From an optimization exercise on the open Yosys and OpenROAD flow, aimed at small area; shortcuts taken in it are not production practice.
In this exercise RTL edits were held to simulation tests only and were not proved equivalent to the original.
Not every run is shown, and edits may drop behaviour that the tests do not exercise.

Fig. 1: run 1, register map, names as in the netlist
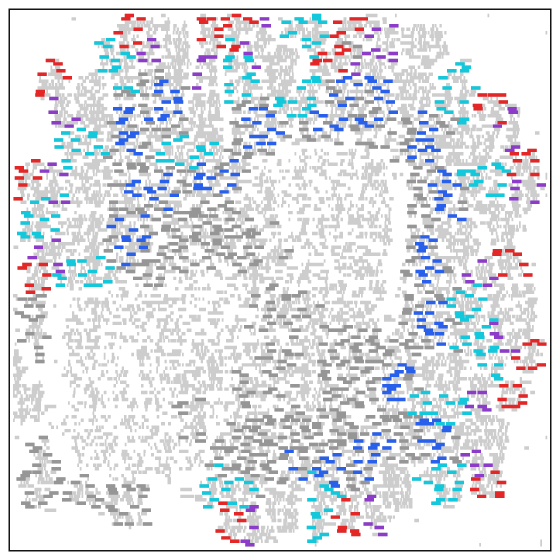
Fig. 2: run 1, gate-type map
Scale bar: 100 um.
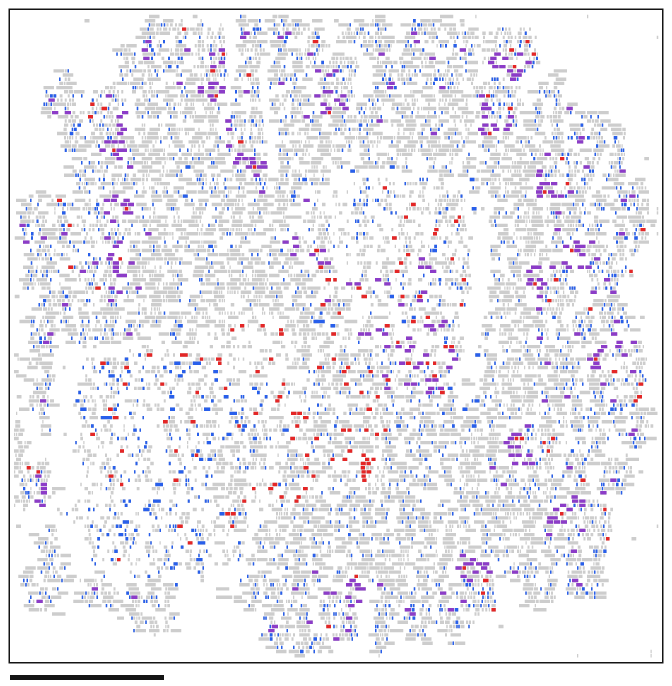
Fig. 3: run 1, wires at chosen ports, followed through buffers
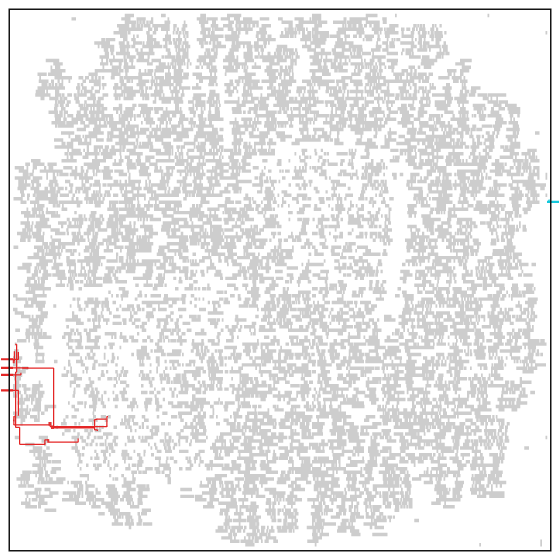
==> flow/design.v <==
module pipeline_6 (
    input clk,
    input in,
    output reg out
  );
  localparam DEPTH = 2'h2;
  reg [1:0] M_pipe_d, M_pipe_q;
  always @* begin
    M_pipe_d = M_pipe_q;
    M_pipe_d[0+0-:1] = in;
    out = M_pipe_q[1+0-:1];
    M_pipe_d[1] = M_pipe_q[0];
  end
  always @(posedge clk) begin
    M_pipe_q <= M_pipe_d;
  end
endmodule
module button_conditioner_2 (
    input clk,
    input in,
    output reg out
  );
  localparam CLK_FREQ = 26'h2faf080;
  localparam MIN_DELAY = 5'h14;
  localparam NUM_SYNC = 2'h2;
  wire [1-1:0] M_sync_out;
  reg [1-1:0] M_sync_in;
  pipeline_6 sync (
    .clk(clk),
    .in(M_sync_in),
    .out(M_sync_out)
  );
  reg [7:0] M_ctr_d, M_ctr_q;  
  always @* begin
    M_ctr_d = M_ctr_q;
    M_sync_in = in;
    out = (&M_ctr_q);
    if (!(&M_ctr_q)) begin
      M_ctr_d = M_ctr_q + 1'h1;
    end
    if (!M_sync_out) begin
      M_ctr_d = 1'h0;
    end
  end
  always @(posedge clk) begin
    M_ctr_q <= M_ctr_d;
  end
endmodule
module edge_detector_3 (
    input clk,
    input in,
    output reg out
  );
  localparam RISE = 1'h1;
  localparam FALL = 1'h0;
  reg M_last_d, M_last_q;
  always @* begin
    M_last_d = M_last_q;
    out = 1'h0;
    M_last_d = in;
    if (1'h1) begin
      if (in == 1'h1 && M_last_q == 1'h0) begin
        out = 1'h1;
      end
    end
    if (1'h0) begin
      if (in == 1'h0 && M_last_q == 1'h1) begin
        out = 1'h1;
      end
    end
  end
  always @(posedge clk) begin
    M_last_q <= M_last_d;
  end
endmodule
module reset_conditioner_1 (
    input clk,
    input in,
    output reg out
  );
  localparam STAGES = 3'h4;
  reg [3:0] M_stage_d, M_stage_q;
  always @* begin
    M_stage_d = M_stage_q;
    M_stage_d = {M_stage_q[0+2-:3], 1'h0};
    out = M_stage_q[3+0-:1];
  end
  always @(posedge clk) begin
    if (in == 1'b1) begin
      M_stage_q <= 4'hf;
    end else begin
      M_stage_q <= M_stage_d;
    end
  end
endmodule
module counter_11 (
    input clk,
    input rst,
    output reg [0:0] value
  );
  localparam SIZE = 1'h1;
  localparam DIV = 5'h0e;
  localparam TOP = 1'h0;
  localparam UP = 1'h1;
  reg [14:0] M_ctr_d, M_ctr_q;
  localparam MAX_VALUE = 15'h3fff;
  always @* begin
    M_ctr_d = M_ctr_q;
    value = M_ctr_q[14+0-:1];
    if (1'h1) begin
      M_ctr_d = M_ctr_q + 1'h1;
      if (1'h0 && M_ctr_q == 15'h3fff) begin
        M_ctr_d = 1'h0;
      end
    end else begin
      M_ctr_d = M_ctr_q - 1'h1;
      if (1'h0 && M_ctr_q == 1'h0) begin
        M_ctr_d = 15'h3fff;
      end
    end
  end
  always @(posedge clk) begin
    if (rst == 1'b1) begin
      M_ctr_q <= 1'h0;
    end else begin
      M_ctr_q <= M_ctr_d;
    end
  end
endmodule
module counter_12 (
    input clk,
    input rst,
    output reg [1:0] value
  );
  localparam SIZE = 2'h2;
  localparam DIV = 5'h10;
  localparam TOP = 4'h3;
  localparam UP = 1'h1;
  reg [17:0] M_ctr_d, M_ctr_q;
  localparam MAX_VALUE = 20'h3ffff;
  always @* begin
    M_ctr_d = M_ctr_q;
    value = M_ctr_q[16+1-:2];
    if (1'h1) begin
      M_ctr_d = M_ctr_q + 1'h1;
      if (1'h1 && M_ctr_q == 20'h3ffff) begin
        M_ctr_d = 1'h0;
      end
    end else begin
      M_ctr_d = M_ctr_q - 1'h1;
      if (1'h1 && M_ctr_q == 1'h0) begin
        M_ctr_d = 20'h3ffff;
      end
    end
  end
  always @(posedge clk) begin
    if (rst == 1'b1) begin
      M_ctr_q <= 1'h0;
    end else begin
      M_ctr_q <= M_ctr_d;
    end
  end
endmodule
module decoder_14 (
    input [1:0] in,
    output reg [3:0] out
  );
  localparam WIDTH = 2'h2;
  always @* begin
    out = 1'h0;
    out[(in)*1+0-:1] = 1'h1;
  end
endmodule
module seven_seg_13 (
    input [4:0] char,
    output reg [6:0] segs
  );
  always @* begin
    case (char)
      1'h0: begin
        segs = 7'h3f;
      end
      1'h1: begin
        segs = 7'h06;
      end
      2'h2: begin
        segs = 7'h5b;
      end
      2'h3: begin
        segs = 7'h4f;
      end
      3'h4: begin
        segs = 7'h66;
      end
      3'h5: begin
        segs = 7'h6d;
      end
      3'h6: begin
        segs = 7'h7d;
      end
      3'h7: begin
        segs = 7'h07;
      end
      4'h8: begin
        segs = 7'h7f;
      end
      4'h9: begin
        segs = 7'h67;
      end
      4'ha: begin
        segs = 7'h77;
      end
      4'hb: begin
        segs = 7'h7c;
      end
      4'hc: begin
        segs = 7'h39;
      end
      4'hd: begin
        segs = 7'h79;
      end
      4'he: begin
        segs = 7'h76;
      end
      4'hf: begin
        segs = 7'h5e;
      end
      5'h10: begin
        segs = 7'h38;
      end
      5'h11: begin
        segs = 7'h71;
      end
      5'h12: begin
        segs = 7'h6d;
      end
      5'h13: begin
        segs = 7'h73;
      end
      5'h14: begin
        segs = 7'h77;
      end
      5'h15: begin
        segs = 7'h3e;
      end
      default: begin
        segs = 7'h00;
      end
    endcase
  end
endmodule
module multi_seven_seg_5 (
    input clk,
    input rst,
    input [19:0] values,
    output reg [6:0] seg,
    output reg [3:0] sel
  );
  localparam DIGITS = 3'h4;
  localparam DIV = 5'h10;
  localparam DIGIT_BITS = 2'h2;
  wire [2-1:0] M_ctr_value;
  counter_12 ctr (
    .clk(clk),
    .rst(rst),
    .value(M_ctr_value)
  );
  wire [7-1:0] M_seg_dec_segs;
  reg [5-1:0] M_seg_dec_char;
  seven_seg_13 seg_dec (
    .char(M_seg_dec_char),
    .segs(M_seg_dec_segs)
  );
  wire [4-1:0] M_digit_dec_out;
  reg [2-1:0] M_digit_dec_in;
  decoder_14 digit_dec (
    .in(M_digit_dec_in),
    .out(M_digit_dec_out)
  );
  always @* begin
    M_seg_dec_char = values[(M_ctr_value)*5+4-:5];
    seg = M_seg_dec_segs;
    M_digit_dec_in = M_ctr_value;
    sel = M_digit_dec_out;
  end
endmodule
module adder_16 (
    input rst,
    input [15:0] a,
    input [15:0] b,
    input [5:0] alufn,
    output reg [2:0] zvn,
    output reg [15:0] out
  );
  reg [15:0] s;
  always @* begin
    s = 16'h0000;
    if (alufn[0+0-:1] == 1'h0) begin
      s = a + b;
    end
    if (alufn[0+0-:1] == 1'h1) begin
      s = a - b;
    end
    zvn[0+0-:1] = s[15+0-:1];
    zvn[1+0-:1] = (a[15+0-:1] & (b[15+0-:1] ^ alufn[0+0-:1]) & !s[15+0-:1]) | (!a[15+0-:1] & !(b[15+0-:1] ^ alufn[0+0-:1]) & s[15+0-:1]);
    zvn[2+0-:1] = 1'h0;
    if (s == 16'h0000) begin
      zvn[2+0-:1] = 1'h1;
    end
    out = s;
  end
endmodule
module boolean_18 (
    input rst,
    input [15:0] a,
    input [15:0] b,
    input [5:0] alufn_op,
    output reg [15:0] out
  );
  always @* begin
    case (alufn_op[0+3-:4])
      4'h8: begin
        out = a & b;
      end
      4'he: begin
        out = a | b;
      end
      4'h6: begin
        out = a ^ b;
      end
      4'ha: begin
        out = a;
      end
      default: begin
        out = 16'h0000;
      end
    endcase
  end
endmodule
module comparator_15 (
    input rst,
    input z,
    input v,
    input n,
    input [5:0] alufn_op,
    output reg [15:0] out
  );
  always @* begin
    case (alufn_op[1+1-:2])
      default: begin
        out[0+0-:1] = 1'h0;
      end
      2'h2: begin
        out[0+0-:1] = n ^ v;
      end
      2'h1: begin
        out[0+0-:1] = z;
      end
      2'h3: begin
        out[0+0-:1] = z | n ^ v;
      end
    endcase
    out[1+14-:15] = 1'h0;
  end
endmodule
module multiplier_19 (
    input rst,
    input [15:0] a,
    input [15:0] b,
    input [5:0] alufn_op,
    output reg [15:0] out
  );
  always @* begin
    case (alufn_op)
      default: begin
        out = 16'h0000;
      end
      6'h02: begin
        out = a * b;
      end
    endcase
  end
endmodule
module shifter_17 (
    input rst,
    input [15:0] a,
    input [3:0] b,
    input [5:0] alufn_op,
    output reg [15:0] out
  );
  always @* begin
    case (alufn_op[0+2-:3])
      default: begin
        out = a;
      end
      2'h0: begin
        out = a << b;
      end
      2'h1: begin
        out = a >> b;
      end
      2'h2: begin
        out = $signed(a) >>> b;
      end
      2'h3: begin
        out = (a << b) | (a >> (5'h10 - b));
      end
      3'h4: begin
        out = (a >> b) | (a << (5'h10 - b));
      end
    endcase
  end
endmodule
module alu_7 (
    input rst,
    input [5:0] alufn_signal,
    input [15:0] a,
    input [15:0] b,
    output reg [15:0] out,
    output reg [0:0] div_err,
    output reg [2:0] zvn,
    output reg [15:0] a_data,
    output reg [15:0] b_data,
    output reg [5:0] aluop_signal
  );
  wire [16-1:0] M_cmp_out;
  reg [1-1:0] M_cmp_z;
  reg [1-1:0] M_cmp_v;
  reg [1-1:0] M_cmp_n;
  reg [6-1:0] M_cmp_alufn_op;
  comparator_15 cmp (
    .rst(rst),
    .z(M_cmp_z),
    .v(M_cmp_v),
    .n(M_cmp_n),
    .alufn_op(M_cmp_alufn_op),
    .out(M_cmp_out)
  );
  wire [3-1:0] M_add_zvn;
  wire [16-1:0] M_add_out;
  reg [16-1:0] M_add_a;
  reg [16-1:0] M_add_b;
  reg [6-1:0] M_add_alufn;
  adder_16 add (
    .rst(rst),
    .a(M_add_a),
    .b(M_add_b),
    .alufn(M_add_alufn),
    .zvn(M_add_zvn),
    .out(M_add_out)
  );
  wire [16-1:0] M_shift_out;
  reg [16-1:0] M_shift_a;
  reg [4-1:0] M_shift_b;
  reg [6-1:0] M_shift_alufn_op;
  shifter_17 shift (
    .rst(rst),
    .a(M_shift_a),
    .b(M_shift_b),
    .alufn_op(M_shift_alufn_op),
    .out(M_shift_out)
  );
  wire [16-1:0] M_bool_out;
  reg [16-1:0] M_bool_a;
  reg [16-1:0] M_bool_b;
  reg [6-1:0] M_bool_alufn_op;
  boolean_18 bool (
    .rst(rst),
    .a(M_bool_a),
    .b(M_bool_b),
    .alufn_op(M_bool_alufn_op),
    .out(M_bool_out)
  );
  wire [16-1:0] M_mult_out;
  reg [16-1:0] M_mult_a;
  reg [16-1:0] M_mult_b;
  reg [6-1:0] M_mult_alufn_op;
  multiplier_19 mult (
    .rst(rst),
    .a(M_mult_a),
    .b(M_mult_b),
    .alufn_op(M_mult_alufn_op),
    .out(M_mult_out)
  );
  always @* begin
    zvn = 3'h0;
    M_add_a = a;
    M_add_b = b;
    M_add_alufn = alufn_signal;
    M_bool_a = a;
    M_bool_b = b;
    M_bool_alufn_op = alufn_signal;
    M_mult_a = a;
    M_mult_b = b;
    M_mult_alufn_op = alufn_signal;
    M_shift_a = a;
    M_shift_b = b;
    M_shift_alufn_op = alufn_signal;
    M_cmp_z = 1'h0;
    M_cmp_v = 1'h0;
    M_cmp_n = 1'h0;
    M_cmp_alufn_op = alufn_signal;
    div_err = 1'h0;
    out = 16'h0000;
    a_data = a;
    b_data = b;
    aluop_signal = alufn_signal;
    case (alufn_signal[4+1-:2])
      2'h0: begin
        case (alufn_signal[1+0-:1])
          1'h0: begin
            out = M_add_out;
            zvn[2+0-:1] = M_add_zvn[2+0-:1];
            zvn[1+0-:1] = M_add_zvn[1+0-:1];
            zvn[0+0-:1] = M_add_zvn[0+0-:1];
          end
          1'h1: begin
            out = M_mult_out;
          end
        endcase
      end
      2'h1: begin
        out = M_bool_out;
      end
      2'h2: begin
        out = M_shift_out;
      end
      2'h3: begin
        M_cmp_z = M_add_zvn[2+0-:1];
        M_cmp_v = M_add_zvn[1+0-:1];
        M_cmp_n = M_add_zvn[0+0-:1];
        out = M_cmp_out;
      end
    endcase
  end
endmodule
module regfile_8 (
    input clk,
    input rst,
    input [4:0] ra,
    input [4:0] rb,
    input [4:0] rc,
    input we,
    input [15:0] wr_data,
    output reg [15:0] ra_data,
    output reg [15:0] rb_data
  );
  reg [15:0] M_reg_current_position_d, M_reg_current_position_q;
  reg [15:0] M_reg_current_colour_d, M_reg_current_colour_q;
  reg [15:0] M_reg_current_guess_count_d, M_reg_current_guess_count_q;
  reg [15:0] M_reg_game_mode_d, M_reg_game_mode_q;
  reg [15:0] M_reg_code_d, M_reg_code_q;
  reg [15:0] M_reg_code_helper_d, M_reg_code_helper_q;
  reg [15:0] M_reg_guess_d, M_reg_guess_q;
  reg [15:0] M_reg_guess_helper_d, M_reg_guess_helper_q;
  reg [15:0] M_reg_hint_d, M_reg_hint_q;
  reg [15:0] M_reg_temp_code_d, M_reg_temp_code_q;
  reg [15:0] M_reg_temp_guess_d, M_reg_temp_guess_q;
  reg [15:0] M_reg_temp_counter_d, M_reg_temp_counter_q;
  reg [15:0] M_reg_xor_d, M_reg_xor_q;
  reg [15:0] M_reg_led_colour_d, M_reg_led_colour_q;
  reg [15:0] M_reg_temp_d, M_reg_temp_q;
  always @* begin
    M_reg_current_guess_count_d = M_reg_current_guess_count_q;
    M_reg_led_colour_d = M_reg_led_colour_q;
    M_reg_guess_helper_d = M_reg_guess_helper_q;
    M_reg_xor_d = M_reg_xor_q;
    M_reg_code_helper_d = M_reg_code_helper_q;
    M_reg_temp_counter_d = M_reg_temp_counter_q;
    M_reg_temp_d = M_reg_temp_q;
    M_reg_temp_code_d = M_reg_temp_code_q;
    M_reg_current_position_d = M_reg_current_position_q;
    M_reg_current_colour_d = M_reg_current_colour_q;
    M_reg_game_mode_d = M_reg_game_mode_q;
    M_reg_hint_d = M_reg_hint_q;
    M_reg_temp_guess_d = M_reg_temp_guess_q;
    M_reg_guess_d = M_reg_guess_q;
    M_reg_code_d = M_reg_code_q;
    ra_data = 16'h0000;
    rb_data = 16'h0000;
    if (we) begin
      case (rc)
        4'h1: begin
          M_reg_current_position_d = wr_data;
        end
        4'h2: begin
          M_reg_current_colour_d = wr_data;
        end
        4'h3: begin
          M_reg_current_guess_count_d = wr_data;
        end
        4'h4: begin
          M_reg_game_mode_d = wr_data;
        end
        4'h5: begin
          M_reg_code_d = wr_data;
        end
        4'h6: begin
          M_reg_code_helper_d = wr_data;
        end
        4'h7: begin
          M_reg_guess_d = wr_data;
        end
        4'h8: begin
          M_reg_guess_helper_d = wr_data;
        end
        4'h9: begin
          M_reg_hint_d = wr_data;
        end
        4'ha: begin
          M_reg_temp_code_d = wr_data;
        end
        4'hb: begin
          M_reg_temp_guess_d = wr_data;
        end
        4'hc: begin
          M_reg_temp_counter_d = wr_data;
        end
        4'hd: begin
          M_reg_xor_d = wr_data;
        end
        4'he: begin
          M_reg_led_colour_d = wr_data;
        end
        4'hf: begin
          M_reg_temp_d = wr_data;
        end
      endcase
    end
    case (ra)
      4'h1: begin
        ra_data = M_reg_current_position_q;
      end
      4'h2: begin
        ra_data = M_reg_current_colour_q;
      end
      4'h3: begin
        ra_data = M_reg_current_guess_count_q;
      end
      4'h4: begin
        ra_data = M_reg_game_mode_q;
      end
      4'h5: begin
        ra_data = M_reg_code_q;
      end
      4'h6: begin
        ra_data = M_reg_code_helper_q;
      end
      4'h7: begin
        ra_data = M_reg_guess_q;
      end
      4'h8: begin
        ra_data = M_reg_guess_helper_q;
      end
      4'h9: begin
        ra_data = M_reg_hint_q;
      end
      4'ha: begin
        ra_data = M_reg_temp_code_q;
      end
      4'hb: begin
        ra_data = M_reg_temp_guess_q;
      end
      4'hc: begin
        ra_data = M_reg_temp_counter_q;
      end
      4'hd: begin
        ra_data = M_reg_xor_q;
      end
      4'he: begin
        ra_data = M_reg_led_colour_q;
      end
      4'hf: begin
        ra_data = M_reg_temp_q;
      end
      default: begin
        ra_data = 16'h0000;
      end
    endcase
    case (rb)
      4'h1: begin
        rb_data = M_reg_current_position_q;
      end
      4'h2: begin
        rb_data = M_reg_current_colour_q;
      end
      4'h3: begin
        rb_data = M_reg_current_guess_count_q;
      end
      4'h4: begin
        rb_data = M_reg_game_mode_q;
      end
      4'h5: begin
        rb_data = M_reg_code_q;
      end
      4'h6: begin
        rb_data = M_reg_code_helper_q;
      end
      4'h7: begin
        rb_data = M_reg_guess_q;
      end
      4'h8: begin
        rb_data = M_reg_guess_helper_q;
      end
      4'h9: begin
        rb_data = M_reg_hint_q;
      end
      4'ha: begin
        rb_data = M_reg_temp_code_q;
      end
      4'hb: begin
        rb_data = M_reg_temp_guess_q;
      end
      4'hc: begin
        rb_data = M_reg_temp_counter_q;
      end
      4'hd: begin
        rb_data = M_reg_xor_q;
      end
      4'he: begin
        rb_data = M_reg_led_colour_q;
      end
      4'hf: begin
        rb_data = M_reg_temp_q;
      end
      default: begin
        rb_data = 16'h0000;
      end
    endcase
  end
  always @(posedge clk) begin
    if (rst == 1'b1) begin
      M_reg_hint_q <= 1'h0;
    end else begin
      M_reg_hint_q <= M_reg_hint_d;
    end
  end
  always @(posedge clk) begin
    if (rst == 1'b1) begin
      M_reg_temp_guess_q <= 1'h0;
    end else begin
      M_reg_temp_guess_q <= M_reg_temp_guess_d;
    end
  end
  always @(posedge clk) begin
    if (rst == 1'b1) begin
      M_reg_led_colour_q <= 16'h2222;
    end else begin
      M_reg_led_colour_q <= M_reg_led_colour_d;
    end
  end
  always @(posedge clk) begin
    if (rst == 1'b1) begin
      M_reg_game_mode_q <= 1'h0;
    end else begin
      M_reg_game_mode_q <= M_reg_game_mode_d;
    end
  end
  always @(posedge clk) begin
    if (rst == 1'b1) begin
      M_reg_temp_code_q <= 1'h0;
    end else begin
      M_reg_temp_code_q <= M_reg_temp_code_d;
    end
  end
  always @(posedge clk) begin
    if (rst == 1'b1) begin
      M_reg_temp_q <= 1'h0;
    end else begin
      M_reg_temp_q <= M_reg_temp_d;
    end
  end
  always @(posedge clk) begin
    if (rst == 1'b1) begin
      M_reg_current_guess_count_q <= 16'h8000;
    end else begin
      M_reg_current_guess_count_q <= M_reg_current_guess_count_d;
    end
  end
  always @(posedge clk) begin
    if (rst == 1'b1) begin
      M_reg_code_helper_q <= 16'hf000;
    end else begin
      M_reg_code_helper_q <= M_reg_code_helper_d;
    end
  end
  always @(posedge clk) begin
    if (rst == 1'b1) begin
      M_reg_current_position_q <= 1'h0;
    end else begin
      M_reg_current_position_q <= M_reg_current_position_d;
    end
  end
  always @(posedge clk) begin
    if (rst == 1'b1) begin
      M_reg_temp_counter_q <= 1'h1;
    end else begin
      M_reg_temp_counter_q <= M_reg_temp_counter_d;
    end
  end
  always @(posedge clk) begin
    if (rst == 1'b1) begin
      M_reg_guess_helper_q <= 16'hf000;
    end else begin
      M_reg_guess_helper_q <= M_reg_guess_helper_d;
    end
  end
  always @(posedge clk) begin
    if (rst == 1'b1) begin
      M_reg_guess_q <= 16'h2222;
    end else begin
      M_reg_guess_q <= M_reg_guess_d;
    end
  end
  always @(posedge clk) begin
    if (rst == 1'b1) begin
      M_reg_current_colour_q <= 2'h2;
    end else begin
      M_reg_current_colour_q <= M_reg_current_colour_d;
    end
  end
  always @(posedge clk) begin
    if (rst == 1'b1) begin
      M_reg_code_q <= 15'h4627;
    end else begin
      M_reg_code_q <= M_reg_code_d;
    end
  end
  always @(posedge clk) begin
    if (rst == 1'b1) begin
      M_reg_xor_q <= 16'hf000;
    end else begin
      M_reg_xor_q <= M_reg_xor_d;
    end
  end
endmodule
module sel_mux_9 (
    input [15:0] ra_data,
    input [15:0] rb_data,
    input [15:0] alu_data,
    input [2:0] asel_signal,
    input [3:0] bsel_signal,
    input [1:0] wdsel_signal,
    output reg [15:0] asel_out,
    output reg [15:0] bsel_out,
    output reg [15:0] wdsel_out
  );
  always @* begin
    asel_out = 16'h0000;
    bsel_out = 16'h0000;
    wdsel_out = 16'h0000;
    case (asel_signal)
      2'h0: begin
        asel_out = ra_data;
      end
      2'h1: begin
        asel_out = 16'h0001;
      end
      2'h2: begin
        asel_out = 16'h0000;
      end
      2'h3: begin
        asel_out = 16'h0002;
      end
      3'h4: begin
        asel_out = 16'h0008;
      end
      3'h5: begin
        asel_out = 16'h2222;
      end
      3'h6: begin
        asel_out = 16'hf000;
      end
      3'h7: begin
        asel_out = 16'h8000;
      end
      default: begin
        asel_out = ra_data;
      end
    endcase
    case (bsel_signal)
      3'h0: begin
        bsel_out = rb_data;
      end
      3'h1: begin
        bsel_out = 16'h0000;
      end
      3'h2: begin
        bsel_out = 16'h0001;
      end
      3'h3: begin
        bsel_out = 16'h0003;
      end
      3'h4: begin
        bsel_out = 16'h0004;
      end
      3'h5: begin
        bsel_out = 16'h0005;
      end
      3'h6: begin
        bsel_out = 16'h0006;
      end
      3'h7: begin
        bsel_out = 16'h0007;
      end
      4'h8: begin
        bsel_out = 16'h0008;
      end
      4'hc: begin
        bsel_out = 16'h000c;
      end
      4'he: begin
        bsel_out = 16'hffff;
      end
      default: begin
        bsel_out = rb_data;
      end
    endcase
    case (wdsel_signal)
      2'h0: begin
        wdsel_out = alu_data;
      end
      2'h1: begin
        wdsel_out = 16'h0fff;
      end
      2'h2: begin
        wdsel_out = 16'h0000;
      end
    endcase
  end
endmodule
module ws2812b_writer_20 (
    input clk,
    input rst,
    input update,
    input [23:0] color,
    output reg [1:0] pixel_address,
    output reg led,
    output reg reset
  );
  localparam PIXEL_COUNT = 3'h4;
  localparam SEND_PIXEL_state = 1'd0;
  localparam RESET_state = 1'd1;
  reg M_state_d, M_state_q;
  reg [1:0] M_pixel_address_ctr_d, M_pixel_address_ctr_q;
  reg [4:0] M_bit_ctr_d, M_bit_ctr_q;
  reg [6:0] M_ctr_d, M_ctr_q;
  reg [12:0] M_rst_ctr_d, M_rst_ctr_q;
  always @* begin
    M_state_d = M_state_q;
    M_ctr_d = M_ctr_q;
    M_bit_ctr_d = M_bit_ctr_q;
    M_pixel_address_ctr_d = M_pixel_address_ctr_q;
    M_rst_ctr_d = M_rst_ctr_q;
    led = 1'h0;
    reset = 1'h0;
    pixel_address = M_pixel_address_ctr_q;
    case (M_state_q)
      SEND_PIXEL_state: begin
        if (color[(M_bit_ctr_q)*1+0-:1]) begin
          led = M_ctr_q < 7'h50;
        end else begin
          led = M_ctr_q < 6'h28;
        end
        M_ctr_d = M_ctr_q + 1'h1;
        if (M_ctr_q == 7'h7d) begin
          M_ctr_d = 1'h0;
          M_bit_ctr_d = M_bit_ctr_q + 1'h1;
          if (M_bit_ctr_q == 5'h17) begin
            M_bit_ctr_d = 1'h0;
            M_pixel_address_ctr_d = M_pixel_address_ctr_q + 1'h1;
            if (M_pixel_address_ctr_q == 4'h3) begin
              M_pixel_address_ctr_d = 1'h0;
              M_state_d = RESET_state;
            end
          end
        end
      end
      RESET_state: begin
        reset = 1'h1;
        if ((&M_rst_ctr_q)) begin
          if (update) begin
            M_rst_ctr_d = 1'h0;
            M_state_d = SEND_PIXEL_state;
          end
        end else begin
          M_rst_ctr_d = M_rst_ctr_q + 1'h1;
        end
      end
    endcase
  end
  always @(posedge clk) begin
    if (rst == 1'b1) begin
      M_pixel_address_ctr_q <= 1'h0;
      M_bit_ctr_q <= 1'h0;
      M_ctr_q <= 1'h0;
      M_rst_ctr_q <= 1'h0;
      M_state_q <= 1'h0;
    end else begin
      M_pixel_address_ctr_q <= M_pixel_address_ctr_d;
      M_bit_ctr_q <= M_bit_ctr_d;
      M_ctr_q <= M_ctr_d;
      M_rst_ctr_q <= M_rst_ctr_d;
      M_state_q <= M_state_d;
    end
  end
endmodule
module led_out_10 (
    input clk,
    input rst,
    input update,
    input [15:0] encode,
    output reg led
  );
  localparam PIXEL_COUNT = 3'h4;
  localparam ENCODING_AMOUNT = 4'h8;
  reg [3:0] transformed_pixel_address;
  reg [3:0] current_color_encoding;
  localparam LEDCOLOR = 192'h00333366ff664c9900330000003300000033606060000000;
  reg [15:0] M_led_encoding_d, M_led_encoding_q;
  reg [15:0] M_temp_encoding_d, M_temp_encoding_q;
  wire [2-1:0] M_led_strip_pixel_address;
  wire [1-1:0] M_led_strip_led;
  wire [1-1:0] M_led_strip_reset;
  reg [1-1:0] M_led_strip_update;
  reg [24-1:0] M_led_strip_color;
  ws2812b_writer_20 led_strip (
    .clk(clk),
    .rst(rst),
    .update(M_led_strip_update),
    .color(M_led_strip_color),
    .pixel_address(M_led_strip_pixel_address),
    .led(M_led_strip_led),
    .reset(M_led_strip_reset)
  );
  localparam IDLE_state = 1'd0;
  localparam LOAD_state = 1'd1;
  reg M_state_d, M_state_q;
  always @* begin
    M_state_d = M_state_q;
    M_temp_encoding_d = M_temp_encoding_q;
    M_led_encoding_d = M_led_encoding_q;
    case (M_state_q)
      IDLE_state: begin
        if (update) begin
          M_temp_encoding_d = encode;
          M_state_d = LOAD_state;
        end
      end
      LOAD_state: begin
        if (M_led_strip_reset) begin
          M_led_encoding_d = M_temp_encoding_q;
          M_state_d = IDLE_state;
        end
      end
    endcase
    M_led_strip_update = 1'h1;
    transformed_pixel_address = M_led_strip_pixel_address * 3'h4;
    current_color_encoding[0] = M_led_encoding_q[transformed_pixel_address];
    current_color_encoding[1] = M_led_encoding_q[transformed_pixel_address + 4'h1];
    current_color_encoding[2] = M_led_encoding_q[transformed_pixel_address + 4'h2];
    current_color_encoding[3] = 1'b0;
    M_led_strip_color = LEDCOLOR[(current_color_encoding)*24+23-:24];
    led = M_led_strip_led;
  end
  always @(posedge clk) begin
    if (rst == 1'b1) begin
      M_state_q <= 1'h0;
    end else begin
      M_state_q <= M_state_d;
    end
  end
  always @(posedge clk) begin
    if (rst == 1'b1) begin
      M_temp_encoding_q <= 1'h0;
    end else begin
      M_temp_encoding_q <= M_temp_encoding_d;
    end
  end
  always @(posedge clk) begin
    if (rst == 1'b1) begin
      M_led_encoding_q <= 1'h0;
    end else begin
      M_led_encoding_q <= M_led_encoding_d;
    end
  end
endmodule
module control_fsm_4 (
    input clk,
    input rst,
    input colour_button,
    input confirm_button,
    output reg [15:0] out,
    output reg [19:0] seg_out,
    output reg [15:0] outled
  );
  wire [16-1:0] M_alu16_out;
  wire [1-1:0] M_alu16_div_err;
  wire [3-1:0] M_alu16_zvn;
  wire [16-1:0] M_alu16_a_data;
  wire [16-1:0] M_alu16_b_data;
  wire [6-1:0] M_alu16_aluop_signal;
  reg [6-1:0] M_alu16_alufn_signal;
  reg [16-1:0] M_alu16_a;
  reg [16-1:0] M_alu16_b;
  alu_7 alu16 (
    .rst(rst),
    .alufn_signal(M_alu16_alufn_signal),
    .a(M_alu16_a),
    .b(M_alu16_b),
    .out(M_alu16_out),
    .div_err(M_alu16_div_err),
    .zvn(M_alu16_zvn),
    .a_data(M_alu16_a_data),
    .b_data(M_alu16_b_data),
    .aluop_signal(M_alu16_aluop_signal)
  );
  wire [16-1:0] M_regfile_ra_data;
  wire [16-1:0] M_regfile_rb_data;
  reg [5-1:0] M_regfile_ra;
  reg [5-1:0] M_regfile_rb;
  reg [5-1:0] M_regfile_rc;
  reg [1-1:0] M_regfile_we;
  reg [16-1:0] M_regfile_wr_data;
  regfile_8 regfile (
    .clk(clk),
    .rst(rst),
    .ra(M_regfile_ra),
    .rb(M_regfile_rb),
    .rc(M_regfile_rc),
    .we(M_regfile_we),
    .wr_data(M_regfile_wr_data),
    .ra_data(M_regfile_ra_data),
    .rb_data(M_regfile_rb_data)
  );
  wire [16-1:0] M_sel_mux_asel_out;
  wire [16-1:0] M_sel_mux_bsel_out;
  wire [16-1:0] M_sel_mux_wdsel_out;
  reg [16-1:0] M_sel_mux_ra_data;
  reg [16-1:0] M_sel_mux_rb_data;
  reg [16-1:0] M_sel_mux_alu_data;
  reg [3-1:0] M_sel_mux_asel_signal;
  reg [4-1:0] M_sel_mux_bsel_signal;
  reg [2-1:0] M_sel_mux_wdsel_signal;
  sel_mux_9 sel_mux (
    .ra_data(M_sel_mux_ra_data),
    .rb_data(M_sel_mux_rb_data),
    .alu_data(M_sel_mux_alu_data),
    .asel_signal(M_sel_mux_asel_signal),
    .bsel_signal(M_sel_mux_bsel_signal),
    .wdsel_signal(M_sel_mux_wdsel_signal),
    .asel_out(M_sel_mux_asel_out),
    .bsel_out(M_sel_mux_bsel_out),
    .wdsel_out(M_sel_mux_wdsel_out)
  );
  wire [(5'h10+0)-1:0] M_led_out_led;
  reg [(5'h10+0)-1:0] M_led_out_update;
  reg [(5'h10+0)*16-1:0] M_led_out_encode;
  genvar GEN_led_out0;
  generate
  for (GEN_led_out0=0;GEN_led_out0<5'h10;GEN_led_out0=GEN_led_out0+1) begin: led_out_gen_0
    led_out_10 led_out (
      .clk(clk),
      .rst(rst),
      .update(M_led_out_update[GEN_led_out0*(1)+(1)-1-:(1)]),
      .encode(M_led_out_encode[GEN_led_out0*(5'h10)+(5'h10)-1-:(5'h10)]),
      .led(M_led_out_led[GEN_led_out0*(1)+(1)-1-:(1)])
    );
  end
  endgenerate
  wire [1-1:0] M_slow_clock_value;
  counter_11 slow_clock (
    .clk(clk),
    .rst(rst),
    .value(M_slow_clock_value)
  );
  wire [1-1:0] M_slow_edge_out;
  reg [1-1:0] M_slow_edge_in;
  edge_detector_3 slow_edge (
    .clk(clk),
    .in(M_slow_edge_in),
    .out(M_slow_edge_out)
  );
  localparam IDLE_phase = 7'd0;
  localparam NORMALMODE_phase = 7'd1;
  localparam IMPOSTERMODE_phase = 7'd2;
  localparam ADDGAMEMODE_phase = 7'd3;
  localparam SUBGAMEMODE_phase = 7'd4;
  localparam UPDATEGAMEMODEADD_phase = 7'd5;
  localparam UPDATEGAMEMODESUB_phase = 7'd6;
  localparam POSITION_phase = 7'd7;
  localparam BRANCHCOLOURINDEX_phase = 7'd8;
  localparam INCREASECOLOURINDEX_phase = 7'd9;
  localparam UPDATECOLOURINDEX_phase = 7'd10;
  localparam BACKTOFIRSTCOLOURINDEX_phase = 7'd11;
  localparam UPDATECOLOURPOS0_phase = 7'd12;
  localparam ADDTOGUESSINDEX_phase = 7'd13;
  localparam UPDATEGUESSINDEX_phase = 7'd14;
  localparam SHIFTLEFTGUESSINDEX_phase = 7'd15;
  localparam UPDATESHIFTEDGUESSINDEX_phase = 7'd16;
  localparam BRANCHCHECKPOSITIONINDEX_phase = 7'd17;
  localparam INCREASEPOSITIONINDEX_phase = 7'd18;
  localparam UPDATEPOSITIONINDEX_phase = 7'd19;
  localparam FINISH_phase = 7'd20;
  localparam ANDLEDSTRIP_phase = 7'd21;
  localparam SHIFTCOLOUR_phase = 7'd22;
  localparam UPDATELEDCOLOUR_phase = 7'd23;
  localparam UPDATEPHASETWOLED_phase = 7'd24;
  localparam SHIFTXORHELPER_phase = 7'd25;
  localparam UPDATEXORHELPER_phase = 7'd26;
  localparam XOR_phase = 7'd27;
  localparam BRANCHSHIFTCOLOURPOSITION_phase = 7'd28;
  localparam SHIFTCOLOUR0_phase = 7'd29;
  localparam SHIFTCOLOUR1_phase = 7'd30;
  localparam SHIFTCOLOUR2_phase = 7'd31;
  localparam SHIFTCOLOUR3_phase = 7'd32;
  localparam SHIFTGUESSATTEMPTCOUNT_phase = 7'd33;
  localparam UPDATEGUESSATTEMPTCOUNT_phase = 7'd34;
  localparam GETGUESS_phase = 7'd35;
  localparam GETCODE_phase = 7'd36;
  localparam CHECKGUESS_CORRCODE_phase = 7'd37;
  localparam SHIFTHINTRED_phase = 7'd38;
  localparam UPDATEHINTRED_phase = 7'd39;
  localparam SHIFTGUESSHELPERDEFAULT_phase = 7'd40;
  localparam UPDATEGUESSHELPERDEFAULT_phase = 7'd41;
  localparam SHIFTCODEHELPER_phase = 7'd42;
  localparam UPDATECODEHELPER_phase = 7'd43;
  localparam CHECKCODEHELPER_phase = 7'd44;
  localparam SHIFTNOHINT_phase = 7'd45;
  localparam UPDATENOHINT_phase = 7'd46;
  localparam GETNEXTCODE_phase = 7'd47;
  localparam SHIFTTEMPGUESS_phase = 7'd48;
  localparam UPDATETEMPGUESS_phase = 7'd49;
  localparam CHECKTEMPGUESS_TEMPCODE_phase = 7'd50;
  localparam SHIFTHINTWHITE_phase = 7'd51;
  localparam UPDATEHINTWHITE_phase = 7'd52;
  localparam SHIFTCODEHELPERDEFAULT_phase = 7'd53;
  localparam UPDATECODEHELPERDEFAULT_phase = 7'd54;
  localparam COMPARETEMPCOUNTER_phase = 7'd55;
  localparam ADDTEMPCOUNTER_phase = 7'd56;
  localparam UPDATETEMPCOUNTER_phase = 7'd57;
  localparam CHECKGAMEMODE_phase = 7'd58;
  localparam ADDIMPOSTER_phase = 7'd59;
  localparam UPDATEIMPOSTER_phase = 7'd60;
  localparam COMPARECODE_GUESS_phase = 7'd61;
  localparam SHIFTATTEMPTCOUNT_phase = 7'd62;
  localparam UPDATEATTEMPTCOUNT_phase = 7'd63;
  localparam BRANCHATTEMPTCOUNT_phase = 7'd64;
  localparam UPDATEHINTLED_phase = 7'd65;
  localparam RESETPOSITION_phase = 7'd66;
  localparam RESETCOLOUR_phase = 7'd67;
  localparam RESETHINT_phase = 7'd68;
  localparam RESETCOUNTER_phase = 7'd69;
  localparam RESETATTEMPT_phase = 7'd70;
  localparam RESETLEDCOLOUR_phase = 7'd71;
  localparam RESETXORHELPER_phase = 7'd72;
  localparam RESETALLLED_phase = 7'd73;
  localparam RESETGAMEMODE_phase = 7'd74;
  localparam RESETGUESS_phase = 7'd75;
  localparam RESETPOSITIONFINAL_phase = 7'd76;
  localparam RESETCOLOURFINAL_phase = 7'd77;
  localparam RESETHINTFINAL_phase = 7'd78;
  localparam RESETCOUNTERFINAL_phase = 7'd79;
  localparam RESETATTEMPTFINAL_phase = 7'd80;
  localparam RESETLEDCOLOURFINAL_phase = 7'd81;
  localparam RESETXORHELPERFINAL_phase = 7'd82;
  localparam RESETGUESSFINAL_phase = 7'd83;
  localparam LOSE_phase = 7'd84;
  localparam WIN_phase = 7'd85;
  localparam GAMEOVER_phase = 7'd86;
  reg [6:0] M_phase_d, M_phase_q;
  always @* begin
    M_phase_d = M_phase_q;
    M_regfile_ra = 4'h0;
    M_regfile_rb = 4'h0;
    M_regfile_rc = 4'h0;
    M_regfile_we = 1'h0;
    M_regfile_wr_data = 1'h0;
    M_alu16_alufn_signal = 6'h00;
    M_sel_mux_asel_signal = 2'h0;
    M_sel_mux_bsel_signal = 3'h0;
    M_sel_mux_wdsel_signal = 2'h0;
    M_sel_mux_ra_data = M_regfile_ra_data;
    M_sel_mux_rb_data = M_regfile_rb_data;
    M_alu16_a = M_sel_mux_asel_out;
    M_alu16_b = M_sel_mux_bsel_out;
    M_sel_mux_alu_data = M_alu16_out;
    M_regfile_wr_data = M_sel_mux_wdsel_out;
    out = 16'h0000;
    seg_out = 20'h00000;
    M_slow_edge_in = M_slow_clock_value;
    M_led_out_update = 16'h0000;
    M_led_out_encode = 256'h0000000000000000000000000000000000000000000000000000000000000000;
    outled = M_led_out_led;
    case (M_phase_q)
      IDLE_phase: begin
        seg_out = 20'h0be0d;
        if (confirm_button) begin
          M_phase_d = NORMALMODE_phase;
        end
      end
      NORMALMODE_phase: begin
        seg_out = 20'hb59c1;
        if (colour_button) begin
          M_phase_d = ADDGAMEMODE_phase;
        end else begin
          if (confirm_button) begin
            M_phase_d = POSITION_phase;
          end
        end
      end
      ADDGAMEMODE_phase: begin
        seg_out = 20'h519c0;
        M_regfile_ra = 4'h4;
        M_regfile_rb = 4'h0;
        M_sel_mux_asel_signal = 1'h0;
        M_sel_mux_bsel_signal = 2'h2;
        M_sel_mux_wdsel_signal = 2'h0;
        M_alu16_a = M_sel_mux_asel_out;
        M_alu16_b = M_sel_mux_bsel_out;
        M_alu16_alufn_signal = 6'h00;
        M_regfile_rc = 4'hf;
        M_regfile_we = 1'h1;
        M_phase_d = UPDATEGAMEMODEADD_phase;
      end
      UPDATEGAMEMODEADD_phase: begin
        seg_out = 20'h554ce;
        M_regfile_ra = 4'hf;
        M_regfile_rb = 4'h0;
        M_sel_mux_asel_signal = 1'h0;
        M_sel_mux_bsel_signal = 1'h0;
        M_sel_mux_wdsel_signal = 2'h0;
        M_alu16_a = M_sel_mux_asel_out;
        M_alu16_b = M_sel_mux_bsel_out;
        M_alu16_alufn_signal = 6'h1a;
        M_regfile_rc = 4'h4;
        M_regfile_we = 1'h1;
        out = M_sel_mux_asel_out;
        M_phase_d = IMPOSTERMODE_phase;
      end
      IMPOSTERMODE_phase: begin
        seg_out = 20'hb59c2;
        if (colour_button) begin
          M_phase_d = SUBGAMEMODE_phase;
        end else begin
          if (confirm_button) begin
            M_phase_d = POSITION_phase;
          end
        end
      end
      SUBGAMEMODE_phase: begin
        seg_out = 20'h519c0;
        M_regfile_ra = 4'h4;
        M_regfile_rb = 4'h0;
        M_sel_mux_asel_signal = 1'h0;
        M_sel_mux_bsel_signal = 2'h2;
        M_sel_mux_wdsel_signal = 2'h0;
        M_alu16_a = M_sel_mux_asel_out;
        M_alu16_b = M_sel_mux_bsel_out;
        M_alu16_alufn_signal = 6'h01;
        M_regfile_rc = 4'hf;
        M_regfile_we = 1'h1;
        M_phase_d = UPDATEGAMEMODESUB_phase;
      end
      UPDATEGAMEMODESUB_phase: begin
        seg_out = 20'h954ce;
        M_regfile_ra = 4'hf;
        M_regfile_rb = 4'h0;
        M_sel_mux_asel_signal = 1'h0;
        M_sel_mux_bsel_signal = 1'h0;
        M_sel_mux_wdsel_signal = 2'h0;
        M_alu16_a = M_sel_mux_asel_out;
        M_alu16_b = M_sel_mux_bsel_out;
        M_alu16_alufn_signal = 6'h1a;
        M_regfile_rc = 4'h4;
        M_regfile_we = 1'h1;
        out = M_sel_mux_asel_out;
        M_phase_d = NORMALMODE_phase;
      end
      POSITION_phase: begin
        seg_out = 20'h055d0;
        M_regfile_ra = 4'he;
        M_regfile_rb = 4'h3;
        M_sel_mux_asel_signal = 2'h0;
        M_sel_mux_bsel_signal = 3'h0;
        M_sel_mux_wdsel_signal = 2'h0;
        M_alu16_alufn_signal = 6'h1a;
        M_regfile_rc = 4'h0;
        M_regfile_we = 1'h0;
        M_led_out_encode = {5'h10{{M_sel_mux_asel_out}}};
        out = M_sel_mux_asel_out;
        M_led_out_update = M_sel_mux_bsel_out;
        M_phase_d = BACKTOFIRSTCOLOURINDEX_phase;
      end
      BRANCHCOLOURINDEX_phase: begin
        seg_out = 20'h02d81;
        M_regfile_ra = 4'h2;
        M_sel_mux_asel_signal = 1'h0;
        M_sel_mux_bsel_signal = 3'h7;
        M_sel_mux_wdsel_signal = 2'h0;
        M_alu16_a = M_sel_mux_asel_out;
        M_alu16_b = M_sel_mux_bsel_out;
        M_alu16_alufn_signal = 6'h35;
        if (M_sel_mux_wdsel_out) begin
          M_phase_d = INCREASECOLOURINDEX_phase;
        end else begin
          M_phase_d = BACKTOFIRSTCOLOURINDEX_phase;
        end
      end
      INCREASECOLOURINDEX_phase: begin
        seg_out = 20'h00581;
        M_regfile_ra = 4'h2;
        M_regfile_rb = 4'h0;
        M_sel_mux_asel_signal = 1'h0;
        M_sel_mux_bsel_signal = 3'h2;
        M_sel_mux_wdsel_signal = 2'h0;
        M_alu16_a = M_sel_mux_asel_out;
        M_alu16_b = M_sel_mux_bsel_out;
        M_alu16_alufn_signal = 6'h00;
        M_regfile_rc = 4'hf;
        M_regfile_we = 1'h1;
        M_phase_d = UPDATECOLOURINDEX_phase;
      end
      UPDATECOLOURINDEX_phase: begin
        seg_out = 20'h05581;
        M_regfile_ra = 4'hf;
        M_regfile_rb = 4'h0;
        M_sel_mux_asel_signal = 1'h0;
        M_sel_mux_bsel_signal = 1'h0;
        M_sel_mux_wdsel_signal = 2'h0;
        M_alu16_a = M_sel_mux_asel_out;
        M_alu16_b = M_sel_mux_bsel_out;
        M_alu16_alufn_signal = 6'h1a;
        M_regfile_rc = 4'h2;
        M_regfile_we = 1'h1;
        out = M_sel_mux_asel_out;
        M_phase_d = XOR_phase;
      end
      XOR_phase: begin
        seg_out = 20'h05014;
        M_regfile_ra = 4'hd;
        M_regfile_rb = 4'h0;
        M_sel_mux_asel_signal = 1'h0;
        M_sel_mux_bsel_signal = 4'he;
        M_sel_mux_wdsel_signal = 2'h0;
        M_alu16_a = M_sel_mux_asel_out;
        M_alu16_b = M_sel_mux_bsel_out;
        M_alu16_alufn_signal = 6'h16;
        M_regfile_rc = 4'hf;
        M_regfile_we = 1'h1;
        out = M_sel_mux_wdsel_out;
        M_phase_d = ANDLEDSTRIP_phase;
      end
      ANDLEDSTRIP_phase: begin
        seg_out = 20'h02a12;
        M_regfile_ra = 4'h7;
        M_regfile_rb = 4'hf;
        M_sel_mux_asel_signal = 1'h0;
        M_sel_mux_bsel_signal = 1'h0;
        M_sel_mux_wdsel_signal = 2'h0;
        M_alu16_a = M_sel_mux_asel_out;
        M_alu16_b = M_sel_mux_bsel_out;
        M_alu16_alufn_signal = 6'h18;
        M_regfile_rc = 4'he;
        M_regfile_we = 1'h1;
        out = M_sel_mux_wdsel_out;
        M_phase_d = BRANCHSHIFTCOLOURPOSITION_phase;
      end
      BRANCHSHIFTCOLOURPOSITION_phase: begin
        seg_out = 20'h5c993;
        M_regfile_ra = 4'h1;
        M_regfile_rb = 4'h0;
        M_sel_mux_asel_signal = 1'h0;
        M_sel_mux_bsel_signal = 1'h0;
        M_sel_mux_wdsel_signal = 2'h0;
        M_alu16_a = M_sel_mux_asel_out;
        M_alu16_b = M_sel_mux_bsel_out;
        M_alu16_alufn_signal = 6'h1a;
        M_regfile_rc = 4'hf;
        M_regfile_we = 1'h0;
        out = M_sel_mux_wdsel_out;
        if (M_sel_mux_wdsel_out == 1'h0) begin
          M_phase_d = SHIFTCOLOUR0_phase;
        end else begin
          if (M_sel_mux_wdsel_out == 1'h1) begin
            M_phase_d = SHIFTCOLOUR1_phase;
          end else begin
            if (M_sel_mux_wdsel_out == 2'h2) begin
              M_phase_d = SHIFTCOLOUR2_phase;
            end else begin
              if (M_sel_mux_wdsel_out == 2'h3) begin
                M_phase_d = SHIFTCOLOUR3_phase;
              end
            end
          end
        end
      end
      SHIFTCOLOUR0_phase: begin
        seg_out = 20'h93a00;
        M_regfile_ra = 4'h2;
        M_regfile_rb = 4'h0;
        M_sel_mux_asel_signal = 1'h0;
        M_sel_mux_bsel_signal = 4'hc;
        M_sel_mux_wdsel_signal = 2'h0;
        M_alu16_a = M_sel_mux_asel_out;
        M_alu16_b = M_sel_mux_bsel_out;
        M_alu16_alufn_signal = 6'h20;
        M_regfile_rc = 4'hf;
        M_regfile_we = 1'h1;
        out = M_sel_mux_wdsel_out;
        M_phase_d = UPDATELEDCOLOUR_phase;
      end
      SHIFTCOLOUR1_phase: begin
        seg_out = 20'h93a01;
        M_regfile_ra = 4'h2;
        M_regfile_rb = 4'h0;
        M_sel_mux_asel_signal = 1'h0;
        M_sel_mux_bsel_signal = 4'h8;
        M_sel_mux_wdsel_signal = 2'h0;
        M_alu16_a = M_sel_mux_asel_out;
        M_alu16_b = M_sel_mux_bsel_out;
        M_alu16_alufn_signal = 6'h20;
        M_regfile_rc = 4'hf;
        M_regfile_we = 1'h1;
        out = M_sel_mux_wdsel_out;
        M_phase_d = UPDATELEDCOLOUR_phase;
      end
      SHIFTCOLOUR2_phase: begin
        seg_out = 20'h93a02;
        M_regfile_ra = 4'h2;
        M_regfile_rb = 4'h0;
        M_sel_mux_asel_signal = 1'h0;
        M_sel_mux_bsel_signal = 3'h4;
        M_sel_mux_wdsel_signal = 2'h0;
        M_alu16_a = M_sel_mux_asel_out;
        M_alu16_b = M_sel_mux_bsel_out;
        M_alu16_alufn_signal = 6'h20;
        M_regfile_rc = 4'hf;
        M_regfile_we = 1'h1;
        out = M_sel_mux_wdsel_out;
        M_phase_d = UPDATELEDCOLOUR_phase;
      end
      SHIFTCOLOUR3_phase: begin
        seg_out = 20'h93a03;
        M_regfile_ra = 4'h2;
        M_regfile_rb = 4'h0;
        M_sel_mux_asel_signal = 1'h0;
        M_sel_mux_bsel_signal = 1'h0;
        M_sel_mux_wdsel_signal = 2'h0;
        M_alu16_a = M_sel_mux_asel_out;
        M_alu16_b = M_sel_mux_bsel_out;
        M_alu16_alufn_signal = 6'h1a;
        M_regfile_rc = 4'hf;
        M_regfile_we = 1'h1;
        out = M_sel_mux_wdsel_out;
        M_phase_d = UPDATELEDCOLOUR_phase;
      end
      UPDATELEDCOLOUR_phase: begin
        seg_out = 20'hac260;
        M_regfile_ra = 4'hf;
        M_regfile_rb = 4'he;
        M_sel_mux_asel_signal = 2'h0;
        M_sel_mux_bsel_signal = 3'h0;
        M_sel_mux_wdsel_signal = 2'h0;
        M_alu16_alufn_signal = 6'h00;
        M_regfile_rc = 4'h7;
        M_regfile_we = 1'h1;
        M_phase_d = UPDATEPHASETWOLED_phase;
      end
      UPDATEPHASETWOLED_phase: begin
        seg_out = 20'h05590;
        M_regfile_ra = 4'h7;
        M_regfile_rb = 4'h3;
        M_sel_mux_asel_signal = 2'h0;
        M_sel_mux_bsel_signal = 3'h0;
        M_sel_mux_wdsel_signal = 2'h0;
        M_alu16_alufn_signal = 6'h00;
        M_regfile_rc = 4'h0;
        M_regfile_we = 1'h0;
        M_led_out_encode = {5'h10{{M_sel_mux_asel_out}}};
        out = M_sel_mux_asel_out;
        M_led_out_update = M_sel_mux_bsel_out;
        if (confirm_button) begin
          M_phase_d = BRANCHCHECKPOSITIONINDEX_phase;
        end else begin
          if (colour_button) begin
            M_phase_d = BRANCHCOLOURINDEX_phase;
          end
        end
      end
      BACKTOFIRSTCOLOURINDEX_phase: begin
        seg_out = 20'h5c581;
        M_regfile_ra = 4'h0;
        M_regfile_rb = 4'h0;
        M_sel_mux_asel_signal = 2'h3;
        M_sel_mux_bsel_signal = 1'h0;
        M_sel_mux_wdsel_signal = 2'h0;
        M_alu16_a = M_sel_mux_asel_out;
        M_alu16_b = M_sel_mux_bsel_out;
        M_alu16_alufn_signal = 6'h1a;
        M_regfile_rc = 4'hf;
        M_regfile_we = 1'h1;
        M_phase_d = UPDATECOLOURINDEX_phase;
      end
      BRANCHCHECKPOSITIONINDEX_phase: begin
        seg_out = 20'h5b261;
        M_regfile_ra = 4'h1;
        M_regfile_rb = 4'h0;
        M_sel_mux_asel_signal = 1'h0;
        M_sel_mux_bsel_signal = 3'h3;
        M_sel_mux_wdsel_signal = 2'h0;
        M_alu16_a = M_sel_mux_asel_out;
        M_alu16_b = M_sel_mux_bsel_out;
        M_alu16_alufn_signal = 6'h35;
        M_regfile_rc = 4'h0;
        M_regfile_we = 1'h0;
        if (M_sel_mux_wdsel_out) begin
          M_phase_d = INCREASEPOSITIONINDEX_phase;
        end else begin
          M_phase_d = SHIFTGUESSATTEMPTCOUNT_phase;
        end
      end
      INCREASEPOSITIONINDEX_phase: begin
        seg_out = 20'h00661;
        M_regfile_ra = 4'h1;
        M_regfile_rb = 4'h0;
        M_sel_mux_asel_signal = 1'h0;
        M_sel_mux_bsel_signal = 3'h2;
        M_sel_mux_wdsel_signal = 2'h0;
        M_alu16_a = M_sel_mux_asel_out;
        M_alu16_b = M_sel_mux_bsel_out;
        M_alu16_alufn_signal = 6'h00;
        M_regfile_rc = 4'hf;
        M_regfile_we = 1'h1;
        M_phase_d = UPDATEPOSITIONINDEX_phase;
      end
      UPDATEPOSITIONINDEX_phase: begin
        seg_out = 20'h05661;
        M_regfile_ra = 4'hf;
        M_regfile_rb = 4'h0;
        M_sel_mux_asel_signal = 1'h0;
        M_sel_mux_bsel_signal = 1'h0;
        M_sel_mux_wdsel_signal = 2'h0;
        M_alu16_a = M_sel_mux_asel_out;
        M_alu16_b = M_sel_mux_bsel_out;
        M_alu16_alufn_signal = 6'h1a;
        M_regfile_rc = 4'h1;
        M_regfile_we = 1'h1;
        M_phase_d = SHIFTXORHELPER_phase;
      end
      SHIFTXORHELPER_phase: begin
        seg_out = 20'h049d4;
        M_regfile_ra = 4'hd;
        M_regfile_rb = 4'h0;
        M_sel_mux_asel_signal = 1'h0;
        M_sel_mux_bsel_signal = 3'h4;
        M_sel_mux_wdsel_signal = 2'h0;
        M_alu16_a = M_sel_mux_asel_out;
        M_alu16_b = M_sel_mux_bsel_out;
        M_alu16_alufn_signal = 6'h21;
        M_regfile_rc = 4'hf;
        M_regfile_we = 1'h1;
        out = M_sel_mux_wdsel_out;
        M_phase_d = UPDATEXORHELPER_phase;
      end
      UPDATEXORHELPER_phase: begin
        seg_out = 20'hac9d4;
        M_regfile_ra = 4'hf;
        M_regfile_rb = 4'h0;
        M_sel_mux_asel_signal = 1'h0;
        M_sel_mux_bsel_signal = 3'h4;
        M_sel_mux_wdsel_signal = 2'h0;
        M_alu16_a = M_sel_mux_asel_out;
        M_alu16_b = M_sel_mux_bsel_out;
        M_alu16_alufn_signal = 6'h1a;
        M_regfile_rc = 4'hd;
        M_regfile_we = 1'h1;
        out = M_sel_mux_wdsel_out;
        M_phase_d = BACKTOFIRSTCOLOURINDEX_phase;
      end
      SHIFTGUESSATTEMPTCOUNT_phase: begin
        seg_out = 20'h9194c;
        M_regfile_ra = 4'h3;
        M_regfile_rb = 4'h0;
        M_sel_mux_asel_signal = 2'h0;
        M_sel_mux_bsel_signal = 4'h2;
        M_sel_mux_wdsel_signal = 2'h0;
        M_alu16_alufn_signal = 6'h21;
        M_regfile_rc = 4'hf;
        M_regfile_we = 1'h1;
        out = M_sel_mux_wdsel_out;
        M_phase_d = UPDATEGUESSATTEMPTCOUNT_phase;
      end
      UPDATEGUESSATTEMPTCOUNT_phase: begin
        seg_out = 20'ha994c;
        M_regfile_ra = 4'hf;
        M_regfile_rb = 4'h0;
        M_sel_mux_asel_signal = 2'h0;
        M_sel_mux_bsel_signal = 4'h0;
        M_sel_mux_wdsel_signal = 2'h0;
        M_alu16_alufn_signal = 6'h1a;
        M_regfile_rc = 4'h3;
        M_regfile_we = 1'h1;
        out = M_sel_mux_wdsel_out;
        M_phase_d = FINISH_phase;
      end
      FINISH_phase: begin
        seg_out = 20'h8864e;
        M_regfile_ra = 4'h7;
        M_regfile_rb = 4'h0;
        M_sel_mux_asel_signal = 1'h0;
        M_sel_mux_bsel_signal = 3'h4;
        M_sel_mux_wdsel_signal = 2'h0;
        M_alu16_a = M_sel_mux_asel_out;
        M_alu16_b = M_sel_mux_bsel_out;
        M_alu16_alufn_signal = 6'h1a;
        M_regfile_rc = 4'h0;
        M_regfile_we = 1'h0;
        out = M_sel_mux_wdsel_out;
        M_phase_d = GETGUESS_phase;
      end
      GETGUESS_phase: begin
        seg_out = 20'h00001;
        M_regfile_ra = 4'h7;
        M_regfile_rb = 4'h8;
        M_sel_mux_asel_signal = 2'h0;
        M_sel_mux_bsel_signal = 4'h0;
        M_sel_mux_wdsel_signal = 2'h0;
        M_alu16_alufn_signal = 6'h18;
        M_regfile_rc = 4'hb;
        M_regfile_we = 1'h1;
        out = M_sel_mux_asel_out;
        M_phase_d = GETCODE_phase;
      end
      GETCODE_phase: begin
        seg_out = 20'h00002;
        M_regfile_ra = 4'h5;
        M_regfile_rb = 4'h6;
        M_sel_mux_asel_signal = 2'h0;
        M_sel_mux_bsel_signal = 4'h0;
        M_sel_mux_wdsel_signal = 2'h0;
        M_alu16_alufn_signal = 6'h18;
        M_regfile_rc = 4'ha;
        M_regfile_we = 1'h1;
        M_phase_d = CHECKGUESS_CORRCODE_phase;
      end
      CHECKGUESS_CORRCODE_phase: begin
        seg_out = 20'h6318c;
        M_regfile_ra = 4'ha;
        M_regfile_rb = 4'hb;
        M_sel_mux_asel_signal = 2'h0;
        M_sel_mux_bsel_signal = 4'h0;
        M_sel_mux_wdsel_signal = 2'h0;
        M_alu16_alufn_signal = 6'h33;
        M_regfile_rc = 4'h0;
        M_regfile_we = 1'h0;
        if (M_sel_mux_wdsel_out == 16'h0001) begin
          M_phase_d = SHIFTHINTRED_phase;
        end else begin
          M_phase_d = SHIFTCODEHELPER_phase;
        end
      end
      SHIFTHINTRED_phase: begin
        seg_out = 20'h049d4;
        M_regfile_ra = 4'h9;
        M_regfile_rb = 4'h0;
        M_sel_mux_asel_signal = 2'h0;
        M_sel_mux_bsel_signal = 4'h4;
        M_sel_mux_wdsel_signal = 2'h0;
        M_alu16_alufn_signal = 6'h23;
        M_regfile_rc = 4'hf;
        M_regfile_we = 1'h1;
        M_phase_d = UPDATEHINTRED_phase;
      end
      UPDATEHINTRED_phase: begin
        seg_out = 20'h049d4;
        M_regfile_ra = 4'hf;
        M_regfile_rb = 4'h0;
        M_sel_mux_asel_signal = 2'h0;
        M_sel_mux_bsel_signal = 4'h3;
        M_sel_mux_wdsel_signal = 2'h0;
        M_alu16_alufn_signal = 6'h00;
        M_regfile_rc = 4'h9;
        M_regfile_we = 1'h1;
        M_phase_d = SHIFTGUESSHELPERDEFAULT_phase;
      end
      SHIFTCODEHELPER_phase: begin
        seg_out = 20'h0498e;
        M_regfile_ra = 4'h6;
        M_regfile_rb = 4'h0;
        M_sel_mux_asel_signal = 2'h0;
        M_sel_mux_bsel_signal = 4'h4;
        M_sel_mux_wdsel_signal = 2'h0;
        M_alu16_alufn_signal = 6'h23;
        M_regfile_rc = 4'hf;
        M_regfile_we = 1'h1;
        M_phase_d = UPDATECODEHELPER_phase;
      end
      UPDATECODEHELPER_phase: begin
        seg_out = 20'h0558e;
        M_regfile_ra = 4'hf;
        M_regfile_rb = 4'h0;
        M_sel_mux_asel_signal = 2'h0;
        M_sel_mux_bsel_signal = 4'h0;
        M_sel_mux_wdsel_signal = 2'h0;
        M_alu16_alufn_signal = 6'h1a;
        M_regfile_rc = 4'h6;
        M_regfile_we = 1'h1;
        M_phase_d = CHECKCODEHELPER_phase;
      end
      CHECKCODEHELPER_phase: begin
        seg_out = 20'h0318e;
        M_regfile_ra = 4'h6;
        M_regfile_rb = 4'h8;
        M_sel_mux_asel_signal = 2'h0;
        M_sel_mux_bsel_signal = 4'h0;
        M_sel_mux_wdsel_signal = 2'h0;
        M_alu16_alufn_signal = 6'h33;
        M_regfile_rc = 4'h0;
        M_regfile_we = 1'h0;
        if (M_sel_mux_wdsel_out == 16'h0001) begin
          M_phase_d = SHIFTNOHINT_phase;
        end else begin
          M_phase_d = GETNEXTCODE_phase;
        end
      end
      SHIFTNOHINT_phase: begin
        seg_out = 20'h0000e;
        M_regfile_ra = 4'h9;
        M_regfile_rb = 4'h0;
        M_sel_mux_asel_signal = 2'h0;
        M_sel_mux_bsel_signal = 4'h4;
        M_sel_mux_wdsel_signal = 2'h0;
        M_alu16_alufn_signal = 6'h23;
        M_regfile_rc = 4'hf;
        M_regfile_we = 1'h1;
        M_phase_d = UPDATENOHINT_phase;
      end
      UPDATENOHINT_phase: begin
        seg_out = 20'ha800e;
        M_regfile_ra = 4'hf;
        M_regfile_rb = 4'h0;
        M_sel_mux_asel_signal = 2'h0;
        M_sel_mux_bsel_signal = 4'h0;
        M_sel_mux_wdsel_signal = 2'h0;
        M_alu16_alufn_signal = 6'h1a;
        M_regfile_rc = 4'h9;
        M_regfile_we = 1'h1;
        M_phase_d = SHIFTGUESSHELPERDEFAULT_phase;
      end
      GETNEXTCODE_phase: begin
        seg_out = 20'h00003;
        M_regfile_ra = 4'h5;
        M_regfile_rb = 4'h6;
        M_sel_mux_asel_signal = 2'h0;
        M_sel_mux_bsel_signal = 4'h0;
        M_sel_mux_wdsel_signal = 2'h0;
        M_alu16_alufn_signal = 6'h18;
        M_regfile_rc = 4'ha;
        M_regfile_we = 1'h1;
        M_phase_d = SHIFTTEMPGUESS_phase;
      end
      SHIFTTEMPGUESS_phase: begin
        seg_out = 20'h00012;
        M_regfile_ra = 4'hb;
        M_regfile_rb = 4'h0;
        M_sel_mux_asel_signal = 2'h0;
        M_sel_mux_bsel_signal = 4'h4;
        M_sel_mux_wdsel_signal = 2'h0;
        M_alu16_alufn_signal = 6'h23;
        M_regfile_rc = 4'hf;
        M_regfile_we = 1'h1;
        M_phase_d = UPDATETEMPGUESS_phase;
      end
      UPDATETEMPGUESS_phase: begin
        seg_out = 20'h0540c;
        M_regfile_ra = 4'hf;
        M_regfile_rb = 4'h0;
        M_sel_mux_asel_signal = 2'h0;
        M_sel_mux_bsel_signal = 4'h0;
        M_sel_mux_wdsel_signal = 2'h0;
        M_alu16_alufn_signal = 16'h001a;
        M_regfile_rc = 4'hb;
        M_regfile_we = 1'h1;
        M_phase_d = CHECKTEMPGUESS_TEMPCODE_phase;
      end
      CHECKTEMPGUESS_TEMPCODE_phase: begin
        seg_out = 20'h0300c;
        M_regfile_ra = 4'ha;
        M_regfile_rb = 4'hb;
        M_sel_mux_asel_signal = 2'h0;
        M_sel_mux_bsel_signal = 4'h0;
        M_sel_mux_wdsel_signal = 2'h0;
        M_alu16_alufn_signal = 6'h33;
        M_regfile_rc = 4'h0;
        M_regfile_we = 1'h0;
        if (M_sel_mux_wdsel_out == 16'h0001) begin
          M_phase_d = SHIFTHINTWHITE_phase;
        end else begin
          M_phase_d = SHIFTCODEHELPER_phase;
        end
      end
      SHIFTHINTWHITE_phase: begin
        seg_out = 20'h049ce;
        M_regfile_ra = 4'h9;
        M_regfile_rb = 4'h0;
        M_sel_mux_asel_signal = 2'h0;
        M_sel_mux_bsel_signal = 4'h4;
        M_sel_mux_wdsel_signal = 2'h0;
        M_alu16_alufn_signal = 6'h23;
        M_regfile_rc = 4'hf;
        M_regfile_we = 1'h1;
        M_phase_d = UPDATEHINTWHITE_phase;
      end
      UPDATEHINTWHITE_phase: begin
        seg_out = 20'h029ce;
        M_regfile_ra = 4'hf;
        M_regfile_rb = 4'h0;
        M_sel_mux_asel_signal = 2'h0;
        M_sel_mux_bsel_signal = 4'h2;
        M_sel_mux_wdsel_signal = 2'h0;
        M_alu16_alufn_signal = 6'h00;
        M_regfile_rc = 4'h9;
        M_regfile_we = 1'h1;
        M_phase_d = SHIFTGUESSHELPERDEFAULT_phase;
      end
      SHIFTGUESSHELPERDEFAULT_phase: begin
        seg_out = 20'h031cf;
        M_regfile_ra = 4'h8;
        M_regfile_rb = 4'h0;
        M_sel_mux_asel_signal = 2'h0;
        M_sel_mux_bsel_signal = 4'h4;
        M_sel_mux_wdsel_signal = 2'h0;
        M_alu16_alufn_signal = 6'h24;
        M_regfile_rc = 4'hf;
        M_regfile_we = 1'h1;
        M_phase_d = UPDATEGUESSHELPERDEFAULT_phase;
      end
      UPDATEGUESSHELPERDEFAULT_phase: begin
        seg_out = 20'h055cf;
        M_regfile_ra = 4'hf;
        M_regfile_rb = 4'h0;
        M_sel_mux_asel_signal = 2'h0;
        M_sel_mux_bsel_signal = 4'h0;
        M_sel_mux_wdsel_signal = 2'h0;
        M_alu16_alufn_signal = 6'h1a;
        M_regfile_rc = 4'h8;
        M_regfile_we = 1'h1;
        M_phase_d = UPDATECODEHELPERDEFAULT_phase;
      end
      UPDATECODEHELPERDEFAULT_phase: begin
        seg_out = 20'h0318f;
        M_regfile_ra = 4'h8;
        M_regfile_rb = 4'h0;
        M_sel_mux_asel_signal = 2'h0;
        M_sel_mux_bsel_signal = 4'h0;
        M_sel_mux_wdsel_signal = 2'h0;
        M_alu16_alufn_signal = 6'h1a;
        M_regfile_rc = 4'h6;
        M_regfile_we = 1'h1;
        M_phase_d = COMPARETEMPCOUNTER_phase;
      end
      COMPARETEMPCOUNTER_phase: begin
        seg_out = 20'h6302c;
        M_regfile_ra = 4'hc;
        M_regfile_rb = 4'h0;
        M_sel_mux_asel_signal = 2'h0;
        M_sel_mux_bsel_signal = 4'h4;
        M_sel_mux_wdsel_signal = 2'h0;
        M_alu16_alufn_signal = 6'h33;
        M_regfile_rc = 4'h0;
        M_regfile_we = 1'h0;
        if (M_sel_mux_wdsel_out == 16'h0001) begin
          M_phase_d = CHECKGAMEMODE_phase;
        end else begin
          M_phase_d = ADDTEMPCOUNTER_phase;
        end
      end
      ADDTEMPCOUNTER_phase: begin
        seg_out = 20'h53180;
        M_regfile_ra = 4'hc;
        M_regfile_rb = 4'h0;
        M_sel_mux_asel_signal = 2'h0;
        M_sel_mux_bsel_signal = 4'h2;
        M_sel_mux_wdsel_signal = 2'h0;
        M_alu16_alufn_signal = 6'h00;
        M_regfile_rc = 4'hf;
        M_regfile_we = 1'h1;
        M_phase_d = UPDATETEMPCOUNTER_phase;
      end
      UPDATETEMPCOUNTER_phase: begin
        seg_out = 20'hab18c;
        M_regfile_ra = 4'hf;
        M_regfile_rb = 4'h0;
        M_sel_mux_asel_signal = 2'h0;
        M_sel_mux_bsel_signal = 4'h0;
        M_sel_mux_wdsel_signal = 2'h0;
        M_alu16_alufn_signal = 6'h1a;
        M_regfile_rc = 4'hc;
        M_regfile_we = 1'h1;
        M_phase_d = GETGUESS_phase;
      end
      CHECKGAMEMODE_phase: begin
        seg_out = 20'h630ce;
        M_regfile_ra = 4'h4;
        M_regfile_rb = 4'h0;
        M_sel_mux_asel_signal = 2'h0;
        M_sel_mux_bsel_signal = 4'h2;
        M_sel_mux_wdsel_signal = 2'h0;
        M_alu16_alufn_signal = 6'h33;
        M_regfile_rc = 4'h0;
        M_regfile_we = 1'h0;
        if (M_sel_mux_wdsel_out == 16'h0001) begin
          M_phase_d = ADDIMPOSTER_phase;
        end else begin
          M_phase_d = UPDATEHINTLED_phase;
        end
      end
      ADDIMPOSTER_phase: begin
        seg_out = 20'h52821;
        M_regfile_ra = 4'h9;
        M_regfile_rb = 4'h0;
        M_sel_mux_asel_signal = 2'h0;
        M_sel_mux_bsel_signal = 4'h3;
        M_sel_mux_wdsel_signal = 2'h0;
        M_alu16_alufn_signal = 6'h1e;
        M_regfile_rc = 4'hf;
        M_regfile_we = 1'h1;
        out = M_sel_mux_asel_out;
        M_phase_d = UPDATEIMPOSTER_phase;
      end
      UPDATEIMPOSTER_phase: begin
        seg_out = 20'ha8421;
        M_regfile_ra = 4'hf;
        M_regfile_rb = 4'h0;
        M_sel_mux_asel_signal = 2'h0;
        M_sel_mux_bsel_signal = 4'h0;
        M_sel_mux_wdsel_signal = 2'h0;
        M_alu16_alufn_signal = 6'h1a;
        M_regfile_rc = 4'h9;
        M_regfile_we = 1'h1;
        out = M_sel_mux_asel_out;
        M_phase_d = UPDATEHINTLED_phase;
      end
      UPDATEHINTLED_phase: begin
        seg_out = 20'hab82d;
        M_regfile_ra = 4'h9;
        M_regfile_rb = 4'h3;
        M_sel_mux_asel_signal = 2'h0;
        M_sel_mux_bsel_signal = 4'h0;
        M_sel_mux_wdsel_signal = 2'h0;
        M_alu16_alufn_signal = 6'h1a;
        M_regfile_rc = 4'h0;
        M_regfile_we = 1'h0;
        M_led_out_encode = {5'h10{{M_sel_mux_asel_out}}};
        out = M_sel_mux_asel_out;
        M_led_out_update = M_sel_mux_bsel_out;
        M_phase_d = COMPARECODE_GUESS_phase;
      end
      COMPARECODE_GUESS_phase: begin
        seg_out = 20'h6318c;
        M_regfile_ra = 4'h5;
        M_regfile_rb = 4'h7;
        M_sel_mux_asel_signal = 2'h0;
        M_sel_mux_bsel_signal = 4'h0;
        M_sel_mux_wdsel_signal = 2'h0;
        M_alu16_alufn_signal = 6'h33;
        M_regfile_rc = 4'h0;
        M_regfile_we = 1'h0;
        if (M_sel_mux_wdsel_out == 16'h0001) begin
          M_phase_d = WIN_phase;
        end else begin
          M_phase_d = SHIFTATTEMPTCOUNT_phase;
        end
      end
      SHIFTATTEMPTCOUNT_phase: begin
        seg_out = 20'h5298c;
        M_regfile_ra = 4'h3;
        M_regfile_rb = 4'h0;
        M_sel_mux_asel_signal = 2'h0;
        M_sel_mux_bsel_signal = 4'h2;
        M_sel_mux_wdsel_signal = 2'h0;
        M_alu16_alufn_signal = 6'h21;
        M_regfile_rc = 4'hf;
        M_regfile_we = 1'h1;
        out = M_sel_mux_wdsel_out;
        M_phase_d = UPDATEATTEMPTCOUNT_phase;
      end
      UPDATEATTEMPTCOUNT_phase: begin
        seg_out = 20'haa98c;
        M_regfile_ra = 4'hf;
        M_regfile_rb = 4'h0;
        M_sel_mux_asel_signal = 2'h0;
        M_sel_mux_bsel_signal = 4'h0;
        M_sel_mux_wdsel_signal = 2'h0;
        M_alu16_alufn_signal = 6'h1a;
        M_regfile_rc = 4'h3;
        M_regfile_we = 1'h1;
        out = M_sel_mux_wdsel_out;
        M_phase_d = BRANCHATTEMPTCOUNT_phase;
      end
      BRANCHATTEMPTCOUNT_phase: begin
        seg_out = 20'h5314c;
        M_regfile_ra = 4'h3;
        M_regfile_rb = 4'h0;
        M_sel_mux_asel_signal = 2'h0;
        M_sel_mux_bsel_signal = 4'h1;
        M_sel_mux_wdsel_signal = 2'h0;
        M_alu16_alufn_signal = 6'h33;
        M_regfile_rc = 4'h0;
        M_regfile_we = 1'h0;
        if (M_sel_mux_wdsel_out == 16'h0001) begin
          M_phase_d = LOSE_phase;
        end else begin
          M_phase_d = RESETPOSITION_phase;
        end
      end
      RESETPOSITION_phase: begin
        seg_out = 20'ha5281;
        M_regfile_ra = 4'h0;
        M_regfile_rb = 4'h0;
        M_sel_mux_asel_signal = 2'h2;
        M_sel_mux_bsel_signal = 4'h0;
        M_sel_mux_wdsel_signal = 2'h0;
        M_alu16_alufn_signal = 6'h1a;
        M_regfile_rc = 4'h1;
        M_regfile_we = 1'h1;
        out = M_sel_mux_wdsel_out;
        M_phase_d = RESETCOLOUR_phase;
      end
      RESETCOLOUR_phase: begin
        seg_out = 20'ha5282;
        M_regfile_ra = 4'h0;
        M_regfile_rb = 4'h0;
        M_sel_mux_asel_signal = 2'h3;
        M_sel_mux_bsel_signal = 4'h0;
        M_sel_mux_wdsel_signal = 2'h0;
        M_alu16_alufn_signal = 6'h1a;
        M_regfile_rc = 4'h2;
        M_regfile_we = 1'h1;
        out = M_sel_mux_wdsel_out;
        M_phase_d = RESETHINT_phase;
      end
      RESETHINT_phase: begin
        seg_out = 20'ha5283;
        M_regfile_ra = 4'h0;
        M_regfile_rb = 4'h0;
        M_sel_mux_asel_signal = 2'h2;
        M_sel_mux_bsel_signal = 4'h0;
        M_sel_mux_wdsel_signal = 2'h0;
        M_alu16_alufn_signal = 6'h1a;
        M_regfile_rc = 4'h9;
        M_regfile_we = 1'h1;
        out = M_sel_mux_wdsel_out;
        M_phase_d = RESETCOUNTER_phase;
      end
      RESETCOUNTER_phase: begin
        seg_out = 20'ha5281;
        M_regfile_ra = 4'h0;
        M_regfile_rb = 4'h0;
        M_sel_mux_asel_signal = 2'h1;
        M_sel_mux_bsel_signal = 4'h0;
        M_sel_mux_wdsel_signal = 2'h0;
        M_alu16_alufn_signal = 6'h1a;
        M_regfile_rc = 4'hc;
        M_regfile_we = 1'h1;
        out = M_sel_mux_wdsel_out;
        M_phase_d = RESETLEDCOLOUR_phase;
      end
      RESETLEDCOLOUR_phase: begin
        seg_out = 20'h0520c;
        M_regfile_ra = 4'h0;
        M_regfile_rb = 4'h0;
        M_sel_mux_asel_signal = 3'h5;
        M_sel_mux_bsel_signal = 4'h0;
        M_sel_mux_wdsel_signal = 2'h0;
        M_alu16_alufn_signal = 6'h1a;
        M_regfile_rc = 4'he;
        M_regfile_we = 1'h1;
        out = M_sel_mux_wdsel_out;
        M_phase_d = RESETXORHELPER_phase;
      end
      RESETXORHELPER_phase: begin
        seg_out = 20'h5294e;
        M_regfile_ra = 4'h0;
        M_regfile_rb = 4'h0;
        M_sel_mux_asel_signal = 3'h6;
        M_sel_mux_bsel_signal = 4'h0;
        M_sel_mux_wdsel_signal = 2'h0;
        M_alu16_alufn_signal = 6'h1a;
        M_regfile_rc = 4'hd;
        M_regfile_we = 1'h1;
        out = M_sel_mux_wdsel_out;
        M_phase_d = RESETGUESS_phase;
      end
      RESETGUESS_phase: begin
        seg_out = 20'h52946;
        M_regfile_ra = 4'h0;
        M_regfile_rb = 4'h0;
        M_sel_mux_asel_signal = 3'h5;
        M_sel_mux_bsel_signal = 4'h0;
        M_sel_mux_wdsel_signal = 2'h0;
        M_alu16_alufn_signal = 6'h1a;
        M_regfile_rc = 4'h7;
        M_regfile_we = 1'h1;
        out = M_sel_mux_wdsel_out;
        M_phase_d = POSITION_phase;
      end
      LOSE_phase: begin
        seg_out = 20'h8024d;
        if (M_slow_edge_out) begin
          M_phase_d = GAMEOVER_phase;
        end
      end
      WIN_phase: begin
        seg_out = 20'h9aa52;
        if (M_slow_edge_out) begin
          M_phase_d = GAMEOVER_phase;
        end
      end
      GAMEOVER_phase: begin
        seg_out = 20'h8864e;
        if (M_slow_edge_out) begin
          M_phase_d = RESETATTEMPT_phase;
        end
      end
      RESETATTEMPT_phase: begin
        seg_out = 20'h5294a;
        M_regfile_ra = 4'h0;
        M_regfile_rb = 4'h0;
        M_sel_mux_asel_signal = 3'h7;
        M_sel_mux_bsel_signal = 3'h0;
        M_sel_mux_wdsel_signal = 2'h0;
        M_alu16_alufn_signal = 6'h1a;
        M_regfile_rc = 4'h3;
        M_regfile_we = 1'h1;
        out = M_sel_mux_wdsel_out;
        M_phase_d = RESETALLLED_phase;
      end
      RESETALLLED_phase: begin
        seg_out = 20'h52950;
        M_regfile_ra = 4'h0;
        M_regfile_rb = 4'h0;
        M_sel_mux_asel_signal = 3'h2;
        M_sel_mux_bsel_signal = 4'he;
        M_sel_mux_wdsel_signal = 2'h0;
        M_alu16_alufn_signal = 6'h1a;
        M_regfile_rc = 4'h0;
        M_regfile_we = 1'h0;
        M_led_out_encode = {5'h10{{M_sel_mux_asel_out}}};
        out = M_sel_mux_wdsel_out;
        M_led_out_update = M_sel_mux_bsel_out;
        M_phase_d = RESETGAMEMODE_phase;
      end
      RESETGAMEMODE_phase: begin
        seg_out = 20'h528ce;
        M_regfile_ra = 4'h0;
        M_regfile_rb = 4'h0;
        M_sel_mux_asel_signal = 3'h2;
        M_sel_mux_bsel_signal = 4'he;
        M_sel_mux_wdsel_signal = 2'h0;
        M_alu16_alufn_signal = 6'h1a;
        M_regfile_rc = 4'h4;
        M_regfile_we = 1'h1;
        M_led_out_encode = {5'h10{{M_sel_mux_asel_out}}};
        out = M_sel_mux_wdsel_out;
        M_led_out_update = M_sel_mux_bsel_out;
        M_phase_d = RESETPOSITIONFINAL_phase;
      end
      RESETPOSITIONFINAL_phase: begin
        seg_out = 20'ha5281;
        M_regfile_ra = 4'h0;
        M_regfile_rb = 4'h0;
        M_sel_mux_asel_signal = 2'h2;
        M_sel_mux_bsel_signal = 4'h0;
        M_sel_mux_wdsel_signal = 2'h0;
        M_alu16_alufn_signal = 6'h1a;
        M_regfile_rc = 4'h1;
        M_regfile_we = 1'h1;
        out = M_sel_mux_wdsel_out;
        M_phase_d = RESETCOLOURFINAL_phase;
      end
      RESETCOLOURFINAL_phase: begin
        seg_out = 20'ha5282;
        M_regfile_ra = 4'h0;
        M_regfile_rb = 4'h0;
        M_sel_mux_asel_signal = 2'h3;
        M_sel_mux_bsel_signal = 4'h0;
        M_sel_mux_wdsel_signal = 2'h0;
        M_alu16_alufn_signal = 6'h1a;
        M_regfile_rc = 4'h2;
        M_regfile_we = 1'h1;
        out = M_sel_mux_wdsel_out;
        M_phase_d = RESETHINTFINAL_phase;
      end
      RESETHINTFINAL_phase: begin
        seg_out = 20'ha5283;
        M_regfile_ra = 4'h0;
        M_regfile_rb = 4'h0;
        M_sel_mux_asel_signal = 2'h2;
        M_sel_mux_bsel_signal = 4'h0;
        M_sel_mux_wdsel_signal = 2'h0;
        M_alu16_alufn_signal = 6'h1a;
        M_regfile_rc = 4'h9;
        M_regfile_we = 1'h1;
        out = M_sel_mux_wdsel_out;
        M_phase_d = RESETCOUNTERFINAL_phase;
      end
      RESETCOUNTERFINAL_phase: begin
        seg_out = 20'ha5281;
        M_regfile_ra = 4'h0;
        M_regfile_rb = 4'h0;
        M_sel_mux_asel_signal = 2'h1;
        M_sel_mux_bsel_signal = 4'h0;
        M_sel_mux_wdsel_signal = 2'h0;
        M_alu16_alufn_signal = 6'h1a;
        M_regfile_rc = 4'hc;
        M_regfile_we = 1'h1;
        out = M_sel_mux_wdsel_out;
        M_phase_d = RESETLEDCOLOURFINAL_phase;
      end
      RESETLEDCOLOURFINAL_phase: begin
        seg_out = 20'h0520c;
        M_regfile_ra = 4'h0;
        M_regfile_rb = 4'h0;
        M_sel_mux_asel_signal = 3'h5;
        M_sel_mux_bsel_signal = 4'h0;
        M_sel_mux_wdsel_signal = 2'h0;
        M_alu16_alufn_signal = 6'h1a;
        M_regfile_rc = 4'he;
        M_regfile_we = 1'h1;
        out = M_sel_mux_wdsel_out;
        M_phase_d = RESETXORHELPERFINAL_phase;
      end
      RESETXORHELPERFINAL_phase: begin
        seg_out = 20'h5294e;
        M_regfile_ra = 4'h0;
        M_regfile_rb = 4'h0;
        M_sel_mux_asel_signal = 3'h6;
        M_sel_mux_bsel_signal = 4'h0;
        M_sel_mux_wdsel_signal = 2'h0;
        M_alu16_alufn_signal = 6'h1a;
        M_regfile_rc = 4'hd;
        M_regfile_we = 1'h1;
        out = M_sel_mux_wdsel_out;
        M_phase_d = RESETGUESSFINAL_phase;
      end
      RESETGUESSFINAL_phase: begin
        seg_out = 20'h52946;
        M_regfile_ra = 4'h0;
        M_regfile_rb = 4'h0;
        M_sel_mux_asel_signal = 3'h5;
        M_sel_mux_bsel_signal = 4'h0;
        M_sel_mux_wdsel_signal = 2'h0;
        M_alu16_alufn_signal = 6'h1a;
        M_regfile_rc = 4'h7;
        M_regfile_we = 1'h1;
        out = M_sel_mux_wdsel_out;
        M_phase_d = IDLE_phase;
      end
    endcase
  end
  always @(posedge clk) begin
    if (rst == 1'b1) begin
      M_phase_q <= 1'h0;
    end else begin
      M_phase_q <= M_phase_d;
    end
  end
endmodule
module au_top_0 (
    input clk,
    input rst_n,
    output reg [7:0] led,
    input usb_rx,
    output reg usb_tx,
    output reg [7:0] io_seg,
    output reg [3:0] io_sel,
    input [1:0] inbutton,
    output reg [15:0] outled,
    output reg [7:0] outseg,
    output reg [3:0] outsel
  );
  reg rst;
  wire [1-1:0] M_reset_cond_out;
  reg [1-1:0] M_reset_cond_in;
  reset_conditioner_1 reset_cond (
    .clk(clk),
    .in(M_reset_cond_in),
    .out(M_reset_cond_out)
  );
  wire [(2'h2+0)-1:0] M_buttoncond_out;
  reg [(2'h2+0)-1:0] M_buttoncond_in;
  genvar GEN_buttoncond0;
  generate
  for (GEN_buttoncond0=0;GEN_buttoncond0<2'h2;GEN_buttoncond0=GEN_buttoncond0+1) begin: buttoncond_gen_0
    button_conditioner_2 buttoncond (
      .clk(clk),
      .in(M_buttoncond_in[GEN_buttoncond0*(1)+(1)-1-:(1)]),
      .out(M_buttoncond_out[GEN_buttoncond0*(1)+(1)-1-:(1)])
    );
  end
  endgenerate
  wire [(2'h2+0)-1:0] M_buttondetector_out;
  reg [(2'h2+0)-1:0] M_buttondetector_in;
  genvar GEN_buttondetector0;
  generate
  for (GEN_buttondetector0=0;GEN_buttondetector0<2'h2;GEN_buttondetector0=GEN_buttondetector0+1) begin: buttondetector_gen_0
    edge_detector_3 buttondetector (
      .clk(clk),
      .in(M_buttondetector_in[GEN_buttondetector0*(1)+(1)-1-:(1)]),
      .out(M_buttondetector_out[GEN_buttondetector0*(1)+(1)-1-:(1)])
    );
  end
  endgenerate
  wire [16-1:0] M_man_out;
  wire [20-1:0] M_man_seg_out;
  wire [16-1:0] M_man_outled;
  reg [1-1:0] M_man_colour_button;
  reg [1-1:0] M_man_confirm_button;
  control_fsm_4 man (
    .clk(clk),
    .rst(rst),
    .colour_button(M_man_colour_button),
    .confirm_button(M_man_confirm_button),
    .out(M_man_out),
    .seg_out(M_man_seg_out),
    .outled(M_man_outled)
  );
  wire [7-1:0] M_seg_seg;
  wire [4-1:0] M_seg_sel;
  reg [20-1:0] M_seg_values;
  multi_seven_seg_5 seg (
    .clk(clk),
    .rst(rst),
    .values(M_seg_values),
    .seg(M_seg_seg),
    .sel(M_seg_sel)
  );
  always @* begin
    M_reset_cond_in = ~rst_n;
    rst = M_reset_cond_out;
    usb_tx = usb_rx;
    led = 8'h00;
    io_seg = 8'hff;
    io_sel = 4'hf;
    M_buttoncond_in = inbutton;
    M_buttondetector_in = M_buttoncond_out;
    outseg = M_seg_seg;
    outsel = M_seg_sel;
    M_man_confirm_button = 1'h0;
    M_man_colour_button = 1'h0;
    M_man_confirm_button = M_buttondetector_out[0+0-:1];
    M_man_colour_button = M_buttondetector_out[1+0-:1];
    outled = M_man_outled;
    M_seg_values = M_man_seg_out;
    io_seg = ~M_seg_seg;
    io_sel = ~M_seg_sel;
  end
endmodule
==> flow/run.sh <==
#!/bin/bash
# synth_recipe.tcl (not shown) runs the flow's synth.tcl, then flattens the netlist and writes it again
# the make line also repeats each setting of config.mk as NAME=value (left out here)
make -C /OpenROAD-flow-scripts/flow DESIGN_CONFIG=/design/flow/config.mk WORK_HOME=/design/flow/orfs CLKGATE_MAP_FILE= SYNTH_SCRIPT=/design/flow/synth_recipe.tcl finish
==> flow/config.mk <==
export PLATFORM = sky130hd
export DESIGN_NAME = au_top_0
export DESIGN_NICKNAME = au_top_0
export VERILOG_FILES = /design/flow/design.v
export SDC_FILE = /design/flow/constraint.sdc
export NUM_CORES = 4
export LEC_CHECK = 0
export CAP_MARGIN = 20
export CORE_MARGIN = 2
export CORE_UTILIZATION = 40
export SLEW_MARGIN = 20
==> flow/constraint.sdc <==
create_clock -name core_clock -period 12.0 [get_ports {clk}]
set_input_delay 2.4000 -clock core_clock [delete_from_list [all_inputs] [get_ports {clk}]]
set_output_delay 2.4000 -clock core_clock [all_outputs]
set_load 0.01 [all_outputs]
==> impl_results.md, run 1 <==
- First-pass GRT wire length: 381 mm
- Worst rel slew slack: 15.2%
- Worst setup EP type: flip-flop
- Fill cells: 17400
- Die area: 180000 sq um
- Post-CTS Setup Bufs: 0
- Primary FF master, synth: dfxtp_1
- Core area: 176000 sq um
- Peak fanout along the critical path: 48
- CTS buffer count: 136
- Mapped cell area: 70700 sq um
- Vias in the first global route: 62300
- Pre-CTS setup slack: 2.91 ns
- CP dominant cell by count: nor2_1
- # setup viols final: 0
- Least-Margin Pin Slew: 1.26 ns
- Cell with the most instances after synthesis: nor2_1
- Post-DRT Antenna Nets: 0
- Period minus WS final: 9.58 ns
- Kind of critical path: reg2reg
- Sequential area share after synthesis: 32.7%
- Ys Warns: 21
- Root Buffer: clkbuf_16
- Final RePlAce weighted congestion: 1.05
- Via count: 67600
- Layout Skew: 0.0519 ns
- CTS tree: yes
- # placed instances: 11000
- GRT Total Usage: 26.8%
- Top post-synthesis cells by area: dfxtp_1, nor2_1, nand2_1
- Critical Path Source Type: flip-flop
- Drt wl/cell: 22.2 um
- EDFF count, synth: 0
- DP HPWL: 174 mm
- Top cell types by occurrence after synthesis: nor2_1, nand2_1, dfxtp_1, a21oi_1, clkbuf_1
- Vert. Die Dim: 425 um
- Slew Viols, Final: 0
- Final Hold Viols: 0
- Max incr delay on CP: 0.86 ns
- Syn Area/Cell: 7.75 sq um
- Drt pass-1 iters: 8
- H-tree levels: 4
- Max_cap viols: 0
- RSZ-0062 raised after global routing: false
- WP data arrival: 10.28 ns
- Total Wirelength: 251 mm
- I/O Pins: 54
- Outcome: complete, no violations
- Slowest cell on the critical path: a211oi_4
- Setup ws final: 2.42 ns
- DR iter-0 viols: 7662
- Critical Path RT: 12.70 ns
- Vias per cell: 6.00
- Clock Tree Buf Depth: 3
- Synth unique cells: 126
- Area Overhead vs Synth: 9.51%
- Share of layout cells above drive strength 1: 7.15%
- Clock transition at path regs: 0.07 ns
- Flops & latches, synth: 1155
- Cell Rows: 154
- F_max: 104 MHz
- Post-CTS Hold Fix Bufs: 0
- Total grt overflow: 0
- Post-synth top area cell: dfxtp_1
- Initial core utilization: 40.2%
- DRC violations left: 0
- Period utilization: 79.8%
- NumNets Final: 9148
- Hold Path Class: reg2reg
- Ys async rst share: 0%
- Synth top area share: 32.7%
- Syn Inst Count: 9132
- Worst hold slack: 0.326 ns
- Setup TNS: 0 ns
- Initial antenna violation count: 9
- IO buf count: 41
Notes on Fig. 1 above:
color	name in the netlist	sequential cells
red	`man.led_out_gen_0.led_out.led_strip.M_ctr_q`	112
cyan	`man.led_out_gen_0.led_out.led_strip.M_rst_ctr_q`	208
blue	`man.led_out_gen_0.led_out.M_led_encoding_q`	192
purple	`man.led_out_gen_0.led_out.led_strip.M_bit_ctr_q`	80
Reg area: 23100 sq um
Final Util: 44.0%
Seq area share: 29.9%

Notes on Fig. 2 above:
color	family	cells	most used
red	AND-OR and OR-AND gates	179	a21o_1
blue	NOR gates	1690	nor2_1
purple	adder and majority cells	332	ha_1
fraction of area in multi-input gates: 56.8%
Final Non-Filler Cells: 11300
commonest non-fill, non-tap cell in the layout: nor2_1

Notes on Fig. 3 above:
color	port	bits	direction	end cells	buffers	wire
cyan	`usb_tx`	1	output	0	0	2.20 um
red	`io_sel`	4	output	4	4	419 um

run 1: cells in the final DEF, fill, tap and decap left out, types with 49 or more instances in the layout:
| cell | synthesis | routed |
|---|---|---|
| nor3_1 | 177 | 157 |
| a22oi_1 | 97 | 97 |
| inv_1 | 208 | 207 |
| a31oi_1 | 97 | 95 |
| o22ai_1 | 84 | 83 |
| xnor2_1 | 206 | 205 |
| and3_1 | 101 | 101 |
| o21ai_0 | 384 | 384 |
| nand4_1 | 113 | 113 |
| nand2_1 | 1229 | 1229 |
| mux4_2 | 68 | 68 |
| xor2_1 | 239 | 239 |
| or3_1 | 49 | 49 |
| a211oi_1 | 331 | 331 |
| o211ai_1 | 72 | 72 |
| mux2i_1 | 188 | 188 |
| nand3_1 | 270 | 270 |
| buf_4 | 51 | 163 |
| a21oi_1 | 732 | 728 |
| dfxtp_1 | 1155 | 1147 |
| nor2_1 | 1336 | 1333 |
| clkbuf_16 | 0 | 138 |
| ha_1 | 315 | 315 |
| nor2b_1 | 66 | 66 |
run 1: logic make-up (layout without fill, tap and decap cells):
kind of cell,after synthesis,in the layout,share of synthesized area [%]
DFF,1155,1155,32.7
buffers and inverters,907,688,5.47
xor gates and xnor gates,446,446,5.53
other,2,17,0.0106
muxes,265,265,4.99
adders and majority gates,332,332,6.05
and+or+nand+nor,3696,3696,23.7
AOI/OAI and AO/OA,2329,2329,21.6
run 1: metal layers:
metal / wire, um / track usage, % / vias to the layer above
met4: 14000 / 13.9 / 10
met1: 106000 / 35.3 / 31900
li1: - / - / 31800
met5: 76 / 0 / -
met3: 23600 / 6.85 / 789
met2: 106000 / 40.2 / 3099
run 1: worst max-delay path, delay by kind of cell, from the launching register on:
family,cells,cell delay (ns)
AOI/OAI and AO/OA,8,1.98
xor gates and xnor gates,2,0.38
adders and majority gates,2,0.99
buffers and inverters,2,0.66
DFF,1,0.73
and+or+nand+nor,15,4.67
run 1: stage by stage:
step           utilization (%)  area, sq um
4_1_cts                   44.0        77400
2_1_floorplan                -        70800
3_3_place_gp              41.3        72600
5_1_grt                   44.0        77400
3_5_place_dp              41.3        72600
6_report                  44.0        77500
run 1: state kept, by name (all words and copies together), names as in the netlist, 18 cells and up:
register and cells:
man.led_out_gen_0.led_out.led_strip.M_rst_ctr_q 208, man.led_out_gen_0.led_out.M_led_encoding_q 192, man.led_out_gen_0.led_out.M_temp_encoding_q 192, man.led_out_gen_0.led_out.led_strip.M_ctr_q 112, man.led_out_gen_0.led_out.led_strip.M_bit_ctr_q 80, man.led_out_gen_0.led_out.led_strip.M_pixel_address_ctr_q 32, seg.ctr.M_ctr_q 18
run 1: final timing paths:
check                                                               start                                                       to  slack (ns)  depth (start not counted)
hold reg to reg   buttoncond_gen_0[0].buttoncond.sync.M_pipe_q[0]$_DFF_P_  buttoncond_gen_0[0].buttoncond.sync.M_pipe_q[1]$_DFF_P_        0.33                          0
setup reg to reg                            man.M_phase_q[2]$_SDFFE_PP0P_                            man.M_phase_q[6]$_SDFFE_PP0P_        2.42                         29
setup / recovery                            man.M_phase_q[2]$_SDFFE_PP0P_                            man.M_phase_q[6]$_SDFFE_PP0P_        2.42                         29
hold / removal    buttoncond_gen_0[0].buttoncond.sync.M_pipe_q[0]$_DFF_P_  buttoncond_gen_0[0].buttoncond.sync.M_pipe_q[1]$_DFF_P_        0.33                          0
run 1: area by class of cell:
cell class / count / area, sq um / share of cell area (%)
antenna: 7 / 17.5 / 0.0226
sequential: 1155 / 23100 / 29.9
inverter: 233 / 881 / 1.14
timing repair buffer: 207 / 1690 / 2.18
clock inverter: 66 / 935 / 1.21
multi-input combinational: 7078 / 44000 / 56.8
clock buffer: 182 / 3830 / 4.94
tap: 2340 / 2930 / 3.78
## Run 2: files that changed since run 1, shown whole
==> flow/design.v <==
module button_conditioner_2 (
    input clk,
    input in,
    output press
  );
  reg [1:0] sync;
  reg [7:0] ctr;
  reg last;
  wire full = &ctr;
  always @(posedge clk) begin
    sync <= {sync[0], in};
    if (!sync[1])
      ctr <= 8'h00;
    else if (!full)
      ctr <= ctr + 8'h01;
    last <= full;
  end
  assign press = full & ~last;
endmodule
module reset_conditioner_1 (
    input clk,
    input in,
    output out
  );
  reg [3:0] stage;
  always @(posedge clk) begin
    if (in)
      stage <= 4'hf;
    else
      stage <= {stage[2:0], 1'b0};
  end
  assign out = stage[3];
endmodule
module multi_seven_seg_5 (
    input clk,
    input rst,
    input [19:0] values,
    output reg [6:0] seg,
    output [3:0] sel,
    output slow_edge
  );
  reg [17:0] ctr;
  always @(posedge clk) begin
    if (rst)
      ctr <= 18'h00000;
    else
      ctr <= ctr + 18'h00001;
  end
  assign slow_edge = ctr[14] & ~|ctr[13:0];
  wire [1:0] digit = ctr[17:16];
  assign sel = 4'b0001 << digit;
  wire [4:0] ch = values[digit*5 +: 5];
  always @* begin
    case (ch)
      5'h00: seg = 7'h3f;
      5'h01: seg = 7'h06;
      5'h02: seg = 7'h5b;
      5'h03: seg = 7'h4f;
      5'h04: seg = 7'h66;
      5'h05: seg = 7'h6d;
      5'h06: seg = 7'h7d;
      5'h07: seg = 7'h07;
      5'h08: seg = 7'h7f;
      5'h09: seg = 7'h67;
      5'h0a: seg = 7'h77;
      5'h0b: seg = 7'h7c;
      5'h0c: seg = 7'h39;
      5'h0d: seg = 7'h79;
      5'h0e: seg = 7'h76;
      5'h0f: seg = 7'h5e;
      5'h10: seg = 7'h38;
      5'h11: seg = 7'h71;
      5'h12: seg = 7'h6d;
      5'h13: seg = 7'h73;
      5'h14: seg = 7'h77;
      5'h15: seg = 7'h3e;
      default: seg = 7'h00;
    endcase
  end
endmodule
module ws2812b_writer_20 (
    input clk,
    input rst,
    output reg in_reset,
    output reg [1:0] pixel,
    output [7:0] wave
  );
  localparam LEDCOLOR = 192'h00333366ff664c9900330000003300000033606060000000;
  reg [6:0] ctr;
  reg [4:0] bit_ctr;
  wire c1 = in_reset ? &ctr : (ctr == 7'd125);
  wire c2 = c1 & (in_reset ? &bit_ctr : (bit_ctr == 5'd23));
  wire c3 = c2 & (in_reset ? pixel[0] : &pixel);
  always @(posedge clk) begin
    if (rst) begin
      in_reset <= 1'b0;
      pixel <= 2'd0;
      bit_ctr <= 5'd0;
      ctr <= 7'd0;
    end else begin
      ctr <= c1 ? 7'd0 : ctr + 7'd1;
      if (c2)
        bit_ctr <= 5'd0;
      else if (c1)
        bit_ctr <= bit_ctr + 5'd1;
      if (c3)
        pixel <= 2'd0;
      else if (c2)
        pixel <= pixel + 2'd1;
      if (c3)
        in_reset <= ~in_reset;
    end
  end
  wire lt40 = ctr < 7'd40;
  wire lt80 = ctr < 7'd80;
  genvar c;
  generate
    for (c = 0; c < 8; c = c + 1) begin : wv
      assign wave[c] = ~in_reset & (LEDCOLOR[c*24 + bit_ctr] ? lt80 : lt40);
    end
  endgenerate
endmodule
module led_out_10 (
    input clk,
    input rst,
    input upd_guess,           
    input upd_hint,            
    input upd_all,             
    input [3:0] attempt,
    input [11:0] guess,
    input [7:0] hint,
    output [15:0] outled
  );
  wire in_reset;
  wire [1:0] pixel;
  wire [7:0] wave;
  ws2812b_writer_20 writer (.clk(clk), .rst(rst), .in_reset(in_reset), .pixel(pixel), .wave(wave));
  wire [11:0] genc = upd_all ? 12'h000 : guess;
  wire [7:0] henc = upd_all ? 8'h00 : hint;
  genvar k;
  generate
    for (k = 0; k < 8; k = k + 1) begin : line
      reg gst;
      reg [11:0] gpend, gdisp;
      wire gupd = upd_all | (upd_guess & (attempt == k));
      always @(posedge clk) begin
        if (rst) begin
          gst <= 1'b0;
          gdisp <= 12'h000;
        end else if (gst) begin
          if (in_reset) begin
            gst <= 1'b0;
            gdisp <= gpend;
          end
        end else if (gupd) begin
          gst <= 1'b1;
        end
        if (!gst && gupd)
          gpend <= genc;
      end
      wire [2:0] gcol = gdisp[pixel*3 +: 3];
      assign outled[15-2*k] = wave[gcol];
      reg hst;
      reg [7:0] hpend, hdisp;
      wire hupd = upd_all | (upd_hint & (attempt == k));
      always @(posedge clk) begin
        if (rst) begin
          hst <= 1'b0;
          hdisp <= 8'h00;
        end else if (hst) begin
          if (in_reset) begin
            hst <= 1'b0;
            hdisp <= hpend;
          end
        end else if (hupd) begin
          hst <= 1'b1;
        end
        if (!hst && hupd)
          hpend <= henc;
      end
      wire [1:0] hcol = hdisp[pixel*2 +: 2];
      assign outled[14-2*k] = hcol[1] ? wave[3] : hcol[0] ? wave[1] : wave[0];
    end
  endgenerate
endmodule
module control_fsm_4 (
    input clk,
    input rst,
    input colour_button,
    input confirm_button,
    input slow_edge,
    output reg [19:0] seg_out,
    output upd_guess,
    output upd_hint,
    output upd_all,
    output [3:0] attempt,
    output [11:0] guess,
    output [7:0] hint
  );
  localparam IDLE = 7'd0;
  localparam NORMALMODE = 7'd1;
  localparam IMPOSTERMODE = 7'd2;
  localparam ADDGAMEMODE = 7'd3;
  localparam SUBGAMEMODE = 7'd4;
  localparam UPDATEGAMEMODEADD = 7'd5;
  localparam UPDATEGAMEMODESUB = 7'd6;
  localparam POSITION = 7'd7;
  localparam BRANCHCOLOURINDEX = 7'd8;
  localparam INCREASECOLOURINDEX = 7'd9;
  localparam UPDATECOLOURINDEX = 7'd10;
  localparam BACKTOFIRSTCOLOURINDEX = 7'd11;
  localparam BRANCHCHECKPOSITIONINDEX = 7'd17;
  localparam INCREASEPOSITIONINDEX = 7'd18;
  localparam UPDATEPOSITIONINDEX = 7'd19;
  localparam FINISH = 7'd20;
  localparam ANDLEDSTRIP = 7'd21;
  localparam UPDATELEDCOLOUR = 7'd23;
  localparam UPDATEPHASETWOLED = 7'd24;
  localparam SHIFTXORHELPER = 7'd25;
  localparam UPDATEXORHELPER = 7'd26;
  localparam XOR = 7'd27;
  localparam BRANCHSHIFTCOLOURPOSITION = 7'd28;
  localparam SHIFTCOLOUR0 = 7'd29;
  localparam SHIFTCOLOUR1 = 7'd30;
  localparam SHIFTCOLOUR2 = 7'd31;
  localparam SHIFTCOLOUR3 = 7'd32;
  localparam SHIFTGUESSATTEMPTCOUNT = 7'd33;
  localparam UPDATEGUESSATTEMPTCOUNT = 7'd34;
  localparam GETGUESS = 7'd35;
  localparam GETCODE = 7'd36;
  localparam CHECKGUESS_CORRCODE = 7'd37;
  localparam SHIFTHINTRED = 7'd38;
  localparam UPDATEHINTRED = 7'd39;
  localparam SHIFTGUESSHELPERDEFAULT = 7'd40;
  localparam UPDATEGUESSHELPERDEFAULT = 7'd41;
  localparam SHIFTCODEHELPER = 7'd42;
  localparam UPDATECODEHELPER = 7'd43;
  localparam CHECKCODEHELPER = 7'd44;
  localparam SHIFTNOHINT = 7'd45;
  localparam UPDATENOHINT = 7'd46;
  localparam GETNEXTCODE = 7'd47;
  localparam SHIFTTEMPGUESS = 7'd48;
  localparam UPDATETEMPGUESS = 7'd49;
  localparam CHECKTEMPGUESS_TEMPCODE = 7'd50;
  localparam SHIFTHINTWHITE = 7'd51;
  localparam UPDATEHINTWHITE = 7'd52;
  localparam UPDATECODEHELPERDEFAULT = 7'd54;
  localparam COMPARETEMPCOUNTER = 7'd55;
  localparam ADDTEMPCOUNTER = 7'd56;
  localparam UPDATETEMPCOUNTER = 7'd57;
  localparam CHECKGAMEMODE = 7'd58;
  localparam ADDIMPOSTER = 7'd59;
  localparam UPDATEIMPOSTER = 7'd60;
  localparam COMPARECODE_GUESS = 7'd61;
  localparam SHIFTATTEMPTCOUNT = 7'd62;
  localparam UPDATEATTEMPTCOUNT = 7'd63;
  localparam BRANCHATTEMPTCOUNT = 7'd64;
  localparam UPDATEHINTLED = 7'd65;
  localparam RESETPOSITION = 7'd66;
  localparam RESETCOLOUR = 7'd67;
  localparam RESETHINT = 7'd68;
  localparam RESETCOUNTER = 7'd69;
  localparam RESETATTEMPT = 7'd70;
  localparam RESETLEDCOLOUR = 7'd71;
  localparam RESETXORHELPER = 7'd72;
  localparam RESETALLLED = 7'd73;
  localparam RESETGAMEMODE = 7'd74;
  localparam RESETGUESS = 7'd75;
  localparam LOSE = 7'd84;
  localparam WIN = 7'd85;
  localparam GAMEOVER = 7'd86;
  localparam [11:0] CODE = {3'd4, 3'd6, 3'd2, 3'd7};
  reg [6:0] ph, ph_d;
  reg [1:0] pos;
  reg [2:0] col;
  reg [3:0] att;
  reg mode;
  reg [11:0] g;
  reg [7:0] h;
  reg [1:0] tc, j;
  assign attempt = att;
  assign guess = g;
  assign hint = h;
  assign upd_guess = (ph == POSITION) | (ph == UPDATEPHASETWOLED);
  assign upd_hint = (ph == UPDATEHINTLED);
  assign upd_all = (ph == RESETALLLED) | (ph == RESETGAMEMODE);
  wire [1:0] q0 = ~tc;                
  wire [1:0] q1 = q0 + j;             
  wire [2:0] gq = g[q0*3 +: 3];
  wire red = gq == CODE[q0*3 +: 3];
  wire white = gq == CODE[q1*3 +: 3];
  always @* begin
    ph_d = ph;
    seg_out = 20'h00000;
    case (ph)
      IDLE: begin
        seg_out = 20'h0be0d;
        if (confirm_button) ph_d = NORMALMODE;
      end
      NORMALMODE: begin
        seg_out = 20'hb59c1;
        if (colour_button) ph_d = ADDGAMEMODE;
        else if (confirm_button) ph_d = POSITION;
      end
      ADDGAMEMODE: begin
        seg_out = 20'h519c0;
        ph_d = UPDATEGAMEMODEADD;
      end
      UPDATEGAMEMODEADD: begin
        seg_out = 20'h554ce;
        ph_d = IMPOSTERMODE;
      end
      IMPOSTERMODE: begin
        seg_out = 20'hb59c2;
        if (colour_button) ph_d = SUBGAMEMODE;
        else if (confirm_button) ph_d = POSITION;
      end
      SUBGAMEMODE: begin
        seg_out = 20'h519c0;
        ph_d = UPDATEGAMEMODESUB;
      end
      UPDATEGAMEMODESUB: begin
        seg_out = 20'h954ce;
        ph_d = NORMALMODE;
      end
      POSITION: begin
        seg_out = 20'h055d0;
        ph_d = BACKTOFIRSTCOLOURINDEX;
      end
      BRANCHCOLOURINDEX: begin
        seg_out = 20'h02d81;
        ph_d = (col != 3'd7) ? INCREASECOLOURINDEX : BACKTOFIRSTCOLOURINDEX;
      end
      INCREASECOLOURINDEX: begin
        seg_out = 20'h00581;
        ph_d = UPDATECOLOURINDEX;
      end
      UPDATECOLOURINDEX: begin
        seg_out = 20'h05581;
        ph_d = XOR;
      end
      XOR: begin
        seg_out = 20'h05014;
        ph_d = ANDLEDSTRIP;
      end
      ANDLEDSTRIP: begin
        seg_out = 20'h02a12;
        ph_d = BRANCHSHIFTCOLOURPOSITION;
      end
      BRANCHSHIFTCOLOURPOSITION: begin
        seg_out = 20'h5c993;
        case (pos)
          2'd0: ph_d = SHIFTCOLOUR0;
          2'd1: ph_d = SHIFTCOLOUR1;
          2'd2: ph_d = SHIFTCOLOUR2;
          default: ph_d = SHIFTCOLOUR3;
        endcase
      end
      SHIFTCOLOUR0: begin
        seg_out = 20'h93a00;
        ph_d = UPDATELEDCOLOUR;
      end
      SHIFTCOLOUR1: begin
        seg_out = 20'h93a01;
        ph_d = UPDATELEDCOLOUR;
      end
      SHIFTCOLOUR2: begin
        seg_out = 20'h93a02;
        ph_d = UPDATELEDCOLOUR;
      end
      SHIFTCOLOUR3: begin
        seg_out = 20'h93a03;
        ph_d = UPDATELEDCOLOUR;
      end
      UPDATELEDCOLOUR: begin
        seg_out = 20'hac260;
        ph_d = UPDATEPHASETWOLED;
      end
      UPDATEPHASETWOLED: begin
        seg_out = 20'h05590;
        if (confirm_button) ph_d = BRANCHCHECKPOSITIONINDEX;
        else if (colour_button) ph_d = BRANCHCOLOURINDEX;
      end
      BACKTOFIRSTCOLOURINDEX: begin
        seg_out = 20'h5c581;
        ph_d = UPDATECOLOURINDEX;
      end
      BRANCHCHECKPOSITIONINDEX: begin
        seg_out = 20'h5b261;
        ph_d = (pos != 2'd3) ? INCREASEPOSITIONINDEX : SHIFTGUESSATTEMPTCOUNT;
      end
      INCREASEPOSITIONINDEX: begin
        seg_out = 20'h00661;
        ph_d = UPDATEPOSITIONINDEX;
      end
      UPDATEPOSITIONINDEX: begin
        seg_out = 20'h05661;
        ph_d = SHIFTXORHELPER;
      end
      SHIFTXORHELPER: begin
        seg_out = 20'h049d4;
        ph_d = UPDATEXORHELPER;
      end
      UPDATEXORHELPER: begin
        seg_out = 20'hac9d4;
        ph_d = BACKTOFIRSTCOLOURINDEX;
      end
      SHIFTGUESSATTEMPTCOUNT: begin
        seg_out = 20'h9194c;
        ph_d = UPDATEGUESSATTEMPTCOUNT;
      end
      UPDATEGUESSATTEMPTCOUNT: begin
        seg_out = 20'ha994c;
        ph_d = FINISH;
      end
      FINISH: begin
        seg_out = 20'h8864e;
        ph_d = GETGUESS;
      end
      GETGUESS: begin
        seg_out = 20'h00001;
        ph_d = GETCODE;
      end
      GETCODE: begin
        seg_out = 20'h00002;
        ph_d = CHECKGUESS_CORRCODE;
      end
      CHECKGUESS_CORRCODE: begin
        seg_out = 20'h6318c;
        ph_d = red ? SHIFTHINTRED : SHIFTCODEHELPER;
      end
      SHIFTHINTRED: begin
        seg_out = 20'h049d4;
        ph_d = UPDATEHINTRED;
      end
      UPDATEHINTRED: begin
        seg_out = 20'h049d4;
        ph_d = SHIFTGUESSHELPERDEFAULT;
      end
      SHIFTCODEHELPER: begin
        seg_out = 20'h0498e;
        ph_d = UPDATECODEHELPER;
      end
      UPDATECODEHELPER: begin
        seg_out = 20'h0558e;
        ph_d = CHECKCODEHELPER;
      end
      CHECKCODEHELPER: begin
        seg_out = 20'h0318e;
        ph_d = (j == 2'd0) ? SHIFTNOHINT : GETNEXTCODE;
      end
      SHIFTNOHINT: begin
        seg_out = 20'h0000e;
        ph_d = UPDATENOHINT;
      end
      UPDATENOHINT: begin
        seg_out = 20'ha800e;
        ph_d = SHIFTGUESSHELPERDEFAULT;
      end
      GETNEXTCODE: begin
        seg_out = 20'h00003;
        ph_d = SHIFTTEMPGUESS;
      end
      SHIFTTEMPGUESS: begin
        seg_out = 20'h00012;
        ph_d = UPDATETEMPGUESS;
      end
      UPDATETEMPGUESS: begin
        seg_out = 20'h0540c;
        ph_d = CHECKTEMPGUESS_TEMPCODE;
      end
      CHECKTEMPGUESS_TEMPCODE: begin
        seg_out = 20'h0300c;
        ph_d = white ? SHIFTHINTWHITE : SHIFTCODEHELPER;
      end
      SHIFTHINTWHITE: begin
        seg_out = 20'h049ce;
        ph_d = UPDATEHINTWHITE;
      end
      UPDATEHINTWHITE: begin
        seg_out = 20'h029ce;
        ph_d = SHIFTGUESSHELPERDEFAULT;
      end
      SHIFTGUESSHELPERDEFAULT: begin
        seg_out = 20'h031cf;
        ph_d = UPDATEGUESSHELPERDEFAULT;
      end
      UPDATEGUESSHELPERDEFAULT: begin
        seg_out = 20'h055cf;
        ph_d = UPDATECODEHELPERDEFAULT;
      end
      UPDATECODEHELPERDEFAULT: begin
        seg_out = 20'h0318f;
        ph_d = COMPARETEMPCOUNTER;
      end
      COMPARETEMPCOUNTER: begin
        seg_out = 20'h6302c;
        ph_d = (tc == 2'd3) ? CHECKGAMEMODE : ADDTEMPCOUNTER;
      end
      ADDTEMPCOUNTER: begin
        seg_out = 20'h53180;
        ph_d = UPDATETEMPCOUNTER;
      end
      UPDATETEMPCOUNTER: begin
        seg_out = 20'hab18c;
        ph_d = GETGUESS;
      end
      CHECKGAMEMODE: begin
        seg_out = 20'h630ce;
        ph_d = mode ? ADDIMPOSTER : UPDATEHINTLED;
      end
      ADDIMPOSTER: begin
        seg_out = 20'h52821;
        ph_d = UPDATEIMPOSTER;
      end
      UPDATEIMPOSTER: begin
        seg_out = 20'ha8421;
        ph_d = UPDATEHINTLED;
      end
      UPDATEHINTLED: begin
        seg_out = 20'hab82d;
        ph_d = COMPARECODE_GUESS;
      end
      COMPARECODE_GUESS: begin
        seg_out = 20'h6318c;
        ph_d = (g == CODE) ? WIN : SHIFTATTEMPTCOUNT;
      end
      SHIFTATTEMPTCOUNT: begin
        seg_out = 20'h5298c;
        ph_d = UPDATEATTEMPTCOUNT;
      end
      UPDATEATTEMPTCOUNT: begin
        seg_out = 20'haa98c;
        ph_d = BRANCHATTEMPTCOUNT;
      end
      BRANCHATTEMPTCOUNT: begin
        seg_out = 20'h5314c;
        ph_d = att[3] ? LOSE : RESETPOSITION;
      end
      RESETPOSITION: begin
        seg_out = 20'ha5281;
        ph_d = RESETCOLOUR;
      end
      RESETCOLOUR: begin
        seg_out = 20'ha5282;
        ph_d = RESETHINT;
      end
      RESETHINT: begin
        seg_out = 20'ha5283;
        ph_d = RESETCOUNTER;
      end
      RESETCOUNTER: begin
        seg_out = 20'ha5281;
        ph_d = RESETLEDCOLOUR;
      end
      RESETLEDCOLOUR: begin
        seg_out = 20'h0520c;
        ph_d = RESETXORHELPER;
      end
      RESETXORHELPER: begin
        seg_out = 20'h5294e;
        ph_d = RESETGUESS;
      end
      RESETGUESS: begin
        seg_out = 20'h52946;
        ph_d = (att == 4'd0) ? IDLE : POSITION;
      end
      LOSE: begin
        seg_out = 20'h8024d;
        if (slow_edge) ph_d = GAMEOVER;
      end
      WIN: begin
        seg_out = 20'h9aa52;
        if (slow_edge) ph_d = GAMEOVER;
      end
      GAMEOVER: begin
        seg_out = 20'h8864e;
        if (slow_edge) ph_d = RESETATTEMPT;
      end
      RESETATTEMPT: begin
        seg_out = 20'h5294a;
        ph_d = RESETALLLED;
      end
      RESETALLLED: begin
        seg_out = 20'h52950;
        ph_d = RESETGAMEMODE;
      end
      RESETGAMEMODE: begin
        seg_out = 20'h528ce;
        ph_d = RESETPOSITION;
      end
      default: begin
        seg_out = 20'h00000;
        ph_d = ph;
      end
    endcase
  end
  always @(posedge clk) begin
    if (rst)
      ph <= IDLE;
    else
      ph <= ph_d;
    if (ph == BACKTOFIRSTCOLOURINDEX)
      col <= 3'd2;
    else if (ph == INCREASECOLOURINDEX)
      col <= col + 3'd1;
    if (ph == POSITION)
      pos <= 2'd0;
    else if (ph == INCREASEPOSITIONINDEX)
      pos <= pos + 2'd1;
    if (rst || ph == RESETATTEMPT)
      att <= 4'd0;
    else if (ph == SHIFTATTEMPTCOUNT)
      att <= att + 4'd1;
    if (ph == IDLE)
      mode <= 1'b0;
    else if (ph == ADDGAMEMODE)
      mode <= 1'b1;
    else if (ph == SUBGAMEMODE)
      mode <= 1'b0;
    if (rst || ph == RESETGUESS)
      g <= {4{3'd2}};
    else if (ph == UPDATELEDCOLOUR)
      case (pos)
        2'd0: g[11:9] <= col;
        2'd1: g[8:6] <= col;
        2'd2: g[5:3] <= col;
        default: g[2:0] <= col;
      endcase
    if (ph == UPDATEHINTRED)
      h <= {h[5:0], 2'b11};
    else if (ph == UPDATEHINTWHITE)
      h <= {h[5:0], 2'b01};
    else if (ph == UPDATENOHINT)
      h <= {h[5:0], 2'b00};
    else if (ph == UPDATEIMPOSTER)
      h[1:0] <= 2'b11;
    if (ph == POSITION)
      tc <= 2'd0;
    else if (ph == ADDTEMPCOUNTER)
      tc <= tc + 2'd1;
    if (ph == GETGUESS)
      j <= 2'd0;
    else if (ph == SHIFTCODEHELPER)
      j <= j + 2'd1;
  end
endmodule
module au_top_0 (
    input clk,
    input rst_n,
    output [7:0] led,
    input usb_rx,
    output usb_tx,
    output [7:0] io_seg,
    output [3:0] io_sel,
    input [1:0] inbutton,
    output [15:0] outled,
    output [7:0] outseg,
    output [3:0] outsel
  );
  wire rst;
  reset_conditioner_1 reset_cond (.clk(clk), .in(~rst_n), .out(rst));
  wire confirm_button, colour_button;
  button_conditioner_2 confirm_cond (.clk(clk), .in(inbutton[0]), .press(confirm_button));
  button_conditioner_2 colour_cond  (.clk(clk), .in(inbutton[1]), .press(colour_button));
  wire [19:0] seg_values;
  wire slow_edge;
  wire [6:0] seg;
  wire [3:0] sel;
  multi_seven_seg_5 display (.clk(clk), .rst(rst), .values(seg_values), .seg(seg), .sel(sel),
                             .slow_edge(slow_edge));
  wire upd_guess, upd_hint, upd_all;
  wire [3:0] attempt;
  wire [11:0] guess;
  wire [7:0] hint;
  control_fsm_4 man (
    .clk(clk), .rst(rst),
    .colour_button(colour_button), .confirm_button(confirm_button),
    .slow_edge(slow_edge),
    .seg_out(seg_values),
    .upd_guess(upd_guess), .upd_hint(upd_hint), .upd_all(upd_all),
    .attempt(attempt), .guess(guess), .hint(hint)
  );
  led_out_10 leds (
    .clk(clk), .rst(rst),
    .upd_guess(upd_guess), .upd_hint(upd_hint), .upd_all(upd_all),
    .attempt(attempt), .guess(guess), .hint(hint),
    .outled(outled)
  );
  assign usb_tx = usb_rx;
  assign led = 8'h00;
  assign outseg = {1'b0, seg};
  assign outsel = sel;
  assign io_seg = ~{1'b0, seg};
  assign io_sel = ~sel;
endmodule
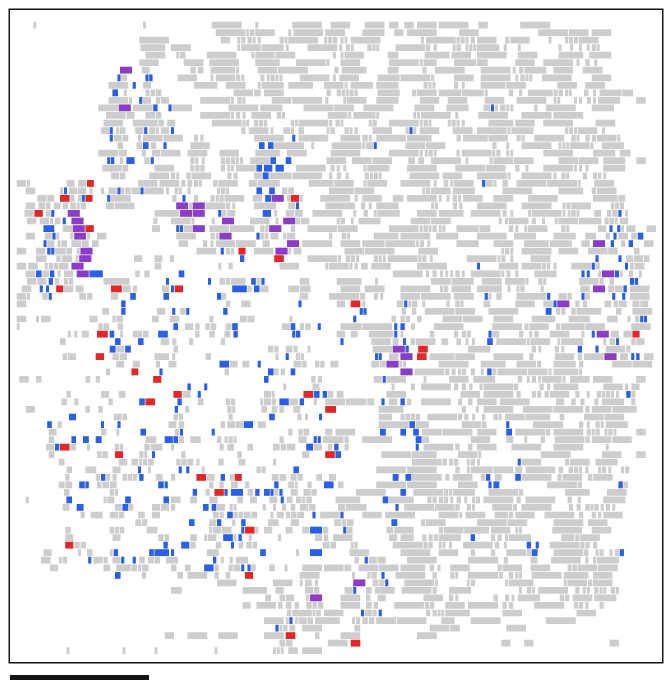
Fig. 4. Gate-type map (run 2).
Scale bar: 50 um.
color	family	cells	most used
purple	adder and majority cells	34	ha_1
blue	NOR gates	272	nor2_1
red	AND-OR and OR-AND gates	34	a211o_1

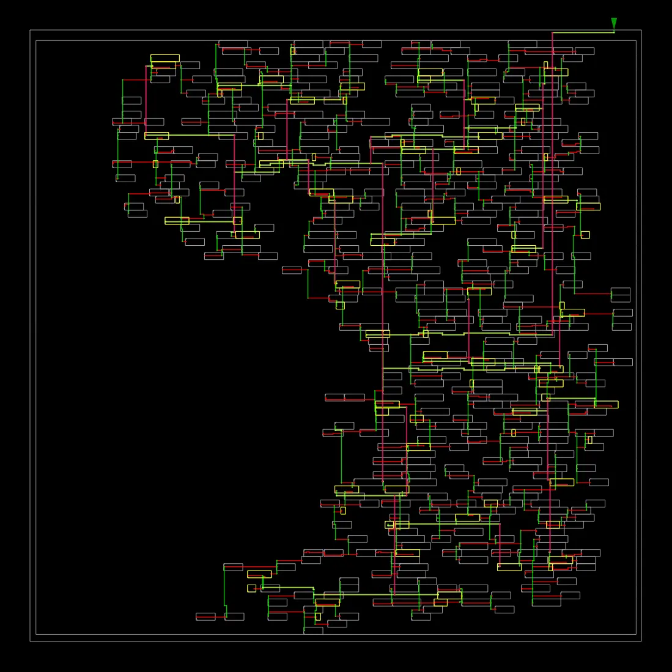
Fig. 5. Clock wiring as the flow saved it (run 2).
clock buffer count: 63
clock tree sinks: 436

==> run 2 against run 1 <==
Against the previous run: fmax up 18%; register-to-register slack improved by 5.3 ns; area after synthesis fell by 70%; final cell count down 74%; worst hold slack improved by 0.0044 ns; via count fell by 75%; still clean; clock skew down 0.030 ns; largest cell class is now sequential cells; core utilization grew 0.51 points; global-route usage down 3.4 points.
==> impl_results.md, run 2 <==
- Post-CTS Hold Fix Bufs: 0 (unchanged)
- Flops & latches, synth: 436 (-62%)
- Vias in the first global route: 16300 (-74%)
- Via count: 17100 (-75%)
- DRC violations left: 0 (unchanged)
- Top post-synthesis cells by area: dfxtp_1, edfxtp_1, nand2_1
- Post-synth top area cell: dfxtp_1
- Ys Warns: 6 (-71%)
- Critical Path Source Type: flip-flop
- Commonest non-fill, non-tap cells in the layout: nand2_1, dfxtp_1, a21oi_1, edfxtp_1, nor2_1
- Syn Area/Cell: 9.56 sq um (+23%)
- Synth top area share: 25.3% (-7.4 points)
- RSZ-0062 raised after global routing: false
- Initial core utilization: 40.5% (+0.34 points)
- Clock Tree Buf Depth: 3 (unchanged)
- Total Wirelength: 66.1 mm (-74%)
- CTS tree: yes
- Sequential area share after synthesis: 48.6% (+16 points)
- Worst rel slew slack: 23.1% (+7.9 points)
- Final Hold Viols: 0 (unchanged)
- Synth unique cells: 95 (-25%)
- Core area: 52800 sq um (-70%)
- Cell Rows: 84 (-45%)
- DR iter-0 viols: 1638 (-79%)
- Final Util: 44.5% (+0.51 points)
- Mapped cell area: 21400 sq um (-70%)
- Primary FF master, synth: dfxtp_1
- Top cell types by occurrence after synthesis: nand2_1, dfxtp_1, a21oi_1, edfxtp_1, nor2_1
- Least-Margin Pin Slew: 1.15 ns (-0.110 ns)
- Outcome: complete, no violations
- Ys async rst share: 0% (unchanged)
- Initial antenna violation count: 0 (-9)
- First-pass GRT wire length: 100 mm (-74%)
- Reg-to-reg startpoint: man.ph[3]$_SDFFE_PP0P_
- # setup viols final: 0 (unchanged)
- Max_cap viols: 0 (unchanged)
- Vias per cell: 5.87 (-2.2%)
- Syn Inst Count: 2238 (-75%)
- Drt wl/cell: 22.7 um (+1.9%)
- H-tree levels: 2 (-2)
- Slew Viols, Final: 0 (unchanged)
- Critical path endpoint: io_seg[4]
- CTS buffer count: 45 (-67%)
- Setup TNS: 0 ns (unchanged)
- Hold Path Class: reg2reg
- Area Overhead vs Synth: 9.84%
- WP data arrival: 5.74 ns (-4.54 ns)
- I/O Pins: 54 (unchanged)
- Period utilization: 67.9% (-12 points)
- Post-CTS Setup Bufs: 0 (unchanged)
- Commonest non-fill, non-tap cell in the layout: nand2_1
- F_max: 123 MHz (+18%)
- Fill cells: 5036 (-71%)
- Cell with the most instances after synthesis: nand2_1
- DP Area: 22100 sq um (-70%)
- Drt pass-1 iters: 6 (-2)
- DP HPWL: 44.4 mm (-74%)
- Vert. Die Dim: 235 um (-45%)
- Design area: 23500 sq um (-70%)
- Peak fanout along the critical path: 46 (-4.2%)
- Kind of critical path: reg2out
- Antenna diodes: 0 (-7)
- Post-DRT Antenna Nets: 0 (unchanged)
- Worst setup EP type: output pin
- Largest regs: leds.line.gdisp (96), leds.line.gpend (96)
- Final RePlAce weighted congestion: 1.05 (-0.44%)
- NumNets Final: 2231 (-76%)
- Root Buffer: clkbuf_16
- R2R depth: 9 (-69%)
- IO buf count: 41 (unchanged)
- Die area: 55300 sq um (-69%)
- Flop-to-flop setup slack: 7.68 ns (+5.26 ns)
- EDFF count, synth: 166 (+166)
[run 2: area by class of cell]
class	count	area, sq um	area share (%)
Clock buffer	63	1260	5.38
Clock inverter	20	139	0.591
Inverter	43	161	0.687
Multi-Input combinational cell	1601	10100	42.9
Sequential cell	436	10400	44.3
Tap cell	688	861	3.66
Timing Repair Buffer	65	594	2.53
[run 2: how the worst min path moves through the flow]
stage,start,to,slack [ns],depth (start not counted)
global placement,confirm_cond.sync[0]$_DFF_P_,confirm_cond.sync[1]$_DFF_P_,0.32,0
finish,confirm_cond.sync[0]$_DFF_P_,confirm_cond.sync[1]$_DFF_P_,0.33,0
CTS,colour_cond.sync[0]$_DFF_P_,colour_cond.sync[1]$_DFF_P_,0.33,0
floorplan,colour_cond.sync[0]$_DFF_P_,colour_cond.sync[1]$_DFF_P_,0.31,0
detailed placement,colour_cond.sync[0]$_DFF_P_,colour_cond.sync[1]$_DFF_P_,0.32,0
global route,confirm_cond.sync[0]$_DFF_P_,confirm_cond.sync[1]$_DFF_P_,0.34,0
[run 2: worst max-delay path: stages (launching register included)]
cell,delay (ns)
dfxtp_1,0.31
buf_4,0.44
nand3b_1,0.72
nor2_1,0.17
a211oi_1,0.72
o2111ai_1,0.29
nor4_1,0.49
or3_1,0.70
mux2_2,0.41
o22ai_1,0.19
o21bai_1,0.15
clkdlybuf4s50_1,0.56
[run 2: routing by layer]
metal,GRT usage [%],routed length (um),up-vias
met2,37.4,30000,683
li1,-,-,7996
met1,31.5,28700,8270
met3,3.31,4140,168
met5,0,0,-
met4,10.8,3180,0
[run 2: kinds of logic after synthesis]
kind of cell	count (synthesis)	share of synthesized area, %
buffers and inverters	209	4.57
flip-flops	436	48.6
adder cells (fa/ha/maj)	34	1.99
other	2	0.0351
multiplexers	89	7.69
AND/OR/NAND/NOR	929	21.1
AO/OA/AOI/OAI	487	13.9
XOR/XNOR	52	2.13
[run 2: per-stage QoR]
step	worst slack [ns]	cells	hold slack, ns
6_report	3.86	2916	0.330
5_1_grt	3.53	2916	0.344
4_1_cts	3.96	2915	0.332
3_5_place_dp	4.59	2832	0.318
3_3_place_gp	4.58	2831	0.315
2_1_floorplan	6.34	2246	0.310
--- run 3 (changed files replaced; the others as in run 2) ---
==> flow/design.v <==
module button_conditioner_2 (
    input clk,
    input in,
    output press
  );
  reg [1:0] sync;
  reg [7:0] ctr;
  reg last;
  wire full = &ctr;
  always @(posedge clk) begin
    sync <= {sync[0], in};
    if (!sync[1])
      ctr <= 8'h00;
    else if (!full)
      ctr <= ctr + 8'h01;
    last <= full;
  end
  assign press = full & ~last;
endmodule
module reset_conditioner_1 (
    input clk,
    input in,
    output out
  );
  reg [3:0] stage;
  always @(posedge clk) begin
    if (in)
      stage <= 4'hf;
    else
      stage <= {stage[2:0], 1'b0};
  end
  assign out = stage[3];
endmodule
module multi_seven_seg_5 (
    input clk,
    input rst,
    input [19:0] values,
    output reg [6:0] seg,
    output [3:0] sel,
    output slow_edge,
    output [1:0] phase
  );
  reg [17:0] ctr;
  always @(posedge clk) begin
    if (rst)
      ctr <= 18'h00000;
    else
      ctr <= ctr + 18'h00001;
  end
  assign slow_edge = ctr[14] & ~|ctr[13:0];
  assign phase = ctr[1:0];
  wire [1:0] digit = ctr[17:16];
  assign sel = 4'b0001 << digit;
  wire [4:0] ch = values[digit*5 +: 5];
  always @* begin
    case (ch)
      5'h00: seg = 7'h3f;
      5'h01: seg = 7'h06;
      5'h02: seg = 7'h5b;
      5'h03: seg = 7'h4f;
      5'h04: seg = 7'h66;
      5'h05: seg = 7'h6d;
      5'h06: seg = 7'h7d;
      5'h07: seg = 7'h07;
      5'h08: seg = 7'h7f;
      5'h09: seg = 7'h67;
      5'h0a: seg = 7'h77;
      5'h0b: seg = 7'h7c;
      5'h0c: seg = 7'h39;
      5'h0d: seg = 7'h79;
      5'h0e: seg = 7'h76;
      5'h0f: seg = 7'h5e;
      5'h10: seg = 7'h38;
      5'h11: seg = 7'h71;
      5'h12: seg = 7'h6d;
      5'h13: seg = 7'h73;
      5'h14: seg = 7'h77;
      5'h15: seg = 7'h3e;
      default: seg = 7'h00;
    endcase
  end
endmodule
module ws2812b_writer_20 (
    input clk,
    input rst,
    output reg in_reset,       
    output reg [1:0] pixel,    
    output [7:0] colbit,       
    output hi_all,             
    output hi_one,             
    output sample,             
    output gap_start           
  );
  localparam LEDCOLOR = 192'h00333366ff664c9900330000003300000033606060000000;
  reg [6:0] ctr;
  reg [4:0] bit_ctr;
  wire c1 = in_reset ? &ctr : (ctr == 7'd125);
  wire c2 = c1 & (in_reset ? &bit_ctr : (bit_ctr == 5'd23));
  wire c3 = c2 & (in_reset ? pixel[0] : &pixel);
  always @(posedge clk) begin
    if (rst) begin
      in_reset <= 1'b0;
      pixel <= 2'd0;
      bit_ctr <= 5'd0;
      ctr <= 7'd0;
    end else begin
      ctr <= c1 ? 7'd0 : ctr + 7'd1;
      if (c2)
        bit_ctr <= 5'd0;
      else if (c1)
        bit_ctr <= bit_ctr + 5'd1;
      if (c3)
        pixel <= 2'd0;
      else if (c2)
        pixel <= pixel + 2'd1;
      if (c3)
        in_reset <= ~in_reset;
    end
  end
  assign hi_all = ~in_reset & (ctr < 7'd40);
  assign hi_one = ~in_reset & (ctr < 7'd80);
  assign sample = ~in_reset & (ctr[6:2] == 5'd9);
  assign gap_start = in_reset & (ctr[6:2] == 5'd0) & (bit_ctr == 5'd0) & ~pixel[0];
  genvar c;
  generate
    for (c = 0; c < 8; c = c + 1) begin : cb
      assign colbit[c] = LEDCOLOR[c*24 + bit_ctr];
    end
  endgenerate
endmodule
module led_out_10 (
    input clk,
    input rst,
    input upd_guess,           
    input upd_hint,            
    input upd_all,             
    input [3:0] attempt,
    input [11:0] guess,
    input [7:0] hint,
    input [1:0] phase,
    output [15:0] outled
  );
  wire in_reset, hi_all, hi_one, sample, gap_start;
  wire [1:0] pixel;
  wire [7:0] colbit;
  ws2812b_writer_20 writer (.clk(clk), .rst(rst), .in_reset(in_reset), .pixel(pixel),
                            .colbit(colbit), .hi_all(hi_all), .hi_one(hi_one),
                            .sample(sample), .gap_start(gap_start));
  wire [1:0] lpix = ~phase;
  wire take = sample & (lpix == pixel);
  wire [7:0] gcap, hcap;       
  wire ev = |{gcap, hcap};
  reg ev1, ev2, ev3, cev1, cev2, cev3;
  reg tg, th, tz;              
  wire cev = ev1 & in_reset;
  wire lwin = ev1 | ev2 | ev3;
  wire cwin = cev | cev1 | cev2 | cev3;
  wire zero = rst | (ev ? upd_all : tz);
  wire lall = rst | lwin;
  wire zall = rst | tz;
  wire call = rst | gap_start;
  always @(posedge clk) begin
    if (rst) begin
      {ev1, ev2, ev3, cev1, cev2, cev3} <= 6'b0;
      {tg, th, tz} <= 3'b0;
    end else begin
      ev1 <= ev; ev2 <= ev1; ev3 <= ev2;
      cev1 <= cev; cev2 <= cev1; cev3 <= cev2;
      if (ev) begin
        tg <= upd_guess;
        th <= upd_hint;
        tz <= upd_all;
      end
    end
  end
  wire [2:0] gsrc = zero ? 3'b000 : guess[lpix*3 +: 3];
  wire [1:0] hsrc = zero ? 2'b00 : hint[lpix*2 +: 2];
  genvar k, b;
  generate
    for (k = 0; k < 8; k = k + 1) begin : line
      wire mine = (attempt == k);
      reg gst, gcur;
      wire gupd = upd_all | (upd_guess & mine);
      assign gcap[k] = ~gst & gupd;
      wire gsel = zall | (tg & mine);
      wire gload = gcap[k] | (lall & gsel);
      wire gcopy = call | (cwin & gsel);
      wire [2:0] gtap;
      always @(posedge clk) begin
        if (rst)
          gst <= 1'b0;
        else if (gst)
          gst <= ~in_reset;
        else
          gst <= gupd;
      end
      for (b = 0; b < 3; b = b + 1) begin : gbit
        reg [3:0] pend, disp;
        wire pin = gload ? gsrc[b] : pend[3];
        wire din = gcopy ? pin : disp[3];
        always @(posedge clk) begin
          pend <= {pend[2:0], pin};
          disp <= {disp[2:0], din};
        end
        assign gtap[b] = disp[3];
      end
      always @(posedge clk)
        if (take) gcur <= colbit[gtap];
      assign outled[15-2*k] = hi_all | (hi_one & gcur);
      reg hst, hcur;
      wire hupd = upd_all | (upd_hint & mine);
      assign hcap[k] = ~hst & hupd;
      wire hsel = zall | (th & mine);
      wire hload = hcap[k] | (lall & hsel);
      wire hcopy = call | (cwin & hsel);
      wire [1:0] htap;
      always @(posedge clk) begin
        if (rst)
          hst <= 1'b0;
        else if (hst)
          hst <= ~in_reset;
        else
          hst <= hupd;
      end
      for (b = 0; b < 2; b = b + 1) begin : hbit
        reg [3:0] pend, disp;
        wire pin = hload ? hsrc[b] : pend[3];
        wire din = hcopy ? pin : disp[3];
        always @(posedge clk) begin
          pend <= {pend[2:0], pin};
          disp <= {disp[2:0], din};
        end
        assign htap[b] = disp[3];
      end
      always @(posedge clk)
        if (take) hcur <= htap[1] ? colbit[3] : htap[0] ? colbit[1] : colbit[0];
      assign outled[14-2*k] = hi_all | (hi_one & hcur);
    end
  endgenerate
endmodule
module control_fsm_4 (
    input clk,
    input rst,
    input colour_button,
    input confirm_button,
    input slow_edge,
    output reg [20-1:0] seg_out,
    output upd_guess,
    output upd_hint,
    output upd_all,
    output [3:0] attempt,
    output [11:0] guess,
    output [7:0] hint
  );
  localparam [6:0] IDLE = 7'd0;
  localparam [6:0] NORMALMODE = 7'd1;
  localparam [6:0] ADDGAMEMODE = 7'd2;
  localparam [6:0] UPDATEGAMEMODEADD = 7'd3;
  localparam [6:0] IMPOSTERMODE = 7'd4;
  localparam [6:0] SUBGAMEMODE = 7'd5;
  localparam [6:0] UPDATEGAMEMODESUB = 7'd6;
  localparam [6:0] RESETGUESS = 7'd7;
  localparam [6:0] POSITION = 7'd8;
  localparam [6:0] BACKTOFIRSTCOLOURINDEX = 7'd9;
  localparam [6:0] UPDATECOLOURINDEX = 7'd10;
  localparam [6:0] XOR = 7'd11;
  localparam [6:0] ANDLEDSTRIP = 7'd12;
  localparam [6:0] BRANCHSHIFTCOLOURPOSITION = 7'd13;
  localparam [6:0] UPDATELEDCOLOUR = 7'd14;
  localparam [6:0] UPDATEPHASETWOLED = 7'd15;
  localparam [6:0] BRANCHCOLOURINDEX = 7'd16;
  localparam [6:0] INCREASECOLOURINDEX = 7'd17;
  localparam [6:0] BRANCHCHECKPOSITIONINDEX = 7'd18;
  localparam [6:0] INCREASEPOSITIONINDEX = 7'd19;
  localparam [6:0] UPDATEPOSITIONINDEX = 7'd20;
  localparam [6:0] SHIFTXORHELPER = 7'd21;
  localparam [6:0] UPDATEXORHELPER = 7'd22;
  localparam [6:0] SHIFTCOLOUR0 = 7'd23;
  localparam [6:0] SHIFTCOLOUR1 = 7'd24;
  localparam [6:0] SHIFTCOLOUR2 = 7'd25;
  localparam [6:0] SHIFTCOLOUR3 = 7'd26;
  localparam [6:0] SHIFTGUESSATTEMPTCOUNT = 7'd27;
  localparam [6:0] UPDATEGUESSATTEMPTCOUNT = 7'd28;
  localparam [6:0] FINISH = 7'd29;
  localparam [6:0] GETGUESS = 7'd30;
  localparam [6:0] GETCODE = 7'd31;
  localparam [6:0] CHECKGUESS_CORRCODE = 7'd32;
  localparam [6:0] SHIFTCODEHELPER = 7'd33;
  localparam [6:0] UPDATECODEHELPER = 7'd34;
  localparam [6:0] CHECKCODEHELPER = 7'd35;
  localparam [6:0] GETNEXTCODE = 7'd36;
  localparam [6:0] SHIFTTEMPGUESS = 7'd37;
  localparam [6:0] UPDATETEMPGUESS = 7'd38;
  localparam [6:0] CHECKTEMPGUESS_TEMPCODE = 7'd39;
  localparam [6:0] SHIFTHINTWHITE = 7'd40;
  localparam [6:0] UPDATEHINTWHITE = 7'd41;
  localparam [6:0] SHIFTNOHINT = 7'd42;
  localparam [6:0] UPDATENOHINT = 7'd43;
  localparam [6:0] SHIFTHINTRED = 7'd44;
  localparam [6:0] UPDATEHINTRED = 7'd45;
  localparam [6:0] SHIFTGUESSHELPERDEFAULT = 7'd46;
  localparam [6:0] UPDATEGUESSHELPERDEFAULT = 7'd47;
  localparam [6:0] UPDATECODEHELPERDEFAULT = 7'd48;
  localparam [6:0] COMPARETEMPCOUNTER = 7'd49;
  localparam [6:0] ADDTEMPCOUNTER = 7'd50;
  localparam [6:0] UPDATETEMPCOUNTER = 7'd51;
  localparam [6:0] CHECKGAMEMODE = 7'd52;
  localparam [6:0] ADDIMPOSTER = 7'd53;
  localparam [6:0] UPDATEIMPOSTER = 7'd54;
  localparam [6:0] UPDATEHINTLED = 7'd55;
  localparam [6:0] COMPARECODE_GUESS = 7'd56;
  localparam [6:0] SHIFTATTEMPTCOUNT = 7'd57;
  localparam [6:0] UPDATEATTEMPTCOUNT = 7'd58;
  localparam [6:0] BRANCHATTEMPTCOUNT = 7'd59;
  localparam [6:0] RESETPOSITION = 7'd60;
  localparam [6:0] RESETCOLOUR = 7'd61;
  localparam [6:0] RESETHINT = 7'd62;
  localparam [6:0] RESETCOUNTER = 7'd63;
  localparam [6:0] RESETLEDCOLOUR = 7'd64;
  localparam [6:0] RESETXORHELPER = 7'd65;
  localparam [6:0] WIN = 7'd66;
  localparam [6:0] LOSE = 7'd67;
  localparam [6:0] GAMEOVER = 7'd68;
  localparam [6:0] RESETATTEMPT = 7'd69;
  localparam [6:0] RESETALLLED = 7'd70;
  localparam [6:0] RESETGAMEMODE = 7'd71;
  localparam [11:0] CODE = {3'd4, 3'd6, 3'd2, 3'd7};
  reg [7-1:0] ph, ph_d;
  reg [1:0] pos;
  reg [2:0] col;
  reg [3:0] att;
  reg mode;
  reg [11:0] g;
  reg [7:0] h;
  reg [1:0] tc, j;
  assign attempt = att;
  assign guess = g;
  assign hint = h;
  assign upd_guess = (ph == POSITION) | (ph == UPDATEPHASETWOLED);
  assign upd_hint = (ph == UPDATEHINTLED);
  assign upd_all = (ph == RESETALLLED) | (ph == RESETGAMEMODE);
  wire [1:0] q0 = ~tc;                
  wire [1:0] q1 = q0 + j;             
  wire [2:0] gq = g[q0*3 +: 3];
  wire red = gq == CODE[q0*3 +: 3];
  wire white = gq == CODE[q1*3 +: 3];
  always @* begin
    ph_d = ph + 1'b1;
    seg_out = 0;
    case (ph)
      IDLE: begin seg_out = 20'h0be0d; if (confirm_button) ph_d = NORMALMODE; else ph_d = IDLE; end
      NORMALMODE: begin seg_out = 20'hb59c1; if (colour_button) ph_d = ADDGAMEMODE; else if (confirm_button) ph_d = POSITION; else ph_d = NORMALMODE; end
      ADDGAMEMODE: begin seg_out = 20'h519c0; end
      UPDATEGAMEMODEADD: begin seg_out = 20'h554ce; end
      IMPOSTERMODE: begin seg_out = 20'hb59c2; if (colour_button) ph_d = SUBGAMEMODE; else if (confirm_button) ph_d = POSITION; else ph_d = IMPOSTERMODE; end
      SUBGAMEMODE: begin seg_out = 20'h519c0; end
      UPDATEGAMEMODESUB: begin seg_out = 20'h954ce; ph_d = NORMALMODE; end
      RESETGUESS: begin seg_out = 20'h52946; if (att == 4'd0) ph_d = IDLE; else ph_d = ph + 1'b1; end
      POSITION: begin seg_out = 20'h055d0; end
      BACKTOFIRSTCOLOURINDEX: begin seg_out = 20'h5c581; end
      UPDATECOLOURINDEX: begin seg_out = 20'h05581; end
      XOR: begin seg_out = 20'h05014; end
      ANDLEDSTRIP: begin seg_out = 20'h02a12; end
      BRANCHSHIFTCOLOURPOSITION: begin seg_out = 20'h5c993; if (pos == 2'd0) ph_d = SHIFTCOLOUR0; else if (pos == 2'd1) ph_d = SHIFTCOLOUR1; else if (pos == 2'd2) ph_d = SHIFTCOLOUR2; else ph_d = SHIFTCOLOUR3; end
      UPDATELEDCOLOUR: begin seg_out = 20'hac260; end
      UPDATEPHASETWOLED: begin seg_out = 20'h05590; if (confirm_button) ph_d = BRANCHCHECKPOSITIONINDEX; else if (colour_button) ph_d = BRANCHCOLOURINDEX; else ph_d = UPDATEPHASETWOLED; end
      BRANCHCOLOURINDEX: begin seg_out = 20'h02d81; if (col == 3'd7) ph_d = BACKTOFIRSTCOLOURINDEX; else ph_d = ph + 1'b1; end
      INCREASECOLOURINDEX: begin seg_out = 20'h00581; ph_d = UPDATECOLOURINDEX; end
      BRANCHCHECKPOSITIONINDEX: begin seg_out = 20'h5b261; if (pos == 2'd3) ph_d = SHIFTGUESSATTEMPTCOUNT; else ph_d = ph + 1'b1; end
      INCREASEPOSITIONINDEX: begin seg_out = 20'h00661; end
      UPDATEPOSITIONINDEX: begin seg_out = 20'h05661; end
      SHIFTXORHELPER: begin seg_out = 20'h049d4; end
      UPDATEXORHELPER: begin seg_out = 20'hac9d4; ph_d = BACKTOFIRSTCOLOURINDEX; end
      SHIFTCOLOUR0: begin seg_out = 20'h93a00; ph_d = UPDATELEDCOLOUR; end
      SHIFTCOLOUR1: begin seg_out = 20'h93a01; ph_d = UPDATELEDCOLOUR; end
      SHIFTCOLOUR2: begin seg_out = 20'h93a02; ph_d = UPDATELEDCOLOUR; end
      SHIFTCOLOUR3: begin seg_out = 20'h93a03; ph_d = UPDATELEDCOLOUR; end
      SHIFTGUESSATTEMPTCOUNT: begin seg_out = 20'h9194c; end
      UPDATEGUESSATTEMPTCOUNT: begin seg_out = 20'ha994c; end
      FINISH: begin seg_out = 20'h8864e; end
      GETGUESS: begin seg_out = 20'h00001; end
      GETCODE: begin seg_out = 20'h00002; end
      CHECKGUESS_CORRCODE: begin seg_out = 20'h6318c; if (red) ph_d = SHIFTHINTRED; else ph_d = ph + 1'b1; end
      SHIFTCODEHELPER: begin seg_out = 20'h0498e; end
      UPDATECODEHELPER: begin seg_out = 20'h0558e; end
      CHECKCODEHELPER: begin seg_out = 20'h0318e; if (j == 2'd0) ph_d = SHIFTNOHINT; else ph_d = ph + 1'b1; end
      GETNEXTCODE: begin seg_out = 20'h00003; end
      SHIFTTEMPGUESS: begin seg_out = 20'h00012; end
      UPDATETEMPGUESS: begin seg_out = 20'h0540c; end
      CHECKTEMPGUESS_TEMPCODE: begin seg_out = 20'h0300c; if (white) ph_d = SHIFTHINTWHITE; else ph_d = SHIFTCODEHELPER; end
      SHIFTHINTWHITE: begin seg_out = 20'h049ce; end
      UPDATEHINTWHITE: begin seg_out = 20'h029ce; ph_d = SHIFTGUESSHELPERDEFAULT; end
      SHIFTNOHINT: begin seg_out = 20'h0000e; end
      UPDATENOHINT: begin seg_out = 20'ha800e; ph_d = SHIFTGUESSHELPERDEFAULT; end
      SHIFTHINTRED: begin seg_out = 20'h049d4; end
      UPDATEHINTRED: begin seg_out = 20'h049d4; end
      SHIFTGUESSHELPERDEFAULT: begin seg_out = 20'h031cf; end
      UPDATEGUESSHELPERDEFAULT: begin seg_out = 20'h055cf; end
      UPDATECODEHELPERDEFAULT: begin seg_out = 20'h0318f; end
      COMPARETEMPCOUNTER: begin seg_out = 20'h6302c; if (tc == 2'd3) ph_d = CHECKGAMEMODE; else ph_d = ph + 1'b1; end
      ADDTEMPCOUNTER: begin seg_out = 20'h53180; end
      UPDATETEMPCOUNTER: begin seg_out = 20'hab18c; ph_d = GETGUESS; end
      CHECKGAMEMODE: begin seg_out = 20'h630ce; if (mode) ph_d = ADDIMPOSTER; else ph_d = UPDATEHINTLED; end
      ADDIMPOSTER: begin seg_out = 20'h52821; end
      UPDATEIMPOSTER: begin seg_out = 20'ha8421; end
      UPDATEHINTLED: begin seg_out = 20'hab82d; end
      COMPARECODE_GUESS: begin seg_out = 20'h6318c; if (g == CODE) ph_d = WIN; else ph_d = ph + 1'b1; end
      SHIFTATTEMPTCOUNT: begin seg_out = 20'h5298c; end
      UPDATEATTEMPTCOUNT: begin seg_out = 20'haa98c; end
      BRANCHATTEMPTCOUNT: begin seg_out = 20'h5314c; if (att == 4'd7) ph_d = LOSE; else ph_d = ph + 1'b1; end
      RESETPOSITION: begin seg_out = 20'ha5281; end
      RESETCOLOUR: begin seg_out = 20'ha5282; end
      RESETHINT: begin seg_out = 20'ha5283; end
      RESETCOUNTER: begin seg_out = 20'ha5281; end
      RESETLEDCOLOUR: begin seg_out = 20'h0520c; end
      RESETXORHELPER: begin seg_out = 20'h5294e; ph_d = RESETGUESS; end
      WIN: begin seg_out = 20'h9aa52; if (slow_edge) ph_d = GAMEOVER; else ph_d = WIN; end
      LOSE: begin seg_out = 20'h8024d; if (slow_edge) ph_d = GAMEOVER; else ph_d = LOSE; end
      GAMEOVER: begin seg_out = 20'h8864e; if (slow_edge) ph_d = RESETATTEMPT; else ph_d = GAMEOVER; end
      RESETATTEMPT: begin seg_out = 20'h5294a; end
      RESETALLLED: begin seg_out = 20'h52950; end
      RESETGAMEMODE: begin seg_out = 20'h528ce; ph_d = RESETPOSITION; end
      default: ;
    endcase
  end
  always @(posedge clk) begin
    if (rst)
      ph <= IDLE;
    else
      ph <= ph_d;
    if (ph == BACKTOFIRSTCOLOURINDEX)
      col <= 3'd2;
    else if (ph == INCREASECOLOURINDEX)
      col <= col + 3'd1;
    if (ph == POSITION)
      pos <= 2'd0;
    else if (ph == INCREASEPOSITIONINDEX)
      pos <= pos + 2'd1;
    if (rst || ph == RESETATTEMPT)
      att <= 4'd0;
    else if (ph == BRANCHATTEMPTCOUNT)
      att <= att + 4'd1;
    if (ph == IDLE)
      mode <= 1'b0;
    else if (ph == ADDGAMEMODE)
      mode <= 1'b1;
    else if (ph == SUBGAMEMODE)
      mode <= 1'b0;
    if (rst || ph == RESETGUESS)
      g <= {4{3'd2}};
    else if (ph == UPDATELEDCOLOUR)
      case (pos)
        2'd0: g[11:9] <= col;
        2'd1: g[8:6] <= col;
        2'd2: g[5:3] <= col;
        default: g[2:0] <= col;
      endcase
    if (ph == UPDATEHINTRED)
      h <= {h[5:0], 2'b11};
    else if (ph == UPDATEHINTWHITE)
      h <= {h[5:0], 2'b01};
    else if (ph == UPDATENOHINT)
      h <= {h[5:0], 2'b00};
    else if (ph == UPDATEIMPOSTER)
      h[1:0] <= 2'b11;
    if (ph == POSITION)
      tc <= 2'd0;
    else if (ph == ADDTEMPCOUNTER)
      tc <= tc + 2'd1;
    if (ph == GETGUESS)
      j <= 2'd0;
    else if (ph == SHIFTCODEHELPER)
      j <= j + 2'd1;
  end
endmodule
module au_top_0 (
    input clk,
    input rst_n,
    output [7:0] led,
    input usb_rx,
    output usb_tx,
    output [7:0] io_seg,
    output [3:0] io_sel,
    input [1:0] inbutton,
    output [15:0] outled,
    output [7:0] outseg,
    output [3:0] outsel
  );
  wire rst;
  reset_conditioner_1 reset_cond (.clk(clk), .in(~rst_n), .out(rst));
  wire confirm_button, colour_button;
  button_conditioner_2 confirm_cond (.clk(clk), .in(inbutton[0]), .press(confirm_button));
  button_conditioner_2 colour_cond  (.clk(clk), .in(inbutton[1]), .press(colour_button));
  wire [19:0] seg_values;
  wire slow_edge;
  wire [1:0] phase;
  wire [6:0] seg;
  wire [3:0] sel;
  multi_seven_seg_5 display (.clk(clk), .rst(rst), .values(seg_values), .seg(seg), .sel(sel),
                             .slow_edge(slow_edge), .phase(phase));
  wire upd_guess, upd_hint, upd_all;
  wire [3:0] attempt;
  wire [11:0] guess;
  wire [7:0] hint;
  control_fsm_4 man (
    .clk(clk), .rst(rst),
    .colour_button(colour_button), .confirm_button(confirm_button),
    .slow_edge(slow_edge),
    .seg_out(seg_values),
    .upd_guess(upd_guess), .upd_hint(upd_hint), .upd_all(upd_all),
    .attempt(attempt), .guess(guess), .hint(hint)
  );
  led_out_10 leds (
    .clk(clk), .rst(rst),
    .upd_guess(upd_guess), .upd_hint(upd_hint), .upd_all(upd_all),
    .attempt(attempt), .guess(guess), .hint(hint), .phase(phase),
    .outled(outled)
  );
  assign usb_tx = usb_rx;
  assign led = 8'h00;
  assign outseg = {1'b0, seg};
  assign outsel = sel;
  assign io_seg = ~{1'b0, seg};
  assign io_sel = ~sel;
endmodule
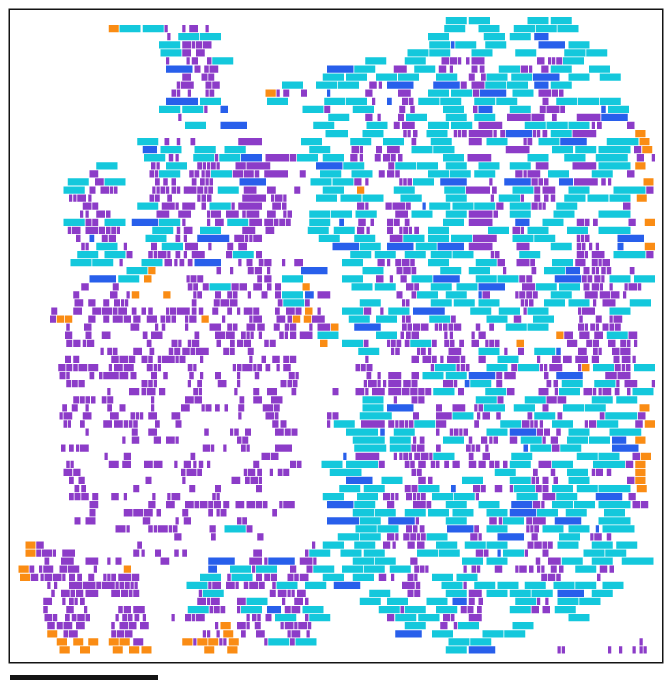
Fig. 6. Placement by cell class (run 3).
Scale bar: 50 um.
color	class	cells	share of their area
purple	combinational and other logic	1349	43%
cyan	flops	461	47%
blue	clock drivers and dummy loads	82	7.7%
orange	other buffers and delay cells	59	2.7%
Final Util: 45.2%
design area: 20900 sq um
Cell Rows: 79
Seq area share: 45.2%
core area: 46300 sq um

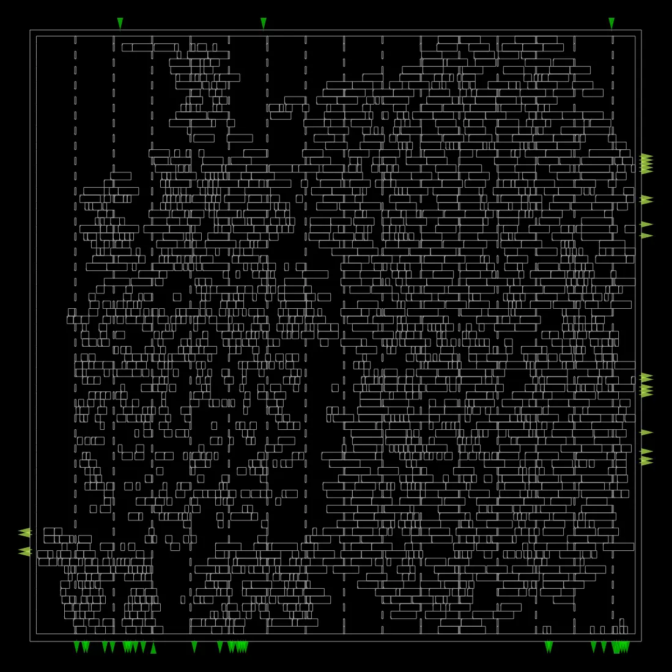
Fig. 7. Cell outlines without signal wires (run 3).
TAP cells: 607
Final Non-Filler Cells: 2558

==> run 3 against run 2 <==
Against the previous run: sequential share of layout area up 0.94 points; final area down 11%; fmax up 5.1%; routed wire length down 26%; die area down 13%; clock-buffer cell count unchanged; worst hold slack worse by 0.044 ns; via count down 17%; global-route usage down 3.2 points; critical path depth up 2; highest routed layer unchanged.
==> impl_results.md, run 3 <==
- Top cell types by occurrence after synthesis: dfxtp_1, nand2_1, a21oi_1, nor2_1, nand3_1
- Period utilization: 64.6% (-3.3 points)
- Mapped cell area: 18600 sq um (-13%)
- Max_cap viols: 0 (unchanged)
- Area Overhead vs Synth: 12.1%
- Sequential area share after synthesis: 50.7% (+2.1 points)
- Die area: 48300 sq um (-13%)
- Vert. Die Dim: 220 um (-6.6%)
- Max incr delay on CP: 0.70 ns (-0.02 ns)
- Slew Viols, Final: 0 (unchanged)
- Commonest non-fill, non-tap cell in the layout: dfxtp_1
- Setup TNS: 0 ns (unchanged)
- H-tree levels: 2 (unchanged)
- NumNets Final: 1961 (-12%)
- Hold Path Sink: leds.line[4].hbit[0].pend[3]$_DFF_P_
- RR Endpoint: leds.line[0].hbit[0].disp[0]$_DFF_P_
- Syn Inst Count: 1930 (-14%)
- GRT Total Usage: 20.2%
- Commonest non-fill, non-tap cells in the layout: dfxtp_1, nand2_1, a21oi_1, nor2_1, nand3_1
- CTS buffer count: 46 (+2.2%)
- Kind of critical path: reg2out
- Largest net degree at the start of global routing: 82
- Synth unique cells: 86 (-9.5%)
- Ys Warns: 6 (unchanged)
- Die X: 220 um
- RSZ-0062 raised after global routing: false
- Post-CTS sizing: 0
- Clock transition at path regs: 0.06 ns
- Worst setup EP type: output pin
- Reg-to-reg startpoint: man.ph[6]$_SDFF_PP0_
- Post-DRT Antenna Nets: 0 (unchanged)
- Primary FF master, synth: dfxtp_1
- DR iter-0 viols: 1057 (-35%)
- Hold depth: 0 (unchanged)
- Largest regs: leds.line.gbit.disp (96), leds.line.gbit.pend (96)
- Worst rel slew slack: 25.4% (+2.3 points)
- Syn Area/Cell: 9.65 sq um (+0.99%)
- I/O Pins: 54 (unchanged)
- Root Buffer: clkbuf_16
- Final Hold Viols: 0 (unchanged)
- Ys async rst share: 0% (unchanged)
- Clock tree sinks: 461 (+5.7%)
- Worst skew pair latency: 0.58 ns
- DP Area: 19300 sq um (-12%)
- Flops & latches, synth: 461 (+5.7%)
- WP buf/inv: 3 (+1)
- Hold path startpoint: leds.line[4].hbit[0].pend[2]$_DFF_P_
- CTS tree: yes
- EDFF count, synth: 22 (-87%)
- Crit path max-delay family: simple AND/OR/NAND/NOR gates
- Initial antenna violation count: 0 (unchanged)
- First-pass GRT wire length: 76.3 mm (-24%)
- Drt wl/cell: 19.1 um (-16%)
- Slowest cell on the critical path: nor3_1
- Least-Margin Pin Slew: 1.12 ns (-0.0326 ns)
- DP HPWL: 33.9 mm (-24%)
- Final RePlAce weighted congestion: 0.983 (-6.1%)
- WP data arrival: 5.35 ns (-0.39 ns)
- Cell with the most instances after synthesis: dfxtp_1
- Drt pass-1 iters: 5 (-1)
- Initial core utilization: 40.3% (-0.27 points)
- Flop-to-flop setup slack: 7.67 ns (about the same)
- Peak fanout along the critical path: 29 (-37%)
- DRC violations left: 0 (unchanged)
- Post-CTS Setup Bufs: 0 (unchanged)
- Crit path cell chain: inv_1, ha_1, buf_4, or2_2, o21ai_0, a21oi_1, nor3_1, a41o_1, and2_1, nand2_1, a31o_2, o31a_1, clkdlybuf4s50_1
- Post-CTS Hold Fix Bufs: 0 (unchanged)
- Top post-synthesis cells by area: dfxtp_1, a21oi_1, nand2_1
- Total Wirelength: 48.9 mm (-26%)
- Vias in the first global route: 13400 (-18%)
- Via count: 14100 (-17%)
- Critical Path Source Type: flip-flop
- Clock Tree Buf Depth: 3 (unchanged)
- Synth top area share: 47.2% (+22 points)
- # placed instances: 2475 (-13%)
- Outcome: complete, no violations
- IO buf count: 41 (unchanged)
- Share of layout cells above drive strength 1: 9.12%
- Antenna diodes: 0 (unchanged)
- Period minus WS final: 7.75 ns
- Layout Skew: 0.0432 ns
- Critical Path RT: 9.60 ns
- Vias per cell: 5.52 (-6.0%)
- F_max: 129 MHz (+5.1%)
- Total grt overflow: 0
- Hold Path Class: reg2reg
- R2R depth: 9 (unchanged)
- # setup viols final: 0 (unchanged)
- Post-synth top area cell: dfxtp_1
==> run 3: changes by cell type after synthesis, moves of 18 or more <==
cell      previous run  this run
dfxtp_1            270       439
nor3_1              50        32
nand2_1            380       182
a21oi_1            251       163
nand3_1            126        65
mux4_2              59        22
o31ai_2              0        27
edfxtp_1           166        22
o31ai_1              7        64
and3_1              16        55
nor2_1             141       161
clkbuf_1            90        64
a21o_1               4        25
==> run 3: final cells by class <==
cell class	instances	area [sq um]
fillers	4367	25400
flip-flops and latches	461	9450
multi-input cells	1313	8450
clock buffers	63	1320
well taps	607	759
repair buffers	59	546
clock inverters	19	236
inverters	36	135
==> run 3: how the worst max path moves through the flow <==
| stage | slack [ns] | startpoint | endpoint | cells after the start |
|---|---|---|---|---|
| detailed placement | 5.02 | man.ph[6]$_SDFF_PP0_ | outseg[6] | 15 |
| floorplan | 6.11 | man.ph[0]$_SDFF_PP0_ | io_seg[3] | 15 |
| CTS | 4.37 | man.ph[6]$_SDFF_PP0_ | outseg[6] | 15 |
| finish | 4.25 | man.ph[0]$_SDFF_PP0_ | outseg[3] | 13 |
| global route | 4.07 | man.ph[6]$_SDFF_PP0_ | outseg[6] | 15 |
| global placement | 4.95 | man.ph[0]$_SDFF_PP0_ | outseg[3] | 13 |
==> run 3: cells by family (layout without fill, tap and decap cells) <==
| kind of cell | after synthesis | count (layout) | share of synthesized area, % |
|---|---|---|---|
| other | 2 | 10 | 0.0403 |
| flip-flops | 461 | 461 | 50.7 |
| buffers and inverters | 164 | 177 | 4.24 |
| adder cells (fa/ha/maj) | 39 | 39 | 2.62 |
| multiplexers | 40 | 40 | 3.66 |
| XOR/XNOR | 55 | 55 | 2.59 |
| AND/OR/NAND/NOR | 692 | 692 | 18.8 |
| AO/OA/AOI/OAI | 477 | 477 | 17.3 |
==> run 3: stage by stage <==
step / setup WS [ns] / utilization (%) / hold WS, ns
2_1_floorplan: 6.11 / - / 0.310
3_3_place_gp: 4.95 / 41.8 / 0.310
3_5_place_dp: 5.02 / 41.8 / 0.312
4_1_cts: 4.37 / 45.1 / 0.289
5_1_grt: 4.07 / 45.2 / 0.299
6_report: 4.25 / 45.2 / 0.286
==> run 3: routing by layer <==
layer / vias to the layer above / track usage [%] / wire, um
li1: 6868 / - / -
met1: 6700 / 26.2 / 21500
met2: 444 / 33.5 / 23000
met3: 110 / 3.46 / 2680
met4: 0 / 7.96 / 1750
met5: - / 0 / 0
==> inputs of run 4 (changes only) <==
--- a/flow/config.mk
+++ b/flow/config.mk
@@ -7,5 +7,6 @@
 export LEC_CHECK = 0
 export CAP_MARGIN = 20
 export CORE_MARGIN = 2
-export CORE_UTILIZATION = 40
+export CORE_UTILIZATION = 70
+export PLACE_DENSITY = 0.8
 export SLEW_MARGIN = 20
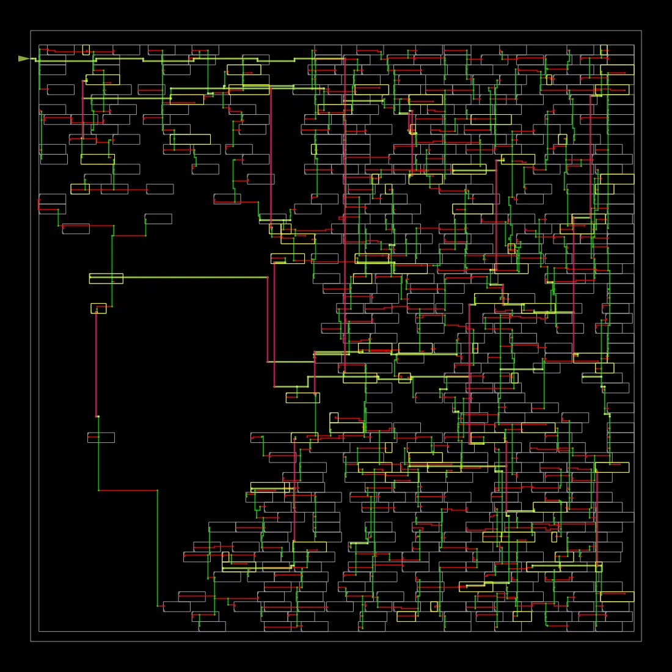
Fig. 8. Clock wiring as the flow saved it (run 4).
clock buffer count: 58
FF+latch count: 461

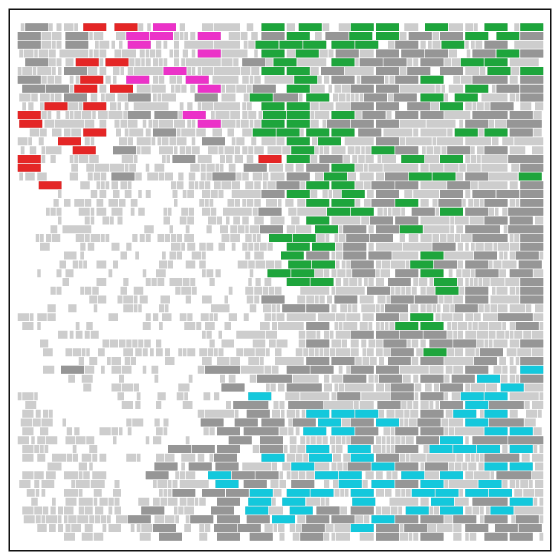
Fig. 9. Register map, names as in the netlist (run 4).
color	name in the netlist	sequential cells
cyan	`leds.line.hbit.disp`	64
magenta	`man.g`	12
red	`display.ctr`	18
green	`leds.line.gbit.pend`	96
not colored	271

==> run 4 against run 3 <==
Against the previous run: first-iteration DRC count rose to 2.6 times the previous value; critical path depth is 2 higher; area after synthesis did not move; clock skew down 0.020 ns; final area shrank 2.1%; non-clock buffer count decreased by 3; register-to-register slack worse by 0.27 ns; critical path type unchanged; critical endpoint is now io_seg[0].
==> impl_results.md, run 4 <==
- Worst setup EP type: output pin
- RR Endpoint: leds.line[1].hbit[0].pend[0]$_DFF_P_
- DRC violations left: 0 (unchanged)
- Post-DRT Antenna Nets: 0 (unchanged)
- Post-Synth Adder-Cell Area: 2.62% (unchanged)
- Layout Skew: 0.0233 ns (-0.0199 ns)
- Clock transition at path regs: 0.07 ns (about the same)
- Total Wirelength: 62.4 mm (+28%)
- Pre-CTS setup slack: 5.02 ns (-0.00267 ns)
- Commonest non-fill, non-tap cell in the layout: dfxtp_1
- Share of layout cells above drive strength 1: 8.95% (-0.18 points)
- CTS tree: yes
- Period utilization: 64.4% (-0.13 points)
- Reg-to-reg startpoint: man.ph[3]$_SDFF_PP0_
- Peak fanout along the critical path: 52 (+79%)
- Critical Path Source Type: flip-flop
- CTS buffer count: 43 (-6.5%)
- Critical Path RT: 9.60 ns (about the same)
- Final RePlAce weighted congestion: 1.05 (+6.9%)
- Primary FF master, synth: dfxtp_1
- Setup ws final: 4.27 ns (+0.0160 ns)
- Area Overhead vs Synth: 9.84%
- Reg area: 9450 sq um (unchanged)
- Worst rel slew slack: 23.6% (-1.8 points)
- Synth Area in XOR/XNOR: 2.59% (unchanged)
- # setup viols final: 0 (unchanged)
- Simple-gate portion of the synthesized area: 18.8% (unchanged)
- Commonest non-fill, non-tap cells in the layout: dfxtp_1, nand2_1, a21oi_1, nor2_1, nand3_1
- Drt wl/cell: 27.3 um (+43%)
- Largest net degree at the start of global routing: 82 (unchanged)
- Final Non-Filler Cells: 2282 (-11%)
- Core area: 26100 sq um (-44%)
- Final Hold Viols: 0 (unchanged)
- Post-synth top area cell: dfxtp_1
- Initial core utilization: 71.3% (+31 points)
- Hold path startpoint: leds.line[0].gbit[1].pend[2]$_DFF_P_
- Synth top area share: 47.2% (unchanged)
- Initial antenna violation count: 4 (+4)
- Drt pass-1 iters: 31 (+26)
- Total grt overflow: 0 (unchanged)
- Hold Path Sink: leds.line[0].gbit[1].pend[3]$_DFF_P_
- Area of the multi-input gates: 8460 sq um (about the same)
- Vias in the first global route: 16400 (+22%)
- First-pass GRT wire length: 95.0 mm (+25%)
- DR iter-0 viols: 2765 (+160%)
- Mapped cell area: 18600 sq um (unchanged)
- Design area: 20500 sq um (-2.1%)
- Worst skew pair latency: 0.56 ns (-0.02 ns)
- Period minus WS final: 7.73 ns (-0.0160 ns)
- I/O Pins: 54 (unchanged)
- Flops & latches, synth: 461 (unchanged)
- Outcome: complete, no violations
- Clock tree sinks: 461 (unchanged)
- R2R depth: 10 (+1)
- Mux cell area share after synthesis: 3.66% (unchanged)
- Cell Rows: 59 (-25%)
- Post-CTS sizing: 0 (unchanged)
- Die area: 27900 sq um (-42%)
- Worst hold slack: 0.313 ns (+0.0272 ns)
- Clock Tree Buf Depth: 3 (unchanged)
- DP Area: 19000 sq um (-1.9%)
- Sequential area share after synthesis: 50.7% (unchanged)
- Flop-to-flop setup slack: 7.40 ns (-0.27 ns)
- Ys async rst share: 0% (unchanged)
- # placed instances: 2200 (-11%)
- Vert. Die Dim: 167 um (-24%)
run 4: worst max-delay path by stage:
stage / startpoint / end / slack [ns] / cells past startpoint
global placement: man.ph[0]$_SDFF_PP0_ / io_seg[3] / 5.08 / 15
detailed placement: man.ph[2]$_SDFF_PP0_ / io_seg[0] / 5.02 / 15
floorplan: man.ph[0]$_SDFF_PP0_ / io_seg[3] / 6.11 / 15
global route: man.ph[2]$_SDFF_PP0_ / io_seg[0] / 4.01 / 15
finish: man.ph[2]$_SDFF_PP0_ / io_seg[0] / 4.27 / 15
CTS: man.ph[0]$_SDFF_PP0_ / io_seg[3] / 4.44 / 15
run 4: metrics by stage:
stage | util (%)
floorplan | -
global placement | 72.5
detailed placement | 72.5
CTS | 78.2
global route | 78.3
finish | 78.3
run 4: per-layer routing:
metal / GRT usage (%) / vias up / routed length (um)
li1: - / 6842 / -
met3: 11.6 / 464 / 7420
met1: 50.7 / 7611 / 21400
met4: 31.0 / 4 / 5360
met2: 70.1 / 1508 / 28200
met5: 2.26 / - / 27
run 4: kinds of logic (layout without fill, tap and decap cells):
family	after synthesis	in the layout
DFF	461	461
xor gates and xnor gates	55	55
and+or+nand+nor	692	692
buffers and inverters	164	171
other	2	12
adders and majority gates	39	39
AOI/OAI and AO/OA	477	477
muxes	40	40
run 4: layout make-up:
| type | instances | area share [%] |
|---|---|---|
| well taps | 335 | 2.05 |
| clock buffers | 58 | 6.03 |
| multi-input cells | 1313 | 41.3 |
| diodes | 2 | 0.0245 |
| repair buffers | 56 | 2.56 |
| inverters | 36 | 0.660 |
| clock inverters | 21 | 1.17 |
| flip-flops and latches | 461 | 46.2 |
run 4: critical path: stages, from the launching register on:
cell and delay, ns:
dfxtp_1 0.31, buf_4 0.43, nor2b_1 0.68, nand2_1 0.27
a21oi_1 0.58, nor2_1 0.14, o211ai_1 0.14, o211a_1 0.34
inv_1 0.20, ha_1 0.28, inv_1 0.09, a21oi_1 0.06
o21bai_1 0.20, a211oi_1 0.31, a2bb2oi_1 0.18, clkdlybuf4s50_1 0.55
==> inputs of run 5 (changes only) <==
--- a/flow/design.v
+++ b/flow/design.v
@@ -84,6 +84,7 @@
     input clk,
     input rst,
     output reg in_reset,       
+    output last_gap,           
     output reg [1:0] pixel,    
     output [7:0] colbit,       
     output hi_all,             
@@ -117,6 +118,7 @@
         in_reset <= ~in_reset;
     end
   end
+  assign last_gap = in_reset & c3;
   assign hi_all = ~in_reset & (ctr < 7'd40);
   assign hi_one = ~in_reset & (ctr < 7'd80);
   assign sample = ~in_reset & (ctr[6:2] == 5'd9);
@@ -134,17 +136,18 @@
     input upd_guess,           
     input upd_hint,            
     input upd_all,             
+    input guess_shown,         
     input [3:0] attempt,
     input [11:0] guess,
     input [7:0] hint,
     input [1:0] phase,
     output [15:0] outled
   );
-  wire in_reset, hi_all, hi_one, sample, gap_start;
+  wire in_reset, last_gap, hi_all, hi_one, sample, gap_start;
   wire [1:0] pixel;
   wire [7:0] colbit;
-  ws2812b_writer_20 writer (.clk(clk), .rst(rst), .in_reset(in_reset), .pixel(pixel),
-                            .colbit(colbit), .hi_all(hi_all), .hi_one(hi_one),
+  ws2812b_writer_20 writer (.clk(clk), .rst(rst), .in_reset(in_reset), .last_gap(last_gap),
+                            .pixel(pixel), .colbit(colbit), .hi_all(hi_all), .hi_one(hi_one),
                             .sample(sample), .gap_start(gap_start));
   wire [1:0] lpix = ~phase;
   wire take = sample & (lpix == pixel);
@@ -155,10 +158,6 @@
   wire cev = ev1 & in_reset;
   wire lwin = ev1 | ev2 | ev3;
   wire cwin = cev | cev1 | cev2 | cev3;
-  wire zero = rst | (ev ? upd_all : tz);
-  wire lall = rst | lwin;
-  wire zall = rst | tz;
-  wire call = rst | gap_start;
   always @(posedge clk) begin
     if (rst) begin
       {ev1, ev2, ev3, cev1, cev2, cev3} <= 6'b0;
@@ -173,18 +172,37 @@
       end
     end
   end
-  wire [2:0] gsrc = zero ? 3'b000 : guess[lpix*3 +: 3];
-  wire [1:0] hsrc = zero ? 2'b00 : hint[lpix*2 +: 2];
+  reg [11:0] snap;
+  reg [2:0] snap_line;
+  wire gcap_cur = |gcap & upd_guess;
+  always @(posedge clk)
+    if (gcap_cur & (~in_reset | last_gap) & (guess_shown | (snap_line == attempt[2:0]))) begin
+      snap <= guess;
+      snap_line <= attempt[2:0];
+    end
+  reg zc;
+  always @(posedge clk)
+    if (!gap_start) zc <= ev ? upd_all : tz;
+  wire zero = rst | tz;
+  wire zgap = rst | zc;
+  wire [2:0] live = zero ? 3'b000 : guess[lpix*3 +: 3];      
+  wire [2:0] kept = zgap ? 3'b000 : snap[lpix*3 +: 3];
+  wire [2:0] start = zgap ? 3'b000 : 3'b010;                  
+  wire zero_h = rst | (ev ? upd_all : tz);
+  wire [1:0] hsrc = zero_h ? 2'b00 : hint[lpix*2 +: 2];
+  wire lall = rst | lwin;
+  wire zall = rst | tz;
+  wire call = rst | gap_start;
   genvar k, b;
   generate
     for (k = 0; k < 8; k = k + 1) begin : line
       wire mine = (attempt == k);
-      reg gst, gcur;
+      reg gst, gcm, gcur;
       wire gupd = upd_all | (upd_guess & mine);
       assign gcap[k] = ~gst & gupd;
-      wire gsel = zall | (tg & mine);
-      wire gload = gcap[k] | (lall & gsel);
-      wire gcopy = call | (cwin & gsel);
+      wire gcommit = rst | (gap_start & (gst | gcm));          
+      wire gnow = cwin & (tz | (tg & mine));                   
+      wire [2:0] gval = (snap_line == k) ? kept : start;
       wire [2:0] gtap;
       always @(posedge clk) begin
         if (rst)
@@ -193,15 +211,13 @@
           gst <= ~in_reset;
         else
           gst <= gupd;
+        gcm <= gap_start & (gst | gcm);
       end
       for (b = 0; b < 3; b = b + 1) begin : gbit
-        reg [3:0] pend, disp;
-        wire pin = gload ? gsrc[b] : pend[3];
-        wire din = gcopy ? pin : disp[3];
-        always @(posedge clk) begin
-          pend <= {pend[2:0], pin};
+        reg [3:0] disp;
+        wire din = gnow ? live[b] : gcommit ? gval[b] : disp[3];
+        always @(posedge clk)
           disp <= {disp[2:0], din};
-        end
         assign gtap[b] = disp[3];
       end
       always @(posedge clk)
@@ -248,6 +264,7 @@
     output upd_guess,
     output upd_hint,
     output upd_all,
+    output guess_shown,
     output [3:0] attempt,
     output [11:0] guess,
     output [7:0] hint
@@ -332,15 +349,15 @@
   reg mode;
   reg [11:0] g;
   reg [7:0] h;
-  reg [1:0] tc, j;
   assign attempt = att;
   assign guess = g;
   assign hint = h;
   assign upd_guess = (ph == POSITION) | (ph == UPDATEPHASETWOLED);
   assign upd_hint = (ph == UPDATEHINTLED);
   assign upd_all = (ph == RESETALLLED) | (ph == RESETGAMEMODE);
-  wire [1:0] q0 = ~tc;                
-  wire [1:0] q1 = q0 + j;             
+  assign guess_shown = (ph == UPDATEPHASETWOLED);
+  wire [1:0] q0 = 2'd2 - pos;         
+  wire [1:0] q1 = q0 + col[1:0];      
   wire [2:0] gq = g[q0*3 +: 3];
   wire red = gq == CODE[q0*3 +: 3];
   wire white = gq == CODE[q1*3 +: 3];
@@ -383,7 +400,7 @@
       CHECKGUESS_CORRCODE: begin seg_out = 20'h6318c; if (red) ph_d = SHIFTHINTRED; else ph_d = ph + 1'b1; end
       SHIFTCODEHELPER: begin seg_out = 20'h0498e; end
       UPDATECODEHELPER: begin seg_out = 20'h0558e; end
-      CHECKCODEHELPER: begin seg_out = 20'h0318e; if (j == 2'd0) ph_d = SHIFTNOHINT; else ph_d = ph + 1'b1; end
+      CHECKCODEHELPER: begin seg_out = 20'h0318e; if (col[1:0] == 2'd0) ph_d = SHIFTNOHINT; else ph_d = ph + 1'b1; end
       GETNEXTCODE: begin seg_out = 20'h00003; end
       SHIFTTEMPGUESS: begin seg_out = 20'h00012; end
       UPDATETEMPGUESS: begin seg_out = 20'h0540c; end
@@ -397,7 +414,7 @@
       SHIFTGUESSHELPERDEFAULT: begin seg_out = 20'h031cf; end
       UPDATEGUESSHELPERDEFAULT: begin seg_out = 20'h055cf; end
       UPDATECODEHELPERDEFAULT: begin seg_out = 20'h0318f; end
-      COMPARETEMPCOUNTER: begin seg_out = 20'h6302c; if (tc == 2'd3) ph_d = CHECKGAMEMODE; else ph_d = ph + 1'b1; end
+      COMPARETEMPCOUNTER: begin seg_out = 20'h6302c; if (pos == 2'd2) ph_d = CHECKGAMEMODE; else ph_d = ph + 1'b1; end
       ADDTEMPCOUNTER: begin seg_out = 20'h53180; end
       UPDATETEMPCOUNTER: begin seg_out = 20'hab18c; ph_d = GETGUESS; end
       CHECKGAMEMODE: begin seg_out = 20'h630ce; if (mode) ph_d = ADDIMPOSTER; else ph_d = UPDATEHINTLED; end
@@ -430,11 +447,13 @@
       ph <= ph_d;
     if (ph == BACKTOFIRSTCOLOURINDEX)
       col <= 3'd2;
-    else if (ph == INCREASECOLOURINDEX)
+    else if (ph == GETGUESS)
+      col <= 3'd0;
+    else if (ph == INCREASECOLOURINDEX || ph == SHIFTCODEHELPER)
       col <= col + 3'd1;
     if (ph == POSITION)
       pos <= 2'd0;
-    else if (ph == INCREASEPOSITIONINDEX)
+    else if (ph == INCREASEPOSITIONINDEX || ph == ADDTEMPCOUNTER)
       pos <= pos + 2'd1;
     if (rst || ph == RESETATTEMPT)
       att <= 4'd0;
@@ -463,14 +482,6 @@
       h <= {h[5:0], 2'b00};
     else if (ph == UPDATEIMPOSTER)
       h[1:0] <= 2'b11;
-    if (ph == POSITION)
-      tc <= 2'd0;
-    else if (ph == ADDTEMPCOUNTER)
-      tc <= tc + 2'd1;
-    if (ph == GETGUESS)
-      j <= 2'd0;
-    else if (ph == SHIFTCODEHELPER)
-      j <= j + 2'd1;
   end
 endmodule
 module au_top_0 (
@@ -498,7 +509,7 @@
   wire [3:0] sel;
   multi_seven_seg_5 display (.clk(clk), .rst(rst), .values(seg_values), .seg(seg), .sel(sel),
                              .slow_edge(slow_edge), .phase(phase));
-  wire upd_guess, upd_hint, upd_all;
+  wire upd_guess, upd_hint, upd_all, guess_shown;
   wire [3:0] attempt;
   wire [11:0] guess;
   wire [7:0] hint;
@@ -508,12 +519,12 @@
     .slow_edge(slow_edge),
     .seg_out(seg_values),
     .upd_guess(upd_guess), .upd_hint(upd_hint), .upd_all(upd_all),
-    .attempt(attempt), .guess(guess), .hint(hint)
+    .guess_shown(guess_shown), .attempt(attempt), .guess(guess), .hint(hint)
   );
   led_out_10 leds (
     .clk(clk), .rst(rst),
     .upd_guess(upd_guess), .upd_hint(upd_hint), .upd_all(upd_all),
-    .attempt(attempt), .guess(guess), .hint(hint), .phase(phase),
+    .guess_shown(guess_shown), .attempt(attempt), .guess(guess), .hint(hint), .phase(phase),
     .outled(outled)
   );
   assign usb_tx = usb_rx;
==> flow/flow/run.sh (new file) <==
#!/bin/bash
# Layout flow: the standard synthesis, then its combinational logic mapped
# again for area with ABC (every register kept as it is: same instance, name and
# cell), then the standard layout from floorplan to finish.
# Each tool writes its full output to a log file in this folder.
set -euo pipefail

bash standard.sh synth > synth.log 2>&1

R=orfs/results/$FLOW_PLATFORM/au_top_0/base
L=orfs/logs/$FLOW_PLATFORM/au_top_0/base
YOSYS=$(command -v yosys || echo "$FLOW_HOME/../tools/install/yosys/bin/yosys")
LIB=$(grep -o -- '-liberty [^ ]*' $L/1_2_yosys.log | head -1 | cut -d' ' -f2)
DONT_USE=$(grep -o -- '-dont_use [^ ]*' $L/1_2_yosys.log | sort -u | tr '\n' ' ')
# the register cells the standard synthesis used
SEQ=$(grep -o '^ *sky130_fd_sc_hd__[a-z0-9_]*' $R/1_2_yosys.v | sort -u | grep -E '__(df|edf|sdf|dl)' | tr '\n' ' ')

cp $R/1_2_yosys.v standard_netlist.v
cat > remap.ys <<EOS
read_liberty -ignore_miss_func $LIB
read_verilog standard_netlist.v
hierarchy -top $FLOW_TOP
setattr -mod -set keep_hierarchy 1 $SEQ
flatten
delete t:\$scopeinfo
opt_clean -purge
abc -liberty $LIB $DONT_USE -script "+strash;dc2;&get,-n;&deepsyn,-T,60;&put;dch,-f;amap;topo"
setundef -zero
splitnets
opt_clean -purge
hilomap -singleton -hicell sky130_fd_sc_hd__conb_1 HI -locell sky130_fd_sc_hd__conb_1 LO
insbuf -buf sky130_fd_sc_hd__buf_4 A X
blackbox $SEQ
stat -liberty $LIB
write_verilog -noattr -nohex -nodec remapped_netlist.v
EOS
"$YOSYS" -s remap.ys > remap.log 2>&1

# keep the standard netlist if the new one lost or changed any register
if [ "$(grep -cE '^ *sky130_fd_sc_hd__(df|edf|sdf|dl)' standard_netlist.v)" = "$(grep -cE '^ *sky130_fd_sc_hd__(df|edf|sdf|dl)' remapped_netlist.v)" ] &&
   diff <(grep -E '^ *sky130_fd_sc_hd__(df|edf|sdf|dl)' standard_netlist.v | sort) \
        <(grep -E '^ *sky130_fd_sc_hd__(df|edf|sdf|dl)' remapped_netlist.v | sort) > /dev/null; then
  cp remapped_netlist.v $R/1_2_yosys.v
  echo "using the remapped netlist" > netlist_choice.log
else
  echo "remapped netlist differs in its registers; using the standard one" > netlist_choice.log
fi

bash standard.sh > layout.log 2>&1
==> flow/standard.sh (new file) <==
#!/bin/bash
# synth_recipe.tcl (not shown) runs the flow's synth.tcl, then flattens the netlist and writes it again
# the make line also repeats each setting of config.mk as NAME=value (left out here)
make -C /OpenROAD-flow-scripts/flow DESIGN_CONFIG=/design/flow/config.mk WORK_HOME=/design/flow/orfs CLKGATE_MAP_FILE= SYNTH_SCRIPT=/design/flow/synth_recipe.tcl "${@:-finish}"
--- a/flow/config.mk
+++ b/flow/config.mk
@@ -7,6 +7,6 @@
 export LEC_CHECK = 0
 export CAP_MARGIN = 20
 export CORE_MARGIN = 2
-export CORE_UTILIZATION = 70
-export PLACE_DENSITY = 0.8
+export CORE_UTILIZATION = 40
+export CTS_BUF_LIST = sky130_fd_sc_hd__clkbuf_4
 export SLEW_MARGIN = 20
removed: flow/run.sh
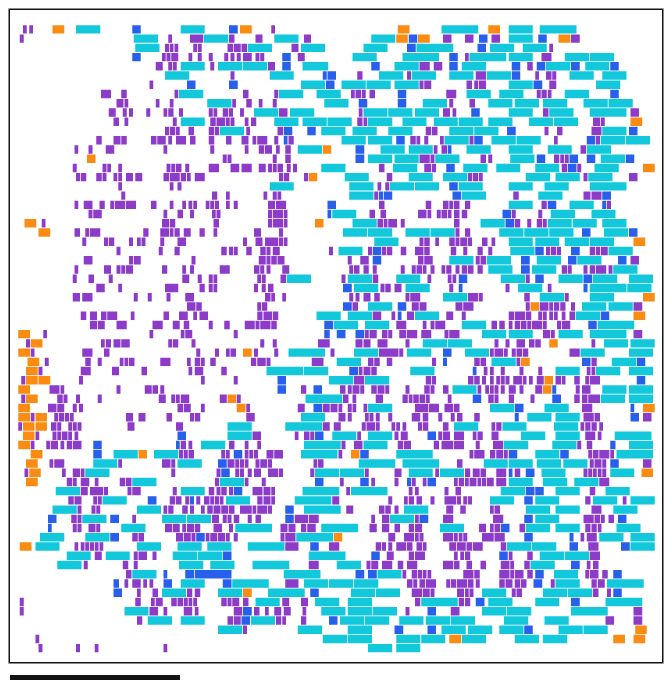
Fig. 10. Placement by cell class (run 5).
Scale bar: 50 um.
color	class	cells	share of their area
purple	combinational and other logic	1192	38%
cyan	flops	385	51%
orange	other buffers and delay cells	57	3.3%
blue	clock drivers and dummy loads	169	7.6%

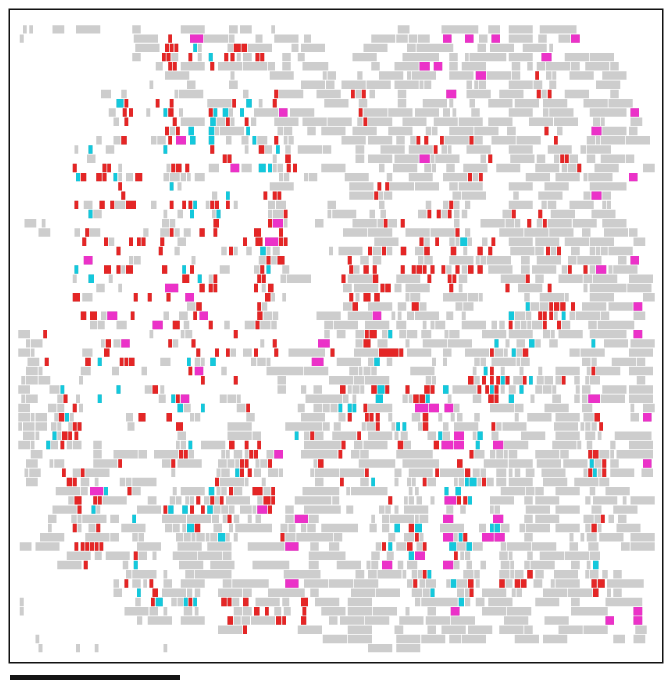
Fig. 11. Gate-type map (run 5).
Scale bar: 50 um.
color	family	cells	most used	where
red	NOR gates	393	nor2_1	widely spread
magenta	AND-OR and OR-AND gates	65	o21a_1	widely spread
cyan	NAND gates	113	nand2_1	widely spread

==> run 5 against run 4 <==
Against the previous run: final area shrank 20%; clock-buffer cell count grew 86; register-to-register slack lost 0.54 ns; worst hold slack lost 0.013 ns; still clean.
==> impl_results.md, run 5 <==
- Cell Rows: 68 (+15%)
- Commonest non-fill, non-tap cell in the layout: dfxtp_1
- WP buf/inv: 5 (+1)
- WL met3: 2.44 mm (-67%)
- Final Non-Filler Cells: 2262 (-0.88%)
- Pre-CTS setup slack: 4.17 ns (-0.846 ns)
- DP Area: 15200 sq um (-20%)
- # placed instances: 2089 (-5.0%)
- Post-CTS Setup Bufs: 0
- Critical Path Source Type: flip-flop
- Drt wl/cell: 19.2 um (-30%)
- Core area: 34700 sq um (+33%)
- Max incr delay on CP: 0.57 ns (-0.11 ns)
- Post-DRT Antenna Nets: 0 (unchanged)
- Vias in the first global route: 11900 (-27%)
- CP dominant cell by count: nor2_1
- Layout Skew: 0.0516 ns (+0.0282 ns)
- Initial antenna violation count: 2 (-2)
- Final Util: 47.3% (-31 points)
- Least-Margin Pin Slew: 1.18 ns
- Mapped cell area: 14100 sq um (-24%)
- First-pass GRT wire length: 67.0 mm (-29%)
- Hold path startpoint: leds.line[4].hbit[0].disp[1]$_DFF_P_
- M1 WL: 18.5 mm (-13%)
- Setup ws final: 3.29 ns (-0.978 ns)
- Critical Path RT: 9.60 ns (about the same)
- Worst rel slew slack: 20.4% (-3.2 points)
- Post-CTS sizing: 0 (unchanged)
- Reg-to-reg startpoint: man.ph[1]$_SDFF_PP0_
- CTS buffer count: 95 (+120%)
- Clock Tree Buf Depth: 3 (unchanged)
- Final Hold Viols: 0 (unchanged)
- R2R depth: 18 (+8)
- Share of layout cells above drive strength 1: 9.26% (+0.32 points)
- Crit path max-delay family: compound AO/OA/AOI/OAI gates
- DP HPWL: 31.7 mm
- GRT Total Usage: 24.0%
- Peak fanout along the critical path: 13 (-75%)
- Design area: 16400 sq um (-20%)
- Hold Path Sink: leds.line[4].hbit[0].disp[2]$_DFF_P_
- Period minus WS final: 8.71 ns (+0.978 ns)
- Clock transition at path regs: 0.06 ns (about the same)
- Flop-to-flop setup slack: 6.86 ns (-0.54 ns)
- Period utilization: 72.6% (+8.2 points)
- Drt pass-1 iters: 5 (-84%)
- Crit path cell chain: clkinv_1, nor2_1, clkinv_1, nor2_1, clkinv_1, o21ai_0, nor2_1, a31oi_1, nor3_1, o21a_1, o221ai_1, o21ai_0, a31oi_1, clkinv_1, nor2_1, nor2_1, o21ai_0, o31ai_1, a21oi_1, clkdlybuf4s50_1
- Total grt overflow: 0 (unchanged)
- DRC violations left: 0 (unchanged)
- Max layer used: met4
- Vert. Die Dim: 192 um (+15%)
- Final RePlAce weighted congestion: 1.01 (-3.9%)
- Worst hold slack: 0.300 ns (-0.0129 ns)
- Via count: 12300
- Commonest non-fill, non-tap cells in the layout: dfxtp_1, nor2_1, clkinv_1, clkbuf_4, o21ai_0
- RR Endpoint: leds.line[7].hbit[0].disp[0]$_DFF_P_
- Total Wirelength: 43.5 mm (-30%)
- Ys Warns: 6
- DR iter-0 viols: 769 (-72%)
- Area Overhead vs Synth: 16.1%
- Die area: 36900 sq um (+32%)
- Largest net degree at the start of global routing: 41 (-50%)
- I/O Pins: 54 (unchanged)
- Largest regs: leds.line.gbit.disp (96), leds.line.hbit.disp (64), leds.line.hbit.pend (64)
- Worst setup EP type: output pin
- Slowest cell on the critical path: dfxtp_1
- Met2 WL post-DR: 20.3 mm (-28%)
- Initial core utilization: 40.7% (-31 points)
- Outcome: complete, no violations
- CTS tree: yes
- Clock tree sinks: 385 (-16%)
- Worst skew pair latency: 0.79 ns (+0.23 ns)
- # setup viols final: 0 (unchanged)
-- run 5: cell type report --
type                    count  area (sq um)  share of cell area, %
well taps                 455           569                   3.47
multi-input cells         986          5240                   31.9
clock buffers             144          1080                   6.58
clock inverters            25           124                  0.755
repair buffers             57           531                   3.23
flip-flops and latches    385          8090                   49.3
diodes                      4          10.0                 0.0610
inverters                 206           773                   4.71
-- run 5: how the worst max path moves through the flow --
stage / startpoint / to / slack (ns) / cells after the start
2_1_floorplan: man.ph[1]$_SDFF_PP0_ / io_seg[0] / 5.69 / 20
3_3_place_gp: man.ph[0]$_SDFF_PP0_ / io_seg[0] / 4.10 / 22
3_5_place_dp: man.ph[0]$_SDFF_PP0_ / outseg[0] / 4.17 / 21
4_1_cts: man.ph[0]$_SDFF_PP0_ / outseg[0] / 3.25 / 21
5_1_grt: man.ph[1]$_SDFF_PP0_ / io_seg[0] / 2.70 / 21
6_report: man.ph[1]$_SDFF_PP0_ / outseg[0] / 3.29 / 20
-- run 5: layer usage --
layer  vias to the layer above  global-route usage, %
met5                         -                      0
met4                         0                   14.0
met3                       133                   5.30
met2                       457                   39.3
met1                      5780                   29.0
li1                       5956                      -
==> inputs of run 6 (changes only) <==
--- a/flow/design.v
+++ b/flow/design.v
@@ -4,18 +4,15 @@
     output press
   );
   reg [1:0] sync;
-  reg [7:0] ctr;
-  reg last;
-  wire full = &ctr;
+  reg [7:0] lfsr;
+  reg done, last;
   always @(posedge clk) begin
     sync <= {sync[0], in};
-    if (!sync[1])
-      ctr <= 8'h00;
-    else if (!full)
-      ctr <= ctr + 8'h01;
-    last <= full;
+    lfsr <= sync[1] ? {lfsr[6:0], ~(lfsr[7] ^ lfsr[5] ^ lfsr[4] ^ lfsr[3])} : 8'h00;
+    done <= sync[1] & (done | (lfsr == 8'h80));
+    last <= done;
   end
-  assign press = full & ~last;
+  assign press = done & ~last;
 endmodule
 module reset_conditioner_1 (
     input clk,
@@ -283,64 +280,61 @@
   localparam [6:0] XOR = 7'd11;
   localparam [6:0] ANDLEDSTRIP = 7'd12;
   localparam [6:0] BRANCHSHIFTCOLOURPOSITION = 7'd13;
-  localparam [6:0] UPDATELEDCOLOUR = 7'd14;
-  localparam [6:0] UPDATEPHASETWOLED = 7'd15;
-  localparam [6:0] BRANCHCOLOURINDEX = 7'd16;
-  localparam [6:0] INCREASECOLOURINDEX = 7'd17;
-  localparam [6:0] BRANCHCHECKPOSITIONINDEX = 7'd18;
-  localparam [6:0] INCREASEPOSITIONINDEX = 7'd19;
-  localparam [6:0] UPDATEPOSITIONINDEX = 7'd20;
-  localparam [6:0] SHIFTXORHELPER = 7'd21;
-  localparam [6:0] UPDATEXORHELPER = 7'd22;
-  localparam [6:0] SHIFTCOLOUR0 = 7'd23;
-  localparam [6:0] SHIFTCOLOUR1 = 7'd24;
-  localparam [6:0] SHIFTCOLOUR2 = 7'd25;
-  localparam [6:0] SHIFTCOLOUR3 = 7'd26;
-  localparam [6:0] SHIFTGUESSATTEMPTCOUNT = 7'd27;
-  localparam [6:0] UPDATEGUESSATTEMPTCOUNT = 7'd28;
-  localparam [6:0] FINISH = 7'd29;
-  localparam [6:0] GETGUESS = 7'd30;
-  localparam [6:0] GETCODE = 7'd31;
-  localparam [6:0] CHECKGUESS_CORRCODE = 7'd32;
-  localparam [6:0] SHIFTCODEHELPER = 7'd33;
-  localparam [6:0] UPDATECODEHELPER = 7'd34;
-  localparam [6:0] CHECKCODEHELPER = 7'd35;
-  localparam [6:0] GETNEXTCODE = 7'd36;
-  localparam [6:0] SHIFTTEMPGUESS = 7'd37;
-  localparam [6:0] UPDATETEMPGUESS = 7'd38;
-  localparam [6:0] CHECKTEMPGUESS_TEMPCODE = 7'd39;
-  localparam [6:0] SHIFTHINTWHITE = 7'd40;
-  localparam [6:0] UPDATEHINTWHITE = 7'd41;
-  localparam [6:0] SHIFTNOHINT = 7'd42;
-  localparam [6:0] UPDATENOHINT = 7'd43;
-  localparam [6:0] SHIFTHINTRED = 7'd44;
-  localparam [6:0] UPDATEHINTRED = 7'd45;
-  localparam [6:0] SHIFTGUESSHELPERDEFAULT = 7'd46;
-  localparam [6:0] UPDATEGUESSHELPERDEFAULT = 7'd47;
-  localparam [6:0] UPDATECODEHELPERDEFAULT = 7'd48;
-  localparam [6:0] COMPARETEMPCOUNTER = 7'd49;
-  localparam [6:0] ADDTEMPCOUNTER = 7'd50;
-  localparam [6:0] UPDATETEMPCOUNTER = 7'd51;
-  localparam [6:0] CHECKGAMEMODE = 7'd52;
-  localparam [6:0] ADDIMPOSTER = 7'd53;
-  localparam [6:0] UPDATEIMPOSTER = 7'd54;
-  localparam [6:0] UPDATEHINTLED = 7'd55;
-  localparam [6:0] COMPARECODE_GUESS = 7'd56;
-  localparam [6:0] SHIFTATTEMPTCOUNT = 7'd57;
-  localparam [6:0] UPDATEATTEMPTCOUNT = 7'd58;
-  localparam [6:0] BRANCHATTEMPTCOUNT = 7'd59;
-  localparam [6:0] RESETPOSITION = 7'd60;
-  localparam [6:0] RESETCOLOUR = 7'd61;
-  localparam [6:0] RESETHINT = 7'd62;
-  localparam [6:0] RESETCOUNTER = 7'd63;
-  localparam [6:0] RESETLEDCOLOUR = 7'd64;
-  localparam [6:0] RESETXORHELPER = 7'd65;
-  localparam [6:0] WIN = 7'd66;
-  localparam [6:0] LOSE = 7'd67;
-  localparam [6:0] GAMEOVER = 7'd68;
-  localparam [6:0] RESETATTEMPT = 7'd69;
-  localparam [6:0] RESETALLLED = 7'd70;
-  localparam [6:0] RESETGAMEMODE = 7'd71;
+  localparam [6:0] SHIFTCOLOUR = 7'd14;
+  localparam [6:0] UPDATELEDCOLOUR = 7'd15;
+  localparam [6:0] UPDATEPHASETWOLED = 7'd16;
+  localparam [6:0] BRANCHCOLOURINDEX = 7'd17;
+  localparam [6:0] INCREASECOLOURINDEX = 7'd18;
+  localparam [6:0] BRANCHCHECKPOSITIONINDEX = 7'd19;
+  localparam [6:0] INCREASEPOSITIONINDEX = 7'd20;
+  localparam [6:0] UPDATEPOSITIONINDEX = 7'd21;
+  localparam [6:0] SHIFTXORHELPER = 7'd22;
+  localparam [6:0] UPDATEXORHELPER = 7'd23;
+  localparam [6:0] SHIFTGUESSATTEMPTCOUNT = 7'd24;
+  localparam [6:0] UPDATEGUESSATTEMPTCOUNT = 7'd25;
+  localparam [6:0] FINISH = 7'd26;
+  localparam [6:0] GETGUESS = 7'd27;
+  localparam [6:0] GETCODE = 7'd28;
+  localparam [6:0] CHECKGUESS_CORRCODE = 7'd29;
+  localparam [6:0] SHIFTCODEHELPER = 7'd30;
+  localparam [6:0] UPDATECODEHELPER = 7'd31;
+  localparam [6:0] CHECKCODEHELPER = 7'd32;
+  localparam [6:0] GETNEXTCODE = 7'd33;
+  localparam [6:0] SHIFTTEMPGUESS = 7'd34;
+  localparam [6:0] UPDATETEMPGUESS = 7'd35;
+  localparam [6:0] CHECKTEMPGUESS_TEMPCODE = 7'd36;
+  localparam [6:0] SHIFTHINTWHITE = 7'd37;
+  localparam [6:0] UPDATEHINTWHITE = 7'd38;
+  localparam [6:0] SHIFTNOHINT = 7'd39;
+  localparam [6:0] UPDATENOHINT = 7'd40;
+  localparam [6:0] SHIFTHINTRED = 7'd41;
+  localparam [6:0] UPDATEHINTRED = 7'd42;
+  localparam [6:0] SHIFTGUESSHELPERDEFAULT = 7'd43;
+  localparam [6:0] UPDATEGUESSHELPERDEFAULT = 7'd44;
+  localparam [6:0] UPDATECODEHELPERDEFAULT = 7'd45;
+  localparam [6:0] COMPARETEMPCOUNTER = 7'd46;
+  localparam [6:0] ADDTEMPCOUNTER = 7'd47;
+  localparam [6:0] UPDATETEMPCOUNTER = 7'd48;
+  localparam [6:0] CHECKGAMEMODE = 7'd49;
+  localparam [6:0] ADDIMPOSTER = 7'd50;
+  localparam [6:0] UPDATEIMPOSTER = 7'd51;
+  localparam [6:0] UPDATEHINTLED = 7'd52;
+  localparam [6:0] COMPARECODE_GUESS = 7'd53;
+  localparam [6:0] SHIFTATTEMPTCOUNT = 7'd54;
+  localparam [6:0] UPDATEATTEMPTCOUNT = 7'd55;
+  localparam [6:0] BRANCHATTEMPTCOUNT = 7'd56;
+  localparam [6:0] RESETPOSITION = 7'd57;
+  localparam [6:0] RESETCOLOUR = 7'd58;
+  localparam [6:0] RESETHINT = 7'd59;
+  localparam [6:0] RESETCOUNTER = 7'd60;
+  localparam [6:0] RESETLEDCOLOUR = 7'd61;
+  localparam [6:0] RESETXORHELPER = 7'd62;
+  localparam [6:0] WIN = 7'd63;
+  localparam [6:0] LOSE = 7'd64;
+  localparam [6:0] GAMEOVER = 7'd65;
+  localparam [6:0] RESETATTEMPT = 7'd66;
+  localparam [6:0] RESETALLLED = 7'd67;
+  localparam [6:0] RESETGAMEMODE = 7'd68;
   localparam [11:0] CODE = {3'd4, 3'd6, 3'd2, 3'd7};
   reg [7-1:0] ph, ph_d;
   reg [1:0] pos;
@@ -378,7 +372,8 @@
       UPDATECOLOURINDEX: begin seg_out = 20'h05581; end
       XOR: begin seg_out = 20'h05014; end
       ANDLEDSTRIP: begin seg_out = 20'h02a12; end
-      BRANCHSHIFTCOLOURPOSITION: begin seg_out = 20'h5c993; if (pos == 2'd0) ph_d = SHIFTCOLOUR0; else if (pos == 2'd1) ph_d = SHIFTCOLOUR1; else if (pos == 2'd2) ph_d = SHIFTCOLOUR2; else ph_d = SHIFTCOLOUR3; end
+      BRANCHSHIFTCOLOURPOSITION: begin seg_out = 20'h5c993; end
+      SHIFTCOLOUR: begin seg_out = {18'h24e80, pos}; end
       UPDATELEDCOLOUR: begin seg_out = 20'hac260; end
       UPDATEPHASETWOLED: begin seg_out = 20'h05590; if (confirm_button) ph_d = BRANCHCHECKPOSITIONINDEX; else if (colour_button) ph_d = BRANCHCOLOURINDEX; else ph_d = UPDATEPHASETWOLED; end
       BRANCHCOLOURINDEX: begin seg_out = 20'h02d81; if (col == 3'd7) ph_d = BACKTOFIRSTCOLOURINDEX; else ph_d = ph + 1'b1; end
@@ -388,10 +383,6 @@
       UPDATEPOSITIONINDEX: begin seg_out = 20'h05661; end
       SHIFTXORHELPER: begin seg_out = 20'h049d4; end
       UPDATEXORHELPER: begin seg_out = 20'hac9d4; ph_d = BACKTOFIRSTCOLOURINDEX; end
-      SHIFTCOLOUR0: begin seg_out = 20'h93a00; ph_d = UPDATELEDCOLOUR; end
-      SHIFTCOLOUR1: begin seg_out = 20'h93a01; ph_d = UPDATELEDCOLOUR; end
-      SHIFTCOLOUR2: begin seg_out = 20'h93a02; ph_d = UPDATELEDCOLOUR; end
-      SHIFTCOLOUR3: begin seg_out = 20'h93a03; ph_d = UPDATELEDCOLOUR; end
       SHIFTGUESSATTEMPTCOUNT: begin seg_out = 20'h9194c; end
       UPDATEGUESSATTEMPTCOUNT: begin seg_out = 20'ha994c; end
       FINISH: begin seg_out = 20'h8864e; end
--- a/flow/flow/run.sh
+++ b/flow/flow/run.sh
@@ -4,6 +4,7 @@
 # cell), then the standard layout from floorplan to finish.
 # Each tool writes its full output to a log file in this folder.
 set -euo pipefail
+DEEPSYN_S=${DEEPSYN_S:-180}
 
 bash standard.sh synth > synth.log 2>&1
 
@@ -16,7 +17,8 @@
 SEQ=$(grep -o '^ *sky130_fd_sc_hd__[a-z0-9_]*' $R/1_2_yosys.v | sort -u | grep -E '__(df|edf|sdf|dl)' | tr '\n' ' ')
 
 cp $R/1_2_yosys.v standard_netlist.v
-cat > remap.ys <<EOS
+for i in 1 2 3 4; do
+cat > remap_$i.ys <<EOS
 read_liberty -ignore_miss_func $LIB
 read_verilog standard_netlist.v
 hierarchy -top $FLOW_TOP
@@ -24,17 +26,27 @@
 flatten
 delete t:\$scopeinfo
 opt_clean -purge
-abc -liberty $LIB $DONT_USE -script "+strash;dc2;&get,-n;&deepsyn,-T,60;&put;dch,-f;amap;topo"
+abc -liberty $LIB $DONT_USE -script "+strash;dc2;&get,-n;&deepsyn,-T,$DEEPSYN_S,-S,$i;&put;dch,-f;amap;topo"
 setundef -zero
 splitnets
 opt_clean -purge
 hilomap -singleton -hicell sky130_fd_sc_hd__conb_1 HI -locell sky130_fd_sc_hd__conb_1 LO
 insbuf -buf sky130_fd_sc_hd__buf_4 A X
 blackbox $SEQ
-stat -liberty $LIB
-write_verilog -noattr -nohex -nodec remapped_netlist.v
+tee -o remap_$i.stat stat -liberty $LIB
+write_verilog -noattr -nohex -nodec remapped_$i.v
 EOS
-"$YOSYS" -s remap.ys > remap.log 2>&1
+"$YOSYS" -s remap_$i.ys > remap_$i.log 2>&1 &
+done
+wait
+best=""; best_area=""
+for i in 1 2 3 4; do
+  a=$( (grep -o "Chip area for module '.au_top_0': [0-9.]*" remap_$i.stat 2>/dev/null || true) | awk '{print $NF}')
+  echo "run $i: $a" >> remap_choice.log
+  if [ -n "$a" ] && { [ -z "$best_area" ] || awk "BEGIN{exit !($a < $best_area)}"; }; then best=$i; best_area=$a; fi
+done
+echo "best: $best ($best_area)" >> remap_choice.log
+if [ -n "$best" ]; then cp remapped_$best.v remapped_netlist.v; else cp standard_netlist.v remapped_netlist.v; fi
 
 # keep the standard netlist if the new one lost or changed any register
 if [ "$(grep -cE '^ *sky130_fd_sc_hd__(df|edf|sdf|dl)' standard_netlist.v)" = "$(grep -cE '^ *sky130_fd_sc_hd__(df|edf|sdf|dl)' remapped_netlist.v)" ] &&
@@ -46,4 +58,8 @@
   echo "remapped netlist differs in its registers; using the standard one" > netlist_choice.log
 fi
 
-bash standard.sh > layout.log 2>&1
+# every port still gets a buffer, as in the standard flow (the smallest one);
+# the clock tree uses clkbuf_4 and no dummy loads
+bash standard.sh "BUFFER_PORTS_ARGS=-buffer_cell sky130_fd_sc_hd__buf_1" \
+  "CTS_ARGS=-sink_clustering_enable -repair_clock_nets -buf_list sky130_fd_sc_hd__clkbuf_4 -dont_use_dummy_load" \
+  > layout.log 2>&1
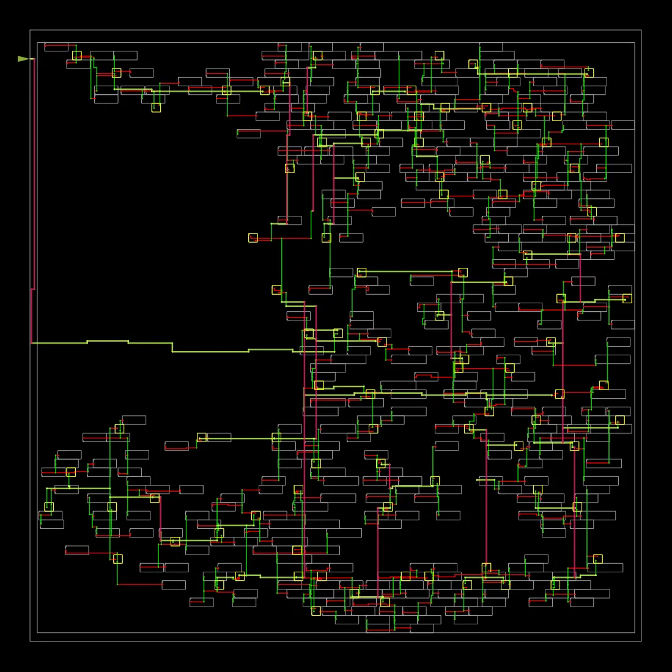
Fig. 12. Clock wiring as the flow saved it (run 6).
Layout Skew: 0.119 ns
CTS buffer count: 99
worst skew pair latency: 0.78 ns

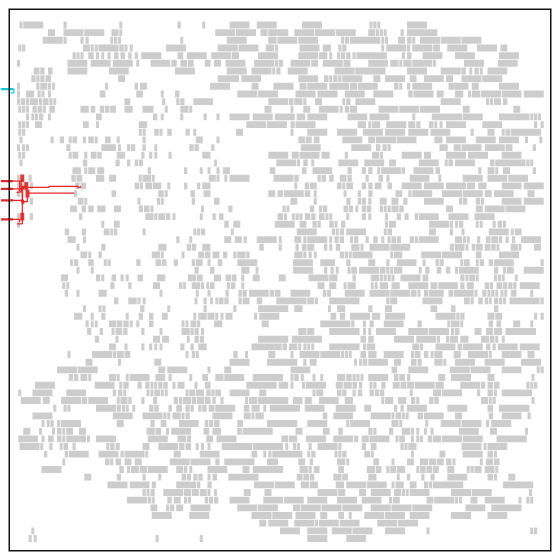
Fig. 13. Wires at chosen ports, followed through buffers (run 6).
color	port	bits	direction	end cells	buffers	wire
red	`io_sel`	4	output	4	4	85.5 um
cyan	`usb_tx`	1	output	0	0	3.20 um
I/O Pins: 54
IO buf count: 41

==> run 6 against run 5 <==
Against the previous run: critical path depth down 1; sequential cell count up 2; worst hold slack worse by 0.050 ns; critical path type unchanged.
==> impl_results.md, run 6 <==
- Clock Tree Buf Depth: 3 (unchanged)
- DRC violations left: 0 (unchanged)
- DR iter-0 viols: 836 (+8.7%)
- Commonest non-fill, non-tap cells in the layout: dfxtp_1, nor2_1, clkinv_1, nand2_1, o21ai_0
- Area Overhead vs Synth: 11.1%
- M2 GR Usage: 37.5% (-1.9 points)
- F_max: 113 MHz
- Largest regs: leds.line.gbit.disp (96), leds.line.hbit.disp (64), leds.line.hbit.pend (64)
- Total grt overflow: 0 (unchanged)
- Drt wl/cell: 19.5 um (+1.2%)
- Die area: 36700 sq um (-0.42%)
- Period utilization: 73.4% (+0.84 points)
- Design area: 15600 sq um (-4.7%)
- Via count: 12100 (-2.1%)
- Critical Path RT: 9.60 ns (about the same)
- Initial antenna violation count: 2 (unchanged)
- Post-CTS Setup Bufs: 0 (unchanged)
- Largest net degree at the start of global routing: 48 (+17%)
- DP Area: 14900 sq um (-2.0%)
- Worst setup EP type: output pin
- Share of layout cells above drive strength 1: 6.98% (-2.3 points)
- Setup TNS: 0 ns
- CTS tree: yes
- Ys Warns: 6 (unchanged)
- # setup viols final: 0 (unchanged)
- Drt pass-1 iters: 5 (unchanged)
- # placed instances: 2075 (-0.67%)
- Number of flip-flops in the largest register: 96
- Worst hold slack: 0.251 ns (-0.0497 ns)
- Commonest non-fill, non-tap cell in the layout: dfxtp_1
- Slew Viols, Final: 0
- Mapped cell area: 14100 sq um (-0.42%)
- First-pass GRT wire length: 64.4 mm (-3.8%)
- Vias in the first global route: 11600 (-2.4%)
- Die X: 192 um
- Core area: 34600 sq um (-0.25%)
- Period minus WS final: 8.81 ns (+0.101 ns)
- Syn Inst Count: 1565
- RSZ-0062 raised after global routing: false
- Post-DRT Antenna Nets: 0 (unchanged)
- H-tree levels: 3
- WP data arrival: 6.41 ns
- Cell Rows: 68 (unchanged)
- Critical Path Source Type: flip-flop
- Met3 usage: 4.93% (-0.37 points)
- Final Non-Filler Cells: 2176 (-3.8%)
- Most flops, register: leds.line.gbit.disp
- Grt peak-use layer: met2
- Final Hold Viols: 0 (unchanged)
- Kind of critical path: reg2out
- Met1 usage: 28.5% (-0.47 points)
- Hold Path Class: reg2reg
- Root Buffer: clkbuf_4
- Max_cap viols: 0
- NumNets Final: 1726
- Post-CTS Hold Fix Bufs: 0
- Clock transition at path regs: 0.06 ns (about the same)
- Worst rel slew slack: 29.5% (+9.1 points)
- Vert. Die Dim: 192 um (-0.21%)
- Post-CTS sizing: 0 (unchanged)
- Vias per cell: 5.54
- Least-Margin Pin Slew: 1.05 ns (-0.125 ns)
- Final RePlAce weighted congestion: 1.02 (+0.58%)
- Syn Area/Cell: 9.00 sq um
- Peak fanout along the critical path: 14 (+1)
- Initial core utilization: 40.7% (-0.073 points)
- Fill cells: 3435
- GRT Total Usage: 23.2% (-0.78 points)
- Total Wirelength: 42.3 mm (-2.7%)
- DP HPWL: 31.0 mm (-2.2%)
- Clock tree sinks: 387 (+0.52%)
- Outcome: complete, no violations
-- run 6: per-stage QoR --
step,utilization (%),setup slack [ns]
global route,45.2,2.80
detailed placement,43.0,4.05
finish,45.2,3.19
CTS,45.2,3.24
floorplan,-,5.24
global placement,43.0,3.92
-- run 6: metal layers --
metal / wire length (um) / part of all wire (%)
met1: 18300 / 43
met2: 19400 / 46
met3: 2250 / 5.3
met4: 2340 / 5.5
met5: 0 / 0
-- run 6: worst paths after layout --
kind | to | slack [ns] | from | depth (start not counted)
worst max-delay path | outseg[0] | 3.19 | man.ph[1]$_SDFF_PP0_ | 19
worst min register to register | leds.line[2].hbit[0].pend[2]$_DFF_P_ | 0.25 | leds.line[2].hbit[0].pend[1]$_DFF_P_ | 0
worst min-delay path | leds.line[2].hbit[0].pend[2]$_DFF_P_ | 0.25 | leds.line[2].hbit[0].pend[1]$_DFF_P_ | 0
worst max register to register | leds.line[7].hbit[1].disp[0]$_DFF_P_ | 6.03 | man.ph[0]$_SDFF_PP0_ | 16
-- run 6: worst max-delay path, cell delays in order, from the launching register on --
cell	delay, ns
dfxtp_1	0.68
clkinv_1	0.64
nor2_1	0.61
clkinv_1	0.38
nor2_1	0.52
clkinv_1	0.26
o22ai_1	0.30
or2_0	0.21
nor2_1	0.07
nand2_1	0.09
nor3_1	0.06
nor3_1	0.58
clkinv_1	0.33
a21oi_1	0.21
nor2_1	0.08
a21oi_1	0.18
clkinv_1	0.10
o221ai_1	0.22
clkinv_1	0.09
buf_1	0.13
-- run 6: final cells by class --
type	count	area, sq um	share of cell area [%]
well taps	455	569	3.64
repair buffers	58	282	1.80
diodes	2	5.00	0.0320
flip-flops and latches	387	8130	51.9
multi-input cells	969	5150	32.9
clock buffers	99	743	4.75
inverters	206	773	4.94
==> inputs of run 7 (changes only) <==
--- a/flow/flow/run.sh
+++ b/flow/flow/run.sh
@@ -59,7 +59,7 @@
 fi
 
 # every port still gets a buffer, as in the standard flow (the smallest one);
-# the clock tree uses clkbuf_4 and no dummy loads
+# the clock tree uses clkbuf_8 leaves of up to 15 registers, and no dummy loads
 bash standard.sh "BUFFER_PORTS_ARGS=-buffer_cell sky130_fd_sc_hd__buf_1" \
-  "CTS_ARGS=-sink_clustering_enable -repair_clock_nets -buf_list sky130_fd_sc_hd__clkbuf_4 -dont_use_dummy_load" \
+  "CTS_ARGS=-sink_clustering_enable -repair_clock_nets -buf_list sky130_fd_sc_hd__clkbuf_8 -dont_use_dummy_load -sink_clustering_size 15 -sink_clustering_max_diameter 80" \
   > layout.log 2>&1
--- a/flow/config.mk
+++ b/flow/config.mk
@@ -7,6 +7,7 @@
 export LEC_CHECK = 0
 export CAP_MARGIN = 20
 export CORE_MARGIN = 2
-export CORE_UTILIZATION = 40
-export CTS_BUF_LIST = sky130_fd_sc_hd__clkbuf_4
+export CORE_UTILIZATION = 55
+export CTS_BUF_LIST = sky130_fd_sc_hd__clkbuf_8
+export PLACE_DENSITY = 0.65
 export SLEW_MARGIN = 20
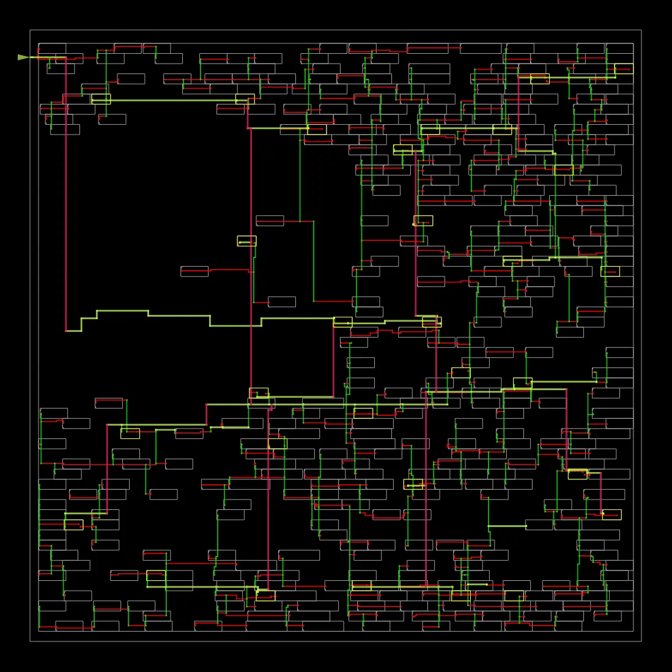
Fig. 14. Clock wiring as the flow saved it (run 7).
clock tree sinks: 387
Layout Skew: 0.0862 ns

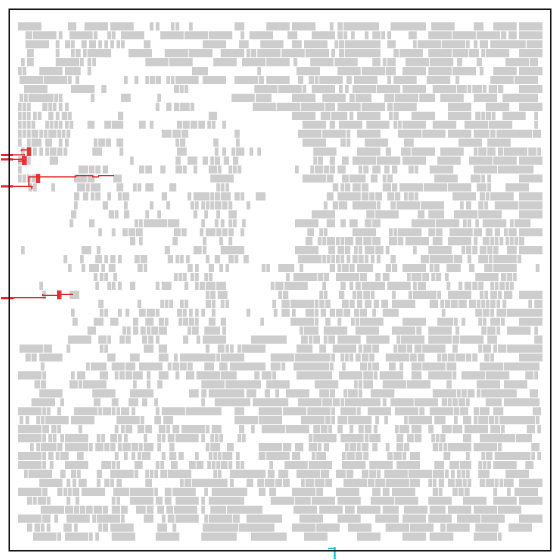
Fig. 15. Wires at chosen ports, followed through buffers (run 7).
color	port	bits	direction	end cells	buffers	wire
red	`io_sel`	4	output	4	4	68.2 um
cyan	`usb_tx`	1	output	0	0	2.20 um

==> run 7 against run 6 <==
Against the previous run: critical endpoint unchanged; core utilization is 15 points higher; clock skew is 0.032 ns lower; sequential cell count stayed put; final cell count is 10% lower; via count is 2.6% lower; fmax is 4.5% higher.
==> impl_results.md, run 7 <==
- Worst rel slew slack: 34.8% (+5.3 points)
- Kind of critical path: reg2out
- Slew Viols, Final: 0 (unchanged)
- F_max: 119 MHz (+4.5%)
- Post-CTS Setup Bufs: 0 (unchanged)
- Drt pass-1 iters: 6 (+1)
- DR iter-0 viols: 1463 (+75%)
- Final RePlAce weighted congestion: 1.04 (+2.4%)
- I/O Pins: 54 (unchanged)
- Commonest non-fill, non-tap cell in the layout: dfxtp_1
- # setup viols final: 0 (unchanged)
- Total grt overflow: 0 (unchanged)
- Syn Area/Cell: 9.12 sq um (+1.3%)
- CTS tree: yes
- Vias in the first global route: 10900 (-5.9%)
- Post-CTS Hold Fix Bufs: 0 (unchanged)
- CTS buffer count: 30 (-70%)
- H-tree levels: 1 (-2)
- Syn Inst Count: 1546 (-1.2%)
- Initial antenna violation count: 0 (-2)
- Area Overhead vs Synth: 7.47%
- Period minus WS final: 8.44 ns (-0.377 ns)
- RSZ-0062 raised after global routing: false
- Core area: 25200 sq um (-27%)
- Via count: 11700 (-2.6%)
- Clock transition at path regs: 0.09 ns (+0.03 ns)
- Critical Path Source Type: flip-flop
- Hold Path Class: reg2reg
- Cell Rows: 58 (-15%)
- Worst skew pair latency: 0.62 ns (-0.16 ns)
- DP Area: 14700 sq um (-1.1%)
- Post-DRT Antenna Nets: 0 (unchanged)
- Hold path startpoint: leds.line[4].hbit[1].disp[0]$_DFF_P_
- Design area: 15100 sq um (-3.2%)
- Post-CTS sizing: 0 (unchanged)
- R2R depth: 17 (+1)
- Worst setup EP type: output pin
- Share of layout cells above drive strength 1: 2.95% (-4.0 points)
- Vias per cell: 6.00 (+8.2%)
- Number of flip-flops in the largest register: 96 (unchanged)
- Least-Margin Pin Slew: 0.974 ns (-0.0789 ns)
- Ys Warns: 6 (unchanged)
- Clock Tree Buf Depth: 3 (unchanged)
- Largest net degree at the start of global routing: 48 (unchanged)
- Drt wl/cell: 20.2 um (+3.9%)
- WP data arrival: 6.04 ns (-0.37 ns)
- Setup TNS: 0 ns (unchanged)
- DP HPWL: 29.2 mm (-5.6%)
- Flop-to-flop setup slack: 6.03 ns (about the same)
- DRC violations left: 0 (unchanged)
- Vert. Die Dim: 164 um (-14%)
- Initial core utilization: 56.0% (+15 points)
- Total Wirelength: 39.6 mm (-6.4%)
- Critical Path RT: 9.60 ns (about the same)
- Period utilization: 70.3% (-3.1 points)
- Antenna diodes: 0 (-2)
- Commonest non-fill, non-tap cells in the layout: dfxtp_1, nor2_1, clkinv_1, o21ai_0, a21oi_1
- Die X: 164 um (-14%)
- Most flops, register: leds.line.gbit.disp
- Hold Path Sink: leds.line[4].hbit[1].disp[1]$_DFF_P_
- First-pass GRT wire length: 61.0 mm (-5.3%)
- Outcome: complete, no violations
- RR Endpoint: leds.line[3].hbit[0].disp[0]$_DFF_P_
- IO buf count: 41 (unchanged)
- Final Hold Viols: 0 (unchanged)
- Max_cap viols: 0 (unchanged)
- Peak fanout along the critical path: 18 (+4)
- NumNets Final: 1636 (-5.2%)
- Largest regs: leds.line.gbit.disp (96), leds.line.hbit.disp (64), leds.line.hbit.pend (64)
- Root Buffer: clkbuf_8
- Die area: 26900 sq um (-27%)
- Final Util: 60.2% (+15 points)
- Mapped cell area: 14100 sq um (about the same)
- GRT Total Usage: 29.3% (+6.1 points)
- Hold depth: 0 (unchanged)
- Reg-to-reg startpoint: man.ph[2]$_SDFF_PP0_
==> run 7: area by class of cell <==
cell class,count,area [sq um]
Clock buffer,30,413
Timing Repair Buffer,56,267
Fill cell,2130,10000
Tap cell,330,413
Inverter,219,822
Sequential cell,387,8130
Multi-Input combinational cell,937,5100
==> run 7: through the flow <==
step	worst slack, ns	instances	hold WS (ns)
after global routing	3.22	1959	0.291
after global placement	4.39	1929	0.310
after CTS	3.75	1959	0.284
after floorplan	5.43	1554	0.310
after detailed placement	4.44	1929	0.312
final	3.56	1959	0.287
==> run 7: worst max path at each step <==
stage	endpoint	from	slack, ns	cells after the start
after global placement	outseg[0]	man.ph[3]$_SDFF_PP0_	4.39	17
final	outseg[0]	man.ph[3]$_SDFF_PP0_	3.56	17
after detailed placement	outseg[0]	man.ph[3]$_SDFF_PP0_	4.44	17
after floorplan	outseg[0]	man.ph[2]$_SDFF_PP0_	5.43	18
after global routing	outseg[0]	man.ph[3]$_SDFF_PP0_	3.22	17
after CTS	outseg[0]	man.ph[3]$_SDFF_PP0_	3.75	17
==> run 7: critical path, cell delays in order, from the launching register on <==
cell and delay (ns):
dfxtp_1 0.81, clkinv_1 0.53, nor3_1 0.74, clkinv_1 0.56
nor2_1 0.44, a2111oi_0 0.17, o21ai_0 0.14, o41a_1 0.17
nor3_1 0.04, a311oi_1 0.50, clkinv_1 0.23, nor2_1 0.22
o22ai_1 0.11, a31oi_1 0.22, clkinv_1 0.12, o22ai_1 0.22
clkinv_1 0.09, buf_1 0.13
==> run 7: layer usage <==
layer	share of wire, %	track usage, %	up-vias	routed length [um]
met5	0	0	-	0
met1	42	37.7	5472	16600
li1	-	-	5615	-
met4	4.9	11.4	0	1940
met3	6.4	4.29	142	2520
met2	47	49.6	517	18600
==> inputs of run 8 (changes only) <==
--- a/flow/flow/run.sh
+++ b/flow/flow/run.sh
@@ -4,7 +4,7 @@
 # cell), then the standard layout from floorplan to finish.
 # Each tool writes its full output to a log file in this folder.
 set -euo pipefail
-DEEPSYN_S=${DEEPSYN_S:-180}
+DEEPSYN_S=${DEEPSYN_S:-60}
 
 bash standard.sh synth > synth.log 2>&1
 
@@ -17,7 +17,10 @@
 SEQ=$(grep -o '^ *sky130_fd_sc_hd__[a-z0-9_]*' $R/1_2_yosys.v | sort -u | grep -E '__(df|edf|sdf|dl)' | tr '\n' ' ')
 
 cp $R/1_2_yosys.v standard_netlist.v
+SEEDS=("4 5 6" "1 2 3" "7 8 9" "10 11")
 for i in 1 2 3 4; do
+DS=""
+for s in ${SEEDS[$((i-1))]}; do DS="$DS;dc2;&get,-n;&deepsyn,-T,$DEEPSYN_S,-S,$s;&put"; done
 cat > remap_$i.ys <<EOS
 read_liberty -ignore_miss_func $LIB
 read_verilog standard_netlist.v
@@ -26,7 +29,7 @@
 flatten
 delete t:\$scopeinfo
 opt_clean -purge
-abc -liberty $LIB $DONT_USE -script "+strash;dc2;&get,-n;&deepsyn,-T,$DEEPSYN_S,-S,$i;&put;dch,-f;amap;topo"
+abc -liberty $LIB $DONT_USE -script "+strash$DS;dch,-f;amap;topo"
 setundef -zero
 splitnets
 opt_clean -purge
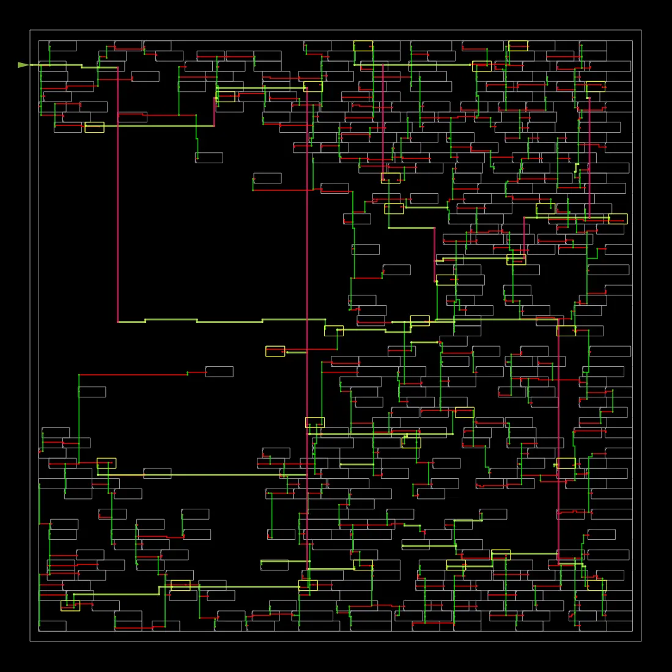
Fig. 16. Clock wiring as the flow saved it (run 8).
CTS buffer count: 29
Layout Skew: 0.0414 ns

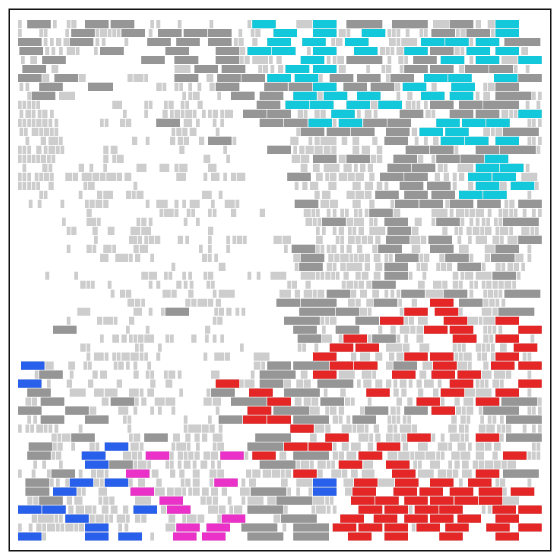
Fig. 17. Register map, names as in the netlist (run 8).
color	name in the netlist	sequential cells
cyan	`leds.line.hbit.disp`	64
blue	`display.ctr`	18
magenta	`man.g`	12
red	`leds.line.gbit.disp`	96
Seq area share: 54.2%
Reg area: 8130 sq um
Final Util: 59.9%

==> run 8 against run 7 <==
Against the previous run: sequential share of layout area rose by 0.58 points; still clean on timing, DRC and antenna; clock skew is 0.045 ns lower; worst setup slack gained 0.034 ns.
==> impl_results.md, run 8 <==
- Outcome: complete, no violations
- Critical Path RT: 9.60 ns (about the same)
- Initial core utilization: 55.8% (-0.18 points)
- Slew Viols, Final: 0 (unchanged)
- Period minus WS final: 8.40 ns (-0.0336 ns)
- Total grt overflow: 0 (unchanged)
- WP buf/inv: 7 (+1)
- Worst skew pair latency: 0.61 ns (about the same)
- Max incr delay on CP: 0.63 ns (-0.18 ns)
- Drt pass-1 iters: 6 (unchanged)
- Reg-to-reg startpoint: man.ph[1]$_SDFF_PP0_
- Root Buffer: clkbuf_8
- DP Area: 14600 sq um (-1.0%)
- Crit path cell chain: clkinv_1, nor2_1, clkinv_1, nor2_1, clkinv_1, o21ai_0, o21ai_0, o21ai_0, o21ai_0, nand2_1, nor4_1, a311oi_1, clkinv_1, nor2_1, nor2_1, o21ai_0, clkinv_1, nor2_1, nor2_1, o22ai_1, clkinv_1, buf_1
- NumNets Final: 1637 (+0.061%)
- Syn Area/Cell: 9.01 sq um (-1.2%)
- Hold Path Sink: leds.line[7].hbit[0].pend[2]$_DFF_P_
- Kind of critical path: reg2out
- CTS tree: yes
- Via count: 11700 (-0.16%)
- Hold path startpoint: leds.line[7].hbit[0].pend[1]$_DFF_P_
- I/O Pins: 54 (unchanged)
- DP HPWL: 30.3 mm (+3.5%)
- F_max: 119 MHz (+0.40%)
- Core area: 25000 sq um (-0.58%)
- Area Overhead vs Synth: 7.28%
- Antenna diodes: 0 (unchanged)
- Hold depth: 0 (unchanged)
- H-tree levels: 1 (unchanged)
- First-pass GRT wire length: 61.6 mm (+1.1%)
- Vias per cell: 5.98 (-0.21%)
- Critical Path Source Type: flip-flop
- WP data arrival: 6.00 ns (-0.04 ns)
- Initial antenna violation count: 0 (unchanged)
- Slowest cell on the critical path: a311oi_1
- DRC violations left: 0 (unchanged)
- Largest regs: leds.line.gbit.disp (96), leds.line.hbit.disp (64), leds.line.hbit.pend (64)
- Hold Path Class: reg2reg
- Flop-to-flop setup slack: 6.80 ns (+0.77 ns)
- # setup viols final: 0 (unchanged)
- Clock tree sinks: 387 (unchanged)
- Period utilization: 70.0% (-0.28 points)
- IO buf count: 41 (unchanged)
- R2R depth: 18 (+1)
- Commonest non-fill, non-tap cells in the layout: dfxtp_1, nor2_1, clkinv_1, o21ai_0, nand2_1
- Peak fanout along the critical path: 13 (-5)
- Worst setup EP type: output pin
- Die X: 163 um (-0.43%)
- Final RePlAce weighted congestion: 1.08 (+3.8%)
- Drt wl/cell: 20.3 um (+0.60%)
- Post-CTS sizing: 0 (unchanged)
- DR iter-0 viols: 1226 (-16%)
- Vert. Die Dim: 163 um (-0.43%)
- Worst rel slew slack: 38.0% (+3.2 points)
- Clock transition at path regs: 0.10 ns (about the same)
- Post-CTS Setup Bufs: 0 (unchanged)
- Post-DRT Antenna Nets: 0 (unchanged)
- Commonest non-fill, non-tap cell in the layout: dfxtp_1
- RR Endpoint: leds.line[5].hbit[1].disp[0]$_DFF_P_
- Setup TNS: 0 ns (unchanged)
- Total Wirelength: 39.9 mm (+0.65%)
- Fill cells: 2181 (+2.4%)
- Syn Inst Count: 1551 (+0.32%)
- Vias in the first global route: 11300 (+3.0%)
- Crit path max-delay family: compound AO/OA/AOI/OAI gates
- Clock Tree Buf Depth: 3 (unchanged)
- Largest net degree at the start of global routing: 39 (-19%)
- Final Hold Viols: 0 (unchanged)
[run 8: area by class of cell]
class / count / area (sq um) / area share, %
Tap cell: 330 / 413 / 2.76
Inverter: 221 / 830 / 5.54
Multi-Input combinational cell: 940 / 4970 / 33.2
Timing Repair Buffer: 53 / 244 / 1.63
Sequential cell: 387 / 8130 / 54.2
Clock buffer: 29 / 399 / 2.66
[run 8: worst max-delay path by stage]
| stage | start | endpoint | slack [ns] | depth (start not counted) |
|---|---|---|---|---|
| 2_1_floorplan | man.ph[1]$_SDFF_PP0_ | io_seg[1] | 5.38 | 21 |
| 3_3_place_gp | man.ph[2]$_SDFF_PP0_ | outseg[3] | 4.45 | 23 |
| 3_5_place_dp | man.ph[1]$_SDFF_PP0_ | io_seg[1] | 4.43 | 22 |
| 4_1_cts | man.ph[1]$_SDFF_PP0_ | io_seg[1] | 3.76 | 22 |
| 5_1_grt | man.ph[1]$_SDFF_PP0_ | outseg[5] | 3.19 | 22 |
| 6_report | man.ph[1]$_SDFF_PP0_ | io_seg[1] | 3.60 | 22 |
[run 8: stage by stage]
stage	setup slack [ns]	std cells	util (%)	hold slack (ns)
2_1_floorplan	5.38	1559	-	0.310
5_1_grt	3.19	1960	59.9	0.316
3_5_place_dp	4.43	1931	58.3	0.312
6_report	3.60	1960	59.9	0.297
4_1_cts	3.76	1960	59.9	0.297
3_3_place_gp	4.45	1931	58.3	0.310
[run 8: per-layer routing]
metal  up-vias  wire length, um  part of all wire (%)  global-route usage (%)
met5         -                0                     0                       0
met4         0             2660                   6.7                    17.4
met3       162             2820                   7.1                    4.93
met2       555            18700                    47                    50.8
met1      5421            15700                    39                    35.9
li1       5589                -                     -                       -
==> inputs of run 9 (changes only) <==
--- a/flow/flow/run.sh
+++ b/flow/flow/run.sh
@@ -17,13 +17,16 @@
 SEQ=$(grep -o '^ *sky130_fd_sc_hd__[a-z0-9_]*' $R/1_2_yosys.v | sort -u | grep -E '__(df|edf|sdf|dl)' | tr '\n' ' ')
 
 cp $R/1_2_yosys.v standard_netlist.v
-SEEDS=("4 5 6" "1 2 3" "7 8 9" "10 11")
-for i in 1 2 3 4; do
-DS=""
-for s in ${SEEDS[$((i-1))]}; do DS="$DS;dc2;&get,-n;&deepsyn,-T,$DEEPSYN_S,-S,$s;&put"; done
-cat > remap_$i.ys <<EOS
+remap_batch() {  # remap_batch BATCH INPUT "seeds of run 1" ... "seeds of run 4"
+  local b=$1 in=$2; shift 2
+  local i=0
+  for seeds in "$@"; do
+    i=$((i+1))
+    local DS=""
+    for s in $seeds; do DS="$DS;dc2;&get,-n;&deepsyn,-T,$DEEPSYN_S,-S,$s;&put"; done
+    cat > remap_${b}_$i.ys <<EOS
 read_liberty -ignore_miss_func $LIB
-read_verilog standard_netlist.v
+read_verilog $in
 hierarchy -top $FLOW_TOP
 setattr -mod -set keep_hierarchy 1 $SEQ
 flatten
@@ -36,20 +39,30 @@
 hilomap -singleton -hicell sky130_fd_sc_hd__conb_1 HI -locell sky130_fd_sc_hd__conb_1 LO
 insbuf -buf sky130_fd_sc_hd__buf_4 A X
 blackbox $SEQ
-tee -o remap_$i.stat stat -liberty $LIB
-write_verilog -noattr -nohex -nodec remapped_$i.v
+tee -o remap_${b}_$i.stat stat -liberty $LIB
+write_verilog -noattr -nohex -nodec remapped_${b}_$i.v
 EOS
-"$YOSYS" -s remap_$i.ys > remap_$i.log 2>&1 &
-done
-wait
+    "$YOSYS" -s remap_${b}_$i.ys > remap_${b}_$i.log 2>&1 &
+  done
+  wait
+}
 best=""; best_area=""
-for i in 1 2 3 4; do
-  a=$( (grep -o "Chip area for module '.au_top_0': [0-9.]*" remap_$i.stat 2>/dev/null || true) | awk '{print $NF}')
-  echo "run $i: $a" >> remap_choice.log
-  if [ -n "$a" ] && { [ -z "$best_area" ] || awk "BEGIN{exit !($a < $best_area)}"; }; then best=$i; best_area=$a; fi
-done
-echo "best: $best ($best_area)" >> remap_choice.log
-if [ -n "$best" ]; then cp remapped_$best.v remapped_netlist.v; else cp standard_netlist.v remapped_netlist.v; fi
+pick() {  # pick BATCH: keep the smallest netlist so far in best/best_area
+  local b=$1 i a
+  for i in 1 2 3 4; do
+    a=$( (grep -o "Chip area for module '.au_top_0': [0-9.]*" remap_${b}_$i.stat 2>/dev/null || true) | awk '{print $NF}')
+    echo "batch $b run $i: $a" >> remap_choice.log
+    if [ -n "$a" ] && { [ -z "$best_area" ] || awk "BEGIN{exit !($a < $best_area)}"; }; then best=remapped_${b}_$i.v; best_area=$a; fi
+  done
+  echo "best so far: $best ($best_area)" >> remap_choice.log
+}
+remap_batch 1 standard_netlist.v "4 5 6" "1 2 3" "7 8 9" "10 11"
+pick 1
+if [ -n "$best" ]; then
+  remap_batch 2 "$best" "12 13" "14 15" "16 17" "18 19"
+  pick 2
+fi
+if [ -n "$best" ]; then cp "$best" remapped_netlist.v; else cp standard_netlist.v remapped_netlist.v; fi
 
 # keep the standard netlist if the new one lost or changed any register
 if [ "$(grep -cE '^ *sky130_fd_sc_hd__(df|edf|sdf|dl)' standard_netlist.v)" = "$(grep -cE '^ *sky130_fd_sc_hd__(df|edf|sdf|dl)' remapped_netlist.v)" ] &&
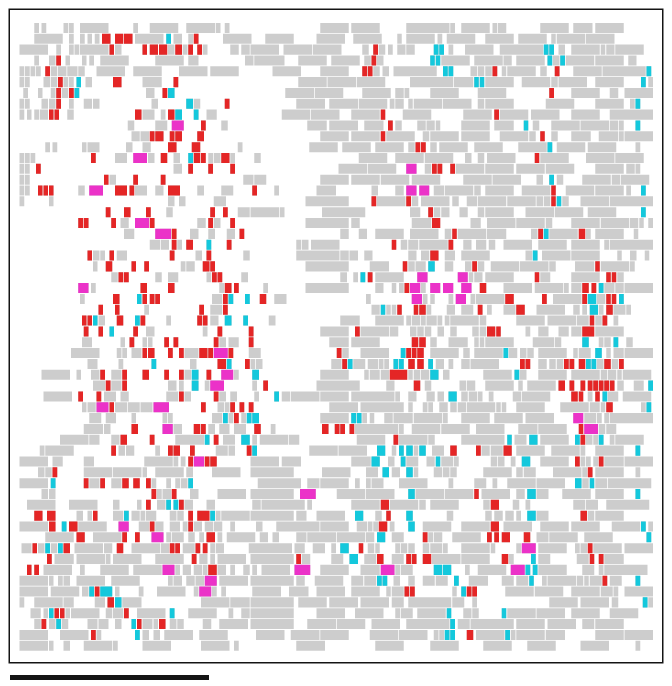
Fig. 18. Gate-type map (run 9).
Scale bar: 50 um.
color	family	cells	most used
magenta	AND-OR and OR-AND gates	36	o21a_1
cyan	NAND gates	143	nand2_1
red	NOR gates	327	nor2_1
Final Non-Filler Cells: 1958
fraction of area in multi-input gates: 33.5%
commonest non-fill, non-tap cell in the layout: dfxtp_1

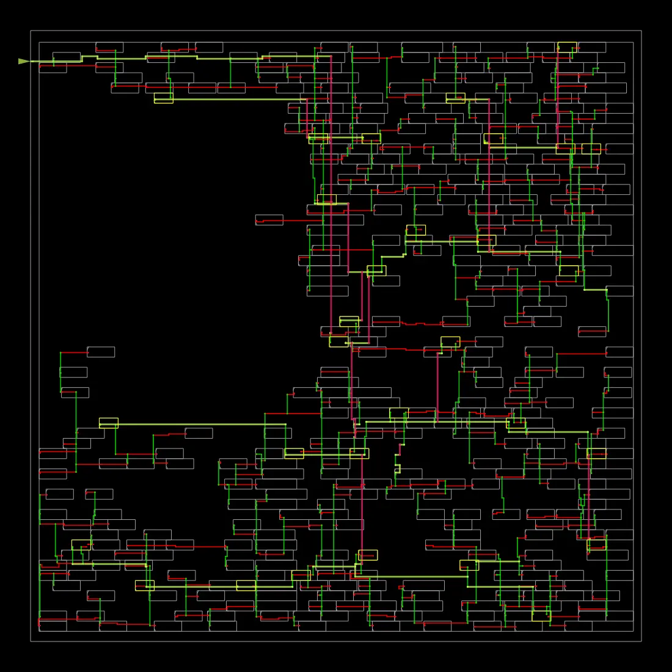
Fig. 19. Clock wiring as the flow saved it (run 9).
worst skew pair latency: 0.60 ns
FF+latch count: 387

==> run 9 against run 8 <==
Against the previous run: first-iteration DRC count increased by 6.3%; routed wire length decreased by 0.33%; sequential cell count unchanged; clock-buffer cell count increased by 1; still clean on timing, DRC and antenna; core utilization increased by 0.15 points; die area increased by 0.31%; worst setup slack got worse by 0.14 ns.
==> impl_results.md, run 9 <==
- Vert. Die Dim: 164 um (+0.16%)
- R2R depth: 18 (unchanged)
- DR iter-0 viols: 1303 (+6.3%)
- WP buf/inv: 5 (-2)
- Hold Path Class: reg2reg
- Critical path depth in cells: 19 (-14%)
- Root Buffer: clkbuf_8
- DP HPWL: 29.1 mm (-4.0%)
- Syn Area/Cell: 9.07 sq um (+0.71%)
- Antenna diodes: 0 (unchanged)
- Cell Rows: 58
- H-tree levels: 1 (unchanged)
- Core area: 25100 sq um (+0.29%)
- Critical path endpoint: io_seg[0]
- Vias in the first global route: 11400 (+1.5%)
- Die X: 164 um (+0.16%)
- I/O Pins: 54 (unchanged)
- Mapped cell area: 14000 sq um
- DP Area: 14700 sq um (+0.46%)
- Worst setup EP type: output pin
- Share of layout cells above drive strength 1: 2.95%
- Syn Inst Count: 1545 (-0.39%)
- CTS tree: yes
- IO buf count: 41 (unchanged)
- Post-CTS sizing: 0 (unchanged)
- Max incr delay on CP: 0.74 ns (+0.11 ns)
- First-pass GRT wire length: 61.7 mm (about the same)
- Peak fanout along the critical path: 19 (+6)
- Slew Viols, Final: 0 (unchanged)
- Worst hold slack: 0.323 ns (+0.0265 ns)
- Clock Tree Buf Depth: 3 (unchanged)
- Drt pass-1 iters: 5 (-1)
- Critical Path Source Type: flip-flop
- Final RePlAce weighted congestion: 1.08 (-0.26%)
- Layout Skew: 0.0984 ns (+0.0570 ns)
- Critical path launch point: man.ph[2]$_SDFF_PP0_
- Via count: 11900 (+1.1%)
- Drt wl/cell: 20.3 um (-0.23%)
- Crit path max-delay family: compound AO/OA/AOI/OAI gates
- NumNets Final: 1635 (-0.12%)
- Critical Path RT: 9.60 ns (about the same)
- Crit path cell chain: clkinv_1, nor2_1, clkinv_1, nor2_1, nor3_1, o22ai_1, or3_1, nor2_1, a2111oi_0, a31oi_1, o21ai_0, clkinv_1, nand2_1, o21ai_0, or2_0, o31ai_1, o21ai_0, clkinv_1, buf_1
- Post-DRT Antenna Nets: 0 (unchanged)
- Flop-to-flop setup slack: 5.95 ns (-0.85 ns)
- Largest regs: leds.line.gbit.disp (96), leds.line.hbit.disp (64), leds.line.hbit.pend (64)
- Area Overhead vs Synth: 7.52%
- Post-CTS Setup Bufs: 0 (unchanged)
- Clock transition at path regs: 0.10 ns (about the same)
- Die area: 26800 sq um
- Largest net degree at the start of global routing: 46 (+18%)
- Initial core utilization: 55.8% (about the same)
- Initial antenna violation count: 0 (unchanged)
- Vias per cell: 6.05 (+1.2%)
- # setup viols final: 0 (unchanged)
- Outcome: complete, no violations
- WP data arrival: 6.14 ns (+0.14 ns)
- Clock tree sinks: 387 (unchanged)
- Worst rel slew slack: 28.7% (-9.3 points)
- Total grt overflow: 0 (unchanged)
- Post-CTS Hold Fix Bufs: 0
- Period minus WS final: 8.54 ns (+0.137 ns)
- CTS buffer count: 30 (+3.4%)
- Total Wirelength: 39.7 mm (-0.33%)
- Reg-to-reg startpoint: man.ph[2]$_SDFF_PP0_
- F_max: 117 MHz (-1.6%)
- Slowest cell on the critical path: dfxtp_1
- Kind of critical path: reg2out
- DRC violations left: 0 (unchanged)
- Final Hold Viols: 0 (unchanged)
- RR Endpoint: leds.line[6].hbit[1].disp[0]$_DFF_P_
- Period utilization: 71.2% (+1.1 points)
- Setup TNS: 0 ns (unchanged)
- Ys Warns: 6
- Commonest non-fill, non-tap cells in the layout: dfxtp_1, nor2_1, clkinv_1, o21ai_0, nand2_1
==> run 9: area by class of cell <==
| class | count | area (sq um) |
|---|---|---|
| Inverter | 214 | 803 |
| Clock buffer | 30 | 413 |
| Fill cell | 2211 | 10000 |
| Tap cell | 330 | 413 |
| Sequential cell | 387 | 8130 |
| Timing Repair Buffer | 56 | 267 |
| Multi-Input combinational cell | 941 | 5040 |
==> run 9: per-stage QoR <==
step,setup slack [ns],instances,util (%)
after detailed placement,4.34,1928,58.4
after global placement,4.41,1928,58.4
after floorplan,5.43,1553,-
final,3.46,1958,60.0
after global routing,2.91,1958,60.0
after CTS,3.65,1958,60.0
==> run 9: worst register-to-register path, stage by stage (launching register included) <==
cell	delay, ns
dfxtp_1	0.74
clkinv_1	0.70
nor2_1	0.44
clkinv_1	0.22
nor2_1	0.34
nor2_1	0.13
nor2_1	0.60
clkinv_1	0.51
o21ai_0	0.32
o21ai_0	0.31
nand3_1	0.20
clkinv_1	0.12
o22ai_1	0.24
clkinv_1	0.14
nand2_1	0.10
or3_1	0.38
a21oi_1	0.18
nor2_1	0.16
a21oi_1	0.07
==> run 9: how the worst min path moves through the flow <==
stage	startpoint	end	slack, ns	depth (start not counted)
floorplan	colour_cond.sync[0]$_DFF_P_	colour_cond.sync[1]$_DFF_P_	0.31	0
global placement	leds.line[7].hbit[1].disp[1]$_DFF_P_	leds.line[7].hbit[1].disp[2]$_DFF_P_	0.31	0
detailed placement	leds.line[0].gbit[2].disp[1]$_DFF_P_	leds.line[0].gbit[2].disp[2]$_DFF_P_	0.31	0
CTS	leds.line[6].hbit[1].disp[2]$_DFF_P_	leds.line[6].hbit[1].disp[3]$_DFF_P_	0.33	0
global route	leds.line[2].hbit[1].pend[2]$_DFF_P_	leds.line[2].hbit[1].pend[3]$_DFF_P_	0.33	0
finish	leds.line[4].hbit[0].pend[1]$_DFF_P_	leds.line[4].hbit[0].pend[2]$_DFF_P_	0.32	0
==> run 9: per-layer routing <==
metal	part of all wire [%]	global-route usage [%]	wire, um	up-vias
met5	0	0	0	-
met4	5.2	14.8	2080	0
met3	6.9	4.27	2730	185
met1	42	37.8	16500	5436
met2	46	49.3	18400	642
li1	-	-	-	5592

==> gallery <==
Register map, names as in the netlist.
picture 1
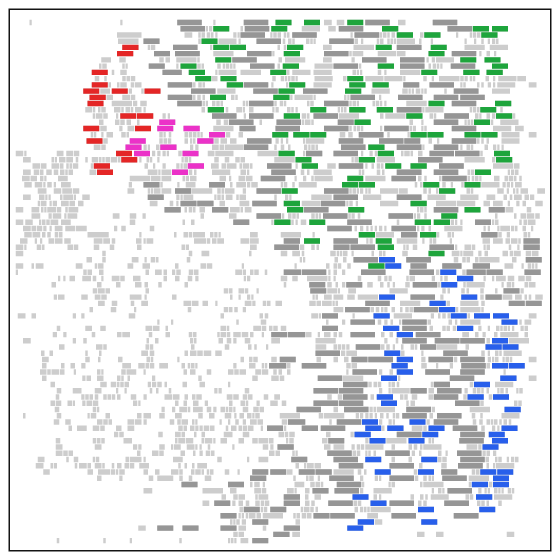
picture 2
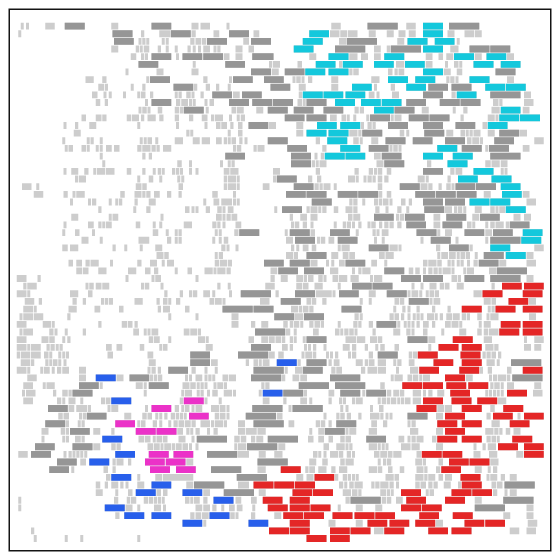
picture 3
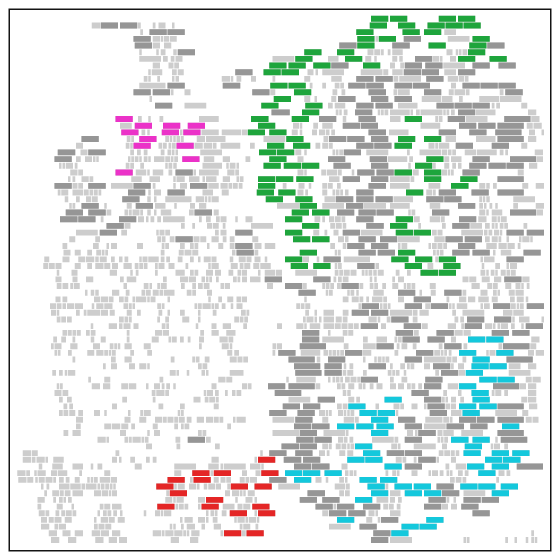
picture 4
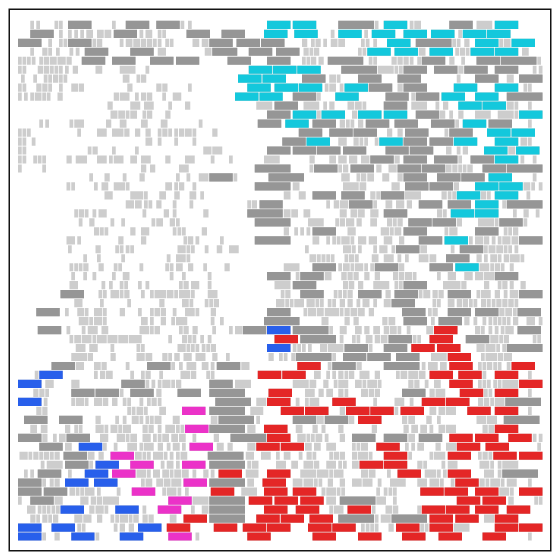
picture 5
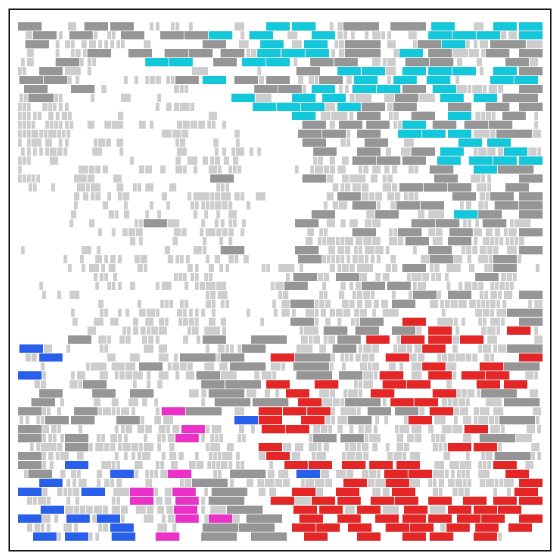
Picture 3 comes from run 3.
Picture 2 comes from run 5.
Picture 1 comes from run 2.
Picture 5 comes from run 7.
Picture 4 comes from run 9.


## Gallery

Cell outlines without signal wires.
image #1
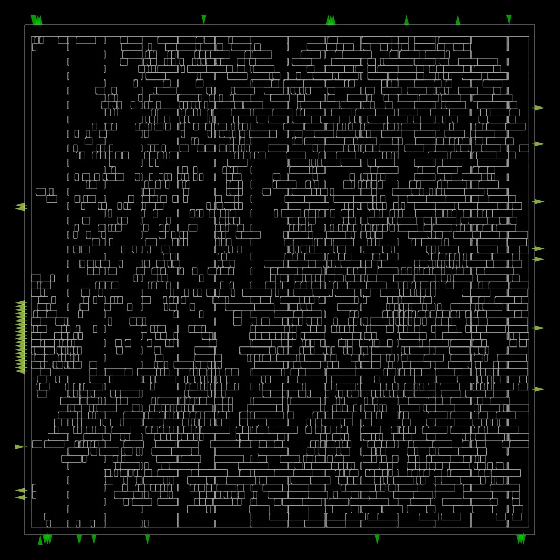
image #2
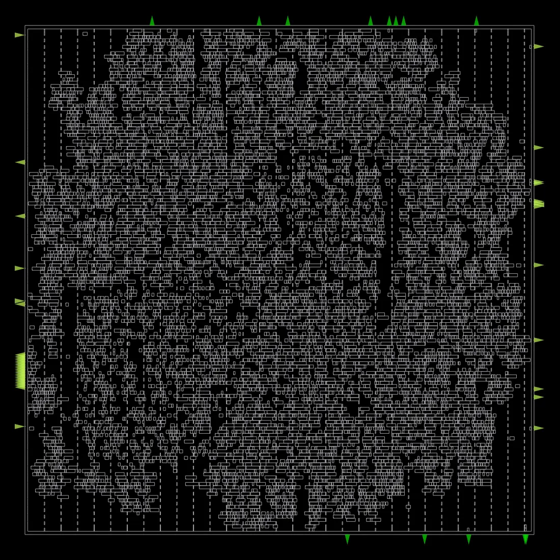
image #3
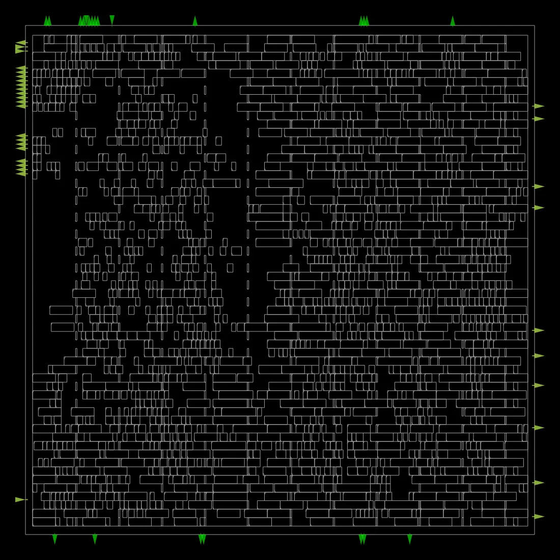
image #4
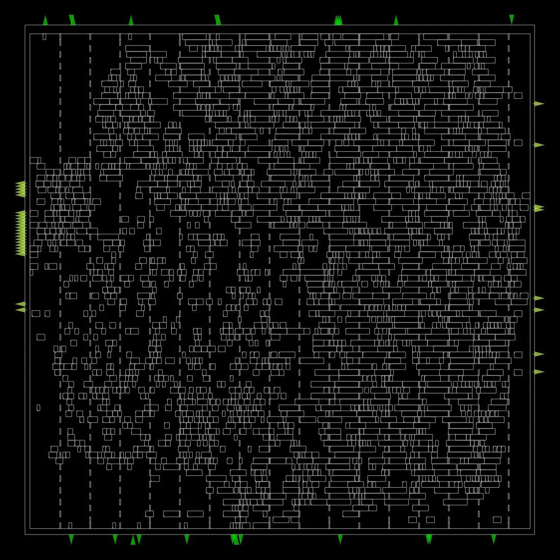
image #5
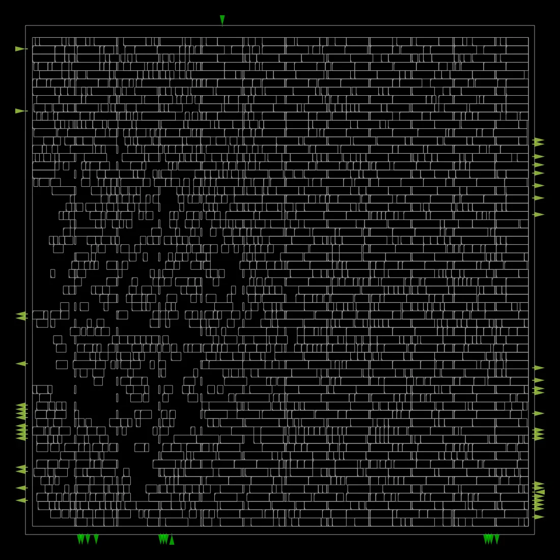
image #6
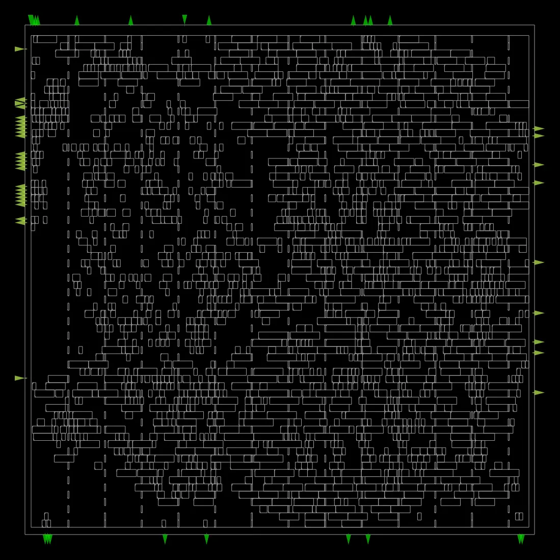
The one with the highest utilization is image #5.
image #4: run 2
image #5: run 4
image #6: run 6
image #1: run 5
image #2: run 1
image #3: run 9

==> separate check: timing with driven ports <==
In the flow no input, the clock included, has a driving cell. The finished layouts below were timed again as built, in two steps.
Step 1 (the two cells are an assumption about what drives the block):
set clk [get_ports {clk}]
set_driving_cell -lib_cell sky130_fd_sc_hd__clkbuf_16 $clk
set_driving_cell -lib_cell sky130_fd_sc_hd__buf_2 [delete_from_list [all_inputs] $clk]
Step 2 also shifts input and output timing later by t, the mid clock arrival at the registers, as if the neighbouring blocks saw the same clock.
Three values: ideal, step 1, step 2; two values: the first two.
| run | shift t [ns] | setup slack, ns | latest minus earliest clock arrival (ns) | worst data-port slew with drivers (ns) | pins driven straight from the clock port |
|---|---|---|---|---|---|
| run 1 | 0.871 | 2.423 / 2.423 / 2.423 | 0.052 / 0.052 | 0.06 | 1 |
| run 2 | 0.614 | 3.858 / 3.801 / 4.415 | 0.024 / 0.024 | 0.06 | 1 |
| run 3 | 0.614 | 4.250 / 4.195 / 4.809 | 0.044 / 0.044 | 0.06 | 1 |
| run 4 | 0.601 | 4.266 / 4.210 / 4.812 | 0.025 / 0.025 | 0.06 | 1 |
| run 5 | 0.815 | 3.288 / 3.235 / 4.050 | 0.051 / 0.052 | 0.06 | 1 |
| run 6 | 0.765 | 3.187 / 3.137 / 3.903 | 0.128 / 0.127 | 0.06 | 1 |
| run 7 | 0.629 | 3.564 / 3.514 / 4.144 | 0.089 / 0.089 | 0.06 | 1 |
| run 8 | 0.637 | 3.598 / 3.551 / 4.187 | 0.042 / 0.041 | 0.06 | 1 |
| run 9 | 0.597 | 3.461 / 3.418 / 4.015 | 0.099 / 0.099 | 0.06 | 1 |
After both steps every run listed still meets setup and hold.
